Context: an optimization exercise on an open-source flow, tuned for small area. The choices shown serve that exercise and are no tape-out recipe. Where RTL was checked, it was by simulation tests only, not by an equivalence proof against the original. Some runs may be left out. An edit can pass the tests and still lose a function that they never use. Function not checked in runs 3, 4 and 14: the RTL went through the layout flow alone.

`flow/run.sh`:
```
#!/bin/bash
# synth_recipe.tcl (not shown) runs the flow's synth.tcl, then flattens the netlist and writes it again
# the make line also repeats each setting of config.mk as NAME=value (left out here)
make -C /OpenROAD-flow-scripts/flow DESIGN_CONFIG=/design/flow/config.mk WORK_HOME=/design/flow/orfs CLKGATE_MAP_FILE= SYNTH_SCRIPT=/design/flow/synth_recipe.tcl finish
```
`flow/config.mk`:
```
export PLATFORM = sky130hd
export DESIGN_NAME = isc_cpu_top
export DESIGN_NICKNAME = isc_cpu_top
export VERILOG_FILES = /design/flow/design.v
export SDC_FILE = /design/flow/constraint.sdc
export NUM_CORES = 4
export LEC_CHECK = 0
export CAP_MARGIN = 20
export CORE_MARGIN = 2
export CORE_UTILIZATION = 40
export PLACE_DENSITY = 0.6
export SLEW_MARGIN = 20
```
`flow/constraint.sdc`:
```
create_clock -name core_clock -period 40.0 [get_ports {clk_i}]
set_input_delay 8.0000 -clock core_clock [delete_from_list [all_inputs] [get_ports {clk_i}]]
set_output_delay 8.0000 -clock core_clock [all_outputs]
set_load 0.01 [all_outputs]
```
`flow/design.v`:
```
module rom
(
     clk_i
    ,rst_i
    ,pc_i
    ,w_rom_data_i
    ,w_rom_addr_i
    ,en_w_rom_i
    ,inst_o
);
    input clk_i;
    input rst_i;
    input [15:0] pc_i;
    input [31:0] w_rom_data_i;
    input [15:0] w_rom_addr_i;
    input en_w_rom_i; 
    output reg [31:0] inst_o;
reg [31:0] ROM[31:0];
integer row;
always @(posedge clk_i) begin
    if (rst_i == 1'b1) begin
        inst_o <= 32'b00010001010000000000000000000000;
        for(row = 0; row <= 31; row = row + 1)
            ROM[row] <= 32'b00010001010000000000000000000000;
    end
    else if (en_w_rom_i == 1'b1) begin
        inst_o <= 32'b00010001000000000000000000000000;
        ROM[w_rom_addr_i[4:0]] <= w_rom_data_i;
    end
    else begin
        inst_o <= ROM[pc_i[4:0]];
    end
end
endmodule
module ram
(
     clk_i
    ,rst_i
    ,en_w_ram_i
    ,w_ram_data_i
    ,w_ram_addr_i
    ,r_ram_addr_i
    ,r_ram_data_o
);
    input clk_i;
    input rst_i;
    input en_w_ram_i;
    input [7:0] w_ram_data_i;
    input [15:0] w_ram_addr_i;
    input [15:0] r_ram_addr_i;
    output reg [7:0] r_ram_data_o;
reg [7:0] RAM[31:0];
integer row;
always @(posedge clk_i) begin
    if (rst_i == 1'b1) begin
        r_ram_data_o <= 0;
        for(row = 0; row <= 31; row = row + 1)
            RAM[row] <= 0;
    end
    else if (en_w_ram_i == 1'b1) begin
        r_ram_data_o <= 0;
        RAM[w_ram_addr_i[4:0]] <= w_ram_data_i;
    end
    else begin
        r_ram_data_o <= RAM[r_ram_addr_i[4:0]];
    end
end
endmodule
module register
(
     clk_i
    ,rst_i
    ,en_w_reg_i
    ,w_reg_data_1_i
    ,w_reg_data_2_i
    ,w_reg_addr_1_i
    ,w_reg_addr_2_i
    ,r_reg_addr_1_i
    ,r_reg_addr_2_i
    ,r_reg_addr_3_i
    ,r_reg_addr_4_i
    ,r_reg_data_1_o
    ,r_reg_data_2_o
    ,r_reg_data_3_o
    ,r_reg_data_4_o
    ,reg_watcher_o
);
    input clk_i;
    input rst_i;
    input en_w_reg_i;
    input [7:0] w_reg_data_1_i;
    input [7:0] w_reg_data_2_i;
    input [4:0] w_reg_addr_1_i;
    input [4:0] w_reg_addr_2_i;
    input [4:0] r_reg_addr_1_i;
    input [4:0] r_reg_addr_2_i;
    input [4:0] r_reg_addr_3_i;
    input [4:0] r_reg_addr_4_i;
    output reg [7:0] r_reg_data_1_o;
    output reg [7:0] r_reg_data_2_o;
    output reg [7:0] r_reg_data_3_o;
    output reg [7:0] r_reg_data_4_o;
    output wire [7:0] reg_watcher_o;
reg [7:0] REG[31:0];  
integer row;
always @(posedge clk_i) begin
    if (rst_i == 1'b1) begin
        r_reg_data_1_o <= 0;
        r_reg_data_2_o <= 0;
        r_reg_data_3_o <= 0;
        r_reg_data_4_o <= 0;
        for(row = 0; row <= 31; row = row + 1)
            REG[row] <= 0;
    end
    else if (en_w_reg_i == 1'b1) begin
        r_reg_data_1_o <= 0;
        r_reg_data_2_o <= 0;
        r_reg_data_3_o <= 0;
        r_reg_data_4_o <= 0;
        REG[w_reg_addr_1_i] <= w_reg_data_1_i;
        REG[w_reg_addr_2_i] <= w_reg_data_2_i;
    end
    else begin
        r_reg_data_1_o <= REG[r_reg_addr_1_i];
        r_reg_data_2_o <= REG[r_reg_addr_2_i];
        r_reg_data_3_o <= REG[r_reg_addr_3_i];
        r_reg_data_4_o <= REG[r_reg_addr_4_i];
    end
end
assign reg_watcher_o = REG[5'd22];
endmodule
module inst_mode
(
     clk_i
    ,rst_i
    ,mode_sel_i
    ,imm_inst_i
    ,rom_inst_i
    ,inst_o
);
    input clk_i;
    input rst_i;
    input mode_sel_i;
    input [31:0] imm_inst_i;
    input [31:0] rom_inst_i;
    output [31:0] inst_o;
reg [1:0] bubble_counter;
always @(posedge clk_i) begin
    if (rst_i == 1'b1) begin
        bubble_counter <= 0;
    end
    else if(mode_sel_i == 1'b1) begin
        if (bubble_counter == 3) begin
            bubble_counter <= 0;
        end
        else begin
            bubble_counter <= bubble_counter + 1;
        end
    end
    else begin
        bubble_counter <= 0;
    end
end
assign inst_o = (bubble_counter == 0)?((mode_sel_i)?rom_inst_i:imm_inst_i):32'b00010001000000000000000000000000;
endmodule
module decode
(
     inst_i
    ,alu_o
    ,pc_o
    ,reg_o
    ,imm_o
    ,mem_o
    ,reg_addr_1_o
    ,reg_addr_2_o
    ,reg_addr_3_o
    ,reg_addr_4_o
    ,ram_addr_o
    ,imm_data_1_o
    ,imm_data_2_o
    ,npu_ram_addr_o
    ,npu_w_reg_addr_o
);
    input [31:0] inst_i;
    output [7:0] alu_o;
    output [1:0] pc_o;
    output [1:0] reg_o;
    output imm_o;
    output mem_o;
    output [4:0] reg_addr_1_o;
    output [4:0] reg_addr_2_o;
    output [4:0] reg_addr_3_o;
    output [4:0] reg_addr_4_o;
    output [15:0] ram_addr_o;
    output [7:0] imm_data_1_o;
    output [7:0] imm_data_2_o;
    output [7:0] npu_ram_addr_o;
    output [4:0] npu_w_reg_addr_o;
function [4:0] reg_addr_1;
    input [31:0] inst_i;
    case(inst_i[19])
        1'b1: begin
            case(inst_i[31:24])
                8'b00000001: reg_addr_1 = inst_i[9:5];
                8'b00000010: reg_addr_1 = inst_i[9:5];
                8'b00000101: reg_addr_1 = inst_i[9:5];
                8'b00000110: reg_addr_1 = inst_i[9:5];
                8'b00000111: reg_addr_1 = inst_i[9:5];
                8'b00001000: reg_addr_1 = inst_i[9:5];
                8'b00001001: reg_addr_1 = inst_i[9:5];
                8'b00001010: reg_addr_1 = inst_i[9:5];
                default: reg_addr_1 = 8'b00000000;
            endcase
        end
        1'b0: begin
            case(inst_i[31:24])
                8'b00000001: reg_addr_1 = inst_i[17:13];
                8'b00000010: reg_addr_1 = inst_i[17:13];
                8'b00000011: reg_addr_1 = inst_i[17:13];
                8'b00000100: reg_addr_1 = inst_i[17:13];
                8'b00000101: reg_addr_1 = inst_i[17:13];
                8'b00000110: reg_addr_1 = inst_i[17:13];
                8'b00000111: reg_addr_1 = inst_i[17:13];
                8'b00001000: reg_addr_1 = inst_i[17:13];
                8'b00001001: reg_addr_1 = inst_i[17:13];
                8'b00001010: reg_addr_1 = inst_i[17:13];            
                8'b00001011: reg_addr_1 = inst_i[17:13];
                8'b00001101: reg_addr_1 = inst_i[17:13];
                8'b00001110: reg_addr_1 = inst_i[17:13];
                8'b00001111: reg_addr_1 = inst_i[17:13];
                8'b00010000: reg_addr_1 = inst_i[17:13];
                8'b00010001: reg_addr_1 = 8'b00000000;
                8'b00010010:  reg_addr_1 = 5'd27;
                default: reg_addr_1 = 8'b00000000;
            endcase
        end
        default: reg_addr_1 = 8'b00000000;
    endcase
endfunction
function [4:0] reg_addr_2;
    input [31:0] inst_i;
    case(inst_i[19])
        1'b1: begin
            case(inst_i[31:24])
                8'b00000001: reg_addr_2 = inst_i[4:0];
                8'b00000010: reg_addr_2 = inst_i[4:0];
                8'b00000101: reg_addr_2 = inst_i[4:0];
                8'b00000110: reg_addr_2 = inst_i[4:0];
                8'b00001000: reg_addr_2 = inst_i[4:0];
                8'b00001001: reg_addr_2 = inst_i[4:0];
                default: reg_addr_2 = 8'b00000000;
            endcase
        end
        1'b0: begin
            case(inst_i[31:24])
                8'b00000001: reg_addr_2 = inst_i[12:8];
                8'b00000010: reg_addr_2 = inst_i[12:8];
                8'b00000011: reg_addr_2 = inst_i[12:8];
                8'b00000100: reg_addr_2 = inst_i[12:8];
                8'b00000101: reg_addr_2 = inst_i[12:8];
                8'b00000110: reg_addr_2 = inst_i[12:8];
                8'b00000111: reg_addr_2 = inst_i[12:8];
                8'b00001000: reg_addr_2 = inst_i[12:8];
                8'b00001001: reg_addr_2 = inst_i[12:8];
                8'b00001010: reg_addr_2 = inst_i[12:8];            
                8'b00001011: reg_addr_2 = inst_i[12:8];
                8'b00001101: reg_addr_2 = inst_i[12:8];
                8'b00001110: reg_addr_2 = inst_i[12:8];
                8'b00001111: reg_addr_2 = inst_i[12:8];
                8'b00010000: reg_addr_2 = inst_i[12:8];
                8'b00010001: reg_addr_2 = 8'b00000000;
                default: reg_addr_2 = 8'b00000000;
            endcase
        end
        default: reg_addr_2 = 8'b00000000;
    endcase
endfunction
function [4:0] reg_addr_3;
    input [31:0] inst_i;
    case(inst_i[19])
        1'b1: begin
            case(inst_i[31:24])
                default: reg_addr_3 = 8'b00000000;
            endcase
        end
        1'b0: begin
            case(inst_i[31:24])
                8'b00000001: reg_addr_3 = inst_i[7:3];
                8'b00000010: reg_addr_3 = inst_i[7:3];
                8'b00000011: reg_addr_3 = inst_i[7:3];
                8'b00000100: reg_addr_3 = 5'd24;
                8'b00000101: reg_addr_3 = inst_i[7:3];
                8'b00000110: reg_addr_3 = inst_i[7:3];
                8'b00001000: reg_addr_3 = inst_i[7:3];
                8'b00001001: reg_addr_3 = inst_i[7:3];           
                8'b00001011: reg_addr_3 = inst_i[7:3];
                8'b00001110: reg_addr_3 = 5'd30;
                8'b00001111: reg_addr_3 = 5'd30;
                8'b00010000: reg_addr_3 = inst_i[7:3];
                8'b00010001: reg_addr_3 = 8'b00000000;
                default: reg_addr_3 = 8'b00000000;
            endcase
        end
        default: reg_addr_3 = 8'b00000000;
    endcase
endfunction
function [4:0] reg_addr_4;
    input [31:0] inst_i;
    case(inst_i[19])
        1'b1: begin
            case(inst_i[31:24])
                default: reg_addr_4 = 8'b00000000;
            endcase
        end
        1'b0: begin
            case(inst_i[31:24])
                8'b00000100: reg_addr_4 = 5'd23;
                8'b00001110: reg_addr_4 = 5'd29;
                8'b00001111: reg_addr_4 = 5'd29;
                8'b00010001: reg_addr_4 = 8'b00000000;
                default: reg_addr_4 = 8'b00000000;
            endcase
        end
        default: reg_addr_4 = 8'b00000000;
    endcase
endfunction
function [7:0] imm_data_1;
    input [31:0]inst_i;
    case(inst_i[19])
        1'b1: begin
            case(inst_i[31:24])
                8'b00000001: imm_data_1 = inst_i[17:10];
                8'b00000010: imm_data_1 = inst_i[17:10];
                8'b00000101: imm_data_1 = inst_i[17:10];
                8'b00000110: imm_data_1 = inst_i[17:10];
                8'b00000111: imm_data_1 = inst_i[17:10];
                8'b00001000: imm_data_1 = inst_i[17:10];
                8'b00001001: imm_data_1 = inst_i[17:10];
                8'b00001010: imm_data_1 = inst_i[17:10];
                8'b00001100: imm_data_1 = inst_i[17:10];
                default: imm_data_1 = 8'b00000000;
            endcase
        end
        1'b0: begin
            case(inst_i[31:24])
                default: imm_data_1 = 8'b00000000;
            endcase
        end
        default: imm_data_1 = 8'b00000000;
    endcase
endfunction
function [7:0] imm_data_2;
    input [31:0]inst_i;
    case(inst_i[19])
        1'b1: begin
            case(inst_i[31:24])
                8'b00001100: imm_data_2 = inst_i[9:2];
                default: imm_data_2 = 8'b00000000;
            endcase
        end
        1'b0: begin
            case(inst_i[31:24])
                default: imm_data_2 = 8'b00000000;
            endcase
        end
        default: imm_data_2 = 8'b00000000;
    endcase
endfunction
assign alu_o = inst_i[31:24];
assign pc_o = inst_i[23:22];
assign reg_o = inst_i[21:20];
assign imm_o = inst_i[19];
assign mem_o = inst_i[18];
assign reg_addr_1_o = reg_addr_1(inst_i);
assign reg_addr_2_o = reg_addr_2(inst_i);
assign reg_addr_3_o = reg_addr_3(inst_i);
assign reg_addr_4_o = reg_addr_4(inst_i);
assign ram_addr_o = (alu_o == 8'b00001100)?inst_i[17:2]:8'b00000000;
assign imm_data_1_o = imm_data_1(inst_i);
assign imm_data_2_o = imm_data_2(inst_i);
assign npu_ram_addr_o = inst_i[17:10];
assign npu_w_reg_addr_o = inst_i[9:5];
endmodule
module inst_buffer
(
     clk_i
    ,rst_i
    ,alu_i
    ,pc_i
    ,reg_i
    ,imm_i
    ,mem_i
    ,reg_addr_1_i
    ,reg_addr_2_i
    ,reg_addr_3_i
    ,reg_addr_4_i
    ,ram_addr_i
    ,imm_data_1_i
    ,imm_data_2_i
    ,npu_ram_addr_i
    ,npu_w_reg_addr_i
    ,alu_o
    ,pc_o
    ,reg_o
    ,imm_o
    ,mem_o
    ,reg_addr_1_o
    ,reg_addr_2_o
    ,reg_addr_3_o
    ,reg_addr_4_o
    ,ram_addr_o
    ,imm_data_1_o
    ,imm_data_2_o
    ,npu_ram_addr_o
    ,npu_w_reg_addr_o
);
    input clk_i;
    input rst_i;
    input [7:0] alu_i;
    input [1:0] pc_i;
    input [1:0] reg_i;
    input imm_i;
    input mem_i;
    input [4:0] reg_addr_1_i;
    input [4:0] reg_addr_2_i;
    input [4:0] reg_addr_3_i;
    input [4:0] reg_addr_4_i;
    input [15:0] ram_addr_i;
    input [7:0] imm_data_1_i;
    input [7:0] imm_data_2_i;
    input [7:0] npu_ram_addr_i;
    input [4:0] npu_w_reg_addr_i;
    output reg [7:0] alu_o;
    output reg [1:0] pc_o;
    output reg [1:0] reg_o;
    output reg imm_o;
    output reg mem_o;
    output reg [4:0] reg_addr_1_o;
    output reg [4:0] reg_addr_2_o;
    output reg [4:0] reg_addr_3_o;
    output reg [4:0] reg_addr_4_o;
    output reg [15:0] ram_addr_o;
    output reg [7:0] imm_data_1_o;
    output reg [7:0] imm_data_2_o;
    output reg [7:0] npu_ram_addr_o;
    output reg [4:0] npu_w_reg_addr_o;
always @(posedge clk_i) begin
    if (rst_i == 1'b1) begin
        alu_o <= 0;
        pc_o <= 0;
        reg_o <= 0;
        imm_o <= 0;
        mem_o <= 0;
        reg_addr_1_o <= 0;
        reg_addr_2_o <= 0;
        reg_addr_3_o <= 0;
        reg_addr_4_o <= 0;
        ram_addr_o <= 0;
        npu_ram_addr_o <= 0;
        npu_w_reg_addr_o <= 0;
    end
    else begin
        alu_o <= alu_i;
        pc_o <= pc_i;
        reg_o <= reg_i;
        imm_o <= imm_i;
        mem_o <= mem_i;
        reg_addr_1_o <= reg_addr_1_i;
        reg_addr_2_o <= reg_addr_2_i;
        reg_addr_3_o <= reg_addr_3_i;
        reg_addr_4_o <= reg_addr_4_i;
        ram_addr_o <= ram_addr_i;
        imm_data_1_o <= imm_data_1_i;
        imm_data_2_o <= imm_data_2_i;
        npu_ram_addr_o <= npu_ram_addr_i;
        npu_w_reg_addr_o <= npu_w_reg_addr_i;
    end
end
endmodule
module alu
(
     clk_i
    ,rst_i
    ,mode_sel_i
    ,alu_i
    ,pc_i
    ,reg_i
    ,imm_i
    ,mem_i
    ,reg_addr_1_i
    ,reg_addr_2_i
    ,reg_addr_3_i
    ,reg_addr_4_i
    ,ram_addr_i
    ,imm_data_1_i
    ,imm_data_2_i
    ,r_ram_data_i
    ,r_reg_data_1_i
    ,r_reg_data_2_i
    ,r_reg_data_3_i
    ,r_reg_data_4_i
    ,r_pc_data_i
    ,en_w_reg_o
    ,en_w_ram_o
    ,w_ram_data_o
    ,w_ram_addr_o
    ,w_reg_data_1_o
    ,w_reg_data_2_o
    ,w_reg_addr_1_o
    ,w_reg_addr_2_o
    ,w_pc_data_o
);
    input clk_i;
    input rst_i;
    input mode_sel_i;
    input [7:0] alu_i;
    input [1:0] pc_i;
    input [1:0] reg_i;
    input imm_i;
    input mem_i;
    input [4:0] reg_addr_1_i;
    input [4:0] reg_addr_2_i;
    input [4:0] reg_addr_3_i;
    input [4:0] reg_addr_4_i;
    input [15:0] ram_addr_i;
    input [7:0] imm_data_1_i;
    input [7:0] imm_data_2_i;
    input [7:0] r_ram_data_i;
    input [7:0] r_reg_data_1_i;
    input [7:0] r_reg_data_2_i;
    input [7:0] r_reg_data_3_i;
    input [7:0] r_reg_data_4_i;
    input [15:0] r_pc_data_i;
    output reg en_w_reg_o;
    output reg en_w_ram_o;
    output reg [7:0] w_ram_data_o;
    output reg [15:0] w_ram_addr_o;
    output reg [7:0] w_reg_data_1_o;
    output reg [7:0] w_reg_data_2_o;
    output reg [4:0] w_reg_addr_1_o;
    output reg [4:0] w_reg_addr_2_o;
    output reg [15:0] w_pc_data_o;
wire [15:0] mul_imm_rslt;
wire [15:0] mul_reg_rslt;
wire [15:0] div_rslt;
assign mul_imm_rslt = r_reg_data_1_i * imm_data_1_i;
assign mul_reg_rslt = r_reg_data_1_i * r_reg_data_2_i;
assign div_rslt = ({r_reg_data_1_i, r_reg_data_2_i} == 16'd0) ? 16'hFFFF :
                  {r_reg_data_3_i, r_reg_data_4_i}/{r_reg_data_1_i, r_reg_data_2_i};
always @(posedge clk_i) begin
    if (rst_i == 1'b1) begin
        en_w_reg_o <= 0;
        en_w_ram_o <= 0;
        w_ram_data_o <= 0;
        w_ram_addr_o <= 0;
        w_reg_data_1_o <= 0;
        w_reg_data_2_o <= 0;
        w_reg_addr_1_o <= 0;
        w_reg_addr_2_o <= 0;
        w_pc_data_o <= 0;
    end
    else begin
        case(alu_i)
            8'b00000001: begin
                if (imm_i == 1'b1) begin
                    if (imm_data_1_i[7] == 1 && r_reg_data_1_i[7] == 1) begin
                        w_reg_addr_1_o <= reg_addr_2_i;
                        w_reg_addr_2_o <= 5'd26;
                        w_reg_data_1_o <= imm_data_1_i + r_reg_data_1_i;
                        w_reg_data_2_o <= 8'b11111111;
                    end
                    else begin
                        w_reg_addr_1_o <= reg_addr_2_i;
                        w_reg_addr_2_o <= 5'd26;
                        w_reg_data_1_o <= imm_data_1_i + r_reg_data_1_i;
                        w_reg_data_2_o <= 8'b00000000;
                    end
                end
                else begin
                    if (r_reg_data_2_i[7] == 1 && r_reg_data_1_i[7] == 1) begin
                        w_reg_addr_1_o <= reg_addr_3_i;
                        w_reg_addr_2_o <= 5'd26;
                        w_reg_data_1_o <= r_reg_data_2_i + r_reg_data_1_i;
                        w_reg_data_2_o <= 8'b11111111;
                    end
                    else begin
                        w_reg_addr_1_o <= reg_addr_3_i;
                        w_reg_addr_2_o <= 5'd26;
                        w_reg_data_1_o <= r_reg_data_2_i + r_reg_data_1_i;
                        w_reg_data_2_o <= 8'b00000000;
                    end
                end
                en_w_reg_o <= 1;
                en_w_ram_o <= 0;
                w_ram_data_o <= 0;
                w_ram_addr_o <= 0;
                if (mode_sel_i == 1'b0) begin
                    w_pc_data_o <= r_pc_data_i;
                end
                else begin
                    if (r_pc_data_i >= 31) begin
                        w_pc_data_o <= 0;
                    end
                    else begin
                        w_pc_data_o <= r_pc_data_i + 1;
                    end
                end
            end
            8'b00000010: begin
                if (imm_i == 1'b1) begin
                    w_reg_addr_1_o <= reg_addr_2_i;
                    w_reg_addr_2_o <= 5'd25;
                    w_reg_data_1_o <= r_reg_data_1_i - imm_data_1_i;
                    if (imm_data_1_i <= r_reg_data_1_i) begin
                        w_reg_data_2_o <= 8'b00000000;
                    end
                    else begin
                        w_reg_data_2_o <= 8'b11111111;
                    end
                end
                else begin
                    w_reg_addr_1_o <= reg_addr_3_i;
                    w_reg_addr_2_o <= 5'd25;
                    w_reg_data_1_o <= r_reg_data_1_i - r_reg_data_2_i;
                    if (r_reg_data_2_i <= r_reg_data_1_i) begin
                        w_reg_data_2_o <= 8'b00000000;
                    end
                    else begin
                        w_reg_data_2_o <= 8'b11111111;
                    end
                end
                en_w_reg_o <= 1;
                en_w_ram_o <= 0;
                w_ram_data_o <= 0;
                w_ram_addr_o <= 0;
                if (mode_sel_i == 1'b0) begin
                    w_pc_data_o <= r_pc_data_i;
                end
                else begin
                    if (r_pc_data_i >= 31) begin
                        w_pc_data_o <= 0;
                    end
                    else begin
                        w_pc_data_o <= r_pc_data_i + 1;
                    end
                end
            end
            8'b00000011: begin
                if (imm_i == 1'b1) begin
                    w_reg_addr_1_o <= 5'd24;
                    w_reg_addr_2_o <= 5'd23;
                    w_reg_data_1_o <= mul_imm_rslt[15:8];
                    w_reg_data_2_o <= mul_imm_rslt[7:0];
                end
                else begin
                    w_reg_addr_1_o <= 5'd24;
                    w_reg_addr_2_o <= 5'd23;
                    w_reg_data_1_o <= mul_reg_rslt[15:8];
                    w_reg_data_2_o <= mul_reg_rslt[7:0];
                end
                en_w_reg_o <= 1;
                en_w_ram_o <= 0;
                w_ram_data_o <= 0;
                w_ram_addr_o <= 0;
                if (mode_sel_i == 1'b0) begin
                    w_pc_data_o <= r_pc_data_i;
                end
                else begin
                    if (r_pc_data_i >= 31) begin
                        w_pc_data_o <= 0;
                    end
                    else begin
                        w_pc_data_o <= r_pc_data_i + 1;
                    end
                end
            end
            8'b00000100: begin
                if (imm_i == 1'b1) begin
                    en_w_reg_o <= 0;
                    en_w_ram_o <= 0;
                    w_ram_data_o <= 0;
                    w_ram_addr_o <= 0;
                    w_reg_data_1_o <= 0;
                    w_reg_data_2_o <= 0;
                    w_reg_addr_1_o <= 0;
                    w_reg_addr_2_o <= 0;
                end
                else begin
                    w_reg_addr_1_o <= 5'd24;
                    w_reg_addr_2_o <= 5'd23;
                    w_reg_data_1_o <= div_rslt[15:8];
                    w_reg_data_2_o <= div_rslt[7:0];
                end
                en_w_reg_o <= 1;
                en_w_ram_o <= 0;
                w_ram_data_o <= 0;
                w_ram_addr_o <= 0;
                if (mode_sel_i == 1'b0) begin
                    w_pc_data_o <= r_pc_data_i;
                end
                else begin
                    if (r_pc_data_i >= 31) begin
                        w_pc_data_o <= 0;
                    end
                    else begin
                        w_pc_data_o <= r_pc_data_i + 1;
                    end
                end
            end
            8'b00000101: begin
                if (imm_i == 1'b1) begin
                    w_reg_addr_1_o <= reg_addr_2_i;
                    w_reg_data_1_o <= imm_data_1_i & r_reg_data_1_i;
                end
                else begin
                    w_reg_addr_1_o <= reg_addr_3_i;
                    w_reg_data_1_o <= r_reg_data_2_i & r_reg_data_1_i;
                end
                w_reg_addr_2_o <= 5'd0;
                w_reg_data_2_o <= 8'b00000000;
                en_w_reg_o <= 1;
                en_w_ram_o <= 0;
                w_ram_data_o <= 0;
                w_ram_addr_o <= 0;
                if (mode_sel_i == 1'b0) begin
                    w_pc_data_o <= r_pc_data_i;
                end
                else begin
                    if (r_pc_data_i >= 31) begin
                        w_pc_data_o <= 0;
                    end
                    else begin
                        w_pc_data_o <= r_pc_data_i + 1;
                    end
                end
            end
            8'b00000110: begin
                if (imm_i == 1'b1) begin
                    w_reg_addr_1_o <= reg_addr_2_i;
                    w_reg_data_1_o <= imm_data_1_i | r_reg_data_1_i;
                end
                else begin
                    w_reg_addr_1_o <= reg_addr_3_i;
                    w_reg_data_1_o <= r_reg_data_2_i | r_reg_data_1_i;
                end
                w_reg_addr_2_o <= 5'd0;
                w_reg_data_2_o <= 8'b00000000;
                en_w_reg_o <= 1;
                en_w_ram_o <= 0;
                w_ram_data_o <= 0;
                w_ram_addr_o <= 0;
                if (mode_sel_i == 1'b0) begin
                    w_pc_data_o <= r_pc_data_i;
                end
                else begin
                    if (r_pc_data_i >= 31) begin
                        w_pc_data_o <= 0;
                    end
                    else begin
                        w_pc_data_o <= r_pc_data_i + 1;
                    end
                end
            end
            8'b00000111: begin
                if (imm_i == 1'b1) begin
                    w_reg_addr_1_o <= reg_addr_1_i;
                    w_reg_data_1_o <= ~ imm_data_1_i;
                end
                else begin
                    w_reg_addr_1_o <= reg_addr_2_i;
                    w_reg_data_1_o <= ~ r_reg_data_1_i;
                end
                w_reg_addr_2_o <= 5'd0;
                w_reg_data_2_o <= 8'b00000000;
                en_w_reg_o <= 1;
                en_w_ram_o <= 0;
                w_ram_data_o <= 0;
                w_ram_addr_o <= 0;
                if (mode_sel_i == 1'b0) begin
                    w_pc_data_o <= r_pc_data_i;
                end
                else begin
                    if (r_pc_data_i >= 31) begin
                        w_pc_data_o <= 0;
                    end
                    else begin
                        w_pc_data_o <= r_pc_data_i + 1;
                    end
                end
            end
            8'b00001000: begin
                if (imm_i == 1'b1) begin
                    w_reg_addr_1_o <= reg_addr_2_i;
                    w_reg_data_1_o <= r_reg_data_1_i >> imm_data_1_i;
                end
                else begin
                    w_reg_addr_1_o <= reg_addr_3_i;
                    w_reg_data_1_o <= r_reg_data_1_i >> r_reg_data_2_i;
                end
                w_reg_addr_2_o <= 5'd0;
                w_reg_data_2_o <= 8'b00000000;
                en_w_reg_o <= 1;
                en_w_ram_o <= 0;
                w_ram_data_o <= 0;
                w_ram_addr_o <= 0;
                if (mode_sel_i == 1'b0) begin
                    w_pc_data_o <= r_pc_data_i;
                end
                else begin
                    if (r_pc_data_i >= 31) begin
                        w_pc_data_o <= 0;
                    end
                    else begin
                        w_pc_data_o <= r_pc_data_i + 1;
                    end
                end
            end
            8'b00001001: begin
                if (imm_i == 1'b1) begin
                    w_reg_addr_1_o <= reg_addr_2_i;
                    w_reg_data_1_o <= r_reg_data_1_i << imm_data_1_i;
                end
                else begin
                    w_reg_addr_1_o <= reg_addr_3_i;
                    w_reg_data_1_o <= r_reg_data_1_i << r_reg_data_2_i;
                end
                w_reg_addr_2_o <= 5'd0;
                w_reg_data_2_o <= 8'b00000000;
                en_w_reg_o <= 1;
                en_w_ram_o <= 0;
                w_ram_data_o <= 0;
                w_ram_addr_o <= 0;
                if (mode_sel_i == 1'b0) begin
                    w_pc_data_o <= r_pc_data_i;
                end
                else begin
                    if (r_pc_data_i >= 31) begin
                        w_pc_data_o <= 0;
                    end
                    else begin
                        w_pc_data_o <= r_pc_data_i + 1;
                    end
                end
            end
            8'b00001010: begin
                if (imm_i == 1'b1) begin
                    w_reg_addr_1_o <= reg_addr_1_i;
                    w_reg_data_1_o <= imm_data_1_i;
                end
                else begin
                    w_reg_addr_1_o <= reg_addr_2_i;
                    w_reg_data_1_o <= r_reg_data_1_i;
                end
                w_reg_addr_2_o <= 5'd0;
                w_reg_data_2_o <= 8'b00000000;
                en_w_reg_o <= 1;
                en_w_ram_o <= 0;
                w_ram_data_o <= 0;
                w_ram_addr_o <= 0;
                if (mode_sel_i == 1'b0) begin
                    w_pc_data_o <= r_pc_data_i;
                end
                else begin
                    if (r_pc_data_i >= 31) begin
                        w_pc_data_o <= 0;
                    end
                    else begin
                        w_pc_data_o <= r_pc_data_i + 1;
                    end
                end
            end
            8'b00001011: begin
                if (imm_i == 1'b1) begin
                    en_w_reg_o <= 0;
                    en_w_ram_o <= 0;
                    w_ram_data_o <= 0;
                    w_ram_addr_o <= 0;
                    w_reg_data_1_o <= 0;
                    w_reg_data_2_o <= 0;
                    w_reg_addr_1_o <= 0;
                    w_reg_addr_2_o <= 0;
                end
                else begin
                    w_reg_addr_1_o <= 5'd0;
                    w_reg_data_1_o <= 8'b00000000;
                    w_reg_addr_2_o <= 5'd0;
                    w_reg_data_2_o <= 8'b00000000;
                    en_w_reg_o <= 0;
                    en_w_ram_o <= 1;
                    w_ram_data_o <= r_reg_data_1_i;
                    w_ram_addr_o <= {r_reg_data_2_i,r_reg_data_3_i};
                end
                if (mode_sel_i == 1'b0) begin
                    w_pc_data_o <= r_pc_data_i;
                end
                else begin
                    if (r_pc_data_i >= 31) begin
                        w_pc_data_o <= 0;
                    end
                    else begin
                        w_pc_data_o <= r_pc_data_i + 1;
                    end
                end
            end
            8'b00001100: begin
                if (imm_i == 1'b1) begin
                    en_w_reg_o <= 1;
                    en_w_ram_o <= 0;
                    w_ram_data_o <= 0;
                    w_ram_addr_o <= 0;
                    w_reg_data_1_o <= r_ram_data_i;
                    w_reg_data_2_o <= 5'd0;
                    w_reg_addr_1_o <= 5'd28;
                    w_reg_addr_2_o <= 8'b00000000;
                end
                else begin
                    en_w_reg_o <= 0;
                    en_w_ram_o <= 0;
                    w_ram_data_o <= 0;
                    w_ram_addr_o <= 0;
                    w_reg_data_1_o <= 0;
                    w_reg_data_2_o <= 0;
                    w_reg_addr_1_o <= 0;
                    w_reg_addr_2_o <= 0;
                end
                if (mode_sel_i == 1'b0) begin
                    w_pc_data_o <= r_pc_data_i;
                end
                else begin
                    if (r_pc_data_i >= 31) begin
                        w_pc_data_o <= 0;
                    end
                    else begin
                        w_pc_data_o <= r_pc_data_i + 1;
                    end
                end
            end
            8'b00001101: begin
                if (imm_i == 1'b1) begin
                    en_w_reg_o <= 0;
                    en_w_ram_o <= 0;
                    w_ram_data_o <= 0;
                    w_ram_addr_o <= 0;
                    w_reg_data_1_o <= 0;
                    w_reg_data_2_o <= 0;
                    w_reg_addr_1_o <= 0;
                    w_reg_addr_2_o <= 0;
                    w_pc_data_o <= r_pc_data_i + 1;
                end
                else begin
                    w_pc_data_o <= {r_reg_data_1_i,r_reg_data_2_i};
                end
            end
            8'b00001110: begin
                if (imm_i == 1'b1) begin
                    en_w_reg_o <= 0;
                    en_w_ram_o <= 0;
                    w_ram_data_o <= 0;
                    w_ram_addr_o <= 0;
                    w_reg_data_1_o <= 0;
                    w_reg_data_2_o <= 0;
                    w_reg_addr_1_o <= 0;
                    w_reg_addr_2_o <= 0;
                    w_pc_data_o <= r_pc_data_i + 1;
                end
                else begin
                    if (r_reg_data_1_i == r_reg_data_2_i) begin
                        w_pc_data_o <= {r_reg_data_3_i,r_reg_data_4_i};
                    end
                    else begin
                        w_pc_data_o <= r_pc_data_i + 1;
                    end
                end
            end
            8'b00001111: begin
                if (imm_i == 1'b1) begin
                    en_w_reg_o <= 0;
                    en_w_ram_o <= 0;
                    w_ram_data_o <= 0;
                    w_ram_addr_o <= 0;
                    w_reg_data_1_o <= 0;
                    w_reg_data_2_o <= 0;
                    w_reg_addr_1_o <= 0;
                    w_reg_addr_2_o <= 0;
                    w_pc_data_o <= r_pc_data_i + 1;
                end
                else begin
                    if (r_reg_data_1_i != r_reg_data_2_i) begin
                        w_pc_data_o <= {r_reg_data_3_i,r_reg_data_4_i};
                    end
                    else begin
                        w_pc_data_o <= r_pc_data_i + 1;
                    end
                end
            end
            8'b00010000: begin
                if (imm_i == 1'b1) begin
                    en_w_reg_o <= 0;
                    w_reg_data_1_o <= 0;
                    w_reg_data_2_o <= 0;
                    w_reg_addr_1_o <= 0;
                    w_reg_addr_2_o <= 0;
                end
                else begin
                    en_w_reg_o <= 1;
                    w_reg_data_1_o <= (r_reg_data_1_i > r_reg_data_2_i)?r_reg_data_1_i:r_reg_data_2_i;
                    w_reg_data_2_o <= (r_reg_data_1_i > r_reg_data_2_i)?8'b11111111:8'b00000000;
                    w_reg_addr_1_o <= r_reg_data_3_i;
                    w_reg_addr_2_o <= 5'd31;
                end
                en_w_ram_o <= 0;
                w_ram_data_o <= 0;
                w_ram_addr_o <= 0;
                if (mode_sel_i == 1'b0) begin
                    w_pc_data_o <= r_pc_data_i;
                end
                else begin
                    if (r_pc_data_i >= 31) begin
                        w_pc_data_o <= 0;
                    end
                    else begin
                        w_pc_data_o <= r_pc_data_i + 1;
                    end
                end
            end
            8'b00010001: begin
                en_w_ram_o <= 0;
                en_w_reg_o <= 0;
                w_ram_data_o <= 0;
                w_ram_addr_o <= 0;
                w_reg_data_1_o <= 0;
                w_reg_data_2_o <= 0;
                w_reg_addr_1_o <= 0;
                w_reg_addr_2_o <= 0;
                if (pc_i == 2'b00 || pc_i == 2'b11 || mode_sel_i == 1'b0) begin
                    w_pc_data_o <= r_pc_data_i;
                end
                else begin
                    if (r_pc_data_i >= 31) begin
                        w_pc_data_o <= 0;
                    end
                    else begin
                        w_pc_data_o <= r_pc_data_i + 1;
                    end
                end
            end
            8'b00010010: begin  
                if (imm_i == 1'b1) begin
                    en_w_reg_o <= 0;
                    en_w_ram_o <= 0;
                    w_ram_data_o <= 0;
                    w_ram_addr_o <= 0;
                    w_reg_data_1_o <= 0;
                    w_reg_data_2_o <= 0;
                    w_reg_addr_1_o <= 0;
                    w_reg_addr_2_o <= 0;
                    if (mode_sel_i == 1'b0) begin
                        w_pc_data_o <= r_pc_data_i;
                    end
                    else begin
                        if (r_pc_data_i >= 31) begin
                            w_pc_data_o <= 0;
                        end
                        else begin
                            w_pc_data_o <= r_pc_data_i + 1;
                        end
                    end
                end
                else begin
                    en_w_reg_o <= 0;
                    en_w_ram_o <= 0;
                    w_ram_data_o <= 0;
                    w_ram_addr_o <= 0;
                    w_reg_data_1_o <= 0;
                    w_reg_data_2_o <= 0;
                    w_reg_addr_1_o <= 0;
                    w_reg_addr_2_o <= 0;
                    if (mode_sel_i == 1'b0) begin
                        w_pc_data_o <= r_pc_data_i;
                    end
                    else begin
                        if (r_pc_data_i >= 31) begin
                            w_pc_data_o <= 0;
                        end
                        else begin
                            w_pc_data_o <= r_pc_data_i + 1;
                        end
                    end
                end
            end
            default: begin
                en_w_ram_o <= 0;
                en_w_reg_o <= 0;
                w_ram_data_o <= 0;
                w_ram_addr_o <= 0;
                w_reg_data_1_o <= 0;
                w_reg_data_2_o <= 0;
                w_reg_addr_1_o <= 0;
                w_reg_addr_2_o <= 0;
                if (mode_sel_i == 1'b0) begin
                    w_pc_data_o <= r_pc_data_i;
                end
                else begin
                    if (r_pc_data_i >= 31) begin
                        w_pc_data_o <= 0;
                    end
                    else begin
                        w_pc_data_o <= r_pc_data_i + 1;
                    end
                end
            end
        endcase
    end
end
endmodule
module isc_cpu_top
(
     clk_i
    ,rst_i
    ,rst_rom_i
    ,mode_sel_i
    ,en_w_rom_i
    ,w_rom_addr_i
    ,w_rom_data_i
    ,instruction_i
    ,reg_watcher_o
    ,pc_o
    ,wb_en_o
    ,wb_addr_1_o
    ,wb_data_1_o
    ,wb_addr_2_o
    ,wb_data_2_o
);
    input clk_i;
    input rst_i;
    input rst_rom_i;
    input mode_sel_i;
    input en_w_rom_i;
    input [15:0] w_rom_addr_i;
    input [31:0] w_rom_data_i;
    input [31:0] instruction_i;
    output [7:0] reg_watcher_o;
    output [15:0] pc_o;
    output wb_en_o;
    output [4:0] wb_addr_1_o;
    output [7:0] wb_data_1_o;
    output [4:0] wb_addr_2_o;
    output [7:0] wb_data_2_o;
wire [15:0] pc_s30;
wire [1:0] pc_sgin_s12;
wire [1:0] pc_sgin_s23;
wire [31:0] rom_inst_s12;
wire [31:0] inst_s12;
wire [7:0] alu_s12;
wire [1:0] reg_s12;
wire imm_s12;
wire mem_s12;
wire [4:0] r_reg_addr_1_s12;
wire [4:0] r_reg_addr_2_s12;
wire [4:0] r_reg_addr_3_s12;
wire [4:0] r_reg_addr_4_s12;
wire [15:0] r_ram_addr_s12;
wire [7:0] imm_data_1_s12;
wire [7:0] imm_data_2_s12;
wire [7:0] npu_ram_addr_s12;
wire [4:0] npu_w_reg_addr_s12;
wire [7:0] alu_s23;
wire [1:0] reg_s23;
wire imm_s23;
wire mem_s23;
wire [4:0] r_reg_addr_1_s23;
wire [4:0] r_reg_addr_2_s23;
wire [4:0] r_reg_addr_3_s23;
wire [4:0] r_reg_addr_4_s23;
wire [15:0] r_ram_addr_s23;
wire [7:0] imm_data_1_s23;
wire [7:0] imm_data_2_s23;
wire [7:0] npu_ram_addr_s23;
wire [4:0] npu_w_reg_addr_s23;
wire [7:0] r_reg_data_1;
wire [7:0] r_reg_data_2;
wire [7:0] r_reg_data_3;
wire [7:0] r_reg_data_4;
wire [7:0] r_ram_data;
wire en_w_reg;
wire en_w_ram;
wire [7:0] w_ram_data;
wire [15:0] w_ram_addr;
wire [7:0] w_reg_data_1;
wire [7:0] w_reg_data_2;
wire [4:0] w_reg_addr_1;
wire [4:0] w_reg_addr_2;
rom rom(
     .clk_i(clk_i)
    ,.rst_i(rst_rom_i)
    ,.pc_i(pc_s30)
    ,.w_rom_data_i(w_rom_data_i)
    ,.w_rom_addr_i(w_rom_addr_i)
    ,.en_w_rom_i(en_w_rom_i)
    ,.inst_o(rom_inst_s12)
);
inst_mode inst_mode(
     .clk_i(clk_i)
    ,.rst_i(rst_i)
    ,.mode_sel_i(mode_sel_i)
    ,.imm_inst_i(instruction_i)
    ,.rom_inst_i(rom_inst_s12)
    ,.inst_o(inst_s12)
);
decode decode(
     .inst_i(inst_s12)
    ,.alu_o(alu_s12)
    ,.pc_o(pc_sgin_s12)
    ,.reg_o(reg_s12)
    ,.imm_o(imm_s12)
    ,.mem_o(mem_s12)
    ,.reg_addr_1_o(r_reg_addr_1_s12)
    ,.reg_addr_2_o(r_reg_addr_2_s12)
    ,.reg_addr_3_o(r_reg_addr_3_s12)
    ,.reg_addr_4_o(r_reg_addr_4_s12)
    ,.ram_addr_o(r_ram_addr_s12)
    ,.imm_data_1_o(imm_data_1_s12)
    ,.imm_data_2_o(imm_data_2_s12)
    ,.npu_ram_addr_o(npu_ram_addr_s12)
    ,.npu_w_reg_addr_o(npu_w_reg_addr_s12)
);
ram ram(
     .clk_i(clk_i)
    ,.rst_i(rst_i)
    ,.en_w_ram_i(en_w_ram)
    ,.w_ram_data_i(w_ram_data)
    ,.w_ram_addr_i(w_ram_addr)
    ,.r_ram_addr_i(r_ram_addr_s12)
    ,.r_ram_data_o(r_ram_data)
);
register register(
     .clk_i(clk_i)
    ,.rst_i(rst_i)
    ,.en_w_reg_i(en_w_reg)
    ,.w_reg_data_1_i(w_reg_data_1)
    ,.w_reg_data_2_i(w_reg_data_2)
    ,.w_reg_addr_1_i(w_reg_addr_1)
    ,.w_reg_addr_2_i(w_reg_addr_2)
    ,.r_reg_addr_1_i(r_reg_addr_1_s12)
    ,.r_reg_addr_2_i(r_reg_addr_2_s12)
    ,.r_reg_addr_3_i(r_reg_addr_3_s12)
    ,.r_reg_addr_4_i(r_reg_addr_4_s12)
    ,.r_reg_data_1_o(r_reg_data_1)
    ,.r_reg_data_2_o(r_reg_data_2)
    ,.r_reg_data_3_o(r_reg_data_3)
    ,.r_reg_data_4_o(r_reg_data_4)
    ,.reg_watcher_o(reg_watcher_o)
);
inst_buffer inst_buffer(
     .clk_i(clk_i)
    ,.rst_i(rst_i)
    ,.alu_i(alu_s12)
    ,.pc_i(pc_sgin_s12)
    ,.reg_i(reg_s12)
    ,.imm_i(imm_s12)
    ,.mem_i(mem_s12)
    ,.reg_addr_1_i(r_reg_addr_1_s12)
    ,.reg_addr_2_i(r_reg_addr_2_s12)
    ,.reg_addr_3_i(r_reg_addr_3_s12)
    ,.reg_addr_4_i(r_reg_addr_4_s12)
    ,.ram_addr_i(r_ram_addr_s12)
    ,.imm_data_1_i(imm_data_1_s12)
    ,.imm_data_2_i(imm_data_2_s12)
    ,.npu_ram_addr_i(npu_ram_addr_s12)
    ,.npu_w_reg_addr_i(npu_w_reg_addr_s12)
    ,.alu_o(alu_s23)
    ,.pc_o(pc_sgin_s23)
    ,.reg_o(reg_s23)
    ,.imm_o(imm_s23)
    ,.mem_o(mem_s23)
    ,.reg_addr_1_o(r_reg_addr_1_s23)
    ,.reg_addr_2_o(r_reg_addr_2_s23)
    ,.reg_addr_3_o(r_reg_addr_3_s23)
    ,.reg_addr_4_o(r_reg_addr_4_s23)
    ,.ram_addr_o(r_ram_addr_s23)
    ,.imm_data_1_o(imm_data_1_s23)
    ,.imm_data_2_o(imm_data_2_s23)
    ,.npu_ram_addr_o(npu_ram_addr_s23)
    ,.npu_w_reg_addr_o(npu_w_reg_addr_s23)
);
alu alu(
     .clk_i(clk_i)
    ,.rst_i(rst_i)
    ,.mode_sel_i(mode_sel_i)
    ,.alu_i(alu_s23)
    ,.pc_i(pc_sgin_s23)
    ,.reg_i(reg_s23)
    ,.imm_i(imm_s23)
    ,.mem_i(mem_s23)
    ,.reg_addr_1_i(r_reg_addr_1_s23)
    ,.reg_addr_2_i(r_reg_addr_2_s23)
    ,.reg_addr_3_i(r_reg_addr_3_s23)
    ,.reg_addr_4_i(r_reg_addr_4_s23)
    ,.ram_addr_i(r_ram_addr_s23)
    ,.imm_data_1_i(imm_data_1_s23)
    ,.imm_data_2_i(imm_data_2_s23)
    ,.r_ram_data_i(r_ram_data)
    ,.r_reg_data_1_i(r_reg_data_1)
    ,.r_reg_data_2_i(r_reg_data_2)
    ,.r_reg_data_3_i(r_reg_data_3)
    ,.r_reg_data_4_i(r_reg_data_4)
    ,.r_pc_data_i(pc_s30)
    ,.en_w_reg_o(en_w_reg)
    ,.en_w_ram_o(en_w_ram)
    ,.w_ram_data_o(w_ram_data)
    ,.w_ram_addr_o(w_ram_addr)
    ,.w_reg_data_1_o(w_reg_data_1)
    ,.w_reg_data_2_o(w_reg_data_2)
    ,.w_reg_addr_1_o(w_reg_addr_1)
    ,.w_reg_addr_2_o(w_reg_addr_2)
    ,.w_pc_data_o(pc_s30)
);
assign pc_o = pc_s30;
assign wb_en_o = en_w_reg;
assign wb_addr_1_o = w_reg_addr_1;
assign wb_data_1_o = w_reg_data_1;
assign wb_addr_2_o = w_reg_addr_2;
assign wb_data_2_o = w_reg_data_2;
endmodule
```
==> impl_table.tex, run 1 <==
\begin{tabular}{lr}
\hline
Metric & Value \\
\hline
\multicolumn{2}{l}{\textbf{Logic synthesis}} \\
\quad Synth top area cells & sky130\_fd\_sc\_hd\_\_edfxtp\_1 47\%, sky130\_fd\_sc\_hd\_\_and2\_1 7.7\%, sky130\_fd\_sc\_hd\_\_mux4\_2 7.2\% \\
\quad Number of flops mapped to enable cells by yosys & 1448 \\
\quad Count of different cell masters after synthesis & 106 \\
\quad Yosys warning total & 7 \\
\quad Mapped cell area & 92600 µm² \\
\quad Mean instance size in the synthesized netlist & 11.6 µm² \\
\multicolumn{2}{l}{\textbf{Clock network}} \\
\quad Clk buf depth & 3 \\
\quad Setup repair bufs after CTS & 0 \\
\quad Total number of clock tree sinks & 1607 \\
\quad Number of hold-repair buffers added at the cts stage & 0 \\
\quad Number of levels in the clock H-tree & 4 \\
\quad CTS tree & done \\
\multicolumn{2}{l}{\textbf{Critical path}} \\
\quad Slowest library cell on the worst path & sky130\_fd\_sc\_hd\_\_a21oi\_1 \\
\quad Req. time, crit path & 40750 ps \\
\multicolumn{2}{l}{\textbf{Die}} \\
\quad I/O Pins & 136 \\
\quad Starting density of the core & 0.402 \\
\multicolumn{2}{l}{\textbf{Timing}} \\
\quad RSZ-0062 raised after global routing & false \\
\quad Headroom to the max-slew limit & 0.196 \\
\quad Final hold slack & 466 ps \\
\quad Number of pins exceeding their max-slew limit in the final report & 0 \\
\quad F\_max & 31.4 MHz \\
\multicolumn{2}{l}{\textbf{Final layout}} \\
\quad Fraction of layout cells with a size suffix above 1 & 0.120 \\
\quad Area taken by flip-flops and latches & 46700 µm² \\
\quad Number of non-filler instances in the completed layout & 10976 \\
\quad Area overhead of the layout relative to synthesis & 10.5\% \\
\quad Area occupied by multi-input gates & 42800 µm² \\
\quad Nets & 8220 \\
\multicolumn{2}{l}{\textbf{Routing}} \\
\quad Antenna Nets Post-Route & 0 \\
\multicolumn{2}{l}{\textbf{GRT}} \\
\quad Vias in the first global route & 65971 \\
\quad Fraction of met1 tracks used by global routing & 0.334 \\
\multicolumn{2}{l}{\textbf{Worst hold path}} \\
\quad Kind of path behind the tightest hold check & flip-flop to flip-flop \\
\multicolumn{2}{l}{\textbf{Run status}} \\
\quad Run status & complete, no violations \\
\hline
\end{tabular}
## run 1: kinds of logic after synthesis
kind of cell / share of synthesized area
AND/OR/NAND/NOR: 0.165
AO/OA/AOI/OAI: 0.126
flip-flops: 0.504
buffers and inverters: 0.0370
multiplexers: 0.106
adder cells (fa/ha/maj): 0.0514
XOR/XNOR: 0.0109
## run 1: critical path, delay by kind of cell (launching register included)
kind,cells,cell delay (ps)
compound gates,54,14330
mux,10,3750
flops,1,300
buf+inv,6,1250
fa+ha+maj,15,5060
simple gates,26,6980
## run 1: through the flow
stage	utilization
CTS	0.444
global placement	0.419
finish	0.445
floorplan	-
detailed placement	0.419
global route	0.444
## run 1: synth_stat cells (54+ instances only)
cell	number
sky130_fd_sc_hd__a211oi_1	179
sky130_fd_sc_hd__a21o_1	73
sky130_fd_sc_hd__a21oi_1	276
sky130_fd_sc_hd__a22o_1	280
sky130_fd_sc_hd__a22oi_1	60
sky130_fd_sc_hd__a31oi_1	88
sky130_fd_sc_hd__and2_1	1137
sky130_fd_sc_hd__and3_1	54
sky130_fd_sc_hd__buf_2	77
sky130_fd_sc_hd__clkbuf_1	499
sky130_fd_sc_hd__dfxtp_1	159
sky130_fd_sc_hd__edfxtp_1	1448
sky130_fd_sc_hd__fa_1	75
sky130_fd_sc_hd__ha_1	260
sky130_fd_sc_hd__inv_1	194
sky130_fd_sc_hd__mux2i_1	249
sky130_fd_sc_hd__mux4_2	296
sky130_fd_sc_hd__nand2_1	590
sky130_fd_sc_hd__nand3_1	110
sky130_fd_sc_hd__nor2_1	410
sky130_fd_sc_hd__nor2b_1	65
sky130_fd_sc_hd__nor3_1	120
sky130_fd_sc_hd__o211ai_1	68
sky130_fd_sc_hd__o21ai_0	202
sky130_fd_sc_hd__or3_1	176
sky130_fd_sc_hd__xnor2_1	64
## run 1: flip-flops by register name, summed over array words and instances (netlist names), 16 cells and up, named ones only
signal	cells
rom.ROM	928
ram.RAM	256
register.REG	256
rom.inst_o	29
alu.w_pc_data_o	16
## run 1: metal layers
| metal | routed length (µm) | share of wire | vias up |
|---|---|---|---|
| met4 | 15800 | 0.050 | 20 |
| li1 | - | - | 29525 |
| met5 | 133 | 0.00042 | - |
| met3 | 24100 | 0.077 | 725 |
| met2 | 148000 | 0.47 | 3130 |
| met1 | 125000 | 0.40 | 33874 |
## run 1: path summary, 6_finish.rpt
check                                         startpoint                                     end  slack, ps  cells past startpoint
setup / recovery   register.r_reg_data_1_o[4]$_SDFF_PP0_      alu.w_reg_data_2_o[0]$_SDFFE_PP0P_       8140                    111
hold / removal    inst_mode.bubble_counter[0]$_SDFF_PP0_  inst_mode.bubble_counter[0]$_SDFF_PP0_        470                      1
setup reg to reg   register.r_reg_data_1_o[4]$_SDFF_PP0_      alu.w_reg_data_2_o[0]$_SDFFE_PP0P_       8140                    111
hold reg to reg   inst_mode.bubble_counter[0]$_SDFF_PP0_  inst_mode.bubble_counter[0]$_SDFF_PP0_        470                      1
## run 1: cell type report
class | instances | share of cell area
Antenna cell | 6 | 0.000147
Clock buffer | 217 | 0.0454
Clock inverter | 104 | 0.0114
Inverter | 204 | 0.00749
Multi-Input combinational cell | 5534 | 0.418
Sequential cell | 1607 | 0.457
Tap cell | 3026 | 0.0370
Timing Repair Buffer | 278 | 0.0239
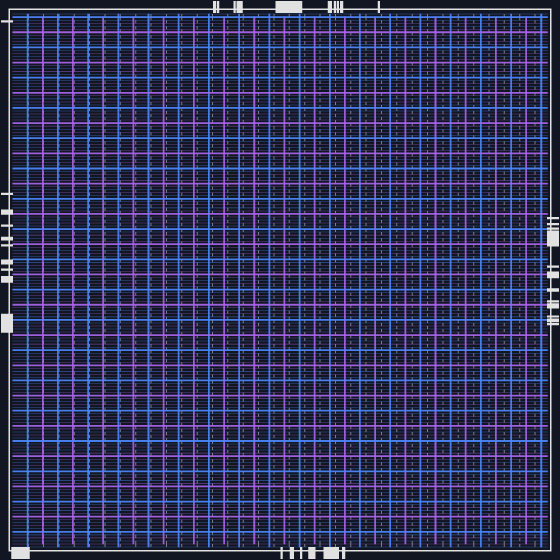
**Above:** run 1 (floorplan with the power grid).
Pins as bars on the die edge. Tap cells in gray.
| color | net |
|---|---|
| blue | VSS |
| purple | VDD |
met1 rails: 177
met5 straps: 35
horizontal die dimension: 485 µm
core region area: 230000 µm²
Die Span Y: 485 µm

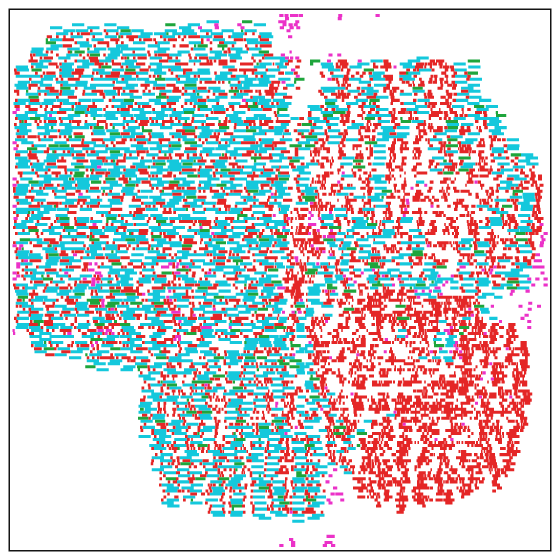
**Above:** run 1 (placed cells, one color a class).
| color | class | cells |
|---|---|---|
| red | all other logic | 5738 |
| green | clock drivers and dummy loads | 321 |
| cyan | flip-flops | 1607 |
| magenta | other buffers and delay cells | 278 |
final core area utilization: 0.445
post-layout instance area: 102000 µm²
number of core rows: 176
fraction of area in registers: 0.457

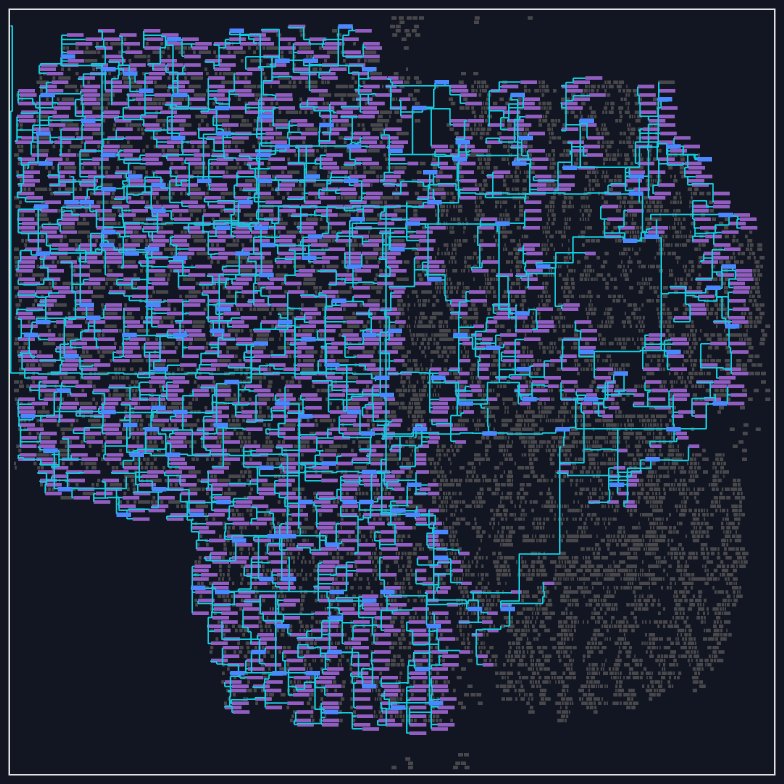
**Above:** run 1 (routed clock nets over the placement).
[blue] cells driving clock nets | count: 175
[purple] flip-flops | count: 1607
[cyan] clock wires | length: 20.8 mm
routed clock nets: 176
Layout Skew: 80.0 ps
clock latency on the worst-skew pair: 870 ps

## Run 2: files that changed since run 1, shown whole
==> flow/design.v <==
module isc_cpu_top (
     clk_i
    ,rst_i
    ,rst_rom_i
    ,mode_sel_i
    ,en_w_rom_i
    ,w_rom_addr_i
    ,w_rom_data_i
    ,instruction_i
    ,reg_watcher_o
    ,pc_o
    ,wb_en_o
    ,wb_addr_1_o
    ,wb_data_1_o
    ,wb_addr_2_o
    ,wb_data_2_o
);
    input clk_i;
    input rst_i;
    input rst_rom_i;
    input mode_sel_i;
    input en_w_rom_i;
    input [15:0] w_rom_addr_i;
    input [31:0] w_rom_data_i;
    input [31:0] instruction_i;
    output [7:0] reg_watcher_o;
    output [15:0] pc_o;
    output wb_en_o;
    output [4:0] wb_addr_1_o;
    output [7:0] wb_data_1_o;
    output [4:0] wb_addr_2_o;
    output [7:0] wb_data_2_o;
function [20:0] enc;
    input [31:0] i;
    begin
        enc = 21'b111_111_10_00000000000_00;
        case (i[31:24])
            8'b00000001:    enc = i[19] ? {3'd0, i[17:0]} : {3'd6, 3'd0, i[12:8], i[17:13], i[7:3]};
            8'b00000010:    enc = i[19] ? {3'd1, i[17:0]} : {3'd6, 3'd1, i[12:8], i[17:13], i[7:3]};
            8'b00000101:    enc = i[19] ? {3'd2, i[17:0]} : {3'd6, 3'd2, i[12:8], i[17:13], i[7:3]};
            8'b00000110:     enc = i[19] ? {3'd3, i[17:0]} : {3'd6, 3'd3, i[12:8], i[17:13], i[7:3]};
            8'b00001000: enc = i[19] ? {3'd4, i[17:0]} : {3'd6, 3'd4, i[12:8], i[17:13], i[7:3]};
            8'b00001001: enc = i[19] ? {3'd5, i[17:0]} : {3'd6, 3'd5, i[12:8], i[17:13], i[7:3]};
            8'b00010000:  enc = i[19] ? 21'b111_111_10_00000000000_00 : {3'd6, 3'd6, i[12:8], i[17:13], i[7:3]};
            8'b00001010:   enc = i[19] ? {3'd7, 3'd7, 2'b00, i[17:10], i[9:5]}
                                 : {3'd3, 8'h00, i[17:13], i[12:8]};
            8'b00000111:    enc = i[19] ? {3'd7, 3'd7, 2'b00, ~i[17:10], i[9:5]}
                                 : {3'd7, 3'd5, i[12:8], i[17:13], i[12:8]};
            8'b00000011:    enc = i[19] ? 21'b111_111_10_00000000000_11 : {3'd7, 3'd0, i[12:8], i[17:13], i[7:3]};
            8'b00000100:    enc = i[19] ? {3'd7, 3'd7, 2'b00, 8'h00, 5'd0}
                                 : {3'd7, 3'd1, i[12:8], i[17:13], i[7:3]};
            8'b00001101:   enc = i[19] ? 21'b111_111_10_00000000000_10 : {3'd7, 3'd2, i[12:8], i[17:13], i[7:3]};
            8'b00001110:  enc = i[19] ? 21'b111_111_10_00000000000_10 : {3'd7, 3'd3, i[12:8], i[17:13], i[7:3]};
            8'b00001111: enc = i[19] ? 21'b111_111_10_00000000000_10 : {3'd7, 3'd4, i[12:8], i[17:13], i[7:3]};
            8'b00001011: enc = i[19] ? 21'b111_111_10_00000000000_00 : {3'd7, 3'd6, i[12:8], i[17:13], i[7:3]};
            8'b00001100: enc = i[19] ? {3'd7, 3'd7, 2'b01, 8'h00, i[6:2]} : 21'b111_111_10_00000000000_00;
            8'b00010001:   enc = (i[23] == i[22]) ? 21'b111_111_10_00000000000_01 : 21'b111_111_10_00000000000_00;
            default: enc = 21'b111_111_10_00000000000_00;
        endcase
    end
endfunction
reg        en_reg_q;
reg        en_ram_q;
reg [7:0]  d1_q;       
reg [4:0]  a1_q;       
reg [7:0]  d2_q;
reg [2:0]  a2_q;       
reg [15:0] pc_q;
reg [1:0]  bub_q;
reg [4:0]  pcf_q;      
reg        romw_q;     
reg [20:0] c_q;        
reg        zr_q;       
reg        zm_q;       
wire [20:0] rom_wd = rst_rom_i ? 21'b111_111_10_00000000000_00 : enc(w_rom_data_i);
wire [20:0] rom_q [0:31];
genvar g;
generate
    for (g = 0; g < 32; g = g + 1) begin : romw
        reg [20:0] q;
        always @(posedge clk_i)
            if (rst_rom_i | (en_w_rom_i & (w_rom_addr_i[4:0] == g)))
                q <= rom_wd;
        assign rom_q[g] = q;
    end
endgenerate
wire [7:0] wd1 = d1_q & {8{~rst_i}};
wire [7:0] wd2 = d2_q & {8{~rst_i}};
wire [7:0] reg_q [0:31];
wire [7:0] ram_q [0:31];
generate
    for (g = 0; g < 32; g = g + 1) begin : regw
        reg [7:0] q;
        wire w1 = en_reg_q & (a1_q == g);
        wire w2;
        if (g == 0)       assign w2 = en_reg_q & (a2_q == 3'd0);
        else if (g == 23) assign w2 = en_reg_q & (a2_q == 3'd1);
        else if (g == 25) assign w2 = en_reg_q & (a2_q == 3'd2);
        else if (g == 26) assign w2 = en_reg_q & (a2_q == 3'd3);
        else if (g == 31) assign w2 = en_reg_q & (a2_q == 3'd4);
        else              assign w2 = 1'b0;
        always @(posedge clk_i)
            if (rst_i | w1 | w2)
                q <= w2 ? wd2 : wd1;
        assign reg_q[g] = q;
    end
    for (g = 0; g < 32; g = g + 1) begin : ramw
        reg [7:0] q;
        always @(posedge clk_i)
            if (rst_i | (en_ram_q & (a1_q == g)))
                q <= wd1;
        assign ram_q[g] = q;
    end
endgenerate
assign reg_watcher_o = reg_q[5'd22];
wire [20:0] rom_rd = rom_q[pcf_q];
wire [20:0] fetch = (bub_q != 2'd0) ? 21'b111_111_10_00000000000_01 :
                    mode_sel_i ? (romw_q ? 21'b111_111_10_00000000000_01 : rom_rd) :
                    enc(instruction_i);
always @(posedge clk_i) begin
    pcf_q  <= pc_q[4:0];
    romw_q <= en_w_rom_i & ~rst_rom_i;
    if (rst_i) begin
        bub_q <= 2'd0;
        c_q   <= 21'b111_111_10_00000000000_00;
    end
    else begin
        bub_q <= mode_sel_i ? bub_q + 2'd1 : 2'd0;
        c_q   <= fetch;
    end
end
wire [2:0] top = c_q[20:18];
wire [2:0] sub = c_q[17:15];
wire is_regf = (top == 3'd6);
wire is_misc = (top == 3'd7);
wire is_immf = ~is_regf & ~is_misc;
wire [2:0] opx = is_regf ? sub : top;
wire arith   = ~is_misc & (opx != 3'd6);
wire op_add  = arith & (opx == 3'd0);
wire op_sub  = arith & (opx == 3'd1);
wire op_and  = arith & (opx == 3'd2);
wire op_or   = arith & (opx == 3'd3);
wire op_rsh  = arith & (opx == 3'd4);
wire op_lsh  = arith & (opx == 3'd5);
wire op_mth  = is_regf & (sub == 3'd6);
wire op_mul  = is_misc & (sub == 3'd0);
wire op_div  = is_misc & (sub == 3'd1);
wire op_jmp  = is_misc & (sub == 3'd2);
wire op_ej   = is_misc & (sub == 3'd3);
wire op_nej  = is_misc & (sub == 3'd4);
wire op_not  = is_misc & (sub == 3'd5);
wire op_mvo  = is_misc & (sub == 3'd6);
wire oth     = is_misc & (sub == 3'd7);
wire op_ldi  = oth & (c_q[14:13] == 2'b00);
wire op_mvi  = oth & (c_q[14:13] == 2'b01);
wire sml   = oth & c_q[14];
wire op_ws   = sml & (c_q[1:0] == 2'b01);
wire op_jmpi = sml & (c_q[1:0] == 2'b10);
wire op_muli = sml & (c_q[1:0] == 2'b11);
wire [4:0] a_addr = c_q[9:5];
wire [4:0] b_addr = c_q[14:10];
wire [4:0] d_addr = c_q[4:0];
wire [7:0] imm    = c_q[17:10];
wire [7:0] R1  = zr_q ? 8'd0 : reg_q[a_addr];
wire [7:0] R2  = zr_q ? 8'd0 : reg_q[b_addr];
wire [4:0] R3  = zr_q ? 5'd0 : reg_q[d_addr][4:0];
wire [7:0] R23 = zr_q ? 8'd0 : reg_q[23];
wire [7:0] R24 = zr_q ? 8'd0 : reg_q[24];
wire [7:0] R29 = zr_q ? 8'd0 : reg_q[29];
wire [7:0] R30 = zr_q ? 8'd0 : reg_q[30];
wire [7:0] RM  = zm_q ? 8'd0 : ram_q[d_addr];
wire [7:0] opB = is_immf ? imm : R2;
wire inv = op_sub | op_mth | op_ej | op_nej;
wire cin = op_sub | op_ej | op_nej;
wire [8:0] sum = {1'b0, R1} + {1'b0, opB ^ {8{inv}}} + {8'd0, cin};
wire carry = opB[7] & R1[7];
wire neg   = ~sum[8];
wire gt    = sum[8];
wire eq    = (sum[7:0] == 8'd0);
function [7:0] rev8;
    input [7:0] x;
    rev8 = {x[0], x[1], x[2], x[3], x[4], x[5], x[6], x[7]};
endfunction
wire [7:0] shx = op_lsh ? rev8(R1) : R1;
wire [7:0] shr = (|opB[7:3]) ? 8'd0 : (shx >> opB[2:0]);
wire [15:0] prod = R1 * R2;
wire [15:0] dvn = {R24, R23};
wire [15:0] dvd = {R1, R2};
wire [15:0] quo;
wire [15:0] rem [0:15];
generate
    for (g = 0; g < 16; g = g + 1) begin : dv
        wire [g:0] t;
        if (g == 0) begin : t0
            assign t = dvn[15];
        end else begin : tn
            assign t = {rem[g-1][g-1:0], dvn[15-g]};
        end
        wire [g+1:0] df = {1'b0, t} - {1'b0, dvd[g:0]};
        wire hz;
        if (g < 15) begin : h0
            assign hz = |dvd[15:g+1];
        end else begin : h1
            assign hz = 1'b0;
        end
        assign quo[15-g] = ~hz & ~df[g+1];
        assign rem[g] = quo[15-g] ? df[g:0] : t;
    end
endgenerate
wire [7:0] mx = gt ? R1 : R2;
reg [7:0] d1_n;
reg [7:0] d2_n;
reg [4:0] a1_n;
reg [2:0] a2_n;
always @(*) begin
    d1_n = 8'd0;
    d2_n = 8'd0;
    a1_n = d_addr;
    a2_n = 3'd0;
    if (op_add | op_sub) d1_n = sum[7:0];
    if (op_and) d1_n = R1 & opB;
    if (op_or)  d1_n = R1 | opB;
    if (op_rsh) d1_n = shr;
    if (op_lsh) d1_n = rev8(shr);
    if (op_mth) d1_n = mx;
    if (op_mul) d1_n = prod[15:8];
    if (op_div) d1_n = quo[15:8];
    if (op_not) d1_n = ~R1;
    if (op_mvo) d1_n = R1;
    if (op_ldi) d1_n = c_q[12:5];
    if (op_mvi) d1_n = RM;
    if (op_add) d2_n = {8{carry}};
    if (op_sub) d2_n = {8{neg}};
    if (op_mth) d2_n = {8{gt}};
    if (op_mul) d2_n = prod[7:0];
    if (op_div) d2_n = quo[7:0];
    if (op_mth | op_mvo) a1_n = R3;
    if (op_mul | op_div | op_muli) a1_n = 5'd24;
    if (op_mvi) a1_n = 5'd28;
    if (op_add) a2_n = 3'd3;
    if (op_sub) a2_n = 3'd2;
    if (op_mth) a2_n = 3'd4;
    if (op_mul | op_div | op_muli) a2_n = 3'd1;
end
wire hold  = op_jmp | op_ej | op_nej;
wire wrreg = ~(op_mvo | op_ws | op_jmpi | (sml & (c_q[1:0] == 2'b00)));
wire [15:0] pc_inc = pc_q + 16'd1;
wire wrap = (|pc_q[15:5]) | (&pc_q[4:0]);
wire [15:0] pc_adv = mode_sel_i ? (wrap ? 16'd0 : pc_inc) : pc_q;
reg [15:0] pc_n;
always @(*) begin
    pc_n = pc_adv;
    if (op_jmp) pc_n = {R1, R2};
    if (op_ej)  pc_n = eq ? {R30, R29} : pc_inc;
    if (op_nej) pc_n = eq ? pc_inc : {R30, R29};
    if (op_jmpi) pc_n = pc_inc;
    if (op_ws)  pc_n = pc_q;
end
always @(posedge clk_i) begin
    zr_q <= en_reg_q;
    zm_q <= en_ram_q;
    if (rst_i) begin
        en_reg_q <= 1'b0;
        en_ram_q <= 1'b0;
        pc_q     <= 16'd0;
    end
    else begin
        pc_q <= pc_n;
        if (~hold) begin
            en_reg_q <= wrreg;
            en_ram_q <= op_mvo;
        end
    end
    if (~hold) begin
        d1_q <= d1_n;
        d2_q <= d2_n;
        a1_q <= a1_n;
        a2_q <= a2_n;
    end
end
assign pc_o = pc_q;
assign wb_en_o = en_reg_q;
assign wb_addr_1_o = a1_q;
assign wb_data_1_o = d1_q;
assign wb_data_2_o = d2_q;
assign wb_addr_2_o = (a2_q == 3'd1) ? 5'd23 :
                     (a2_q == 3'd2) ? 5'd25 :
                     (a2_q == 3'd3) ? 5'd26 :
                     (a2_q == 3'd4) ? 5'd31 : 5'd0;
endmodule
==> flow/config.mk <==
export PLATFORM = sky130hd
export DESIGN_NAME = isc_cpu_top
export DESIGN_NICKNAME = isc_cpu_top
export VERILOG_FILES = /design/flow/design.v
export SDC_FILE = /design/flow/constraint.sdc
export NUM_CORES = 4
export LEC_CHECK = 0
export ABC_AREA = 1
export CAP_MARGIN = 20
export CORE_MARGIN = 2
export CORE_UTILIZATION = 40
export PLACE_DENSITY = 0.6
export SLEW_MARGIN = 20
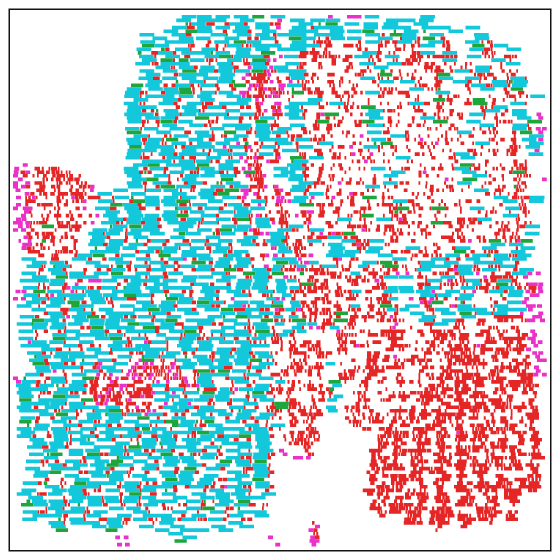
**Above:** run 2 (placed cells, one color a class).
core region area: 161000 µm²
fraction of area in registers: 0.504

==> run 2 against run 1 <==
Effect of this change:
- synthesized cell count decreased by 18%
- largest cell class unchanged
- critical path depth up 94
- sequential cell count is 350 lower
- critical endpoint is now d2_q[0]$_DFFE_PN_
- first-iteration DRC count is 4.9% lower
- via count decreased by 22%
- critical path type unchanged
- global-route usage up 3.6 points
- worst setup slack worse by 4400 ps
- non-clock buffer count is 29 higher
- wire length down 21%
==> impl_table.tex, run 2 <==
\begin{tabular}{lr}
\hline
Metric & Value \\
\hline
\multicolumn{2}{l}{\textbf{Critical path}} \\
\quad Req. time, crit path & 40470 ps \\
\quad Critical path buffer and inverter count & 24 \\
\quad CP delay by family, top & compound AO/OA/AOI/OAI gates \\
\quad Launching element of the worst setup path & c\_q[14]\$\_SDFF\_PP1\_ \\
\multicolumn{2}{l}{\textbf{Clock network}} \\
\quad Total number of clock tree sinks & 1257 \\
\quad Setup repair bufs after CTS & 0 \\
\quad CTS tree & done \\
\quad Clock latency on the worst-skew pair & 810 ps \\
\multicolumn{2}{l}{\textbf{Die}} \\
\quad Number of core rows & 147 \\
\quad Starting density of the core & 0.403 \\
\multicolumn{2}{l}{\textbf{Logic synthesis}} \\
\quad Mean instance size in the synthesized netlist & 9.93 µm² \\
\quad Most used standard cell by instance count after synthesis & sky130\_fd\_sc\_hd\_\_nand2\_1 \\
\quad Count of different cell masters after synthesis & 66 \\
\quad Yosys warning total & 1 \\
\quad Post-synth top cells & 1670 x sky130\_fd\_sc\_hd\_\_nand2\_1, 1208 x sky130\_fd\_sc\_hd\_\_edfxtp\_1, 570 x sky130\_fd\_sc\_hd\_\_nor2\_1 \\
\quad Synth top area cells & sky130\_fd\_sc\_hd\_\_edfxtp\_1 56\%, sky130\_fd\_sc\_hd\_\_nand2\_1 9.7\%, sky130\_fd\_sc\_hd\_\_ha\_1 3.5\% \\
\quad Mapped cell area & 64700 µm² \\
\quad Number of flops mapped to enable cells by yosys & 1208 \\
\multicolumn{2}{l}{\textbf{Final layout}} \\
\quad Largest Register & romw.q \\
\quad Area overhead of the layout relative to synthesis & 14.2\% \\
\quad Nets & 7043 \\
\quad Number of antenna diodes & 0 \\
\quad Registers with the most flip-flops & romw.q x672, ramw.q x256, regw.q x256 \\
\quad Flip-flop count of the largest register, all copies and words added & 672 \\
\multicolumn{2}{l}{\textbf{Timing}} \\
\quad Number of pins exceeding their max-slew limit in the final report & 0 \\
\quad Final hold slack & 377 ps \\
\quad Headroom to the max-slew limit & 0.182 \\
\quad RSZ-0062 raised after global routing & false \\
\multicolumn{2}{l}{\textbf{Routing}} \\
\quad Antenna Nets Post-Route & 0 \\
\multicolumn{2}{l}{\textbf{Worst hold path}} \\
\quad Kind of path behind the tightest hold check & flip-flop to flip-flop \\
\quad Start point of the worst min-delay path & en\_ram\_q\$\_SDFFE\_PP0N\_ \\
\multicolumn{2}{l}{\textbf{Run status}} \\
\quad Run status & complete, no violations \\
\multicolumn{2}{l}{\textbf{GRT}} \\
\quad Fraction of met1 tracks used by global routing & 0.419 \\
\hline
\end{tabular}
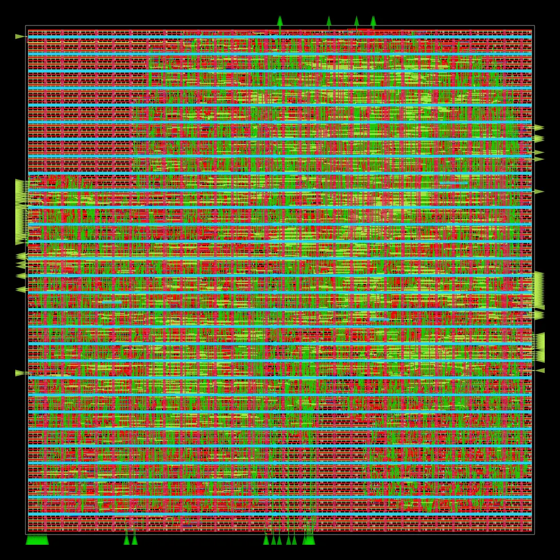
**Above:** run 2 (finished layout with every layer on).
Routed Wire Length: 247000 µm
DIE AREA: 165000 µm²
final core area utilization: 0.460
horizontal die dimension: 406 µm
I/O Pins: 136

run 2: worst paths after layout:
| check | cells after the start | slack (ps) | end |
|---|---|---|---|
| worst max-delay path | 205 | 3720 | d2_q[0]$_DFFE_PN_ |
| worst min-delay path | 0 | 380 | zm_q$_DFF_P_ |
| worst max register to register | 205 | 3720 | d2_q[0]$_DFFE_PN_ |
| worst min register to register | 0 | 380 | zm_q$_DFF_P_ |
run 2: cell families after synthesis:
group | count (synthesis) | share of synthesized area
xor+xnor | 109 | 0.0147
flops | 1257 | 0.576
simple gates | 2982 | 0.195
mux | 2 | 0.000309
buf+inv | 786 | 0.0469
compound gates | 1151 | 0.117
fa+ha+maj | 232 | 0.0509
run 2: cell type report:
type / instances / area [µm²]
repair buffers: 307 / 2620
flip-flops and latches: 1257 / 37300
multi-input cells: 4476 / 24900
inverters: 549 / 2060
well taps: 2160 / 2700
fillers: 14962 / 86700
clock inverters: 67 / 795
clock buffers: 174 / 3580
run 2: layer usage:
| layer | vias to the layer above | part of all wire |
|---|---|---|
| met5 | - | 0.00019 |
| met2 | 2619 | 0.44 |
| li1 | 23570 | - |
| met4 | 6 | 0.041 |
| met3 | 423 | 0.096 |
| met1 | 25795 | 0.42 |
run 2: what timing repair did:
item | CTS | global route
endpoints found under the setup margin | 0 | 1
hold endpoints to repair | 0 | 0
resized for setup | 0 | 7
hold buffers | 0 | 0
run 2: per-stage QoR:
| step | instances | cell area [µm²] | util |
|---|---|---|---|
| final | 8990 | 73900 | 0.460 |
| after global routing | 8990 | 73900 | 0.460 |
| after CTS | 8989 | 73800 | 0.460 |
| after detailed placement | 8748 | 69500 | 0.433 |
| after global placement | 8747 | 69400 | 0.433 |
| after floorplan | 6519 | 64700 | - |
## Run 3: files that changed since run 2, shown whole
==> flow/design.v <==
module ao32 (d, s, y);
    input [31:0] d;
    input [31:0] s;
    output y;
    assign y = |(d & s);
endmodule
module inst_mode (inst_i, code_o);
    input [31:0] inst_i;
    output [20:0] code_o;
wire [7:0] op = inst_i[31:24];
wire im = inst_i[19];
wire o_add = (op == 8'b00000001);
wire o_sub = (op == 8'b00000010);
wire o_and = (op == 8'b00000101);
wire o_or  = (op == 8'b00000110);
wire o_rsh = (op == 8'b00001000);
wire o_lsh = (op == 8'b00001001);
wire o_mul = (op == 8'b00000011);
wire o_div = (op == 8'b00000100);
wire o_not = (op == 8'b00000111);
wire o_mov = (op == 8'b00001010);
wire o_mvo = (op == 8'b00001011);
wire o_mvi = (op == 8'b00001100);
wire o_jmp = (op == 8'b00001101);
wire o_ej  = (op == 8'b00001110);
wire o_nej = (op == 8'b00001111);
wire o_mth = (op == 8'b00010000);
wire o_wt  = (op == 8'b00010001);
wire ar = o_add | o_sub | o_and | o_or | o_rsh | o_lsh;
wire [2:0] arx = o_sub ? 3'd1 : o_and ? 3'd2 : o_or ? 3'd3 :
                 o_rsh ? 3'd4 : o_lsh ? 3'd5 : 3'd0;
wire imf  = im & ar;
wire rgf  = ~im & (ar | o_mth | o_mvo);
wire grp  = ~im & (o_mul | o_div | o_jmp | o_ej | o_nej | o_not | o_mov);
wire movi = im & o_mov;
wire noti = im & o_not;
wire mvi  = im & o_mvi;
wire sgl  = ~(imf | rgf | grp | movi | noti | mvi);
wire [2:0] rsub = o_mth ? 3'd6 : o_mvo ? 3'd7 : arx;
wire [2:0] gcls = sgl ? 3'd7 :
                  o_mul ? 3'd0 : o_div ? 3'd1 : o_jmp ? 3'd2 :
                  o_ej ? 3'd3 : o_nej ? 3'd4 : o_not ? 3'd5 : 3'd6;
wire [2:0] scode = (o_wt & (inst_i[23] == inst_i[22])) ? 3'd1 :
                   (im & (o_jmp | o_ej | o_nej)) ? 3'd2 :
                   (im & o_mul) ? 3'd3 :
                   (im & o_div) ? 3'd4 : 3'd0;
wire [1:0] msub = movi ? 2'd0 : noti ? 2'd1 : mvi ? 2'd3 : 2'd2;
wire [20:0] c;
assign c[20:18] = imf ? arx : rgf ? 3'd6 : 3'd7;
assign c[17:11] = inst_i[17:11];
assign c[10:8]  = sgl ? scode : inst_i[10:8];
assign c[7:5]   = (grp | sgl) ? gcls : inst_i[7:5];
assign c[4:3]   = inst_i[4:3];
assign c[2]     = rgf ? rsub[2] : inst_i[2];
assign c[1:0]   = imf ? inst_i[1:0] : rgf ? rsub[1:0] : msub;
assign code_o = c ^ 21'b111_0000000_001_111_000_10;
endmodule
module add8 (a, b, ci, s, co);
    input [7:0] a;
    input [7:0] b;
    input ci;
    output [7:0] s;
    output co;
    wire [8:0] c;
    assign c[0] = ci;
    genvar k;
    generate
        for (k = 0; k < 8; k = k + 1) begin : fa
            assign s[k] = a[k] ^ b[k] ^ c[k];
            assign c[k+1] = (a[k] & b[k]) | (a[k] & c[k]) | (b[k] & c[k]);
        end
    endgenerate
    assign co = c[8];
endmodule
module mul8 (a, b, p);
    input [7:0] a;
    input [7:0] b;
    output [15:0] p;
    wire [7:0] s [0:7];
    wire [7:0] c [0:7];
    genvar i, j;
    assign s[0] = a & {8{b[0]}};
    assign c[0] = 8'd0;
    generate
        for (i = 1; i < 8; i = i + 1) begin : row
            for (j = 0; j < 8; j = j + 1) begin : col
                wire x = a[j] & b[i];
                wire y;
                if (j < 7) begin : yi
                    assign y = s[i-1][j+1];
                end else begin : yz
                    assign y = 1'b0;
                end
                wire z = c[i-1][j];
                assign s[i][j] = x ^ y ^ z;
                assign c[i][j] = (x & y) | (x & z) | (y & z);
            end
        end
        for (i = 0; i < 8; i = i + 1) begin : lo
            assign p[i] = s[i][0];
        end
    endgenerate
    wire [7:0] fc;
    assign fc[0] = 1'b0;
    generate
        for (j = 0; j < 7; j = j + 1) begin : fin
            wire x = s[7][j+1];
            wire z = c[7][j];
            assign p[8+j] = x ^ z ^ fc[j];
            if (j < 6) begin : cc
                assign fc[j+1] = (x & z) | (x & fc[j]) | (z & fc[j]);
            end else begin : cl
                assign p[15] = c[7][7] ^ ((x & z) | (x & fc[j]) | (z & fc[j]));
            end
        end
    endgenerate
endmodule
module dpg (t, nd, x, g);
    input t, nd;
    output x, g;
    assign x = t ^ nd;
    assign g = t & nd;
endmodule
module dpgn (t, nd, xn, gn);
    input t, nd;
    output xn, gn;
    assign xn = ~(t ^ nd);
    assign gn = ~(t & nd);
endmodule
module dcye (x, g, c, cn);
    input x, g, c;
    output cn;
    assign cn = ~(g | (x & c));
endmodule
module dcyo (xn, gn, cn, c);
    input xn, gn, cn;
    output c;
    assign c = ~(gn & (xn | cn));
endmodule
module dsm (x, c, t, q, r);
    input x, c, t, q;
    output r;
    assign r = q ? (x ^ c) : t;
endmodule
module div16 (n, d, q);
    input [15:0] n;
    input [15:0] d;
    output [15:0] q;
    wire [15:0] nd = ~d;
    wire [15:0] rem [0:15];
    genvar g, b;
    generate
        for (g = 0; g < 16; g = g + 1) begin : row
            wire [g:0] t;
            if (g == 0) begin : t0
                assign t = n[15];
            end else begin : tn
                assign t = {rem[g-1][g-1:0], n[15-g]};
            end
            wire [g+1:0] c;
            wire [g:0] r;
            assign c[0] = 1'b1;
            for (b = 0; b <= g; b = b + 1) begin : bt
                wire x, gg;
                if (b % 2 == 0) begin : ev
                    dpg  p (.t(t[b]), .nd(nd[b]), .x(x), .g(gg));
                    dcye y (.x(x), .g(gg), .c(c[b]), .cn(c[b+1]));
                end else begin : od
                    dpgn p (.t(t[b]), .nd(nd[b]), .xn(x), .gn(gg));
                    dcyo y (.xn(x), .gn(gg), .cn(c[b]), .c(c[b+1]));
                end
                if (g < 15) begin : s
                    dsm m (.x(x), .c(c[b]), .t(t[b]), .q(q[15-g]), .r(r[b]));
                end
            end
            wire hz;
            if (g < 15) begin : h0
                assign hz = |d[15:g+1];
            end else begin : h1
                assign hz = 1'b0;
            end
            if ((g + 1) % 2 == 0) begin : qe
                assign q[15-g] = ~hz & c[g+1];
            end else begin : qo
                assign q[15-g] = ~hz & ~c[g+1];
            end
            if (g < 15) begin : rr
                assign rem[g] = r;
            end else begin : rz
                assign rem[g] = 16'd0;
            end
        end
    endgenerate
endmodule
module isc_cpu_top (
     clk_i
    ,rst_i
    ,rst_rom_i
    ,mode_sel_i
    ,en_w_rom_i
    ,w_rom_addr_i
    ,w_rom_data_i
    ,instruction_i
    ,reg_watcher_o
    ,pc_o
    ,wb_en_o
    ,wb_addr_1_o
    ,wb_data_1_o
    ,wb_addr_2_o
    ,wb_data_2_o
);
    input clk_i;
    input rst_i;
    input rst_rom_i;
    input mode_sel_i;
    input en_w_rom_i;
    input [15:0] w_rom_addr_i;
    input [31:0] w_rom_data_i;
    input [31:0] instruction_i;
    output [7:0] reg_watcher_o;
    output [15:0] pc_o;
    output wb_en_o;
    output [4:0] wb_addr_1_o;
    output [7:0] wb_data_1_o;
    output [4:0] wb_addr_2_o;
    output [7:0] wb_data_2_o;
genvar g, b;
reg        en_reg_q;
reg        en_ram_q;
reg [7:0]  d1_q;       
reg [4:0]  a1_q;       
reg [7:0]  d2_q;
reg [2:0]  a2_q;       
reg [15:0] pc_q;
reg [1:0]  bub_q;
reg [4:0]  pcf_q;      
reg        romw_q;     
reg [20:0] c_q;        
reg        zr_q;       
reg        zm_q;       
wire [20:0] enc_w;
wire [20:0] enc_i;
inst_mode enc_rom (.inst_i(w_rom_data_i), .code_o(enc_w));
inst_mode enc_imm (.inst_i(instruction_i), .code_o(enc_i));
wire [20:0] rom_wd = rst_rom_i ? (21'b111_0000000_000_111_000_10 ^ 21'b111_0000000_001_111_000_10) : enc_w;
wire [31:0] rom_col [0:20];
generate
    for (g = 0; g < 32; g = g + 1) begin : romw
        reg [20:0] q;
        always @(posedge clk_i)
            if (rst_rom_i | (en_w_rom_i & (w_rom_addr_i[4:0] == g)))
                q <= rom_wd;
        for (b = 0; b < 21; b = b + 1) begin : c
            assign rom_col[b][g] = q[b];
        end
    end
endgenerate
wire [7:0] wd1 = d1_q & {8{~rst_i}};
wire [7:0] wd2 = d2_q & {8{~rst_i}};
wire [7:0]  reg_q [0:31];
wire [31:0] reg_col [0:7];
wire [31:0] ram_col [0:7];
generate
    for (g = 0; g < 32; g = g + 1) begin : regw
        reg [7:0] q;
        wire w1 = en_reg_q & (a1_q == g);
        wire w2;
        if (g == 0) begin : p0
            assign w2 = en_reg_q & (a2_q == 3'd0);
        end else if (g == 23) begin : p23
            assign w2 = en_reg_q & (a2_q == 3'd1);
        end else if (g == 25) begin : p25
            assign w2 = en_reg_q & (a2_q == 3'd2);
        end else if (g == 26) begin : p26
            assign w2 = en_reg_q & (a2_q == 3'd3);
        end else if (g == 31) begin : p31
            assign w2 = en_reg_q & (a2_q == 3'd4);
        end else begin : pn
            assign w2 = 1'b0;
        end
        always @(posedge clk_i)
            if (rst_i | w1 | w2)
                q <= w2 ? wd2 : wd1;
        assign reg_q[g] = q;
        for (b = 0; b < 8; b = b + 1) begin : c
            assign reg_col[b][g] = q[b];
        end
    end
    for (g = 0; g < 32; g = g + 1) begin : ramw
        reg [7:0] q;
        always @(posedge clk_i)
            if (rst_i | (en_ram_q & (a1_q == g)))
                q <= wd1;
        for (b = 0; b < 8; b = b + 1) begin : c
            assign ram_col[b][g] = q[b];
        end
    end
endgenerate
assign reg_watcher_o = reg_q[5'd22];
wire slot    = (bub_q == 2'd0);
wire rom_en  = slot & mode_sel_i & ~romw_q;
wire imm_en  = slot & ~mode_sel_i;
wire [31:0] rom_sel;
generate
    for (g = 0; g < 32; g = g + 1) begin : rsel
        assign rom_sel[g] = rom_en & (pcf_q == g);
    end
endgenerate
wire [20:0] rom_rd;
generate
    for (b = 0; b < 21; b = b + 1) begin : rrd
        ao32 u (.d(rom_col[b]), .s(rom_sel), .y(rom_rd[b]));
    end
endgenerate
wire [20:0] fetch = rom_rd | (enc_i & {21{imm_en}});
always @(posedge clk_i) begin
    pcf_q  <= pc_q[4:0];
    romw_q <= en_w_rom_i & ~rst_rom_i;
    if (rst_i) begin
        bub_q <= 2'd0;
        c_q   <= 21'b111_0000000_000_111_000_10 ^ 21'b111_0000000_001_111_000_10;
    end
    else begin
        bub_q <= mode_sel_i ? bub_q + 2'd1 : 2'd0;
        c_q   <= fetch;
    end
end
wire [20:0] c = c_q ^ 21'b111_0000000_001_111_000_10;
wire [2:0] top = c[20:18];
wire is_regf = (top == 3'd6);
wire is_misc = (top == 3'd7);
wire is_immf = ~is_regf & ~is_misc;
wire [2:0] opx = is_regf ? c[2:0] : top;
wire arith   = ~is_misc & ~(opx[2] & opx[1]);
wire op_add  = arith & (opx == 3'd0);
wire op_sub  = arith & (opx == 3'd1);
wire op_and  = arith & (opx == 3'd2);
wire op_or   = arith & (opx == 3'd3);
wire op_rsh  = arith & (opx == 3'd4);
wire op_lsh  = arith & (opx == 3'd5);
wire op_mth  = is_regf & (c[2:0] == 3'd6);
wire op_mvo  = is_regf & (c[2:0] == 3'd7);
wire op_movi = is_misc & (c[1:0] == 2'd0);
wire op_noti = is_misc & (c[1:0] == 2'd1);
wire grp     = is_misc & (c[1:0] == 2'd2);
wire op_mvi  = is_misc & (c[1:0] == 2'd3);
wire [2:0] gc = c[7:5];
wire op_mul  = grp & (gc == 3'd0);
wire op_div  = grp & (gc == 3'd1);
wire op_jmp  = grp & (gc == 3'd2);
wire op_ej   = grp & (gc == 3'd3);
wire op_nej  = grp & (gc == 3'd4);
wire op_not  = grp & (gc == 3'd5);
wire op_mov  = grp & (gc == 3'd6);
wire sgl     = grp & (gc == 3'd7);
wire op_nop  = sgl & (c[10:8] == 3'd0);
wire op_ws   = sgl & (c[10:8] == 3'd1);
wire op_jmpi = sgl & (c[10:8] == 3'd2);
wire op_muli = sgl & (c[10:8] == 3'd3);
wire op_divi = sgl & (c[10:8] == 3'd4);
wire [4:0] a_addr = is_immf ? c[9:5] : c[17:13];
wire [4:0] b_addr = c[12:8];
wire [4:0] d_addr = c[7:3];
wire [4:0] m_addr = c[6:2];
wire [7:0] imm    = c[17:10];
wire [31:0] sel_a, sel_b, sel_d, sel_m;
generate
    for (g = 0; g < 32; g = g + 1) begin : dsel
        assign sel_a[g] = ~zr_q & (a_addr == g);
        assign sel_b[g] = ~zr_q & (b_addr == g);
        assign sel_d[g] = ~zr_q & (d_addr == g);
        assign sel_m[g] = ~zm_q & (m_addr == g);
    end
endgenerate
wire [7:0] R1;
wire [7:0] R2;
wire [4:0] R3;
wire [7:0] RM;
generate
    for (b = 0; b < 8; b = b + 1) begin : rd
        ao32 u1 (.d(reg_col[b]), .s(sel_a), .y(R1[b]));
        ao32 u2 (.d(reg_col[b]), .s(sel_b), .y(R2[b]));
        ao32 um (.d(ram_col[b]), .s(sel_m), .y(RM[b]));
        if (b < 5) begin : r3
            ao32 u3 (.d(reg_col[b]), .s(sel_d), .y(R3[b]));
        end
    end
endgenerate
wire [7:0] opB = is_immf ? imm : R2;
wire inv = op_sub | op_mth | op_ej | op_nej;
wire cin = op_sub | op_ej | op_nej;
wire [7:0] sum;
wire cout;
add8 u_add (.a(R1), .b(opB ^ {8{inv}}), .ci(cin), .s(sum), .co(cout));
wire carry = opB[7] & R1[7];
wire neg   = ~cout;
wire gt    = cout;
wire eq    = (sum == 8'd0);
function [7:0] rev8;
    input [7:0] x;
    rev8 = {x[0], x[1], x[2], x[3], x[4], x[5], x[6], x[7]};
endfunction
wire [7:0] shx = op_lsh ? rev8(R1) : R1;
wire [7:0] shr = (|opB[7:3]) ? 8'd0 : (shx >> opB[2:0]);
wire [15:0] prod;
mul8 u_mul (.a(R1), .b(R2), .p(prod));
wire [15:0] quo;
div16 u_div (.n({reg_q[24], reg_q[23]}), .d({R1, R2}), .q(quo));
wire [7:0] mx = gt ? R1 : R2;
reg [7:0] d1_n;
reg [7:0] d2_n;
reg [4:0] a1_n;
reg [2:0] a2_n;
always @(*) begin
    d1_n = 8'd0;
    d2_n = 8'd0;
    a1_n = 5'd0;
    a2_n = 3'd0;
    if (op_add | op_sub) d1_n = sum;
    if (op_and) d1_n = R1 & opB;
    if (op_or)  d1_n = R1 | opB;
    if (op_rsh) d1_n = shr;
    if (op_lsh) d1_n = rev8(shr);
    if (op_mth) d1_n = mx;
    if (op_mul) d1_n = prod[15:8];
    if (op_div) d1_n = quo[15:8];
    if (op_not) d1_n = ~R1;
    if (op_mov | op_mvo) d1_n = R1;
    if (op_movi) d1_n = imm;
    if (op_noti) d1_n = ~imm;
    if (op_mvi) d1_n = RM;
    if (op_add) d2_n = {8{carry}};
    if (op_sub) d2_n = {8{neg}};
    if (op_mth) d2_n = {8{gt}};
    if (op_mul) d2_n = prod[7:0];
    if (op_div) d2_n = quo[7:0];
    if (arith) a1_n = is_immf ? c[4:0] : c[7:3];
    if (op_movi | op_noti) a1_n = c[9:5];
    if (op_not | op_mov) a1_n = c[12:8];
    if (op_mth | op_mvo) a1_n = R3;
    if (op_mul | op_div | op_muli) a1_n = 5'd24;
    if (op_mvi) a1_n = 5'd28;
    if (op_add) a2_n = 3'd3;
    if (op_sub) a2_n = 3'd2;
    if (op_mth) a2_n = 3'd4;
    if (op_mul | op_div | op_muli) a2_n = 3'd1;
end
wire hold  = op_jmp | op_ej | op_nej;
wire wrreg = ~(op_mvo | op_ws | op_jmpi | op_nop);
wire [15:0] pc_inc;
wire [16:0] ic;
assign ic[0] = 1'b1;
generate
    for (b = 0; b < 16; b = b + 1) begin : inc
        assign pc_inc[b] = pc_q[b] ^ ic[b];
        assign ic[b+1] = pc_q[b] & ic[b];
    end
endgenerate
wire wrap = (|pc_q[15:5]) | (&pc_q[4:0]);
wire [15:0] pc_adv = mode_sel_i ? (wrap ? 16'd0 : pc_inc) : pc_q;
wire [15:0] tgt = zr_q ? 16'd0 : {reg_q[30], reg_q[29]};
reg [15:0] pc_n;
always @(*) begin
    pc_n = pc_adv;
    if (op_jmp) pc_n = {R1, R2};
    if (op_ej)  pc_n = eq ? tgt : pc_inc;
    if (op_nej) pc_n = eq ? pc_inc : tgt;
    if (op_jmpi) pc_n = pc_inc;
    if (op_ws)  pc_n = pc_q;
end
always @(posedge clk_i) begin
    zr_q <= en_reg_q;
    zm_q <= en_ram_q;
    if (rst_i) begin
        en_reg_q <= 1'b0;
        en_ram_q <= 1'b0;
        pc_q     <= 16'd0;
    end
    else begin
        pc_q <= pc_n;
        if (~hold) begin
            en_reg_q <= wrreg;
            en_ram_q <= op_mvo;
        end
    end
    if (~hold) begin
        d1_q <= d1_n;
        d2_q <= d2_n;
        a1_q <= a1_n;
        a2_q <= a2_n;
    end
end
assign pc_o = pc_q;
assign wb_en_o = en_reg_q;
assign wb_addr_1_o = a1_q;
assign wb_data_1_o = d1_q;
assign wb_data_2_o = d2_q;
assign wb_addr_2_o = (a2_q == 3'd1) ? 5'd23 :
                     (a2_q == 3'd2) ? 5'd25 :
                     (a2_q == 3'd3) ? 5'd26 :
                     (a2_q == 3'd4) ? 5'd31 : 5'd0;
endmodule
==> flow/config.mk <==
export PLATFORM = sky130hd
export DESIGN_NAME = isc_cpu_top
export DESIGN_NICKNAME = isc_cpu_top
export VERILOG_FILES = /design/flow/design.v
export SDC_FILE = /design/flow/constraint.sdc
export NUM_CORES = 4
export LEC_CHECK = 0
export ABC_AREA = 0
export CAP_MARGIN = 20
export CORE_MARGIN = 2
export CORE_UTILIZATION = 40
export CTS_BUF_LIST = sky130_fd_sc_hd__clkbuf_8 sky130_fd_sc_hd__clkbuf_16
export CTS_CLUSTER_DIAMETER = 60
export CTS_CLUSTER_SIZE = 24
export SLEW_MARGIN = 20
export SYNTH_HIERARCHICAL = 1
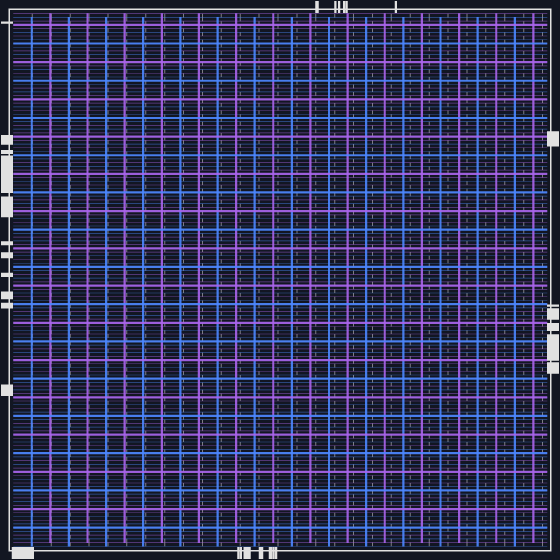
**Above:** run 3 (floorplan with the power grid).
Pins as bars on the die edge. Tap cells in gray.
| color | net |
|---|---|
| blue | VSS |
| purple | VDD |
rows: 143
met4 straps: 28
met1 rails: 144
tap cells: 2030
signal pins: 136

==> run 3 against run 2 <==
Effect of this change:
- still clean
- clock-buffer cell count is 80 lower
- register-to-register slack worse by 430 ps
- hold slack better by 53 ps
- critical endpoint unchanged
- highest routed layer unchanged
==> impl_table.tex, run 3 <==
\begin{tabular}{lr}
\hline
Metric & Value \\
\hline
\multicolumn{2}{l}{\textbf{GRT}} \\
\quad Vias in the first global route & 41451 \\
\multicolumn{2}{l}{\textbf{Logic synthesis}} \\
\quad Synth top area cells & sky130\_fd\_sc\_hd\_\_edfxtp\_1 60\%, sky130\_fd\_sc\_hd\_\_a22oi\_1 9.3\%, sky130\_fd\_sc\_hd\_\_ha\_1 3.3\% \\
\quad Post-synth top cells & 1208 x sky130\_fd\_sc\_hd\_\_edfxtp\_1, 756 x sky130\_fd\_sc\_hd\_\_a22oi\_1, 391 x sky130\_fd\_sc\_hd\_\_nor2\_1 \\
\quad Mapped cell area & 61000 µm² \\
\quad Synthesized-area fraction occupied by ao, oa, aoi and oai cells & 0.181 \\
\quad Largest family of logic cells by synthesized area & compound AO/OA/AOI/OAI gates \\
\quad Mux contribution to synthesized area & 0.00862 \\
\quad Yosys warning total & 9 \\
\quad Number of flops mapped to enable cells by yosys & 1208 \\
\quad Most used standard cell by instance count after synthesis & sky130\_fd\_sc\_hd\_\_edfxtp\_1 \\
\quad Mean instance size in the synthesized netlist & 12.7 µm² \\
\quad Synthesized-area fraction occupied by adder cells & 0.0510 \\
\quad Area share of and/or/nand/nor cells after synthesis & 0.101 \\
\quad Count of different cell masters after synthesis & 95 \\
\quad Fraction of synthesized cell area in xor and xnor cells & 0.0195 \\
\multicolumn{2}{l}{\textbf{Routing}} \\
\quad Antenna Nets Post-Route & 0 \\
\quad Post-route DRC violation count & 0 \\
\quad Total met2 wirelength after detailed routing & 95000 µm \\
\quad Post-Route M1 WL & 83300 µm \\
\quad Met3 Wirelength & 17300 µm \\
\quad Top layer used by detailed routing & met5 \\
\quad Routed Wire Length & 204000 µm \\
\multicolumn{2}{l}{\textbf{Clock network}} \\
\quad Number of levels in the clock H-tree & 3 \\
\quad CTS tree & done \\
\quad Clk buf depth & 3 \\
\quad Total number of clock tree sinks & 1257 \\
\multicolumn{2}{l}{\textbf{Die}} \\
\quad Core region area & 152000 µm² \\
\quad Starting density of the core & 0.402 \\
\quad I/O Pins & 136 \\
\multicolumn{2}{l}{\textbf{Critical path}} \\
\quad Slowest library cell on the worst path & sky130\_fd\_sc\_hd\_\_or4\_1 \\
\quad Launching element of the worst setup path & c\_q[19]\$\_SDFF\_PP0\_ \\
\quad Total number of cells along the worst setup path & 202 \\
\quad Reg-to-reg slack, setup & 3300 ps \\
\quad CP Capture Point & d2\_q[0]\$\_DFFE\_PN\_ \\
\quad Worst reg2reg startpoint & c\_q[19]\$\_SDFF\_PP0\_ \\
\quad CP delay by family, top & compound AO/OA/AOI/OAI gates \\
\quad Critical path buffer and inverter count & 19 \\
\quad Req. time, crit path & 40560 ps \\
\quad End of the worst register-to-register path & d2\_q[0]\$\_DFFE\_PN\_ \\
\quad Cell depth of the worst flop-to-flop path & 202 \\
\multicolumn{2}{l}{\textbf{Timing}} \\
\quad Layout Skew & 73.7 ps \\
\quad Headroom to the max-slew limit & 0.217 \\
\quad Number of pins exceeding their max-slew limit in the final report & 0 \\
\quad F\_max & 27.2 MHz \\
\multicolumn{2}{l}{\textbf{Place}} \\
\quad Placed cell area & 65400 µm² \\
\quad Inst Count DP & 6949 \\
\multicolumn{2}{l}{\textbf{Final layout}} \\
\quad Nets & 5332 \\
\quad Fraction of layout cells with a size suffix above 1 & 0.122 \\
\quad Registers with the most flip-flops & romw.q x672, ramw.q x256, regw.q x256 \\
\quad Area overhead of the layout relative to synthesis & 13.6\% \\
\quad Largest Register & romw.q \\
\multicolumn{2}{l}{\textbf{Run status}} \\
\quad Run status & complete, no violations \\
\multicolumn{2}{l}{\textbf{Worst hold path}} \\
\quad Kind of path behind the tightest hold check & flip-flop to flip-flop \\
\hline
\end{tabular}
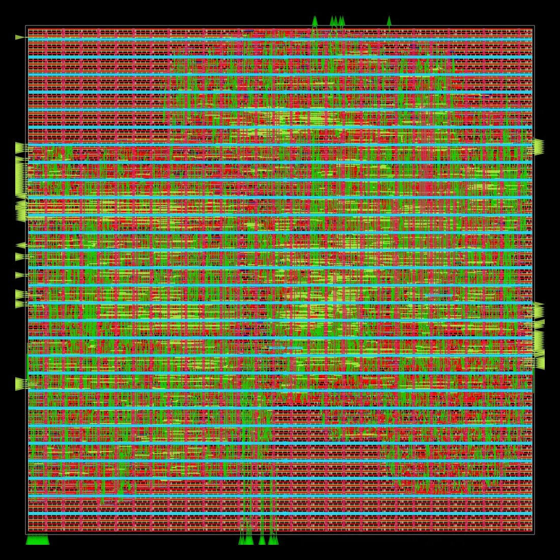
**Above:** run 3 (finished layout with every layer on).
post-layout instance area: 69200 µm²
final core area utilization: 0.456
DIE AREA: 156000 µm²
horizontal die dimension: 394 µm
number of core rows: 143

run 3: cell types whose count changed after synthesis, sizes merged, moves of 57 or more:
| cell | previous run | this run |
|---|---|---|
| a221oi | 132 | 12 |
| clkbuf | 167 | 83 |
| nand2b | 0 | 57 |
| nand2 | 1697 | 157 |
| nand3 | 369 | 29 |
| xnor2 | 29 | 134 |
| xor2 | 80 | 2 |
| a21oi | 238 | 301 |
| nor2 | 589 | 393 |
| o21ai | 408 | 194 |
| a22oi | 37 | 806 |
| a22o | 76 | 6 |
| nor2b | 0 | 60 |
| inv | 530 | 240 |
run 3: modules after synthesis, one instance, submodules excluded, excerpt:
module,cells,flip-flops and latches,cell area [µm²]
dcye,1,0,8.76
dcyo,1,0,5.00
dsm,3,0,17.5
isc_cpu_top,2521,1257,44300
dpgn,3,0,20.0
dpg,1,0,12.5
run 3: kinds of logic (layout without fill, tap and decap cells):
group	count (synthesis)	after routing
AOI/OAI and AO/OA	1548	1548
DFF	1257	1257
and+or+nand+nor	1181	1182
buffers and inverters	395	696
adders and majority gates	215	215
xor gates and xnor gates	136	136
muxes	49	49
other	1	34
run 3: worst min path at each step:
stage,cells past startpoint,endpoint,startpoint
6_report,1,bub_q[0]$_SDFF_PP0_,bub_q[0]$_SDFF_PP0_
5_1_grt,1,bub_q[0]$_SDFF_PP0_,bub_q[0]$_SDFF_PP0_
4_1_cts,1,bub_q[0]$_SDFF_PP0_,bub_q[0]$_SDFF_PP0_
3_5_place_dp,1,bub_q[0]$_SDFF_PP0_,bub_q[0]$_SDFF_PP0_
3_3_place_gp,1,bub_q[0]$_SDFF_PP0_,bub_q[0]$_SDFF_PP0_
2_1_floorplan,0,zm_q$_DFF_P_,en_ram_q$_SDFFE_PP0N_
run 3: stage by stage:
step | hold WS, ps | setup TNS (ps)
finish | 430 | 0
global route | 460 | -36.7
CTS | 428 | 0
detailed placement | 416 | 0
global placement | 405 | 0
floorplan | 380 | 0
run 3: timing repair:
| action | CTS | global route |
|---|---|---|
| endpoints found under the setup margin | 0 | 1 |
| resized for setup | 0 | 46 |
| buffers inserted | 0 | 15 |
run 3: area by class of cell:
class	count	area [µm²]
Antenna cell	3	7.51
Clock buffer	94	2350
Clock inverter	84	1160
Fill cell	13937	82500
Inverter	240	902
Multi-Input combinational cell	3161	22600
Sequential cell	1257	37300
Tap cell	2030	2540
Timing Repair Buffer	278	2410
run 3: metal layers:
layer,vias up,track usage
met5,-,0
met3,366,0.0510
li1,19414,-
met1,21817,0.345
met4,6,0.0945
met2,2069,0.408
==> run 3 -> run 4 <==
--- a/flow/config.mk
+++ b/flow/config.mk
@@ -9,8 +9,9 @@
 export CAP_MARGIN = 20
 export CORE_MARGIN = 2
 export CORE_UTILIZATION = 40
-export CTS_BUF_LIST = sky130_fd_sc_hd__clkbuf_8 sky130_fd_sc_hd__clkbuf_16
-export CTS_CLUSTER_DIAMETER = 60
-export CTS_CLUSTER_SIZE = 24
+export CTS_BUF_LIST = sky130_fd_sc_hd__clkbuf_8
+export CTS_CLUSTER_DIAMETER = 50
+export CTS_CLUSTER_SIZE = 20
+export GPL_TIMING_DRIVEN = 0
 export SLEW_MARGIN = 20
 export SYNTH_HIERARCHICAL = 1
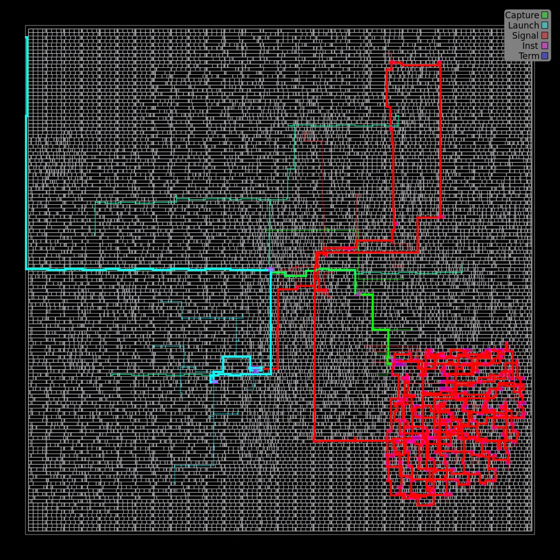
**Above:** run 4 (critical path on the layout).
number of non-filler instances in the completed layout: 7287
Worst Slack Setup Final: 2590 ps
Setup Total Neg Slack: 0 ps
minimum period implied by the final worst setup slack: 37410 ps
final core area utilization: 0.463

==> run 4 against run 3 <==
Effect of this change:
- maximum frequency down 1.9%
- final cell count increased by 2.0%
- die area did not move
- critical path type unchanged
- synthesized area unchanged
- non-clock buffer count is 94 higher
- design area rose by 1.4%
- via count grew 2.5%
==> impl_table.tex, run 4 <==
\begin{tabular}{lr}
\hline
Metric & Value \\
\hline
\multicolumn{2}{l}{\textbf{Run status}} \\
\quad Run status & complete, no violations \\
\multicolumn{2}{l}{\textbf{Final layout}} \\
\quad Nets & 5454 \\
\quad Fraction of layout cells with a size suffix above 1 & 0.147 \\
\quad Registers with the most flip-flops & romw.q x672, ramw.q x256, regw.q x256 \\
\quad Area overhead of the layout relative to synthesis & 15.1\% \\
\quad Largest Register & romw.q \\
\quad Count of filler cells inserted in the layout & 13764 \\
\quad Flip-flop count of the largest register, all copies and words added & 672 \\
\multicolumn{2}{l}{\textbf{Logic synthesis}} \\
\quad Largest family of logic cells by synthesized area & compound AO/OA/AOI/OAI gates \\
\quad Mean instance size in the synthesized netlist & 12.7 µm² \\
\quad Fraction of synthesized cell area in xor and xnor cells & 0.0195 \\
\quad Synth top area cells & sky130\_fd\_sc\_hd\_\_edfxtp\_1 60\%, sky130\_fd\_sc\_hd\_\_a22oi\_1 9.3\%, sky130\_fd\_sc\_hd\_\_ha\_1 3.3\% \\
\quad Count of different cell masters after synthesis & 95 \\
\quad Synthesized-area fraction occupied by ao, oa, aoi and oai cells & 0.181 \\
\quad Area share of and/or/nand/nor cells after synthesis & 0.101 \\
\quad Post-synth top cells & 1208 x sky130\_fd\_sc\_hd\_\_edfxtp\_1, 756 x sky130\_fd\_sc\_hd\_\_a22oi\_1, 391 x sky130\_fd\_sc\_hd\_\_nor2\_1 \\
\quad Number of flops mapped to enable cells by yosys & 1208 \\
\quad Mux contribution to synthesized area & 0.00862 \\
\quad Synthesized-area fraction occupied by adder cells & 0.0510 \\
\quad Mapped cell area & 61000 µm² \\
\quad Most used standard cell by instance count after synthesis & sky130\_fd\_sc\_hd\_\_edfxtp\_1 \\
\multicolumn{2}{l}{\textbf{Die}} \\
\quad Die Span Y & 394 µm \\
\quad Horizontal die dimension & 394 µm \\
\quad Number of core rows & 143 \\
\quad I/O Pins & 136 \\
\quad Starting density of the core & 0.402 \\
\multicolumn{2}{l}{\textbf{Worst hold path}} \\
\quad Kind of path behind the tightest hold check & flip-flop to flip-flop \\
\multicolumn{2}{l}{\textbf{Place}} \\
\quad Inst Count DP & 7005 \\
\quad Placed cell area & 66400 µm² \\
\multicolumn{2}{l}{\textbf{Clock network}} \\
\quad Clk buf depth & 3 \\
\quad Number of levels in the clock H-tree & 3 \\
\quad Number of hold-repair buffers added at the cts stage & 0 \\
\quad Clock latency on the worst-skew pair & 930 ps \\
\quad CTS tree & done \\
\quad Total number of clock tree sinks & 1257 \\
\quad Root Buffer & sky130\_fd\_sc\_hd\_\_clkbuf\_8 \\
\quad Clock buffers created by TritonCTS & 117 \\
\multicolumn{2}{l}{\textbf{Routing}} \\
\quad Routed Wire Length & 213000 µm \\
\quad Antenna Nets Post-Route & 0 \\
\multicolumn{2}{l}{\textbf{Critical path}} \\
\quad Total number of cells along the worst setup path & 208 \\
\quad End of the worst register-to-register path & d2\_q[0]\$\_DFFE\_PN\_ \\
\quad Worst reg2reg startpoint & c\_q[6]\$\_SDFF\_PP0\_ \\
\quad CP Capture Point & d2\_q[0]\$\_DFFE\_PN\_ \\
\quad Reg-to-reg slack, setup & 2590 ps \\
\quad Critical path buffer and inverter count & 24 \\
\quad Slowest library cell on the worst path & sky130\_fd\_sc\_hd\_\_or4\_4 \\
\quad CP delay by family, top & compound AO/OA/AOI/OAI gates \\
\multicolumn{2}{l}{\textbf{GRT}} \\
\quad Fraction of met3 tracks used by global routing & 0.0390 \\
\quad Fraction of met1 tracks used by global routing & 0.361 \\
\quad Global-route layer with the greatest usage & met2 \\
\quad GR met2 Demand/Resource & 0.426 \\
\multicolumn{2}{l}{\textbf{Timing}} \\
\quad F\_max & 26.7 MHz \\
\quad Layout Skew & 98.6 ps \\
\quad Headroom to the max-slew limit & 0.164 \\
\hline
\end{tabular}
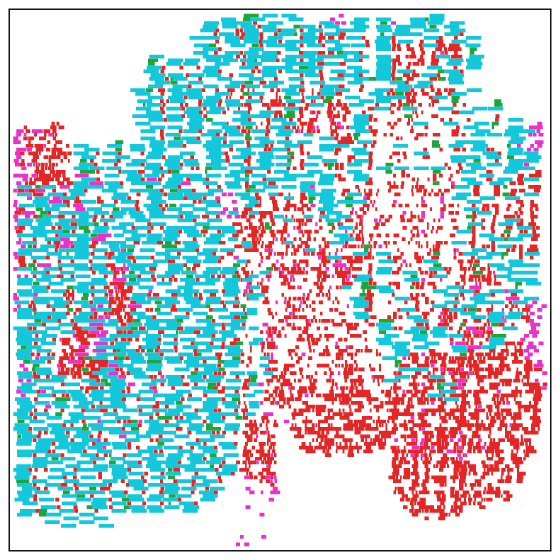
**Above:** run 4 (placed cells, one color a class).
core region area: 152000 µm²
post-layout instance area: 70200 µm²

-- run 4: changes by cell type in the layout (fill, tap and decap cells not counted), sizes merged, moves of 5 or more --
| cell | before | now |
|---|---|---|
| bufinv | 4 | 9 |
| clkbuf | 94 | 198 |
| clkinv | 32 | 40 |
| buf | 162 | 194 |
| clkdlybuf4s50 | 116 | 97 |
| clkinvlp | 6 | 12 |
-- run 4: worst min-delay path by stage --
stage                          end                   from  depth (start not counted)
3_5_place_dp   bub_q[0]$_SDFF_PP0_    bub_q[0]$_SDFF_PP0_                          1
2_1_floorplan         zm_q$_DFF_P_  en_ram_q$_SDFFE_PP0N_                          0
5_1_grt               zm_q$_DFF_P_  en_ram_q$_SDFFE_PP0N_                          0
3_3_place_gp   bub_q[0]$_SDFF_PP0_    bub_q[0]$_SDFF_PP0_                          1
4_1_cts               zm_q$_DFF_P_  en_ram_q$_SDFFE_PP0N_                          0
6_report              zm_q$_DFF_P_  en_ram_q$_SDFFE_PP0N_                          0
-- run 4: cell type report --
cell class,instances,area [µm²],share of cell area
repair buffers,220,2520,0.0360
inverters,240,932,0.0133
multi-input cells,3166,23300,0.332
diodes,4,10.0,0.000143
well taps,2030,2540,0.0362
clock buffers,117,1610,0.0229
clock inverters,101,1260,0.0179
flip-flops and latches,1257,37300,0.531
plain buffers,152,768,0.0109
-- run 4: worst reg2reg max path: cells and delay by family, from the launching register on --
| family | cells | cell delay (ps) |
|---|---|---|
| and+or+nand+nor | 31 | 7750 |
| DFF | 1 | 420 |
| adders and majority gates | 15 | 3690 |
| AOI/OAI and AO/OA | 138 | 22360 |
| buffers and inverters | 24 | 2830 |
-- run 4: logic make-up (layout without fill, tap and decap cells) --
| family | after synthesis | in the layout |
|---|---|---|
| compound gates | 1548 | 1548 |
| flops | 1257 | 1257 |
| simple gates | 1181 | 1187 |
| buf+inv | 395 | 830 |
| fa+ha+maj | 215 | 215 |
| xor+xnor | 136 | 136 |
| mux | 49 | 49 |
| other cells | 1 | 35 |
-- run 4: metal layers --
metal	wire, µm	vias up
li1	-	19664
met1	87200	22519
met2	99100	2150
met3	17400	426
met4	9670	10
met5	63	-
-- run 4: repair_timing --
action,4_1_cts,5_1_grt
endpoints found under the setup margin,2,2
pin swaps,5,26
resized for setup,43,86
cloned,1,5
setup buffers,7,47
-- run 4: Yosys stat by module (local to each module, per instance), excerpt --
| module | flops+latches | copies in the design | cells |
|---|---|---|---|
| div16 | 0 | 1 | 42 |
| isc_cpu_top | 1257 | 1 | 2521 |
| inst_mode | 0 | 2 | 113 |
| dcyo | 0 | 64 | 1 |
| ao32 | 0 | 50 | 21 |
| dpgn | 0 | 64 | 3 |
-- run 4: metrics by stage --
step	setup WS, ps	hold WS (ps)	setup TNS [ps]	utilization
floorplan	272	380	0	-
finish	2590	410	0	0.463
global placement	-11950	408	-27270	0.426
detailed placement	-3500	411	-4600	0.437
CTS	76.5	381	0	0.458
global route	-67.2	387	-67.2	0.463
==> run 4 -> run 5 <==
--- a/flow/design.v
+++ b/flow/design.v
@@ -115,33 +115,6 @@
         end
     endgenerate
 endmodule
-module dpg (t, nd, x, g);
-    input t, nd;
-    output x, g;
-    assign x = t ^ nd;
-    assign g = t & nd;
-endmodule
-module dpgn (t, nd, xn, gn);
-    input t, nd;
-    output xn, gn;
-    assign xn = ~(t ^ nd);
-    assign gn = ~(t & nd);
-endmodule
-module dcye (x, g, c, cn);
-    input x, g, c;
-    output cn;
-    assign cn = ~(g | (x & c));
-endmodule
-module dcyo (xn, gn, cn, c);
-    input xn, gn, cn;
-    output c;
-    assign c = ~(gn & (xn | cn));
-endmodule
-module dsm (x, c, t, q, r);
-    input x, c, t, q;
-    output r;
-    assign r = q ? (x ^ c) : t;
-endmodule
 module div16 (n, d, q);
     input [15:0] n;
     input [15:0] d;
@@ -158,20 +131,11 @@
                 assign t = {rem[g-1][g-1:0], n[15-g]};
             end
             wire [g+1:0] c;
-            wire [g:0] r;
+            wire [g:0] s;
             assign c[0] = 1'b1;
-            for (b = 0; b <= g; b = b + 1) begin : bt
-                wire x, gg;
-                if (b % 2 == 0) begin : ev
-                    dpg  p (.t(t[b]), .nd(nd[b]), .x(x), .g(gg));
-                    dcye y (.x(x), .g(gg), .c(c[b]), .cn(c[b+1]));
-                end else begin : od
-                    dpgn p (.t(t[b]), .nd(nd[b]), .xn(x), .gn(gg));
-                    dcyo y (.xn(x), .gn(gg), .cn(c[b]), .c(c[b+1]));
-                end
-                if (g < 15) begin : s
-                    dsm m (.x(x), .c(c[b]), .t(t[b]), .q(q[15-g]), .r(r[b]));
-                end
+            for (b = 0; b <= g; b = b + 1) begin : fa
+                assign s[b] = t[b] ^ nd[b] ^ c[b];
+                assign c[b+1] = (t[b] & nd[b]) | (t[b] & c[b]) | (nd[b] & c[b]);
             end
             wire hz;
             if (g < 15) begin : h0
@@ -179,16 +143,8 @@
             end else begin : h1
                 assign hz = 1'b0;
             end
-            if ((g + 1) % 2 == 0) begin : qe
-                assign q[15-g] = ~hz & c[g+1];
-            end else begin : qo
-                assign q[15-g] = ~hz & ~c[g+1];
-            end
-            if (g < 15) begin : rr
-                assign rem[g] = r;
-            end else begin : rz
-                assign rem[g] = 16'd0;
-            end
+            assign q[15-g] = ~hz & c[g+1];
+            assign rem[g] = q[15-g] ? s : t;
         end
     endgenerate
 endmodule
--- a/flow/config.mk
+++ b/flow/config.mk
@@ -9,9 +9,6 @@
 export CAP_MARGIN = 20
 export CORE_MARGIN = 2
 export CORE_UTILIZATION = 40
-export CTS_BUF_LIST = sky130_fd_sc_hd__clkbuf_8
-export CTS_CLUSTER_DIAMETER = 50
-export CTS_CLUSTER_SIZE = 20
-export GPL_TIMING_DRIVEN = 0
+export PLACE_DENSITY = 0.6
 export SLEW_MARGIN = 20
 export SYNTH_HIERARCHICAL = 1
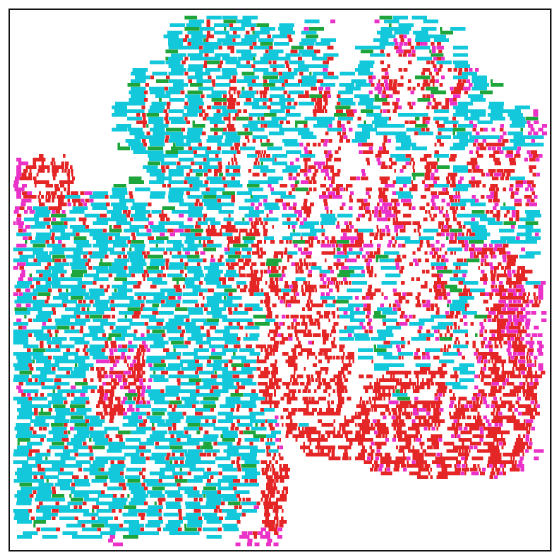
**Above:** run 5 (placed cells, one color a class).
post-layout instance area: 74200 µm²
fraction of area in registers: 0.502

==> run 5 against run 4 <==
Effect of this change:
- now fails the layout checks on setup timing
- first-iteration DRC count is 15% higher
- synthesized area fell by 0.62%
- critical path depth fell by 34
- critical path type unchanged
- global-route usage up 2.1 points
==> impl_table.tex, run 5 <==
\begin{tabular}{lr}
\hline
Metric & Value \\
\hline
\multicolumn{2}{l}{\textbf{Place}} \\
\quad Inst Count DP & 7143 \\
\quad Placed cell area & 69000 µm² \\
\multicolumn{2}{l}{\textbf{Final layout}} \\
\quad Largest Register & romw.q \\
\quad Flip-flop count of the largest register, all copies and words added & 672 \\
\quad Area overhead of the layout relative to synthesis & 22.4\% \\
\quad Registers with the most flip-flops & romw.q x672, ramw.q x256, regw.q x256 \\
\quad Fraction of layout cells with a size suffix above 1 & 0.239 \\
\multicolumn{2}{l}{\textbf{Die}} \\
\quad I/O Pins & 136 \\
\quad Die Span Y & 393 µm \\
\quad Starting density of the core & 0.404 \\
\quad Horizontal die dimension & 393 µm \\
\quad DIE AREA & 155000 µm² \\
\quad Number of core rows & 142 \\
\multicolumn{2}{l}{\textbf{Logic synthesis}} \\
\quad Number of flops mapped to enable cells by yosys & 1208 \\
\quad Post-synth top cells & 1208 x sky130\_fd\_sc\_hd\_\_edfxtp\_1, 763 x sky130\_fd\_sc\_hd\_\_a22oi\_1, 328 x sky130\_fd\_sc\_hd\_\_nor2\_1 \\
\quad Mapped cell area & 60600 µm² \\
\quad Synth top area cells & sky130\_fd\_sc\_hd\_\_edfxtp\_1 60\%, sky130\_fd\_sc\_hd\_\_a22oi\_1 9.5\%, sky130\_fd\_sc\_hd\_\_fa\_1 5.3\% \\
\quad Mean instance size in the synthesized netlist & 13.2 µm² \\
\quad Most used standard cell by instance count after synthesis & sky130\_fd\_sc\_hd\_\_edfxtp\_1 \\
\multicolumn{2}{l}{\textbf{Worst hold path}} \\
\quad Worst min-delay path endpoint & bub\_q[0]\$\_SDFF\_PP0\_ \\
\quad Worst Hold Path Cells & 1 \\
\multicolumn{2}{l}{\textbf{Run status}} \\
\quad Checks that blocked a clean result & setup timing \\
\quad Run status & failed layout checks \\
\multicolumn{2}{l}{\textbf{Clock network}} \\
\quad Total number of clock tree sinks & 1257 \\
\quad Clock buffers created by TritonCTS & 137 \\
\quad Clk buf depth & 3 \\
\quad CTS tree & done \\
\quad Clock latency on the worst-skew pair & 820 ps \\
\quad Root Buffer & sky130\_fd\_sc\_hd\_\_clkbuf\_16 \\
\multicolumn{2}{l}{\textbf{Timing}} \\
\quad Final-report setup violation count & 3 \\
\quad Number of pins exceeding their max-slew limit in the final report & 0 \\
\quad F\_max & 19.3 MHz \\
\quad Worst Slack Setup Final & -11870 ps \\
\quad Headroom to the max-slew limit & 0.245 \\
\quad Final hold slack & 417 ps \\
\multicolumn{2}{l}{\textbf{Critical path}} \\
\quad Worst reg2reg startpoint & c\_q[19]\$\_SDFF\_PP0\_ \\
\quad Slowest library cell on the worst path & sky130\_fd\_sc\_hd\_\_or4\_4 \\
\quad Reg-to-reg slack, setup & -11870 ps \\
\quad Req. time, crit path & 40600 ps \\
\quad End of the worst register-to-register path & d2\_q[0]\$\_DFFE\_PN\_ \\
\multicolumn{2}{l}{\textbf{Routing}} \\
\quad Post-route DRC violation count & 0 \\
\hline
\end{tabular}
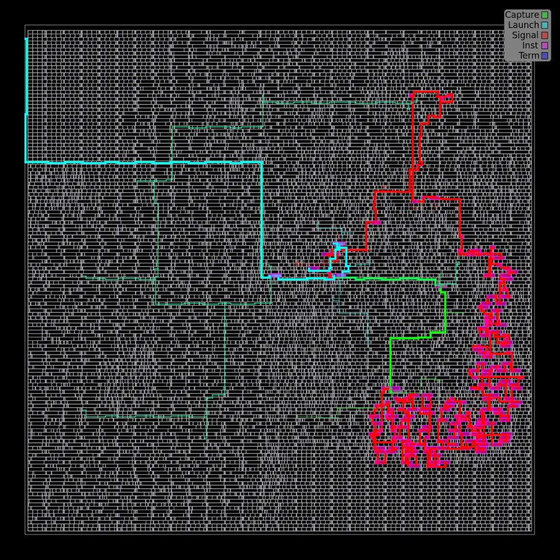
**Above:** run 5 (critical path on the layout).
minimum period implied by the final worst setup slack: 51870 ps
Setup Total Neg Slack: -24790 ps
number of non-filler instances in the completed layout: 7434

==> run 5: cell count changes after synthesis, sizes merged, moves of 19 or more <==
cell    previous run  this run
a211oi            20        39
a21oi            301       128
fa                56       160
ha               159        39
inv              240       137
nand2            157       241
nand3             29        49
nor2             393       330
nor3              62        94
o21ai            194       133
xnor2            134         7
==> run 5: cells by family after synthesis <==
family                   after synthesis  share of synthesized area
multiplexers                          64                     0.0115
flip-flops                          1257                      0.615
adder cells (fa/ha/maj)              208                     0.0625
AO/OA/AOI/OAI                       1426                      0.174
AND/OR/NAND/NOR                     1290                      0.112
buffers and inverters                324                     0.0233
XOR/XNOR                              17                    0.00246
==> run 5: Yosys stat by module (local to each module, per instance) <==
module       area (µm²)  times used  flops+latches  cells
isc_cpu_top       44400           1           1257   2512
add8                198           1              0     18
inst_mode           734           2              0    113
ao32                158          50              0     21
mul8               1580           1              0    165
div16              5060           1              0    615
==> run 5: through the flow <==
stage	utilization	worst slack [ps]	TNS, ps
final	0.494	-11870	-24790
after detailed placement	0.460	-12140	-25420
after floorplan	-	-12840	-27420
after CTS	0.493	-11790	-24210
after global placement	0.459	-11430	-23370
after global routing	0.494	-13120	-28140
==> run 5: worst max-delay path, delay by kind of cell (launching register included) <==
kind / cells / cell delay (ps)
muxes: 3 / 950
DFF: 1 / 340
and+or+nand+nor: 34 / 6930
AOI/OAI and AO/OA: 17 / 2950
adders and majority gates: 112 / 39300
buffers and inverters: 8 / 1150
==> run 5: what timing repair did <==
action,CTS,global route
pin swaps,23,13
setup buffers,29,5
hold endpoints to repair,0,0
gates resized for setup,33,26
setup endpoints to repair,3,3
==> run 5: worst max path at each step <==
stage,start,to,cells after the start
after floorplan,c_q[20]$_SDFF_PP0_,d2_q[0]$_DFFE_PN_,182
after CTS,c_q[20]$_SDFF_PP0_,d2_q[0]$_DFFE_PN_,175
after detailed placement,c_q[20]$_SDFF_PP0_,d2_q[0]$_DFFE_PN_,171
after global placement,c_q[8]$_SDFF_PP1_,d2_q[0]$_DFFE_PN_,169
final,c_q[19]$_SDFF_PP0_,d2_q[0]$_DFFE_PN_,174
after global routing,c_q[20]$_SDFF_PP0_,d2_q[0]$_DFFE_PN_,171
==> run 5: per-layer routing <==
metal | share of wire | global-route usage | vias up
li1 | - | - | 19869
met1 | 0.41 | 0.392 | 23010
met2 | 0.46 | 0.443 | 2509
met3 | 0.092 | 0.0588 | 482
met4 | 0.043 | 0.112 | 14
met5 | 0.00045 | 0 | -
==> run 5: layout make-up <==
cell class | count | area, µm²
clock buffers | 168 | 3570
clock inverters | 83 | 1050
multi-input cells | 3005 | 23000
repair buffers | 756 | 6160
well taps | 2016 | 2520
diodes | 6 | 15.0
flip-flops and latches | 1257 | 37300
fillers | 13065 | 76000
inverters | 143 | 542
==> run 5 -> run 6 <==
--- a/flow/design.v
+++ b/flow/design.v
@@ -1,8 +1,99 @@
+module ao3n (d, s, yn);
+    input [2:0] d;
+    input [2:0] s;
+    output yn;
+    assign yn = ~|(d & s);
+endmodule
+module ao2n (d, s, yn);
+    input [1:0] d;
+    input [1:0] s;
+    output yn;
+    assign yn = ~|(d & s);
+endmodule
+module nand11 (a, y);
+    input [10:0] a;
+    output y;
+    assign y = ~&a;
+endmodule
 module ao32 (d, s, y);
     input [31:0] d;
     input [31:0] s;
     output y;
-    assign y = |(d & s);
+    wire [10:0] t;
+    genvar k;
+    generate
+        for (k = 0; k < 10; k = k + 1) begin : g
+            ao3n u (.d(d[3*k+2:3*k]), .s(s[3*k+2:3*k]), .yn(t[k]));
+        end
+    endgenerate
+    ao2n u10 (.d(d[31:30]), .s(s[31:30]), .yn(t[10]));
+    nand11 c (.a(t), .y(y));
+endmodule
+module pdh (a, hn);
+    input [2:0] a;
+    output [7:0] hn;
+    genvar i;
+    generate
+        for (i = 0; i < 8; i = i + 1) begin : h
+            assign hn[i] = ~(a == i);
+        end
+    endgenerate
+endmodule
+module pdl (a, en, ln);
+    input [1:0] a;
+    input en;
+    output [3:0] ln;
+    genvar i;
+    generate
+        for (i = 0; i < 4; i = i + 1) begin : l
+            assign ln[i] = ~(en & (a == i));
+        end
+    endgenerate
+endmodule
+module pdhf (a, f, hn);
+    input [2:0] a;
+    input f;
+    output [7:0] hn;
+    genvar i;
+    generate
+        for (i = 0; i < 8; i = i + 1) begin : h
+            assign hn[i] = ~(f | (a == i));
+        end
+    endgenerate
+endmodule
+module pdlf (a, en, f, ln);
+    input [1:0] a;
+    input en, f;
+    output [3:0] ln;
+    genvar i;
+    generate
+        for (i = 0; i < 4; i = i + 1) begin : l
+            assign ln[i] = ~(f | (en & (a == i)));
+        end
+    endgenerate
+endmodule
+module sel32 (hn, ln, y);
+    input [7:0] hn;
+    input [3:0] ln;
+    output [31:0] y;
+    genvar i, j;
+    generate
+        for (i = 0; i < 8; i = i + 1) begin : h
+            for (j = 0; j < 4; j = j + 1) begin : l
+                assign y[4*i+j] = ~(hn[i] | ln[j]);
+            end
+        end
+    endgenerate
+endmodule
+module rdec (a, en, y);
+    input [4:0] a;
+    input en;
+    output [31:0] y;
+    wire [7:0] hn;
+    wire [3:0] ln;
+    pdh  h (.a(a[4:2]), .hn(hn));
+    pdl  l (.a(a[1:0]), .en(en), .ln(ln));
+    sel32 s (.hn(hn), .ln(ln), .y(y));
 endmodule
 module inst_mode (inst_i, code_o);
     input [31:0] inst_i;
@@ -115,6 +206,37 @@
         end
     endgenerate
 endmodule
+module dpg (t, nd, x, g);
+    input t, nd;
+    output x, g;
+    assign x = t ^ nd;
+    assign g = t & nd;
+endmodule
+module dxn (t, nd, xn);
+    input t, nd;
+    output xn;
+    assign xn = ~(t ^ nd);
+endmodule
+module dgn (t, nd, gn);
+    input t, nd;
+    output gn;
+    assign gn = ~(t & nd);
+endmodule
+module dcye (x, g, c, cn);
+    input x, g, c;
+    output cn;
+    assign cn = ~(g | (x & c));
+endmodule
+module dcyo (xn, gn, cn, c);
+    input xn, gn, cn;
+    output c;
+    assign c = ~(gn & (xn | cn));
+endmodule
+module dsm (x, c, t, q, r);
+    input x, c, t, q;
+    output r;
+    assign r = q ? (x ^ c) : t;
+endmodule
 module div16 (n, d, q);
     input [15:0] n;
     input [15:0] d;
@@ -131,11 +253,21 @@
                 assign t = {rem[g-1][g-1:0], n[15-g]};
             end
             wire [g+1:0] c;
-            wire [g:0] s;
+            wire [g:0] r;
             assign c[0] = 1'b1;
-            for (b = 0; b <= g; b = b + 1) begin : fa
-                assign s[b] = t[b] ^ nd[b] ^ c[b];
-                assign c[b+1] = (t[b] & nd[b]) | (t[b] & c[b]) | (nd[b] & c[b]);
+            for (b = 0; b <= g; b = b + 1) begin : bt
+                wire x, gg;
+                if (b % 2 == 0) begin : ev
+                    dpg  p (.t(t[b]), .nd(nd[b]), .x(x), .g(gg));
+                    dcye y (.x(x), .g(gg), .c(c[b]), .cn(c[b+1]));
+                end else begin : od
+                    dxn  p (.t(t[b]), .nd(nd[b]), .xn(x));
+                    dgn  h (.t(t[b]), .nd(nd[b]), .gn(gg));
+                    dcyo y (.xn(x), .gn(gg), .cn(c[b]), .c(c[b+1]));
+                end
+                if (g < 15) begin : s
+                    dsm m (.x(x), .c(c[b]), .t(t[b]), .q(q[15-g]), .r(r[b]));
+                end
             end
             wire hz;
             if (g < 15) begin : h0
@@ -143,8 +275,16 @@
             end else begin : h1
                 assign hz = 1'b0;
             end
-            assign q[15-g] = ~hz & c[g+1];
-            assign rem[g] = q[15-g] ? s : t;
+            if ((g + 1) % 2 == 0) begin : qe
+                assign q[15-g] = ~hz & c[g+1];
+            end else begin : qo
+                assign q[15-g] = ~hz & ~c[g+1];
+            end
+            if (g < 15) begin : rr
+                assign rem[g] = r;
+            end else begin : rz
+                assign rem[g] = 16'd0;
+            end
         end
     endgenerate
 endmodule
@@ -200,11 +340,17 @@
 inst_mode enc_imm (.inst_i(instruction_i), .code_o(enc_i));
 wire [20:0] rom_wd = rst_rom_i ? (21'b111_0000000_000_111_000_10 ^ 21'b111_0000000_001_111_000_10) : enc_w;
 wire [31:0] rom_col [0:20];
+wire [7:0] rwh;
+wire [3:0] rwl;
+wire [31:0] rom_we;
+pdhf  u_rwh (.a(w_rom_addr_i[4:2]), .f(rst_rom_i), .hn(rwh));
+pdlf  u_rwl (.a(w_rom_addr_i[1:0]), .en(en_w_rom_i), .f(rst_rom_i), .ln(rwl));
+sel32 u_rws (.hn(rwh), .ln(rwl), .y(rom_we));
 generate
     for (g = 0; g < 32; g = g + 1) begin : romw
         reg [20:0] q;
         always @(posedge clk_i)
-            if (rst_rom_i | (en_w_rom_i & (w_rom_addr_i[4:0] == g)))
+            if (rom_we[g])
                 q <= rom_wd;
         for (b = 0; b < 21; b = b + 1) begin : c
             assign rom_col[b][g] = q[b];
@@ -216,10 +362,18 @@
 wire [7:0]  reg_q [0:31];
 wire [31:0] reg_col [0:7];
 wire [31:0] ram_col [0:7];
+wire [7:0] wh;
+wire [3:0] wl_reg, wl_ram;
+wire [31:0] reg_we, ram_we;
+pdhf  u_wh  (.a(a1_q[4:2]), .f(rst_i), .hn(wh));
+pdlf  u_wlg (.a(a1_q[1:0]), .en(en_reg_q), .f(rst_i), .ln(wl_reg));
+pdlf  u_wlm (.a(a1_q[1:0]), .en(en_ram_q), .f(rst_i), .ln(wl_ram));
+sel32 u_wsg (.hn(wh), .ln(wl_reg), .y(reg_we));
+sel32 u_wsm (.hn(wh), .ln(wl_ram), .y(ram_we));
 generate
     for (g = 0; g < 32; g = g + 1) begin : regw
         reg [7:0] q;
-        wire w1 = en_reg_q & (a1_q == g);
+        wire w1 = reg_we[g];
         wire w2;
         if (g == 0) begin : p0
             assign w2 = en_reg_q & (a2_q == 3'd0);
@@ -235,7 +389,7 @@
             assign w2 = 1'b0;
         end
         always @(posedge clk_i)
-            if (rst_i | w1 | w2)
+            if (w1 | w2)
                 q <= w2 ? wd2 : wd1;
         assign reg_q[g] = q;
         for (b = 0; b < 8; b = b + 1) begin : c
@@ -245,7 +399,7 @@
     for (g = 0; g < 32; g = g + 1) begin : ramw
         reg [7:0] q;
         always @(posedge clk_i)
-            if (rst_i | (en_ram_q & (a1_q == g)))
+            if (ram_we[g])
                 q <= wd1;
         for (b = 0; b < 8; b = b + 1) begin : c
             assign ram_col[b][g] = q[b];
@@ -257,11 +411,7 @@
 wire rom_en  = slot & mode_sel_i & ~romw_q;
 wire imm_en  = slot & ~mode_sel_i;
 wire [31:0] rom_sel;
-generate
-    for (g = 0; g < 32; g = g + 1) begin : rsel
-        assign rom_sel[g] = rom_en & (pcf_q == g);
-    end
-endgenerate
+rdec u_rsel (.a(pcf_q), .en(rom_en), .y(rom_sel));
 wire [20:0] rom_rd;
 generate
     for (b = 0; b < 21; b = b + 1) begin : rrd
@@ -320,14 +470,10 @@
 wire [4:0] m_addr = c[6:2];
 wire [7:0] imm    = c[17:10];
 wire [31:0] sel_a, sel_b, sel_d, sel_m;
-generate
-    for (g = 0; g < 32; g = g + 1) begin : dsel
-        assign sel_a[g] = ~zr_q & (a_addr == g);
-        assign sel_b[g] = ~zr_q & (b_addr == g);
-        assign sel_d[g] = ~zr_q & (d_addr == g);
-        assign sel_m[g] = ~zm_q & (m_addr == g);
-    end
-endgenerate
+rdec u_sa (.a(a_addr), .en(~zr_q), .y(sel_a));
+rdec u_sb (.a(b_addr), .en(~zr_q), .y(sel_b));
+rdec u_sd (.a(d_addr), .en(~zr_q), .y(sel_d));
+rdec u_sm (.a(m_addr), .en(~zm_q), .y(sel_m));
 wire [7:0] R1;
 wire [7:0] R2;
 wire [4:0] R3;
--- a/flow/config.mk
+++ b/flow/config.mk
@@ -9,6 +9,8 @@
 export CAP_MARGIN = 20
 export CORE_MARGIN = 2
 export CORE_UTILIZATION = 40
-export PLACE_DENSITY = 0.6
+export CTS_BUF_LIST = sky130_fd_sc_hd__clkbuf_8 sky130_fd_sc_hd__clkbuf_16
+export CTS_CLUSTER_DIAMETER = 60
+export CTS_CLUSTER_SIZE = 24
 export SLEW_MARGIN = 20
 export SYNTH_HIERARCHICAL = 1
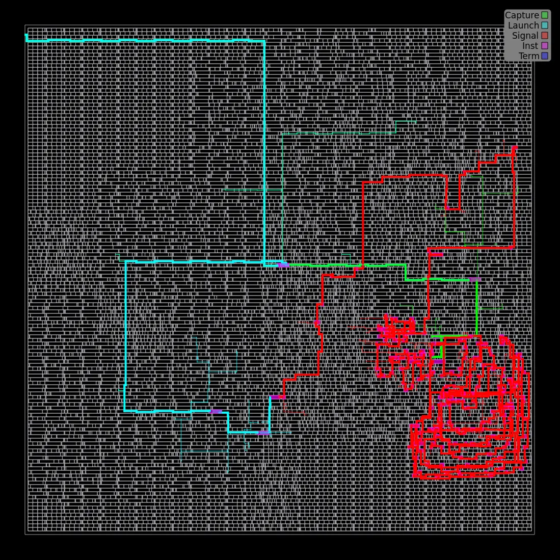
**Above:** run 6 (critical path on the layout).
final core area utilization: 0.456
Setup Total Neg Slack: 0 ps
number of non-filler instances in the completed layout: 6639
Worst Slack Setup Final: 3220 ps
minimum period implied by the final worst setup slack: 36780 ps

==> run 6 against run 5 <==
Effect of this change:
- die area decreased by 2.3%
- now clean on timing, DRC and antenna
- register-to-register slack gained 15000 ps
- via count is 8.7% lower
- worst setup slack better by 15000 ps
- synthesized area decreased by 2.3%
- synthesized cell count is 5.1% lower
- design area shrank 9.5%
==> impl_table.tex, run 6 <==
\begin{tabular}{lr}
\hline
Metric & Value \\
\hline
\multicolumn{2}{l}{\textbf{Final layout}} \\
\quad Commonest cells after routing, fill and taps aside & 1208 x sky130\_fd\_sc\_hd\_\_edfxtp\_1, 500 x sky130\_fd\_sc\_hd\_\_a222oi\_1, 415 x sky130\_fd\_sc\_hd\_\_nor2\_1 \\
\quad Flip-flop count of the largest register, all copies and words added & 672 \\
\quad Registers with the most flip-flops & romw.q x672, ramw.q x256, regw.q x256 \\
\quad Fraction of layout cells with a size suffix above 1 & 0.134 \\
\quad Area overhead of the layout relative to synthesis & 13.4\% \\
\quad Nets & 4865 \\
\multicolumn{2}{l}{\textbf{Die}} \\
\quad Number of core rows & 141 \\
\quad Die Span Y & 389 µm \\
\quad I/O Pins & 136 \\
\quad DIE AREA & 151000 µm² \\
\quad Horizontal die dimension & 389 µm \\
\multicolumn{2}{l}{\textbf{Worst hold path}} \\
\quad Kind of path behind the tightest hold check & flip-flop to flip-flop \\
\multicolumn{2}{l}{\textbf{Critical path}} \\
\quad Critical path buffer and inverter count & 13 \\
\quad CP delay by family, top & compound AO/OA/AOI/OAI gates \\
\quad Req. time, crit path & 40570 ps \\
\quad Largest fanout on the critical path & 27 \\
\quad Reg-to-reg slack, setup & 3220 ps \\
\quad Slowest library cell on the worst path & sky130\_fd\_sc\_hd\_\_a222oi\_1 \\
\multicolumn{2}{l}{\textbf{Clock network}} \\
\quad Clock buffers created by TritonCTS & 93 \\
\quad Number of hold-repair buffers added at the cts stage & 0 \\
\quad CTS tree & done \\
\quad Number of levels in the clock H-tree & 3 \\
\quad Clk buf depth & 3 \\
\quad Total number of clock tree sinks & 1257 \\
\quad Clock latency on the worst-skew pair & 760 ps \\
\quad Root Buffer & sky130\_fd\_sc\_hd\_\_clkbuf\_16 \\
\multicolumn{2}{l}{\textbf{Place}} \\
\quad Inst Count DP & 6448 \\
\quad Placed cell area & 63400 µm² \\
\multicolumn{2}{l}{\textbf{Timing}} \\
\quad Headroom to the max-slew limit & 0.231 \\
\quad Final hold slack & 428 ps \\
\quad Layout Skew & 57.0 ps \\
\quad F\_max & 27.2 MHz \\
\quad Number of pins exceeding their max-slew limit in the final report & 0 \\
\multicolumn{2}{l}{\textbf{Routing}} \\
\quad Antenna Nets Post-Route & 0 \\
\quad Post-route DRC violation count & 0 \\
\quad Routed Wire Length & 185000 µm \\
\multicolumn{2}{l}{\textbf{Logic synthesis}} \\
\quad Yosys warning total & 9 \\
\quad Post-synth top cells & 1208 x sky130\_fd\_sc\_hd\_\_edfxtp\_1, 500 x sky130\_fd\_sc\_hd\_\_a222oi\_1, 461 x sky130\_fd\_sc\_hd\_\_nor2\_1 \\
\quad Mapped cell area & 59200 µm² \\
\quad Most used standard cell by instance count after synthesis & sky130\_fd\_sc\_hd\_\_edfxtp\_1 \\
\quad Mean instance size in the synthesized netlist & 13.6 µm² \\
\quad Count of different cell masters after synthesis & 96 \\
\quad Synth top area cells & sky130\_fd\_sc\_hd\_\_edfxtp\_1 61\%, sky130\_fd\_sc\_hd\_\_a222oi\_1 8.5\%, sky130\_fd\_sc\_hd\_\_nor2\_1 2.9\% \\
\quad Number of flops mapped to enable cells by yosys & 1208 \\
\multicolumn{2}{l}{\textbf{Run status}} \\
\quad Run status & complete, no violations \\
\multicolumn{2}{l}{\textbf{GRT}} \\
\quad Vias in the first global route & 39485 \\
\hline
\end{tabular}
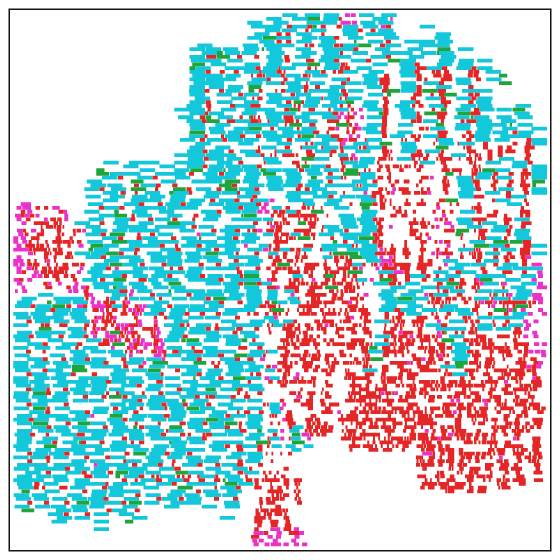
**Above:** run 6 (placed cells, one color a class).
post-layout instance area: 67100 µm²
core region area: 147000 µm²
fraction of area in registers: 0.555

-- run 6: modules after synthesis (local to each module, per instance), excerpt --
module / times used / cell area [µm²] / cells inside
ao2n: 50 / 12.5 / 1
ao3n: 500 / 10.0 / 1
dcye: 72 / 8.76 / 1
dcyo: 64 / 5.00 / 1
div16: 1 / 248 / 42
dpg: 72 / 12.5 / 1
dsm: 120 / 17.5 / 3
dxn: 64 / 8.76 / 1
inst_mode: 2 / 734 / 113
isc_cpu_top: 1 / 42100 / 2066
mul8: 1 / 1580 / 165
nand11: 50 / 23.8 / 4
pdh: 5 / 60.1 / 8
pdl: 5 / 28.8 / 4
pdlf: 3 / 32.5 / 6
sel32: 8 / 165 / 36
-- run 6: final cells by class --
| class | count | area, µm² |
|---|---|---|
| Inverter | 118 | 443 |
| Clock inverter | 78 | 1100 |
| Fill cell | 13101 | 80200 |
| Timing Repair Buffer | 296 | 2550 |
| Sequential cell | 1257 | 37300 |
| Clock buffer | 93 | 2330 |
| Multi-Input combinational cell | 2863 | 21000 |
| Antenna cell | 4 | 10.0 |
| Tap cell | 1930 | 2410 |
-- run 6: worst register-to-register path: cells and delay by family (launching register included) --
kind,cells,cell delay (ps)
and+or+nand+nor,38,6510
muxes,1,120
buffers and inverters,13,2790
xor gates and xnor gates,11,1530
adders and majority gates,4,1220
DFF,1,310
AOI/OAI and AO/OA,134,24120
-- run 6: worst paths after layout --
path / start / endpoint / cells after the start
setup / recovery: c_q[20]$_SDFF_PP0_ / d2_q[0]$_DFFE_PN_ / 201
setup reg to reg: c_q[20]$_SDFF_PP0_ / d2_q[0]$_DFFE_PN_ / 201
hold / removal: bub_q[0]$_SDFF_PP0_ / bub_q[0]$_SDFF_PP0_ / 1
hold reg to reg: bub_q[0]$_SDFF_PP0_ / bub_q[0]$_SDFF_PP0_ / 1
-- run 6: through the flow --
step | setup slack, ps
after global placement | 1700
after CTS | 923
after floorplan | 604
after global routing | -81.5
after detailed placement | 1140
final | 3220
-- run 6: cells by family (layout without fill, tap and decap cells) --
kind of cell | after synthesis | count (layout) | share of synthesized area
AOI/OAI and AO/OA | 1187 | 1187 | 0.164
xor gates and xnor gates | 201 | 201 | 0.0298
adders and majority gates | 151 | 151 | 0.0390
buffers and inverters | 263 | 585 | 0.0236
DFF | 1257 | 1257 | 0.630
muxes | 57 | 57 | 0.0103
other | 1 | 35 | 0.0000634
and+or+nand+nor | 1236 | 1236 | 0.104
-- run 6: routing by layer --
metal / vias to the layer above / share of wire / GRT usage
met4: 12 / 0.040 / 0.0891
met1: 20805 / 0.40 / 0.321
met2: 2245 / 0.46 / 0.377
met5: - / 0.00043 / 0
li1: 18438 / - / -
met3: 372 / 0.099 / 0.0511
-- run 6: what timing repair did --
| action | CTS | global route |
|---|---|---|
| setup buffers | 0 | 16 |
| setup endpoints to repair | 0 | 2 |
| resized for setup | 0 | 31 |
==> run 6 -> run 7 <==
--- a/flow/design.v
+++ b/flow/design.v
@@ -29,6 +29,19 @@
     ao2n u10 (.d(d[31:30]), .s(s[31:30]), .yn(t[10]));
     nand11 c (.a(t), .y(y));
 endmodule
+module ao33 (d, s, y);
+    input [32:0] d;
+    input [32:0] s;
+    output y;
+    wire [10:0] t;
+    genvar k;
+    generate
+        for (k = 0; k < 11; k = k + 1) begin : g
+            ao3n u (.d(d[3*k+2:3*k]), .s(s[3*k+2:3*k]), .yn(t[k]));
+        end
+    endgenerate
+    nand11 c (.a(t), .y(y));
+endmodule
 module pdh (a, hn);
     input [2:0] a;
     output [7:0] hn;
@@ -118,8 +131,7 @@
 wire o_mth = (op == 8'b00010000);
 wire o_wt  = (op == 8'b00010001);
 wire ar = o_add | o_sub | o_and | o_or | o_rsh | o_lsh;
-wire [2:0] arx = o_sub ? 3'd1 : o_and ? 3'd2 : o_or ? 3'd3 :
-                 o_rsh ? 3'd4 : o_lsh ? 3'd5 : 3'd0;
+wire [2:0] arx = {op[3], op[2], op[0]};    
 wire imf  = im & ar;
 wire rgf  = ~im & (ar | o_mth | o_mvo);
 wire grp  = ~im & (o_mul | o_div | o_jmp | o_ej | o_nej | o_not | o_mov);
@@ -128,9 +140,7 @@
 wire mvi  = im & o_mvi;
 wire sgl  = ~(imf | rgf | grp | movi | noti | mvi);
 wire [2:0] rsub = o_mth ? 3'd6 : o_mvo ? 3'd7 : arx;
-wire [2:0] gcls = sgl ? 3'd7 :
-                  o_mul ? 3'd0 : o_div ? 3'd1 : o_jmp ? 3'd2 :
-                  o_ej ? 3'd3 : o_nej ? 3'd4 : o_not ? 3'd5 : 3'd6;
+wire [2:0] gcls = sgl ? 3'd0 : {op[0], op[1] ^ op[2], op[3]};
 wire [2:0] scode = (o_wt & (inst_i[23] == inst_i[22])) ? 3'd1 :
                    (im & (o_jmp | o_ej | o_nej)) ? 3'd2 :
                    (im & o_mul) ? 3'd3 :
@@ -144,7 +154,7 @@
 assign c[4:3]   = inst_i[4:3];
 assign c[2]     = rgf ? rsub[2] : inst_i[2];
 assign c[1:0]   = imf ? inst_i[1:0] : rgf ? rsub[1:0] : msub;
-assign code_o = c ^ 21'b111_0000000_001_111_000_10;
+assign code_o = c ^ 21'b111_0000000_000_000_000_10;
 endmodule
 module add8 (a, b, ci, s, co);
     input [7:0] a;
@@ -163,49 +173,6 @@
     endgenerate
     assign co = c[8];
 endmodule
-module mul8 (a, b, p);
-    input [7:0] a;
-    input [7:0] b;
-    output [15:0] p;
-    wire [7:0] s [0:7];
-    wire [7:0] c [0:7];
-    genvar i, j;
-    assign s[0] = a & {8{b[0]}};
-    assign c[0] = 8'd0;
-    generate
-        for (i = 1; i < 8; i = i + 1) begin : row
-            for (j = 0; j < 8; j = j + 1) begin : col
-                wire x = a[j] & b[i];
-                wire y;
-                if (j < 7) begin : yi
-                    assign y = s[i-1][j+1];
-                end else begin : yz
-                    assign y = 1'b0;
-                end
-                wire z = c[i-1][j];
-                assign s[i][j] = x ^ y ^ z;
-                assign c[i][j] = (x & y) | (x & z) | (y & z);
-            end
-        end
-        for (i = 0; i < 8; i = i + 1) begin : lo
-            assign p[i] = s[i][0];
-        end
-    endgenerate
-    wire [7:0] fc;
-    assign fc[0] = 1'b0;
-    generate
-        for (j = 0; j < 7; j = j + 1) begin : fin
-            wire x = s[7][j+1];
-            wire z = c[7][j];
-            assign p[8+j] = x ^ z ^ fc[j];
-            if (j < 6) begin : cc
-                assign fc[j+1] = (x & z) | (x & fc[j]) | (z & fc[j]);
-            end else begin : cl
-                assign p[15] = c[7][7] ^ ((x & z) | (x & fc[j]) | (z & fc[j]));
-            end
-        end
-    endgenerate
-endmodule
 module dpg (t, nd, x, g);
     input t, nd;
     output x, g;
@@ -237,37 +204,48 @@
     output r;
     assign r = q ? (x ^ c) : t;
 endmodule
-module div16 (n, d, q);
+module div16 (n, d, a, b, mul, q, p);
     input [15:0] n;
     input [15:0] d;
+    input [7:0] a;
+    input [7:0] b;
+    input mul;
     output [15:0] q;
-    wire [15:0] nd = ~d;
+    output [15:0] p;
+    wire [15:0] op;
+    wire [15:0] ne = n & {16{~mul}};
     wire [15:0] rem [0:15];
-    genvar g, b;
+    wire [15:0] qr;
+    genvar g, k;
     generate
+        for (k = 0; k < 16; k = k + 1) begin : opk
+            if (k < 8) begin : lo
+                assign op[k] = mul ? a[k] : ~d[k];
+            end else begin : hi
+                assign op[k] = ~mul & ~d[k];
+            end
+        end
         for (g = 0; g < 16; g = g + 1) begin : row
             wire [g:0] t;
             if (g == 0) begin : t0
-                assign t = n[15];
+                assign t = ne[15];
             end else begin : tn
-                assign t = {rem[g-1][g-1:0], n[15-g]};
+                assign t = {rem[g-1][g-1:0], ne[15-g]};
             end
             wire [g+1:0] c;
             wire [g:0] r;
-            assign c[0] = 1'b1;
-            for (b = 0; b <= g; b = b + 1) begin : bt
+            assign c[0] = ~mul;
+            for (k = 0; k <= g; k = k + 1) begin : bt
                 wire x, gg;
-                if (b % 2 == 0) begin : ev
-                    dpg  p (.t(t[b]), .nd(nd[b]), .x(x), .g(gg));
-                    dcye y (.x(x), .g(gg), .c(c[b]), .cn(c[b+1]));
+                if (k % 2 == 0) begin : ev
+                    dpg  p (.t(t[k]), .nd(op[k]), .x(x), .g(gg));
+                    dcye y (.x(x), .g(gg), .c(c[k]), .cn(c[k+1]));
                 end else begin : od
-                    dxn  p (.t(t[b]), .nd(nd[b]), .xn(x));
-                    dgn  h (.t(t[b]), .nd(nd[b]), .gn(gg));
-                    dcyo y (.xn(x), .gn(gg), .cn(c[b]), .c(c[b+1]));
-                end
-                if (g < 15) begin : s
-                    dsm m (.x(x), .c(c[b]), .t(t[b]), .q(q[15-g]), .r(r[b]));
+                    dxn  p (.t(t[k]), .nd(op[k]), .xn(x));
+                    dgn  h (.t(t[k]), .nd(op[k]), .gn(gg));
+                    dcyo y (.xn(x), .gn(gg), .cn(c[k]), .c(c[k+1]));
                 end
+                dsm m (.x(x), .c(c[k]), .t(t[k]), .q(qr[g]), .r(r[k]));
             end
             wire hz;
             if (g < 15) begin : h0
@@ -275,18 +253,22 @@
             end else begin : h1
                 assign hz = 1'b0;
             end
+            wire cy;
             if ((g + 1) % 2 == 0) begin : qe
-                assign q[15-g] = ~hz & c[g+1];
+                assign cy = c[g+1];
             end else begin : qo
-                assign q[15-g] = ~hz & ~c[g+1];
+                assign cy = ~c[g+1];
             end
-            if (g < 15) begin : rr
-                assign rem[g] = r;
-            end else begin : rz
-                assign rem[g] = 16'd0;
+            assign q[15-g] = ~hz & cy;
+            if (g < 8) begin : qd
+                assign qr[g] = ~mul & ~hz & cy;
+            end else begin : qm
+                assign qr[g] = mul ? b[15-g] : (~hz & cy);
             end
+            assign rem[g] = r;
         end
     endgenerate
+    assign p = rem[15];
 endmodule
 module isc_cpu_top (
      clk_i
@@ -338,7 +320,7 @@
 wire [20:0] enc_i;
 inst_mode enc_rom (.inst_i(w_rom_data_i), .code_o(enc_w));
 inst_mode enc_imm (.inst_i(instruction_i), .code_o(enc_i));
-wire [20:0] rom_wd = rst_rom_i ? (21'b111_0000000_000_111_000_10 ^ 21'b111_0000000_001_111_000_10) : enc_w;
+wire [20:0] rom_wd = enc_w & {21{~rst_rom_i}};    
 wire [31:0] rom_col [0:20];
 wire [7:0] rwh;
 wire [3:0] rwl;
@@ -408,42 +390,39 @@
 endgenerate
 assign reg_watcher_o = reg_q[5'd22];
 wire slot    = (bub_q == 2'd0);
-wire rom_en  = slot & mode_sel_i & ~romw_q;
-wire imm_en  = slot & ~mode_sel_i;
+wire rom_en  = ~rst_i & slot & mode_sel_i & ~romw_q;
+wire imm_en  = ~rst_i & slot & ~mode_sel_i;
+wire ws_en   = ~rst_i & (~slot | (mode_sel_i & romw_q));
 wire [31:0] rom_sel;
 rdec u_rsel (.a(pcf_q), .en(rom_en), .y(rom_sel));
-wire [20:0] rom_rd;
+wire [20:0] fetch;
 generate
     for (b = 0; b < 21; b = b + 1) begin : rrd
-        ao32 u (.d(rom_col[b]), .s(rom_sel), .y(rom_rd[b]));
+        ao33 u (.d({enc_i[b], rom_col[b]}), .s({imm_en, rom_sel}), .y(fetch[b]));
     end
 endgenerate
-wire [20:0] fetch = rom_rd | (enc_i & {21{imm_en}});
 always @(posedge clk_i) begin
     pcf_q  <= pc_q[4:0];
     romw_q <= en_w_rom_i & ~rst_rom_i;
-    if (rst_i) begin
+    if (rst_i)
         bub_q <= 2'd0;
-        c_q   <= 21'b111_0000000_000_111_000_10 ^ 21'b111_0000000_001_111_000_10;
-    end
-    else begin
+    else
         bub_q <= mode_sel_i ? bub_q + 2'd1 : 2'd0;
-        c_q   <= fetch;
-    end
+    c_q <= fetch | ({21{ws_en}} & (21'b111_0000000_001_000_000_10 ^ 21'b111_0000000_000_000_000_10));
 end
-wire [20:0] c = c_q ^ 21'b111_0000000_001_111_000_10;
+wire [20:0] c = c_q ^ 21'b111_0000000_000_000_000_10;
 wire [2:0] top = c[20:18];
 wire is_regf = (top == 3'd6);
 wire is_misc = (top == 3'd7);
 wire is_immf = ~is_regf & ~is_misc;
 wire [2:0] opx = is_regf ? c[2:0] : top;
 wire arith   = ~is_misc & ~(opx[2] & opx[1]);
-wire op_add  = arith & (opx == 3'd0);
-wire op_sub  = arith & (opx == 3'd1);
-wire op_and  = arith & (opx == 3'd2);
-wire op_or   = arith & (opx == 3'd3);
-wire op_rsh  = arith & (opx == 3'd4);
-wire op_lsh  = arith & (opx == 3'd5);
+wire op_add  = arith & (opx == 3'b001);
+wire op_sub  = arith & (opx == 3'b000);
+wire op_and  = arith & (opx == 3'b011);
+wire op_or   = arith & (opx == 3'b010);
+wire op_rsh  = arith & (opx == 3'b100);
+wire op_lsh  = arith & (opx == 3'b101);
 wire op_mth  = is_regf & (c[2:0] == 3'd6);
 wire op_mvo  = is_regf & (c[2:0] == 3'd7);
 wire op_movi = is_misc & (c[1:0] == 2'd0);
@@ -451,14 +430,14 @@
 wire grp     = is_misc & (c[1:0] == 2'd2);
 wire op_mvi  = is_misc & (c[1:0] == 2'd3);
 wire [2:0] gc = c[7:5];
-wire op_mul  = grp & (gc == 3'd0);
-wire op_div  = grp & (gc == 3'd1);
-wire op_jmp  = grp & (gc == 3'd2);
-wire op_ej   = grp & (gc == 3'd3);
-wire op_nej  = grp & (gc == 3'd4);
-wire op_not  = grp & (gc == 3'd5);
-wire op_mov  = grp & (gc == 3'd6);
-wire sgl     = grp & (gc == 3'd7);
+wire op_mul  = grp & (gc == 3'd6);
+wire op_div  = grp & (gc == 3'd2);
+wire op_jmp  = grp & (gc == 3'd7);
+wire op_ej   = grp & (gc == 3'd1);
+wire op_nej  = grp & (gc == 3'd5);
+wire op_not  = grp & (gc == 3'd4);
+wire op_mov  = grp & (gc == 3'd3);
+wire sgl     = grp & (gc == 3'd0);
 wire op_nop  = sgl & (c[10:8] == 3'd0);
 wire op_ws   = sgl & (c[10:8] == 3'd1);
 wire op_jmpi = sgl & (c[10:8] == 3'd2);
@@ -504,10 +483,10 @@
 endfunction
 wire [7:0] shx = op_lsh ? rev8(R1) : R1;
 wire [7:0] shr = (|opB[7:3]) ? 8'd0 : (shx >> opB[2:0]);
-wire [15:0] prod;
-mul8 u_mul (.a(R1), .b(R2), .p(prod));
 wire [15:0] quo;
-div16 u_div (.n({reg_q[24], reg_q[23]}), .d({R1, R2}), .q(quo));
+wire [15:0] prod;
+div16 u_div (.n({reg_q[24], reg_q[23]}), .d({R1, R2}), .a(R1), .b(R2), .mul(op_mul),
+             .q(quo), .p(prod));
 wire [7:0] mx = gt ? R1 : R2;
 reg [7:0] d1_n;
 reg [7:0] d2_n;
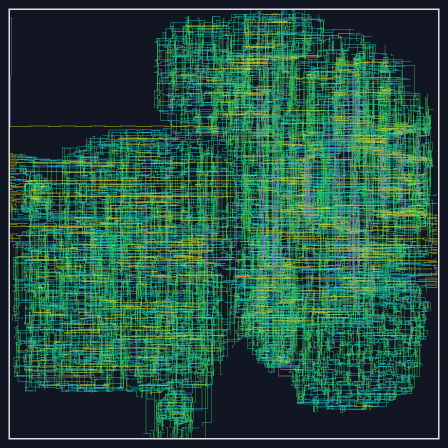
**Above:** run 7 (routed metal, one color a layer).
| color | layer | wire length |
|---|---|---|
| purple | met4 | 7200 µm |
| orange | met5 | 40.5 µm |
| green | met2 | 85.4 mm |
| yellow | met3 | 17300 µm |
| cyan | met1 | 73.8 mm |

==> run 7 against run 6 <==
Effect of this change:
- largest cell class unchanged
- still clean
- synthesized cell count fell by 3.9%
- sequential share of layout area rose by 1.1 points
- critical endpoint is now d1_q[4]$_DFFE_PN_
- critical path type unchanged
- critical path depth rose by 11
- highest routed layer unchanged
- first-iteration DRC count rose by 9.7%
==> impl_table.tex, run 7 <==
\begin{tabular}{lr}
\hline
Metric & Value \\
\hline
\multicolumn{2}{l}{\textbf{Final layout}} \\
\quad Nets & 4663 \\
\quad Commonest cells after routing, fill and taps aside & 1208 x sky130\_fd\_sc\_hd\_\_edfxtp\_1, 525 x sky130\_fd\_sc\_hd\_\_a222oi\_1, 455 x sky130\_fd\_sc\_hd\_\_nor2\_1 \\
\quad Largest Register & romw.q \\
\multicolumn{2}{l}{\textbf{Timing}} \\
\quad Minimum period implied by the final worst setup slack & 37070 ps \\
\quad Final-report setup violation count & 0 \\
\quad F\_max & 27.0 MHz \\
\quad Worst Slack Setup Final & 2930 ps \\
\quad Headroom to the max-slew limit & 0.175 \\
\quad Number of pins exceeding their max-slew limit in the final report & 0 \\
\multicolumn{2}{l}{\textbf{Clock network}} \\
\quad Total number of clock tree sinks & 1257 \\
\quad Number of levels in the clock H-tree & 3 \\
\multicolumn{2}{l}{\textbf{Critical path}} \\
\quad Slowest library cell on the worst path & sky130\_fd\_sc\_hd\_\_a222oi\_1 \\
\quad End of the worst register-to-register path & d1\_q[4]\$\_DFFE\_PN\_ \\
\quad Critical path buffer and inverter count & 14 \\
\quad Launching element of the worst setup path & c\_q[20]\$\_DFF\_P\_ \\
\quad Req. time, crit path & 40440 ps \\
\quad CP delay by family, top & compound AO/OA/AOI/OAI gates \\
\quad Largest fanout on the critical path & 28 \\
\multicolumn{2}{l}{\textbf{Logic synthesis}} \\
\quad Count of different cell masters after synthesis & 85 \\
\quad Post-synth top cells & 1208 x sky130\_fd\_sc\_hd\_\_edfxtp\_1, 525 x sky130\_fd\_sc\_hd\_\_a222oi\_1, 503 x sky130\_fd\_sc\_hd\_\_nor2\_1 \\
\quad Yosys warning total & 8 \\
\quad Synth top area cells & sky130\_fd\_sc\_hd\_\_edfxtp\_1 63\%, sky130\_fd\_sc\_hd\_\_a222oi\_1 9.1\%, sky130\_fd\_sc\_hd\_\_nor2\_1 3.3\% \\
\quad Number of flops mapped to enable cells by yosys & 1208 \\
\multicolumn{2}{l}{\textbf{Die}} \\
\quad Die Span Y & 383 µm \\
\quad Horizontal die dimension & 383 µm \\
\quad DIE AREA & 147000 µm² \\
\quad I/O Pins & 136 \\
\quad Starting density of the core & 0.401 \\
\multicolumn{2}{l}{\textbf{Worst hold path}} \\
\quad Start point of the worst min-delay path & pc\_q[2]\$\_SDFFE\_PP0P\_ \\
\multicolumn{2}{l}{\textbf{Place}} \\
\quad Minimum setup slack after placement & -132 ps \\
\multicolumn{2}{l}{\textbf{Routing}} \\
\quad Post-route DRC violation count & 0 \\
\multicolumn{2}{l}{\textbf{Run status}} \\
\quad Run status & complete, no violations \\
\multicolumn{2}{l}{\textbf{GRT}} \\
\quad Vias in the first global route & 38914 \\
\hline
\end{tabular}
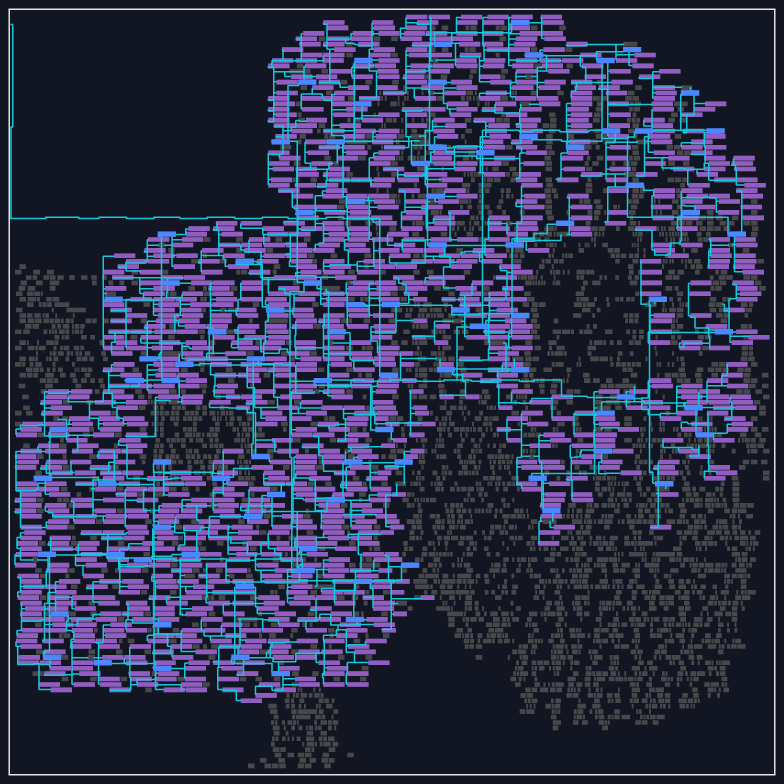
**Above:** run 7 (routed clock nets over the placement).
[purple] flip-flops | count: 1257
[blue] cells driving clock nets | count: 91
[cyan] clock wires | length: 12900 µm
flops lie: all over the die
routed clock nets: 92
clock latency on the worst-skew pair: 740 ps
Layout Skew: 46.6 ps

[run 7: cell count changes in the layout (fill, tap and decap cells not counted), sizes merged, moves of 31 or more]
| cell | change |
|---|---|
| fa | -48 |
| buf | +48 |
| nand2 | -58 |
| inv | -41 |
| conb | -31 |
| nor2 | +40 |
| and2 | -43 |
[run 7: kinds of logic after synthesis]
kind of cell | after synthesis | synth area share
xor gates and xnor gates | 218 | 0.0332
and+or+nand+nor | 1191 | 0.100
muxes | 56 | 0.0104
DFF | 1257 | 0.649
adders and majority gates | 96 | 0.0219
AOI/OAI and AO/OA | 1160 | 0.166
buffers and inverters | 205 | 0.0201
[run 7: repair_timing]
action / in CTS / in global routing
setup buffers: 0 / 3
cloned: 0 / 2
setup endpoints to repair: 4 / 16
pin swaps: 0 / 6
gates resized for setup: 2 / 68
[run 7: worst max path at each step]
stage | slack, ps | cells after the start | to
floorplan | 30 | 215 | d1_q[0]$_DFFE_PN_
global route | 20 | 217 | d1_q[2]$_DFFE_PN_
detailed placement | -130 | 209 | d1_q[4]$_DFFE_PN_
CTS | 70 | 212 | d1_q[4]$_DFFE_PN_
global placement | 340 | 210 | d1_q[4]$_DFFE_PN_
finish | 2930 | 212 | d1_q[4]$_DFFE_PN_
[run 7: routing by layer]
| layer | up-vias | wire, µm | track usage |
|---|---|---|---|
| li1 | 18107 | - | - |
| met5 | - | 40 | 0 |
| met1 | 20698 | 73800 | 0.335 |
| met4 | 6 | 7200 | 0.0876 |
| met3 | 326 | 17300 | 0.0405 |
| met2 | 2274 | 85400 | 0.390 |
[run 7: worst reg2reg max path, delay by kind of cell, from the launching register on]
| kind | cells | cell delay, ps |
|---|---|---|
| xor gates and xnor gates | 4 | 490 |
| AOI/OAI and AO/OA | 135 | 22420 |
| and+or+nand+nor | 45 | 6840 |
| DFF | 1 | 330 |
| adders and majority gates | 9 | 2650 |
| muxes | 5 | 1310 |
| buffers and inverters | 14 | 2790 |
[run 7: layout make-up]
class	instances	area (µm²)	share of cell area
sequential	1257	37300	0.567
multi-input combinational	2722	19600	0.298
timing repair buffer	344	2890	0.0439
tap	1903	2380	0.0362
clock buffer	91	2280	0.0346
clock inverter	77	1080	0.0164
inverter	67	251	0.00382
antenna	9	22.5	0.000343
[run 7: modules after synthesis, one instance, submodules excluded, a selection]
module	cells inside	copies in the design
inst_mode	96	2
pdh	8	5
isc_cpu_top	1986	1
dcye	1	72
add8	18	1
pdlf	6	3
sel32	36	8
nand11	4	50
dpg	1	72
ao3n	1	521
[run 7: metrics by stage]
stage | setup TNS, ps | hold WS [ps] | std cells | util
after floorplan | 0 | 388 | 4183 | -
after global placement | 0 | 405 | 6286 | 0.433
after CTS | 0 | 396 | 6456 | 0.457
final | 0 | 401 | 6470 | 0.459
after detailed placement | -221 | 410 | 6288 | 0.434
after global routing | 0 | 417 | 6462 | 0.459
==> run 7 -> run 8 <==
==> flow/flow/run.sh (new file) <==
#!/bin/bash
# The standard layout (standard.sh: ORFS synthesis to finish) with
# two changes: the port buffers are the smallest buffer cell, and clock tree
# synthesis uses clkbuf_8 with sink clusters of at most 20 and inserts
# no dummy loads. Each tool's full output stays in the ORFS logs under
# orfs/logs/; make's own output goes to flow.log here.
set -euo pipefail
export BUFFER_PORTS_ARGS="-buffer_cell sky130_fd_sc_hd__buf_1"
export CTS_ARGS="-sink_clustering_enable -repair_clock_nets -dont_use_dummy_load -sink_clustering_size 20 -sink_clustering_max_diameter 50 -buf_list {sky130_fd_sc_hd__clkbuf_8}"
bash standard.sh > flow.log 2>&1
==> flow/standard.sh (new file) <==
#!/bin/bash
# synth_recipe.tcl (not shown) runs the flow's synth.tcl, then flattens the netlist and writes it again
# the make line also repeats each setting of config.mk as NAME=value (left out here)
make -C /OpenROAD-flow-scripts/flow DESIGN_CONFIG=/design/flow/config.mk WORK_HOME=/design/flow/orfs CLKGATE_MAP_FILE= SYNTH_SCRIPT=/design/flow/synth_recipe.tcl "${@:-finish}"
==> flow/config.mk (replaced) <==
export PLATFORM = sky130hd
export DESIGN_NAME = isc_cpu_top
export DESIGN_NICKNAME = isc_cpu_top
export VERILOG_FILES = /design/flow/design.v
export SDC_FILE = /design/flow/constraint.sdc
export NUM_CORES = 4
export LEC_CHECK = 0
export ABC_AREA = 0
export CAP_MARGIN = 20
export CORE_MARGIN = 2
export CORE_UTILIZATION = 60
export PLACE_DENSITY = 0.72
export SLEW_MARGIN = 20
export SYNTH_HIERARCHICAL = 1
removed: flow/run.sh
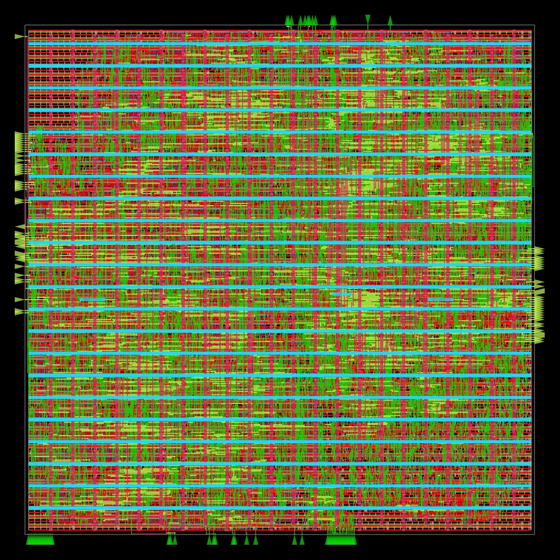
**Above:** run 8 (finished layout with every layer on).
Routed Wire Length: 172000 µm
horizontal die dimension: 313 µm

==> run 8 against run 7 <==
Effect of this change:
- register-to-register slack got worse by 430 ps
- maximum frequency decreased by 1.1%
- largest cell class unchanged
- critical path depth decreased by 3
- wire length decreased by 6.5%
- hold slack got worse by 41 ps
- synthesized cell count unchanged
- worst setup slack got worse by 430 ps
- non-clock buffer count increased by 4
- sequential share of layout area increased by 3.0 points
- via count increased by 0.58%
==> impl_table.tex, run 8 <==
\begin{tabular}{lr}
\hline
Metric & Value \\
\hline
\multicolumn{2}{l}{\textbf{Routing}} \\
\quad Post-route DRC violation count & 0 \\
\quad Antenna Nets Post-Route & 0 \\
\multicolumn{2}{l}{\textbf{Critical path}} \\
\quad Total number of cells along the worst setup path & 209 \\
\quad End of the worst register-to-register path & d1\_q[5]\$\_DFFE\_PN\_ \\
\quad Slowest library cell on the worst path & sky130\_fd\_sc\_hd\_\_or3\_1 \\
\quad Reg-to-reg slack, setup & 2500 ps \\
\quad Worst reg2reg startpoint & c\_q[9]\$\_DFF\_P\_ \\
\quad Req. time, crit path & 40450 ps \\
\quad CP delay by family, top & compound AO/OA/AOI/OAI gates \\
\quad Cell depth of the worst flop-to-flop path & 209 \\
\quad Critical path buffer and inverter count & 17 \\
\multicolumn{2}{l}{\textbf{GRT}} \\
\quad Vias in the first global route & 38500 \\
\multicolumn{2}{l}{\textbf{Die}} \\
\quad Number of core rows & 113 \\
\quad Starting density of the core & 0.605 \\
\quad I/O Pins & 136 \\
\quad DIE AREA & 98200 µm² \\
\multicolumn{2}{l}{\textbf{Final layout}} \\
\quad Nets & 4683 \\
\quad Area overhead of the layout relative to synthesis & 8.66\% \\
\quad Flip-flop count of the largest register, all copies and words added & 672 \\
\quad Commonest cells after routing, fill and taps aside & 1208 x sky130\_fd\_sc\_hd\_\_edfxtp\_1, 525 x sky130\_fd\_sc\_hd\_\_a222oi\_1, 462 x sky130\_fd\_sc\_hd\_\_nor2\_1 \\
\quad Post-layout instance area & 62400 µm² \\
\quad Registers with the most flip-flops & romw.q x672, ramw.q x256, regw.q x256 \\
\multicolumn{2}{l}{\textbf{Logic synthesis}} \\
\quad Mean instance size in the synthesized netlist & 13.7 µm² \\
\quad Post-synth top cells & 1208 x sky130\_fd\_sc\_hd\_\_edfxtp\_1, 525 x sky130\_fd\_sc\_hd\_\_a222oi\_1, 503 x sky130\_fd\_sc\_hd\_\_nor2\_1 \\
\quad Most used standard cell by instance count after synthesis & sky130\_fd\_sc\_hd\_\_edfxtp\_1 \\
\quad Number of flops mapped to enable cells by yosys & 1208 \\
\quad Count of different cell masters after synthesis & 85 \\
\quad Yosys warning total & 8 \\
\multicolumn{2}{l}{\textbf{Worst hold path}} \\
\quad Kind of path behind the tightest hold check & flip-flop to flip-flop \\
\multicolumn{2}{l}{\textbf{Timing}} \\
\quad Minimum period implied by the final worst setup slack & 37500 ps \\
\quad F\_max & 26.7 MHz \\
\quad Number of pins exceeding their max-slew limit in the final report & 0 \\
\quad Final-report setup violation count & 0 \\
\quad Final hold slack & 360 ps \\
\quad Headroom to the max-slew limit & 0.147 \\
\multicolumn{2}{l}{\textbf{Place}} \\
\quad Placed cell area & 60500 µm² \\
\multicolumn{2}{l}{\textbf{Run status}} \\
\quad Run status & complete, no violations \\
\multicolumn{2}{l}{\textbf{Clock network}} \\
\quad Total number of clock tree sinks & 1257 \\
\quad Clk buf depth & 3 \\
\hline
\end{tabular}
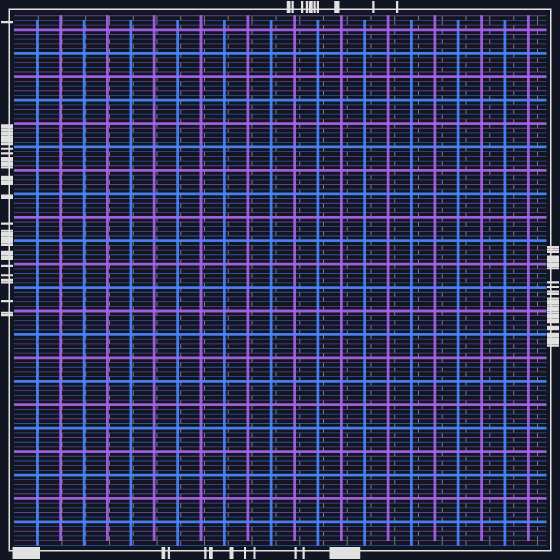
**Above:** run 8 (floorplan with the power grid).
Pins as bars on the die edge. Tap cells in gray.
| color | net |
|---|---|
| blue | VSS |
| purple | VDD |
met4 straps: 22
met5 straps: 22
rows: 113
tap cells: 1265
met1 rails: 114
core region area: 95000 µm²
Die Span Y: 313 µm

## run 8: kinds of logic after synthesis
group	share of synthesized area
multiplexers	0.0104
XOR/XNOR	0.0332
adder cells (fa/ha/maj)	0.0219
flip-flops	0.649
AND/OR/NAND/NOR	0.100
buffers and inverters	0.0201
AO/OA/AOI/OAI	0.166
## run 8: area by class of cell
type / instances / area (µm²)
fillers: 7058 / 32600
flip-flops and latches: 1257 / 37300
clock buffers: 106 / 1460
well taps: 1265 / 1580
repair buffers: 348 / 2200
inverters: 67 / 256
multi-input cells: 2723 / 19700
diodes: 6 / 15.0
## run 8: repair_timing
item	4_1_cts	5_1_grt
gates cloned	0	2
endpoints found under the setup margin	8	16
setup buffers	4	6
pin swaps	2	14
resized for setup	5	70
## run 8: per-layer routing
layer,vias to the layer above,part of all wire,track usage
li1,18012,-,-
met2,2760,0.47,0.550
met1,20471,0.38,0.473
met4,6,0.043,0.132
met3,401,0.11,0.0556
met5,-,0.00022,0
## run 8: how the worst min path moves through the flow
stage	startpoint	end	slack, ps	cells after the start
after floorplan	en_ram_q$_SDFFE_PP0N_	zm_q$_DFF_P_	390	0
after global placement	bub_q[0]$_SDFF_PP0_	bub_q[0]$_SDFF_PP0_	410	1
after detailed placement	bub_q[0]$_SDFF_PP0_	bub_q[0]$_SDFF_PP0_	420	1
after CTS	pc_q[1]$_SDFFE_PP0P_	pcf_q[1]$_DFF_P_	330	0
after global routing	pc_q[1]$_SDFFE_PP0P_	pcf_q[1]$_DFF_P_	360	0
final	pc_q[1]$_SDFFE_PP0P_	pcf_q[1]$_DFF_P_	360	0
## run 8: modules after synthesis (local to each module, per instance), a selection
module / area [µm²] / times used
inst_mode: 647 / 2
sel32: 165 / 8
pdhf: 66.3 / 2
pdh: 60.1 / 5
dpg: 12.5 / 72
dcye: 8.76 / 72
## run 8: stage by stage
stage | util | instances | setup TNS (ps) | setup slack (ps)
after floorplan | - | 4183 | 0 | 28.8
after global placement | 0.637 | 5648 | 0 | 269
after detailed placement | 0.637 | 5648 | -1130 | -314
after CTS | 0.653 | 5758 | 0 | 9.57
after global routing | 0.657 | 5769 | -344 | -79.4
final | 0.657 | 5772 | 0 | 2500
==> run 8 -> run 9 <==
--- a/flow/config.mk
+++ b/flow/config.mk
@@ -8,7 +8,6 @@
 export ABC_AREA = 0
 export CAP_MARGIN = 20
 export CORE_MARGIN = 2
-export CORE_UTILIZATION = 60
-export PLACE_DENSITY = 0.72
+export CORE_UTILIZATION = 40
 export SLEW_MARGIN = 20
 export SYNTH_HIERARCHICAL = 1
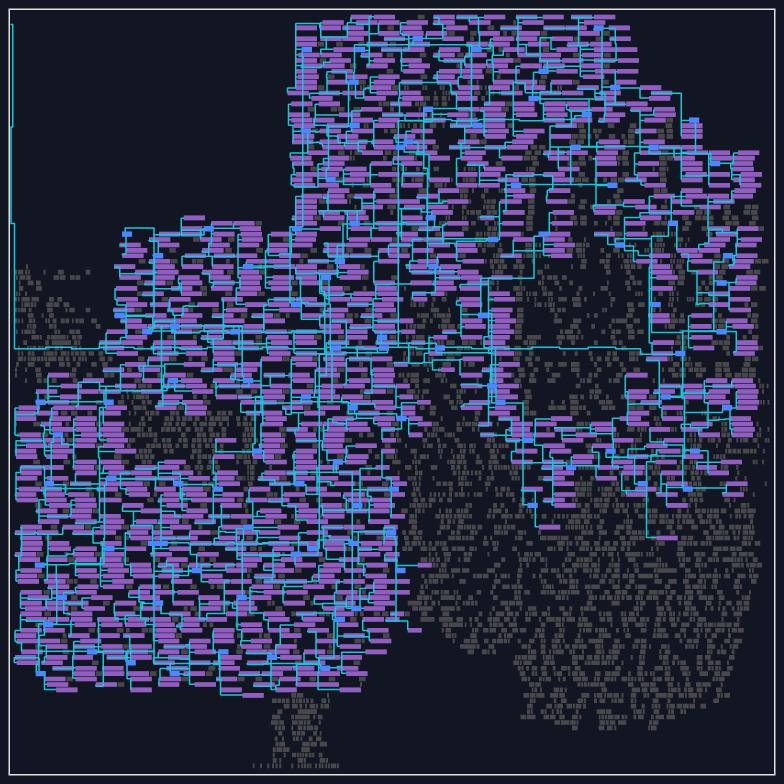
**Above:** run 9 (routed clock nets over the placement).
[cyan] clock wires | length: 13200 µm
[blue] cells driving clock nets | count: 104
[purple] flip-flops | count: 1257
flops lie: all over the die

==> run 9 against run 8 <==
Effect of this change:
- design area up 1.1%
- critical path type unchanged
- register-to-register slack better by 260 ps
- largest cell class unchanged
- synthesized area unchanged
- critical path depth down 3
- sequential cell count unchanged
- final cell count up 11%
- hold slack better by 66 ps
- first-iteration DRC count down 18%
- still clean
- clock-buffer cell count down 2
- clock skew up 9.0 ps
- highest routed layer unchanged
==> impl_table.tex, run 9 <==
\begin{tabular}{lr}
\hline
Metric & Value \\
\hline
\multicolumn{2}{l}{\textbf{Run status}} \\
\quad Run status & complete, no violations \\
\multicolumn{2}{l}{\textbf{Critical path}} \\
\quad Launching element of the worst setup path & zr\_q\$\_DFF\_P\_ \\
\quad Worst reg2reg startpoint & zr\_q\$\_DFF\_P\_ \\
\quad End of the worst register-to-register path & d1\_q[6]\$\_DFFE\_PN\_ \\
\quad Reg-to-reg slack, setup & 2750 ps \\
\multicolumn{2}{l}{\textbf{Final layout}} \\
\quad Nets & 4662 \\
\quad Registers with the most flip-flops & romw.q x672, ramw.q x256, regw.q x256 \\
\quad Flip-flop count of the largest register, all copies and words added & 672 \\
\quad Count of filler cells inserted in the layout & 12931 \\
\quad Area overhead of the layout relative to synthesis & 9.91\% \\
\multicolumn{2}{l}{\textbf{Logic synthesis}} \\
\quad Count of different cell masters after synthesis & 85 \\
\quad Mean instance size in the synthesized netlist & 13.7 µm² \\
\quad Fraction of synthesized cell area in xor and xnor cells & 0.0332 \\
\quad Synthesized-area fraction occupied by adder cells & 0.0219 \\
\quad Synth top area cells & sky130\_fd\_sc\_hd\_\_edfxtp\_1 63\%, sky130\_fd\_sc\_hd\_\_a222oi\_1 9.1\%, sky130\_fd\_sc\_hd\_\_nor2\_1 3.3\% \\
\quad Post-synth top cells & 1208 x sky130\_fd\_sc\_hd\_\_edfxtp\_1, 525 x sky130\_fd\_sc\_hd\_\_a222oi\_1, 503 x sky130\_fd\_sc\_hd\_\_nor2\_1 \\
\quad Number of flops mapped to enable cells by yosys & 1208 \\
\quad Yosys warning total & 8 \\
\multicolumn{2}{l}{\textbf{Routing}} \\
\quad Routed Wire Length & 184000 µm \\
\multicolumn{2}{l}{\textbf{Timing}} \\
\quad Setup Total Neg Slack & 0 ps \\
\quad Number of pins exceeding their max-slew limit in the final report & 0 \\
\multicolumn{2}{l}{\textbf{Clock network}} \\
\quad Clock buffers created by TritonCTS & 104 \\
\quad Total number of clock tree sinks & 1257 \\
\quad Number of levels in the clock H-tree & 3 \\
\multicolumn{2}{l}{\textbf{Die}} \\
\quad Starting density of the core & 0.401 \\
\quad DIE AREA & 147000 µm² \\
\hline
\end{tabular}
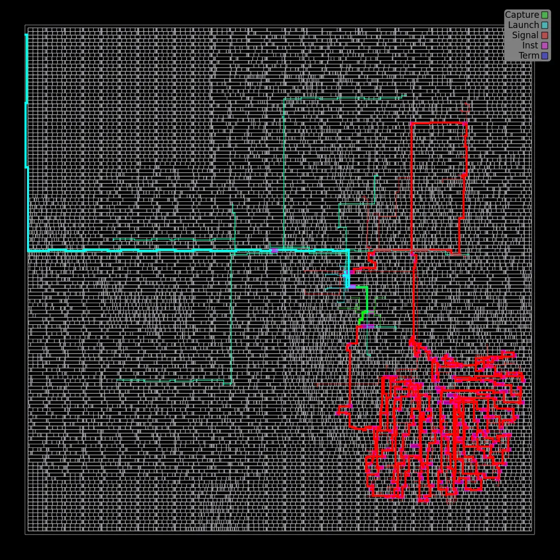
**Above:** run 9 (critical path on the layout).
Worst Slack Setup Final: 2750 ps
final core area utilization: 0.441
number of non-filler instances in the completed layout: 6390
minimum period implied by the final worst setup slack: 37250 ps

-- run 9: cell families after synthesis --
family,count (synthesis)
muxes,56
and+or+nand+nor,1191
adders and majority gates,96
AOI/OAI and AO/OA,1160
xor gates and xnor gates,218
DFF,1257
buffers and inverters,205
-- run 9: worst min path at each step --
stage | end | cells after the start | startpoint | slack, ps
final | bub_q[0]$_SDFF_PP0_ | 1 | bub_q[0]$_SDFF_PP0_ | 430
after detailed placement | bub_q[0]$_SDFF_PP0_ | 1 | bub_q[0]$_SDFF_PP0_ | 420
after CTS | pcf_q[0]$_DFF_P_ | 0 | pc_q[0]$_SDFFE_PP0P_ | 420
after global placement | bub_q[0]$_SDFF_PP0_ | 1 | bub_q[0]$_SDFF_PP0_ | 410
after floorplan | zm_q$_DFF_P_ | 0 | en_ram_q$_SDFFE_PP0N_ | 390
after global routing | pcf_q[2]$_DFF_P_ | 0 | pc_q[2]$_SDFFE_PP0P_ | 440
-- run 9: per-stage QoR --
stage	std cells	instance area (µm²)
2_1_floorplan	4183	57500
3_5_place_dp	6263	61200
4_1_cts	6369	62700
6_report	6390	63100
5_1_grt	6385	63100
3_3_place_gp	6261	61100
-- run 9: per-layer routing --
metal  wire length [µm]  global-route usage
met1              72800               0.330
met2              85600               0.392
met3              19100              0.0518
met4               6380              0.0773
met5                106                   0
-- run 9: final cells by class --
type                       instances  area (µm²)  share of cell area
sequential                      1257       37300               0.590
multi-input combinational       2722       19700               0.312
tap                             1903        2380              0.0377
timing repair buffer             330        2090              0.0331
clock buffer                     104        1430              0.0227
inverter                          67         251             0.00398
antenna                            7        17.5            0.000277
-- run 9: Yosys stat by module, one instance, submodules excluded, excerpt --
module	area [µm²]	times used
ao2n	12.5	29
pdl	28.8	5
dcyo	5.00	64
ao3n	10.0	521
nand11	23.8	50
dsm	17.5	136
dpg	12.5	72
pdlf	32.5	3
div16	548	1
dxn	8.76	64
sel32	165	8
isc_cpu_top	41600	1
inst_mode	647	2
dcye	8.76	72
pdhf	66.3	2
-- run 9: timing repair --
item | in CTS | in global routing
resized for setup | 6 | 77
hold endpoints to repair | 0 | 0
endpoints found under the setup margin | 7 | 16
setup buffers | 2 | 11
cloned | 0 | 2
pin swaps | 1 | 10
-- run 9: worst max-delay path, delay by kind of cell (launching register included) --
kind / cells / cell delay, ps
xor gates and xnor gates: 4 / 670
DFF: 1 / 430
and+or+nand+nor: 39 / 6950
muxes: 5 / 1600
AOI/OAI and AO/OA: 132 / 21140
buffers and inverters: 15 / 2970
adders and majority gates: 11 / 3110
==> run 9 -> run 10 <==
--- a/flow/config.mk
+++ b/flow/config.mk
@@ -6,8 +6,8 @@
 export NUM_CORES = 4
 export LEC_CHECK = 0
 export ABC_AREA = 0
-export CAP_MARGIN = 20
+export CAP_MARGIN = 0
 export CORE_MARGIN = 2
 export CORE_UTILIZATION = 40
-export SLEW_MARGIN = 20
+export SLEW_MARGIN = 0
 export SYNTH_HIERARCHICAL = 1
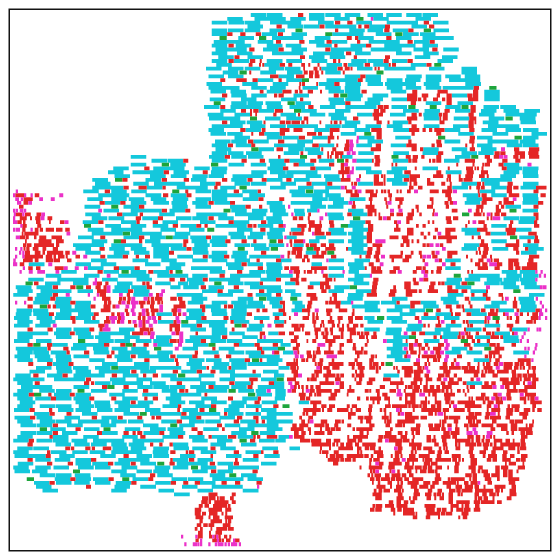
**Above:** run 10 (placed cells, one color a class).
| color | class | cells |
|---|---|---|
| cyan | flip-flops | 1257 |
| magenta | other buffers and delay cells | 327 |
| red | all other logic | 2789 |
| green | cells driving clock nets | 102 |
number of core rows: 139
fraction of area in registers: 0.591
final core area utilization: 0.440
post-layout instance area: 63000 µm²
core region area: 143000 µm²

==> run 10 against run 9 <==
Effect of this change:
- global-route usage is 0.088 points lower
- design area is 0.21% lower
- via count is 0.33% lower
- critical path depth is 3 higher
- core utilization is 0.093 points lower
- largest cell class unchanged
- sequential share of layout area is 0.12 points higher
- clock-buffer cell count is 2 lower
- hold slack worse by 13 ps
- sequential cell count stayed put
==> impl_table.tex, run 10 <==
\begin{tabular}{lr}
\hline
Metric & Value \\
\hline
\multicolumn{2}{l}{\textbf{Die}} \\
\quad Die Span Y & 383 µm \\
\quad Horizontal die dimension & 383 µm \\
\quad DIE AREA & 147000 µm² \\
\quad I/O Pins & 136 \\
\multicolumn{2}{l}{\textbf{Final layout}} \\
\quad Commonest cells after routing, fill and taps aside & 1208 x sky130\_fd\_sc\_hd\_\_edfxtp\_1, 525 x sky130\_fd\_sc\_hd\_\_a222oi\_1, 443 x sky130\_fd\_sc\_hd\_\_nor2\_1 \\
\quad Fraction of layout cells with a size suffix above 1 & 0.142 \\
\quad Largest Register & romw.q \\
\quad Registers with the most flip-flops & romw.q x672, ramw.q x256, regw.q x256 \\
\quad Flip-flop count of the largest register, all copies and words added & 672 \\
\quad Count of filler cells inserted in the layout & 12950 \\
\multicolumn{2}{l}{\textbf{Logic synthesis}} \\
\quad Number of flops mapped to enable cells by yosys & 1208 \\
\quad Most used standard cell by instance count after synthesis & sky130\_fd\_sc\_hd\_\_edfxtp\_1 \\
\quad Yosys warning total & 8 \\
\quad Mean instance size in the synthesized netlist & 13.7 µm² \\
\quad Count of different cell masters after synthesis & 85 \\
\quad Post-synth top cells & 1208 x sky130\_fd\_sc\_hd\_\_edfxtp\_1, 525 x sky130\_fd\_sc\_hd\_\_a222oi\_1, 503 x sky130\_fd\_sc\_hd\_\_nor2\_1 \\
\multicolumn{2}{l}{\textbf{Critical path}} \\
\quad Cell depth of the worst flop-to-flop path & 209 \\
\quad Largest fanout on the critical path & 28 \\
\quad Launching element of the worst setup path & zr\_q\$\_DFF\_P\_ \\
\quad Worst reg2reg startpoint & zr\_q\$\_DFF\_P\_ \\
\quad CP Capture Point & d1\_q[4]\$\_DFFE\_PN\_ \\
\quad End of the worst register-to-register path & d1\_q[4]\$\_DFFE\_PN\_ \\
\multicolumn{2}{l}{\textbf{Timing}} \\
\quad Headroom to the max-slew limit & 0.110 \\
\quad Final hold slack & 413 ps \\
\quad Final-report setup violation count & 0 \\
\quad F\_max & 26.8 MHz \\
\quad Setup Total Neg Slack & 0 ps \\
\multicolumn{2}{l}{\textbf{Routing}} \\
\quad Post-route DRC violation count & 0 \\
\quad Antenna Nets Post-Route & 0 \\
\quad Routed Wire Length & 184000 µm \\
\multicolumn{2}{l}{\textbf{Clock network}} \\
\quad Total number of clock tree sinks & 1257 \\
\quad Clock buffers created by TritonCTS & 102 \\
\quad Clk buf depth & 3 \\
\quad CTS tree & done \\
\quad Number of levels in the clock H-tree & 3 \\
\quad Root Buffer & sky130\_fd\_sc\_hd\_\_clkbuf\_8 \\
\multicolumn{2}{l}{\textbf{GRT}} \\
\quad Vias in the first global route & 38184 \\
\multicolumn{2}{l}{\textbf{Run status}} \\
\quad Run status & complete, no violations \\
\hline
\end{tabular}
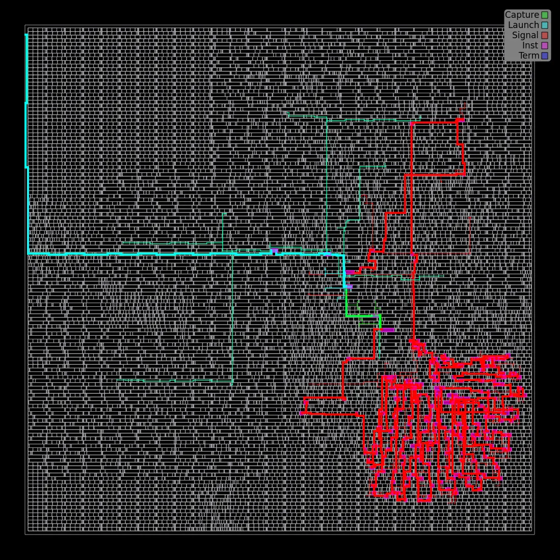
**Above:** run 10 (critical path on the layout).
minimum period implied by the final worst setup slack: 37300 ps
number of non-filler instances in the completed layout: 6384

-- run 10: cell counts after synthesis --
Identical to the previous run, type by type.
-- run 10: how the worst min path moves through the flow --
stage                                endpoint  depth (start not counted)             startpoint  slack [ps]
final                        pcf_q[2]$_DFF_P_                          0   pc_q[2]$_SDFFE_PP0P_         410
after global routing         pcf_q[2]$_DFF_P_                          0   pc_q[2]$_SDFFE_PP0P_         430
after CTS                    pcf_q[2]$_DFF_P_                          0   pc_q[2]$_SDFFE_PP0P_         400
after detailed placement     pcf_q[2]$_DFF_P_                          0   pc_q[2]$_SDFFE_PP0P_         420
after global placement    bub_q[0]$_SDFF_PP0_                          1    bub_q[0]$_SDFF_PP0_         410
after floorplan                  zm_q$_DFF_P_                          0  en_ram_q$_SDFFE_PP0N_         390
-- run 10: routing by layer --
metal,wire length [µm],share of wire,vias to the layer above,GRT usage
met5,92,0.00050,-,0
met4,6390,0.035,16,0.0774
met3,19100,0.10,337,0.0513
met2,85700,0.47,2155,0.390
met1,73000,0.40,20566,0.329
li1,-,-,17956,-
-- run 10: kinds of logic (layout without fill, tap and decap cells) --
logic type      Yosys count  after routing  share of synthesized area
fa+ha+maj                96             96                     0.0219
buf+inv                 205            496                     0.0201
compound gates         1160           1160                      0.166
xor+xnor                218            218                     0.0332
flops                  1257           1257                      0.649
simple gates           1191           1191                      0.100
other cells               0              6                          0
mux                      56             57                     0.0104
-- run 10: cell type report --
class                   count  area [µm²]  share of cell area
repair buffers            327        2060              0.0327
multi-input cells        2722       19600               0.312
well taps                1903        2380              0.0378
clock buffers             102        1400              0.0223
flip-flops and latches   1257       37300               0.591
inverters                  67         251             0.00399
diodes                      6        15.0            0.000238
-- run 10: what timing repair did --
item	4_1_cts	5_1_grt
gates cloned	0	2
resized for setup	5	73
buffers inserted	2	11
endpoints found under the setup margin	7	16
pin swaps	1	9
hold buffers	0	0
-- run 10: modules after synthesis, one instance, submodules excluded, a selection --
module / area [µm²] / copies in the design / cells inside
nand11: 23.8 / 50 / 4
inst_mode: 647 / 2 / 96
dcyo: 5.00 / 64 / 1
pdlf: 32.5 / 3 / 6
pdl: 28.8 / 5 / 4
pdh: 60.1 / 5 / 8
dpg: 12.5 / 72 / 1
isc_cpu_top: 41600 / 1 / 1986
ao3n: 10.0 / 521 / 1
dsm: 17.5 / 136 / 3
ao2n: 12.5 / 29 / 1
dxn: 8.76 / 64 / 1
add8: 198 / 1 / 18
dcye: 8.76 / 72 / 1
-- run 10: critical path, delay by kind of cell (launching register included) --
kind	cells	cell delay [ps]
flops	1	430
compound gates	133	21060
simple gates	42	7110
xor+xnor	3	540
buf+inv	15	2980
mux	5	1580
fa+ha+maj	11	3290
-- run 10: stage by stage --
step / instances / util / cell area, µm² / worst slack, ps
final: 6384 / 0.440 / 63000 / 2700
after global routing: 6380 / 0.440 / 63000 / -133
after CTS: 6365 / 0.437 / 62600 / 41.8
after detailed placement: 6261 / 0.427 / 61100 / -318
after global placement: 6261 / 0.427 / 61100 / 105
after floorplan: 4183 / - / 57500 / 28.8
==> run 10 -> run 11 <==
==> flow/flow/run.sh (replaced) <==
#!/bin/bash
# The standard layout (standard.sh: ORFS synthesis to finish) with
# two changes: the port buffers are the smallest buffer cell, and clock tree
# synthesis uses clkbuf_4 with sink clusters of at most 12 and inserts
# no dummy loads. Each tool's full output stays in the ORFS logs under
# orfs/logs/; make's own output goes to flow.log here.
set -euo pipefail
export BUFFER_PORTS_ARGS="-buffer_cell sky130_fd_sc_hd__buf_1"
export CTS_ARGS="-sink_clustering_enable -repair_clock_nets -dont_use_dummy_load -sink_clustering_size 12 -sink_clustering_max_diameter 40 -buf_list {sky130_fd_sc_hd__clkbuf_4}"
bash standard.sh > flow.log 2>&1
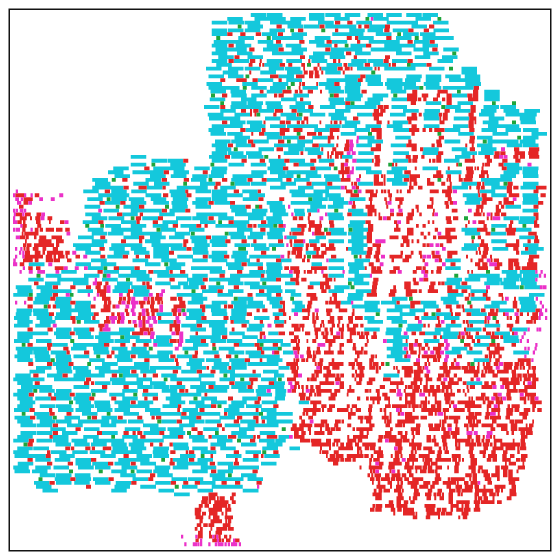
**Above:** run 11 (placed cells, one color a class).
| color | class | cells |
|---|---|---|
| red | all other logic | 2790 |
| magenta | other buffers and delay cells | 325 |
| green | cells driving clock nets | 152 |
| cyan | flip-flops | 1257 |
fraction of area in registers: 0.594
post-layout instance area: 62800 µm²
final core area utilization: 0.438

==> run 11 against run 10 <==
Effect of this change:
- clock-buffer cell count increased by 50
- sequential cell count unchanged
- maximum frequency decreased by 0.33%
- worst setup slack got worse by 120 ps
- synthesized area unchanged
- first-iteration DRC count decreased by 1.7%
- non-clock buffer count decreased by 2
- sequential share of layout area increased by 0.24 points
- critical path depth increased by 1
- die area unchanged
==> impl_table.tex, run 11 <==
\begin{tabular}{lr}
\hline
Metric & Value \\
\hline
\multicolumn{2}{l}{\textbf{Critical path}} \\
\quad Worst reg2reg startpoint & zr\_q\$\_DFF\_P\_ \\
\quad End of the worst register-to-register path & d1\_q[7]\$\_DFFE\_PN\_ \\
\quad Cell depth of the worst flop-to-flop path & 210 \\
\quad Reg-to-reg slack, setup & 2570 ps \\
\quad Req. time, crit path & 40880 ps \\
\multicolumn{2}{l}{\textbf{Worst hold path}} \\
\quad Worst Hold Path Cells & 1 \\
\quad Worst min-delay path endpoint & bub\_q[0]\$\_SDFF\_PP0\_ \\
\quad Kind of path behind the tightest hold check & flip-flop to flip-flop \\
\multicolumn{2}{l}{\textbf{Timing}} \\
\quad F\_max & 26.7 MHz \\
\quad Number of pins exceeding their max-slew limit in the final report & 0 \\
\quad Worst Slack Setup Final & 2570 ps \\
\quad Final-report setup violation count & 0 \\
\multicolumn{2}{l}{\textbf{Logic synthesis}} \\
\quad Synthesized-area fraction occupied by ao, oa, aoi and oai cells & 0.166 \\
\quad Largest family of logic cells by synthesized area & compound AO/OA/AOI/OAI gates \\
\quad Yosys warning total & 8 \\
\quad Fraction of synthesized cell area in xor and xnor cells & 0.0332 \\
\quad Synthesized-area fraction occupied by adder cells & 0.0219 \\
\quad Post-synth top cells & 1208 x sky130\_fd\_sc\_hd\_\_edfxtp\_1, 525 x sky130\_fd\_sc\_hd\_\_a222oi\_1, 503 x sky130\_fd\_sc\_hd\_\_nor2\_1 \\
\quad Mux contribution to synthesized area & 0.0104 \\
\quad Number of flops mapped to enable cells by yosys & 1208 \\
\quad Count of different cell masters after synthesis & 85 \\
\quad Most used standard cell by instance count after synthesis & sky130\_fd\_sc\_hd\_\_edfxtp\_1 \\
\quad Synth top area cells & sky130\_fd\_sc\_hd\_\_edfxtp\_1 63\%, sky130\_fd\_sc\_hd\_\_a222oi\_1 9.1\%, sky130\_fd\_sc\_hd\_\_nor2\_1 3.3\% \\
\quad Area share of and/or/nand/nor cells after synthesis & 0.100 \\
\quad Mean instance size in the synthesized netlist & 13.7 µm² \\
\multicolumn{2}{l}{\textbf{Clock network}} \\
\quad CTS tree & done \\
\quad Number of levels in the clock H-tree & 4 \\
\quad Clk buf depth & 3 \\
\quad Clock buffers created by TritonCTS & 152 \\
\quad Root Buffer & sky130\_fd\_sc\_hd\_\_clkbuf\_4 \\
\quad Clock latency on the worst-skew pair & 1170 ps \\
\multicolumn{2}{l}{\textbf{Final layout}} \\
\quad Largest Register & romw.q \\
\quad Area overhead of the layout relative to synthesis & 9.25\% \\
\quad Count of filler cells inserted in the layout & 13043 \\
\quad Flip-flop count of the largest register, all copies and words added & 672 \\
\quad Fraction of layout cells with a size suffix above 1 & 0.152 \\
\quad Registers with the most flip-flops & romw.q x672, ramw.q x256, regw.q x256 \\
\multicolumn{2}{l}{\textbf{GRT}} \\
\quad Vias in the first global route & 38652 \\
\multicolumn{2}{l}{\textbf{Die}} \\
\quad Number of core rows & 139 \\
\quad Starting density of the core & 0.401 \\
\quad Core region area & 143000 µm² \\
\quad DIE AREA & 147000 µm² \\
\quad Horizontal die dimension & 383 µm \\
\quad I/O Pins & 136 \\
\quad Die Span Y & 383 µm \\
\multicolumn{2}{l}{\textbf{Run status}} \\
\quad Run status & complete, no violations \\
\multicolumn{2}{l}{\textbf{Place}} \\
\quad Placed cell area & 61100 µm² \\
\quad Minimum setup slack after placement & -318 ps \\
\multicolumn{2}{l}{\textbf{Routing}} \\
\quad Routed Wire Length & 185000 µm \\
\hline
\end{tabular}
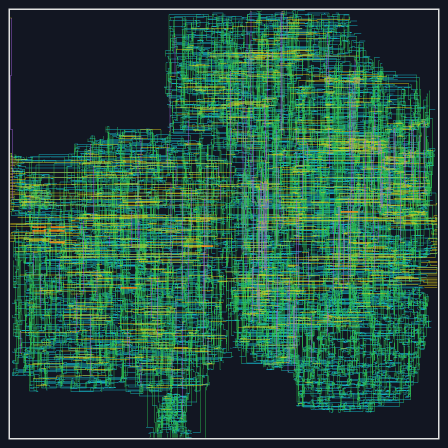
**Above:** run 11 (routed metal, one color a layer).
| color | layer | wire length |
|---|---|---|
| green | met2 | 85.5 mm |
| orange | met5 | 92.9 µm |
| yellow | met3 | 19000 µm |
| cyan | met1 | 73.4 mm |
| purple | met4 | 6490 µm |

[run 11: cell counts after synthesis]
Identical to the previous run, type by type.
[run 11: modules after synthesis, one instance, submodules excluded, excerpt]
module       flops+latches  cells inside  copies in the design  cell area [µm²]
dcyo                     0             1                    64             5.00
dxn                      0             1                    64             8.76
div16                    0           103                     1              548
nand11                   0             4                    50             23.8
add8                     0            18                     1              198
isc_cpu_top           1257          1986                     1            41600
pdlf                     0             6                     3             32.5
dgn                      0             1                    64             3.75
ao3n                     0             1                   521             10.0
[run 11: worst max-delay path by stage]
stage	startpoint	to	slack [ps]	cells after the start
after detailed placement	c_q[20]$_DFF_P_	d1_q[4]$_DFFE_PN_	-320	211
final	zr_q$_DFF_P_	d1_q[7]$_DFFE_PN_	2570	210
after global placement	c_q[20]$_DFF_P_	d1_q[6]$_DFFE_PN_	110	210
after floorplan	c_q[20]$_DFF_P_	d1_q[0]$_DFFE_PN_	30	215
after global routing	c_q[19]$_DFF_P_	d1_q[4]$_DFFE_PN_	-150	217
after CTS	c_q[20]$_DFF_P_	d1_q[4]$_DFFE_PN_	20	211
[run 11: area by class of cell]
class	count	area, µm²	area share
Sequential cell	1257	37300	0.594
Multi-Input combinational cell	2723	19700	0.313
Tap cell	1903	2380	0.0379
Timing Repair Buffer	325	2030	0.0324
Clock buffer	152	1140	0.0182
Inverter	67	255	0.00407
Antenna cell	14	35.0	0.000558
[run 11: logic make-up after synthesis]
kind of cell | count (synthesis)
AO/OA/AOI/OAI | 1160
XOR/XNOR | 218
adder cells (fa/ha/maj) | 96
buffers and inverters | 205
flip-flops | 1257
multiplexers | 56
AND/OR/NAND/NOR | 1191
[run 11: worst max-delay path: cells and delay by family, from the launching register on]
| kind | cells | cell delay, ps |
|---|---|---|
| mux | 5 | 1500 |
| compound gates | 134 | 21340 |
| xor+xnor | 3 | 560 |
| simple gates | 42 | 7170 |
| buf+inv | 15 | 2990 |
| fa+ha+maj | 11 | 3280 |
| flops | 1 | 410 |
[run 11: per-stage QoR]
step | hold slack, ps | util | TNS, ps
3_5_place_dp | 420 | 0.427 | -855
5_1_grt | 440 | 0.438 | -503
6_report | 439 | 0.438 | 0
2_1_floorplan | 388 | - | 0
4_1_cts | 436 | 0.435 | 0
3_3_place_gp | 408 | 0.427 | 0
[run 11: repair_timing]
| action | in CTS | in global routing |
|---|---|---|
| hold endpoints to repair | 0 | 0 |
| setup endpoints to repair | 6 | 16 |
| cloned | 0 | 3 |
| buffers inserted | 2 | 9 |
| pin swaps | 1 | 14 |
| resized for setup | 5 | 80 |
[run 11: routing by layer]
metal	GRT usage	share of wire	vias up
li1	-	-	18134
met1	0.328	0.40	20546
met2	0.389	0.46	2267
met3	0.0558	0.10	362
met4	0.0847	0.035	16
met5	0	0.00050	-
==> run 11 -> run 12 <==
==> flow/flow/run.sh (replaced) <==
#!/bin/bash
# The standard layout (standard.sh: ORFS synthesis to finish) with
# two changes: the port buffers are the smallest buffer cell, and clock tree
# synthesis uses clkbuf_8 with sink clusters of at most 24 and inserts
# no dummy loads. Each tool's full output stays in the ORFS logs under
# orfs/logs/; make's own output goes to flow.log here.
set -euo pipefail
export BUFFER_PORTS_ARGS="-buffer_cell sky130_fd_sc_hd__buf_1"
export CTS_ARGS="-sink_clustering_enable -repair_clock_nets -dont_use_dummy_load -sink_clustering_size 24 -sink_clustering_max_diameter 50 -buf_list {sky130_fd_sc_hd__clkbuf_8}"
bash standard.sh > flow.log 2>&1
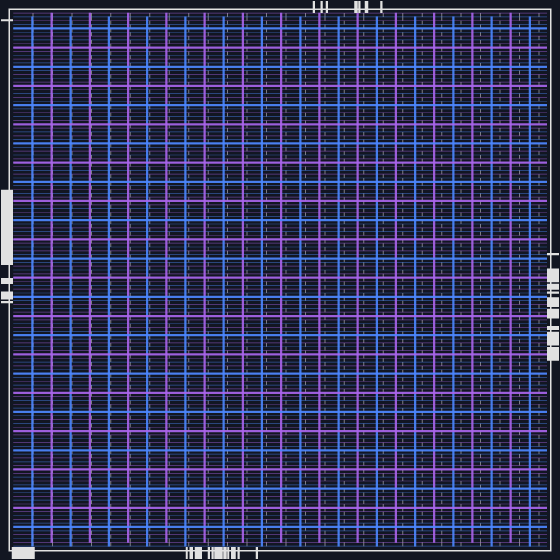
**Above:** run 12 (floorplan with the power grid).
Pins as bars on the die edge. Tap cells in gray.
horizontal die dimension: 383 µm

==> run 12 against run 11 <==
Effect of this change:
- synthesized area stayed put
- via count is 0.55% lower
- critical path type unchanged
- core utilization is 0.17 points higher
- still clean on timing, DRC and antenna
- maximum frequency is 0.20% higher
- wire length is 0.23% lower
- register-to-register slack better by 70 ps
==> impl_table.tex, run 12 <==
\begin{tabular}{lr}
\hline
Metric & Value \\
\hline
\multicolumn{2}{l}{\textbf{Logic synthesis}} \\
\quad Yosys warning total & 8 \\
\quad Mapped cell area & 57400 µm² \\
\quad Most used standard cell by instance count after synthesis & sky130\_fd\_sc\_hd\_\_edfxtp\_1 \\
\quad Mean instance size in the synthesized netlist & 13.7 µm² \\
\multicolumn{2}{l}{\textbf{Critical path}} \\
\quad Worst reg2reg startpoint & zr\_q\$\_DFF\_P\_ \\
\quad Slowest library cell on the worst path & sky130\_fd\_sc\_hd\_\_or3\_1 \\
\quad Largest fanout on the critical path & 28 \\
\quad Cell depth of the worst flop-to-flop path & 209 \\
\quad End of the worst register-to-register path & d1\_q[4]\$\_DFFE\_PN\_ \\
\multicolumn{2}{l}{\textbf{Timing}} \\
\quad Headroom to the max-slew limit & 0.0925 \\
\quad Final hold slack & 413 ps \\
\quad Final-report setup violation count & 0 \\
\quad Layout Skew & 144 ps \\
\multicolumn{2}{l}{\textbf{Die}} \\
\quad DIE AREA & 147000 µm² \\
\quad Number of core rows & 139 \\
\multicolumn{2}{l}{\textbf{GRT}} \\
\quad GR met2 Demand/Resource & 0.390 \\
\quad Fraction of met1 tracks used by global routing & 0.329 \\
\quad Fraction of met3 tracks used by global routing & 0.0507 \\
\multicolumn{2}{l}{\textbf{Final layout}} \\
\quad Largest Register & romw.q \\
\quad Area overhead of the layout relative to synthesis & 9.68\% \\
\quad Fraction of layout cells with a size suffix above 1 & 0.142 \\
\multicolumn{2}{l}{\textbf{Worst hold path}} \\
\quad Kind of path behind the tightest hold check & flip-flop to flip-flop \\
\quad Worst min-delay path endpoint & pcf\_q[2]\$\_DFF\_P\_ \\
\quad Worst Hold Path Cells & 0 \\
\multicolumn{2}{l}{\textbf{Place}} \\
\quad Inst Count DP & 6261 \\
\multicolumn{2}{l}{\textbf{Routing}} \\
\quad Routed Wire Length & 184000 µm \\
\quad Post-route DRC violation count & 0 \\
\multicolumn{2}{l}{\textbf{Clock network}} \\
\quad Total number of clock tree sinks & 1257 \\
\quad Root Buffer & sky130\_fd\_sc\_hd\_\_clkbuf\_8 \\
\quad CTS tree & done \\
\multicolumn{2}{l}{\textbf{Run status}} \\
\quad Run status & complete, no violations \\
\hline
\end{tabular}
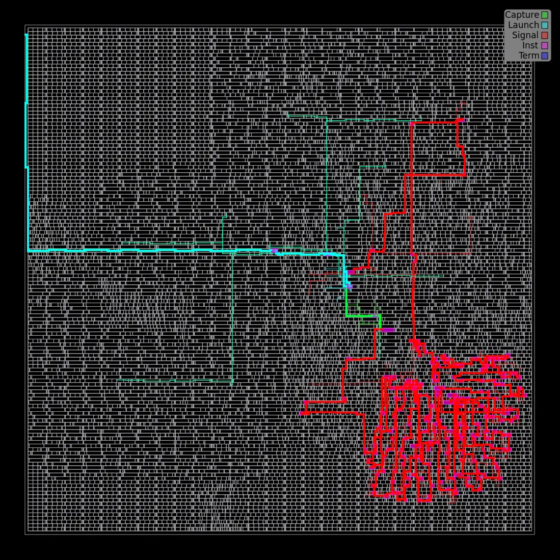
**Above:** run 12 (critical path on the layout).
minimum period implied by the final worst setup slack: 37350 ps
number of non-filler instances in the completed layout: 6385

==> run 12: cell counts after synthesis <==
Identical to the previous run, type by type.
==> run 12: how the worst max path moves through the flow <==
stage / startpoint / to / depth (start not counted)
floorplan: c_q[20]$_DFF_P_ / d1_q[0]$_DFFE_PN_ / 215
global placement: c_q[20]$_DFF_P_ / d1_q[6]$_DFFE_PN_ / 210
detailed placement: c_q[20]$_DFF_P_ / d1_q[4]$_DFFE_PN_ / 211
CTS: c_q[20]$_DFF_P_ / d1_q[4]$_DFFE_PN_ / 211
global route: c_q[19]$_DFF_P_ / d1_q[4]$_DFFE_PN_ / 215
finish: zr_q$_DFF_P_ / d1_q[4]$_DFFE_PN_ / 209
==> run 12: logic make-up after synthesis <==
logic type	share of synthesized area
AOI/OAI and AO/OA	0.166
xor gates and xnor gates	0.0332
adders and majority gates	0.0219
buffers and inverters	0.0201
DFF	0.649
muxes	0.0104
and+or+nand+nor	0.100
==> run 12: critical path: cells and delay by family (launching register included) <==
kind,cells,cell delay [ps]
AO/OA/AOI/OAI,133,21080
AND/OR/NAND/NOR,42,7160
buffers and inverters,15,2980
multiplexers,5,1580
flip-flops,1,420
XOR/XNOR,3,540
adder cells (fa/ha/maj),11,3290
==> run 12: routing by layer <==
metal	vias up	part of all wire
met2	2174	0.47
met1	20612	0.40
met4	16	0.035
met5	-	0.00051
li1	17964	-
met3	330	0.10
==> run 12: per-module statistics from Yosys, one instance, submodules excluded, excerpt <==
module / flip-flops and latches / cells inside
add8: 0 / 18
ao2n: 0 / 1
dcye: 0 / 1
div16: 0 / 103
dpg: 0 / 1
dsm: 0 / 3
pdh: 0 / 8
==> run 12: layout make-up <==
class	count	area, µm²
Antenna cell	7	17.5
Tap cell	1903	2380
Multi-Input combinational cell	2722	19600
Fill cell	12953	80100
Sequential cell	1257	37300
Inverter	67	251
Clock buffer	102	1400
Timing Repair Buffer	327	2060
==> run 12: repair_timing <==
action                                  CTS  global route
buffers inserted                          2            11
hold buffers                              0             0
gates cloned                              0             2
gates resized for setup                   5            73
hold endpoints to repair                  0             0
endpoints found under the setup margin    7            16
pin swaps                                 1             9
==> run 12: metrics by stage <==
| stage | utilization | worst slack, ps | setup TNS, ps |
|---|---|---|---|
| floorplan | - | 28.8 | 0 |
| global placement | 0.427 | 105 | 0 |
| detailed placement | 0.427 | -318 | -855 |
| CTS | 0.437 | 41.8 | 0 |
| global route | 0.440 | -133 | -313 |
| finish | 0.440 | 2650 | 0 |
==> run 12 -> run 13 <==
==> flow/flow/run.sh (replaced) <==
#!/bin/bash
# The standard layout (standard.sh: ORFS synthesis to finish) with
# two changes: the port buffers are the smallest buffer cell, and clock tree
# synthesis uses clkbuf_16 with sink clusters of at most 30 and inserts
# no dummy loads. Each tool's full output stays in the ORFS logs under
# orfs/logs/; make's own output goes to flow.log here.
set -euo pipefail
export BUFFER_PORTS_ARGS="-buffer_cell sky130_fd_sc_hd__buf_1"
export CTS_ARGS="-sink_clustering_enable -repair_clock_nets -dont_use_dummy_load -sink_clustering_size 30 -sink_clustering_max_diameter 60 -buf_list {sky130_fd_sc_hd__clkbuf_16}"
bash standard.sh > flow.log 2>&1
--- a/flow/config.mk
+++ b/flow/config.mk
@@ -6,8 +6,8 @@
 export NUM_CORES = 4
 export LEC_CHECK = 0
 export ABC_AREA = 0
-export CAP_MARGIN = 0
+export CAP_MARGIN = 20
 export CORE_MARGIN = 2
 export CORE_UTILIZATION = 40
-export SLEW_MARGIN = 0
+export SLEW_MARGIN = 20
 export SYNTH_HIERARCHICAL = 1
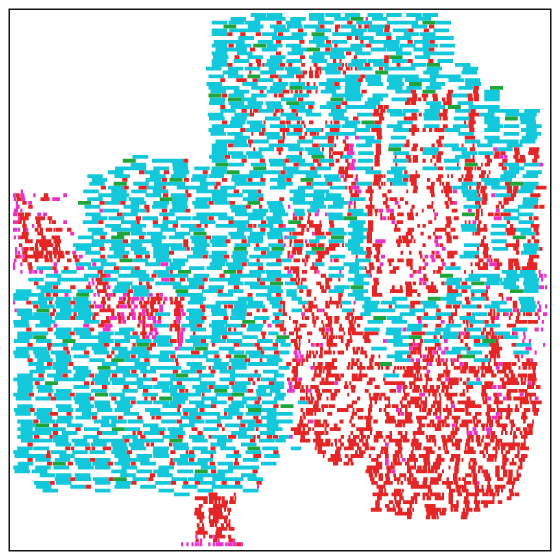
**Above:** run 13 (placed cells, one color a class).
| color | class | cells |
|---|---|---|
| magenta | other buffers and delay cells | 331 |
| cyan | flip-flops | 1257 |
| green | cells driving clock nets | 87 |
| red | all other logic | 2789 |
final core area utilization: 0.446
fraction of area in registers: 0.583
post-layout instance area: 63900 µm²

==> run 13 against run 12 <==
Effect of this change:
- wire length fell by 0.11%
- critical path depth fell by 1
- register-to-register slack got worse by 70 ps
- clock skew fell by 55 ps
- clock-buffer cell count fell by 15
- still clean on timing, DRC and antenna
- final cell count fell by 0.20%
- design area rose by 1.4%
- sequential cell count did not move
- die area did not move
==> impl_table.tex, run 13 <==
\begin{tabular}{lr}
\hline
Metric & Value \\
\hline
\multicolumn{2}{l}{\textbf{Final layout}} \\
\quad Nets & 4646 \\
\quad Registers with the most flip-flops & romw.q x672, ramw.q x256, regw.q x256 \\
\quad Area overhead of the layout relative to synthesis & 11.2\% \\
\quad Fraction of layout cells with a size suffix above 1 & 0.142 \\
\quad Commonest cells after routing, fill and taps aside & 1208 x sky130\_fd\_sc\_hd\_\_edfxtp\_1, 525 x sky130\_fd\_sc\_hd\_\_a222oi\_1, 442 x sky130\_fd\_sc\_hd\_\_nor2\_1 \\
\multicolumn{2}{l}{\textbf{Critical path}} \\
\quad Req. time, crit path & 40370 ps \\
\multicolumn{2}{l}{\textbf{Logic synthesis}} \\
\quad Most used standard cell by instance count after synthesis & sky130\_fd\_sc\_hd\_\_edfxtp\_1 \\
\quad Yosys warning total & 8 \\
\quad Mapped cell area & 57400 µm² \\
\quad Synth top area cells & sky130\_fd\_sc\_hd\_\_edfxtp\_1 63\%, sky130\_fd\_sc\_hd\_\_a222oi\_1 9.1\%, sky130\_fd\_sc\_hd\_\_nor2\_1 3.3\% \\
\multicolumn{2}{l}{\textbf{Worst hold path}} \\
\quad Kind of path behind the tightest hold check & flip-flop to flip-flop \\
\multicolumn{2}{l}{\textbf{Timing}} \\
\quad Headroom to the max-slew limit & 0.168 \\
\quad Number of pins exceeding their max-slew limit in the final report & 0 \\
\quad Final-report setup violation count & 0 \\
\multicolumn{2}{l}{\textbf{Die}} \\
\quad DIE AREA & 147000 µm² \\
\quad Number of core rows & 139 \\
\multicolumn{2}{l}{\textbf{Run status}} \\
\quad Run status & complete, no violations \\
\multicolumn{2}{l}{\textbf{Clock network}} \\
\quad Root Buffer & sky130\_fd\_sc\_hd\_\_clkbuf\_16 \\
\quad Total number of clock tree sinks & 1257 \\
\quad CTS tree & done \\
\quad Clock buffers created by TritonCTS & 87 \\
\quad Clock latency on the worst-skew pair & 720 ps \\
\multicolumn{2}{l}{\textbf{Place}} \\
\quad Placed cell area & 61200 µm² \\
\multicolumn{2}{l}{\textbf{Routing}} \\
\quad Routed Wire Length & 184000 µm \\
\quad Post-route DRC violation count & 0 \\
\hline
\end{tabular}
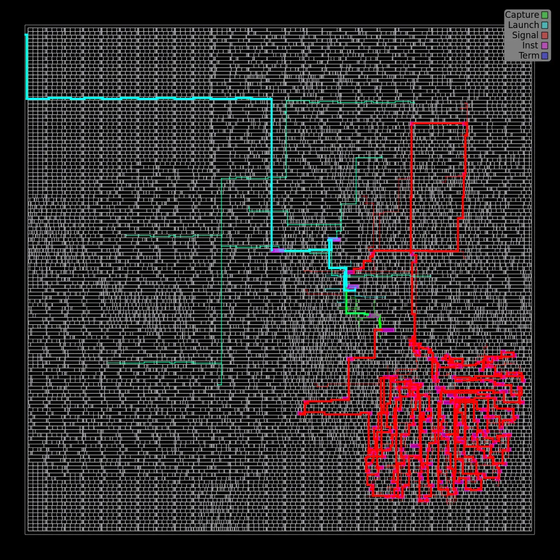
**Above:** run 13 (critical path on the layout).
minimum period implied by the final worst setup slack: 37420 ps
Worst Slack Setup Final: 2580 ps
number of non-filler instances in the completed layout: 6372

run 13: changes by cell type in the layout (fill, tap and decap cells not counted), moves of 4 or more:
cell / delta
sky130_fd_sc_hd__clkbuf_8: -102
sky130_fd_sc_hd__a31oi_1: -5
sky130_fd_sc_hd__clkbuf_16: +87
sky130_fd_sc_hd__a31oi_2: +5
sky130_fd_sc_hd__nor2_4: +4
run 13: critical path, delay by kind of cell (launching register included):
kind	cells	cell delay (ps)
AO/OA/AOI/OAI	133	21180
AND/OR/NAND/NOR	41	7250
adder cells (fa/ha/maj)	11	3110
buffers and inverters	15	2980
multiplexers	5	1590
XOR/XNOR	3	510
flip-flops	1	420
run 13: cell type report:
type | instances | area [µm²]
inverters | 67 | 251
flip-flops and latches | 1257 | 37300
fillers | 12823 | 79200
diodes | 5 | 12.5
multi-input cells | 2722 | 19700
clock buffers | 87 | 2180
repair buffers | 331 | 2100
well taps | 1903 | 2380
run 13: per-layer routing:
layer	track usage	part of all wire	vias to the layer above
met3	0.0518	0.10	355
met5	0	0.00054	-
met2	0.392	0.47	2156
met1	0.330	0.40	20512
li1	-	-	17969
met4	0.0778	0.035	16
run 13: worst paths after layout:
check	from	endpoint	slack, ps	cells past startpoint
max	zr_q$_DFF_P_	d1_q[4]$_DFFE_PN_	2580	208
min	bub_q[0]$_SDFF_PP0_	bub_q[0]$_SDFF_PP0_	430	1
max reg2reg	zr_q$_DFF_P_	d1_q[4]$_DFFE_PN_	2580	208
min reg2reg	bub_q[0]$_SDFF_PP0_	bub_q[0]$_SDFF_PP0_	430	1
run 13: per-stage QoR:
| stage | std cells | utilization | hold slack, ps | setup slack (ps) | TNS [ps] |
|---|---|---|---|---|---|
| 3_5_place_dp | 6263 | 0.428 | 416 | -430 | -1090 |
| 6_report | 6372 | 0.446 | 427 | 2580 | 0 |
| 3_3_place_gp | 6261 | 0.427 | 408 | 105 | 0 |
| 5_1_grt | 6368 | 0.446 | 443 | -54.3 | -186 |
| 2_1_floorplan | 4183 | - | 388 | 28.8 | 0 |
| 4_1_cts | 6352 | 0.443 | 428 | 17.8 | 0 |
run 13: cell families (layout without fill, tap and decap cells):
group | count (synthesis) | in the layout | synth area share
flops | 1257 | 1257 | 0.649
mux | 56 | 57 | 0.0104
fa+ha+maj | 96 | 96 | 0.0219
buf+inv | 205 | 485 | 0.0201
xor+xnor | 218 | 218 | 0.0332
compound gates | 1160 | 1160 | 0.166
simple gates | 1191 | 1191 | 0.100
other cells | 0 | 5 | 0
run 13: what timing repair did:
item	4_1_cts	5_1_grt
buffers inserted	2	11
setup endpoints to repair	7	16
hold endpoints to repair	0	0
pin swaps	1	11
gates resized for setup	6	77
cloned	0	2
run 13: per-module statistics from Yosys, one instance, submodules excluded, excerpt:
module       cells  flip-flops and latches  times used  area, µm²
dcyo             1                       0          64       5.00
dpg              1                       0          72       12.5
ao3n             1                       0         521       10.0
dsm              3                       0         136       17.5
dxn              1                       0          64       8.76
isc_cpu_top   1986                    1257           1      41600
inst_mode       96                       0           2        647
pdl              4                       0           5       28.8
ao2n             1                       0          29       12.5
==> run 13 -> run 14 <==
--- a/flow/design.v
+++ b/flow/design.v
@@ -131,7 +131,8 @@
 wire o_mth = (op == 8'b00010000);
 wire o_wt  = (op == 8'b00010001);
 wire ar = o_add | o_sub | o_and | o_or | o_rsh | o_lsh;
-wire [2:0] arx = {op[3], op[2], op[0]};    
+wire [2:0] arx = o_sub ? 3'd1 : o_and ? 3'd2 : o_or ? 3'd3 :
+                 o_rsh ? 3'd4 : o_lsh ? 3'd5 : 3'd0;
 wire imf  = im & ar;
 wire rgf  = ~im & (ar | o_mth | o_mvo);
 wire grp  = ~im & (o_mul | o_div | o_jmp | o_ej | o_nej | o_not | o_mov);
@@ -140,7 +141,9 @@
 wire mvi  = im & o_mvi;
 wire sgl  = ~(imf | rgf | grp | movi | noti | mvi);
 wire [2:0] rsub = o_mth ? 3'd6 : o_mvo ? 3'd7 : arx;
-wire [2:0] gcls = sgl ? 3'd0 : {op[0], op[1] ^ op[2], op[3]};
+wire [2:0] gcls = sgl ? 3'd7 :
+                  o_mul ? 3'd0 : o_div ? 3'd1 : o_jmp ? 3'd2 :
+                  o_ej ? 3'd3 : o_nej ? 3'd4 : o_not ? 3'd5 : 3'd6;
 wire [2:0] scode = (o_wt & (inst_i[23] == inst_i[22])) ? 3'd1 :
                    (im & (o_jmp | o_ej | o_nej)) ? 3'd2 :
                    (im & o_mul) ? 3'd3 :
@@ -154,7 +157,7 @@
 assign c[4:3]   = inst_i[4:3];
 assign c[2]     = rgf ? rsub[2] : inst_i[2];
 assign c[1:0]   = imf ? inst_i[1:0] : rgf ? rsub[1:0] : msub;
-assign code_o = c ^ 21'b111_0000000_000_000_000_10;
+assign code_o = c ^ 21'b111_0000000_000_111_000_10;
 endmodule
 module add8 (a, b, ci, s, co);
     input [7:0] a;
@@ -408,21 +411,21 @@
         bub_q <= 2'd0;
     else
         bub_q <= mode_sel_i ? bub_q + 2'd1 : 2'd0;
-    c_q <= fetch | ({21{ws_en}} & (21'b111_0000000_001_000_000_10 ^ 21'b111_0000000_000_000_000_10));
+    c_q <= fetch | ({21{ws_en}} & (21'b111_0000000_001_111_000_10 ^ 21'b111_0000000_000_111_000_10));
 end
-wire [20:0] c = c_q ^ 21'b111_0000000_000_000_000_10;
+wire [20:0] c = c_q ^ 21'b111_0000000_000_111_000_10;
 wire [2:0] top = c[20:18];
 wire is_regf = (top == 3'd6);
 wire is_misc = (top == 3'd7);
 wire is_immf = ~is_regf & ~is_misc;
 wire [2:0] opx = is_regf ? c[2:0] : top;
 wire arith   = ~is_misc & ~(opx[2] & opx[1]);
-wire op_add  = arith & (opx == 3'b001);
-wire op_sub  = arith & (opx == 3'b000);
-wire op_and  = arith & (opx == 3'b011);
-wire op_or   = arith & (opx == 3'b010);
-wire op_rsh  = arith & (opx == 3'b100);
-wire op_lsh  = arith & (opx == 3'b101);
+wire op_add  = arith & (opx == 3'd0);
+wire op_sub  = arith & (opx == 3'd1);
+wire op_and  = arith & (opx == 3'd2);
+wire op_or   = arith & (opx == 3'd3);
+wire op_rsh  = arith & (opx == 3'd4);
+wire op_lsh  = arith & (opx == 3'd5);
 wire op_mth  = is_regf & (c[2:0] == 3'd6);
 wire op_mvo  = is_regf & (c[2:0] == 3'd7);
 wire op_movi = is_misc & (c[1:0] == 2'd0);
@@ -430,14 +433,14 @@
 wire grp     = is_misc & (c[1:0] == 2'd2);
 wire op_mvi  = is_misc & (c[1:0] == 2'd3);
 wire [2:0] gc = c[7:5];
-wire op_mul  = grp & (gc == 3'd6);
-wire op_div  = grp & (gc == 3'd2);
-wire op_jmp  = grp & (gc == 3'd7);
-wire op_ej   = grp & (gc == 3'd1);
-wire op_nej  = grp & (gc == 3'd5);
-wire op_not  = grp & (gc == 3'd4);
-wire op_mov  = grp & (gc == 3'd3);
-wire sgl     = grp & (gc == 3'd0);
+wire op_mul  = grp & (gc == 3'd0);
+wire op_div  = grp & (gc == 3'd1);
+wire op_jmp  = grp & (gc == 3'd2);
+wire op_ej   = grp & (gc == 3'd3);
+wire op_nej  = grp & (gc == 3'd4);
+wire op_not  = grp & (gc == 3'd5);
+wire op_mov  = grp & (gc == 3'd6);
+wire sgl     = grp & (gc == 3'd7);
 wire op_nop  = sgl & (c[10:8] == 3'd0);
 wire op_ws   = sgl & (c[10:8] == 3'd1);
 wire op_jmpi = sgl & (c[10:8] == 3'd2);
==> flow/flow/run.sh (replaced) <==
#!/bin/bash
# The standard layout (standard.sh: ORFS synthesis to finish) with
# two changes: the port buffers are the smallest buffer cell, and clock tree
# synthesis uses clkbuf_8 with sink clusters of at most 20 and inserts
# no dummy loads. Each tool's full output stays in the ORFS logs under
# orfs/logs/; make's own output goes to flow.log here.
set -euo pipefail
export BUFFER_PORTS_ARGS="-buffer_cell sky130_fd_sc_hd__buf_1"
export CTS_ARGS="-sink_clustering_enable -repair_clock_nets -dont_use_dummy_load -sink_clustering_size 20 -sink_clustering_max_diameter 50 -buf_list {sky130_fd_sc_hd__clkbuf_8}"
bash standard.sh > flow.log 2>&1
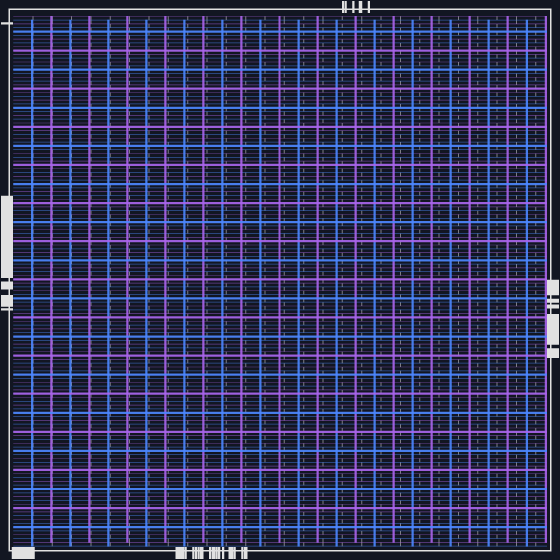
**Above:** run 14 (floorplan with the power grid).
Pins as bars on the die edge. Tap cells in gray.
| color | net |
|---|---|
| purple | VDD |
| blue | VSS |
tap cells: 1903
met5 straps: 27
signal pins: 136
met4 straps: 28
Die Span Y: 385 µm
horizontal die dimension: 385 µm
core region area: 144000 µm²

==> run 14 against run 13 <==
Effect of this change:
- register-to-register slack got worse by 60 ps
- still clean
- hold slack barely moved
- synthesized cell count grew 2.3%
- design area rose by 0.39%
==> impl_table.tex, run 14 <==
\begin{tabular}{lr}
\hline
Metric & Value \\
\hline
\multicolumn{2}{l}{\textbf{Logic synthesis}} \\
\quad Synth top area cells & sky130\_fd\_sc\_hd\_\_edfxtp\_1 62\%, sky130\_fd\_sc\_hd\_\_a222oi\_1 9.0\%, sky130\_fd\_sc\_hd\_\_xnor2\_1 3.2\% \\
\quad Register bit count reported by yosys & 1257 \\
\quad Number of flops mapped to enable cells by yosys & 1208 \\
\quad Mapped cell area & 58100 µm² \\
\quad Yosys warning total & 8 \\
\quad Mean instance size in the synthesized netlist & 13.6 µm² \\
\quad Post-synth top cells & 1208 x sky130\_fd\_sc\_hd\_\_edfxtp\_1, 521 x sky130\_fd\_sc\_hd\_\_a222oi\_1, 492 x sky130\_fd\_sc\_hd\_\_nor2\_1 \\
\quad Count of different cell masters after synthesis & 90 \\
\quad Most used standard cell by instance count after synthesis & sky130\_fd\_sc\_hd\_\_edfxtp\_1 \\
\multicolumn{2}{l}{\textbf{Routing}} \\
\quad Post-route DRC violation count & 0 \\
\quad Antenna Nets Post-Route & 0 \\
\multicolumn{2}{l}{\textbf{Final layout}} \\
\quad Area overhead of the layout relative to synthesis & 10.3\% \\
\quad Number of non-filler instances in the completed layout & 6516 \\
\quad Final core area utilization & 0.445 \\
\quad Count of filler cells inserted in the layout & 13009 \\
\quad Post-layout instance area & 64100 µm² \\
\quad Fraction of layout cells with a size suffix above 1 & 0.154 \\
\quad Registers with the most flip-flops & romw.q x672, ramw.q x256, regw.q x256 \\
\quad Nets & 4789 \\
\quad Commonest cells after routing, fill and taps aside & 1208 x sky130\_fd\_sc\_hd\_\_edfxtp\_1, 521 x sky130\_fd\_sc\_hd\_\_a222oi\_1, 430 x sky130\_fd\_sc\_hd\_\_nor2\_1 \\
\quad Largest Register & romw.q \\
\multicolumn{2}{l}{\textbf{Die}} \\
\quad I/O Pins & 136 \\
\quad Starting density of the core & 0.404 \\
\quad Number of core rows & 139 \\
\quad DIE AREA & 148000 µm² \\
\multicolumn{2}{l}{\textbf{Clock network}} \\
\quad CTS tree & done \\
\quad Number of hold-repair buffers added at the cts stage & 0 \\
\quad Clock latency on the worst-skew pair & 860 ps \\
\quad Clk buf depth & 3 \\
\quad Clock edge transition at the registers on the reported setup and hold paths & 100 ps \\
\quad Clock buffers created by TritonCTS & 107 \\
\quad Root Buffer & sky130\_fd\_sc\_hd\_\_clkbuf\_8 \\
\multicolumn{2}{l}{\textbf{Critical path}} \\
\quad Worst reg2reg startpoint & zr\_q\$\_DFF\_P\_ \\
\quad Cell depth of the worst flop-to-flop path & 213 \\
\quad Slowest library cell on the worst path & sky130\_fd\_sc\_hd\_\_dfxtp\_1 \\
\quad CP delay by family, top & compound AO/OA/AOI/OAI gates \\
\quad Largest fanout on the critical path & 14 \\
\quad Crit path largest cell delay & 680 ps \\
\quad Req. time, crit path & 40520 ps \\
\quad Reg-to-reg slack, setup & 2520 ps \\
\multicolumn{2}{l}{\textbf{Timing}} \\
\quad Number of pins exceeding their max-slew limit in the final report & 0 \\
\quad Layout Skew & 116 ps \\
\quad F\_max & 26.7 MHz \\
\quad RSZ-0062 raised after global routing & false \\
\quad Minimum period implied by the final worst setup slack & 37480 ps \\
\quad Final-report setup violation count & 0 \\
\multicolumn{2}{l}{\textbf{Worst hold path}} \\
\quad Worst Hold Path Cells & 1 \\
\quad Start point of the worst min-delay path & bub\_q[0]\$\_SDFF\_PP0\_ \\
\quad Worst min-delay path endpoint & bub\_q[0]\$\_SDFF\_PP0\_ \\
\quad Kind of path behind the tightest hold check & flip-flop to flip-flop \\
\multicolumn{2}{l}{\textbf{GRT}} \\
\quad Vias in the first global route & 38821 \\
\multicolumn{2}{l}{\textbf{Place}} \\
\quad Inst Count DP & 6389 \\
\multicolumn{2}{l}{\textbf{Run status}} \\
\quad Run status & complete, no violations \\
\hline
\end{tabular}
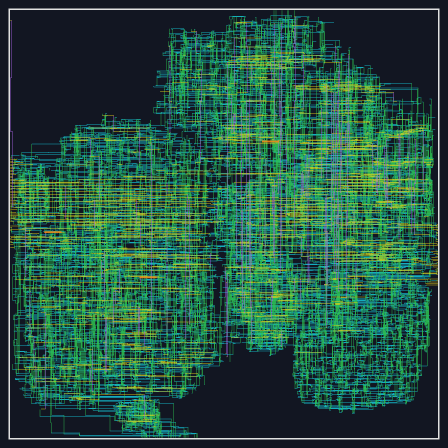
**Above:** run 14 (routed metal, one color a layer).
| color | layer | wire length |
|---|---|---|
| orange | met5 | 41.4 µm |
| yellow | met3 | 17700 µm |
| green | met2 | 85.3 mm |
| cyan | met1 | 75.6 mm |
| purple | met4 | 6690 µm |

run 14: cell types whose count changed in the layout (fill, tap and decap cells not counted), sizes merged, moves of 10 or more:
cell,previous run,this run
a221o,16,1
a221oi,8,32
buf,329,370
clkbuf,89,110
inv,65,52
nand2,185,197
nand2b,22,32
nor2,504,493
nor3,44,55
nor3b,4,20
o21ai,154,193
run 14: worst max path at each step:
stage | from | to | slack [ps] | depth (start not counted)
floorplan | c_q[5]$_DFF_P_ | d1_q[5]$_DFFE_PN_ | 7 | 213
global placement | c_q[20]$_DFF_P_ | d1_q[5]$_DFFE_PN_ | -50 | 215
detailed placement | c_q[20]$_DFF_P_ | d1_q[5]$_DFFE_PN_ | -460 | 215
CTS | c_q[20]$_DFF_P_ | d1_q[5]$_DFFE_PN_ | 30 | 220
global route | c_q[20]$_DFF_P_ | d1_q[5]$_DFFE_PN_ | 30 | 218
finish | zr_q$_DFF_P_ | d1_q[5]$_DFFE_PN_ | 2520 | 213
run 14: cell type report:
type                       instances  area [µm²]  share of cell area
timing repair buffer             373        2440              0.0380
sequential                      1257       37300               0.581
inverter                          56         211             0.00330
clock buffer                     107        1470              0.0230
multi-input combinational       2814       20400               0.318
antenna                            6        15.0            0.000234
tap                             1903        2380              0.0371
run 14: Yosys stat by module, one instance, submodules excluded, a selection:
module | copies in the design | cells inside
inst_mode | 2 | 124
dgn | 64 | 1
pdl | 5 | 4
pdh | 5 | 8
dpg | 72 | 1
sel32 | 8 | 36
add8 | 1 | 18
isc_cpu_top | 1 | 2028
ao3n | 521 | 1
div16 | 1 | 103
pdhf | 2 | 12
run 14: kinds of logic after synthesis:
group           Yosys count  synth area share
flops                  1257             0.641
simple gates           1229             0.104
fa+ha+maj                95            0.0215
mux                      58            0.0105
xor+xnor                217            0.0327
compound gates         1215             0.170
buf+inv                 210            0.0208
run 14: worst reg2reg max path, delay by kind of cell (launching register included):
family	cells	cell delay (ps)
AO/OA/AOI/OAI	132	20250
XOR/XNOR	3	630
adder cells (fa/ha/maj)	11	3340
buffers and inverters	20	3550
flip-flops	1	680
multiplexers	6	1900
AND/OR/NAND/NOR	41	6770
run 14: per-layer routing:
layer / up-vias / routed length [µm] / track usage / share of wire
met2: 2117 / 85300 / 0.384 / 0.46
li1: 18397 / - / - / -
met5: - / 41 / 0 / 0.00022
met1: 20863 / 75600 / 0.335 / 0.41
met4: 6 / 6690 / 0.0798 / 0.036
met3: 329 / 17700 / 0.0464 / 0.095
run 14: repair_timing:
| item | 4_1_cts | 5_1_grt |
|---|---|---|
| setup endpoints to repair | 16 | 16 |
| resized for setup | 8 | 70 |
| pin swaps | 2 | 13 |
| buffers inserted | 2 | 12 |
run 14: metrics by stage:
stage,hold slack (ps),TNS (ps),setup slack [ps]
final,427,0,2520
after global routing,463,0,28.7
after CTS,430,0,29.0
after detailed placement,409,-1900,-462
after global placement,410,-82.2,-48.3
after floorplan,387,0,7.33

## re-timing with driven ports
No port has a modelled driver above. Below, the same layouts with a new extraction and two added sets of constraints.
Step 1, drivers: a clkbuf_16 drives clk_i and a buf_2 each remaining input, both assumed.
Step 2 adds t to the input delays and takes it off the output delays; t is the mean of the earliest and latest rising clock arrival at the registers after step 1. Input paths then give back, and output paths get back, about the clock's delay inside the block.
a / b / c = ideal ports / drivers / drivers and shift; a / b = the first two.
run	shift t [ns]	slack for setup (ns)	worst register clock-pin slew, ns
run 1	0.926	8.136 / 8.136 / 8.136	0.07 / 0.07
run 2	0.871	3.723 / 3.723 / 3.723	0.07 / 0.07
run 3	0.822	3.297 / 3.297 / 3.297	0.09 / 0.09
run 4	0.976	2.588 / 2.588 / 2.588	0.12 / 0.12
run 5	0.861	-11.872 / -11.872 / -11.872	0.06 / 0.06
run 6	0.803	3.218 / 3.218 / 3.218	0.09 / 0.09
run 7	0.786	2.926 / 2.926 / 2.926	0.10 / 0.10
run 8	0.828	2.496 / 2.496 / 2.496	0.12 / 0.12
run 9	0.884	2.753 / 2.753 / 2.753	0.12 / 0.12
run 10	0.859	2.697 / 2.697 / 2.697	0.12 / 0.12
run 11	1.164	2.575 / 2.575 / 2.575	0.13 / 0.13
run 12	0.858	2.649 / 2.649 / 2.649	0.12 / 0.12
run 13	0.753	2.583 / 2.583 / 2.583	0.10 / 0.10
run 14	0.884	2.518 / 2.518 / 2.518	0.11 / 0.11
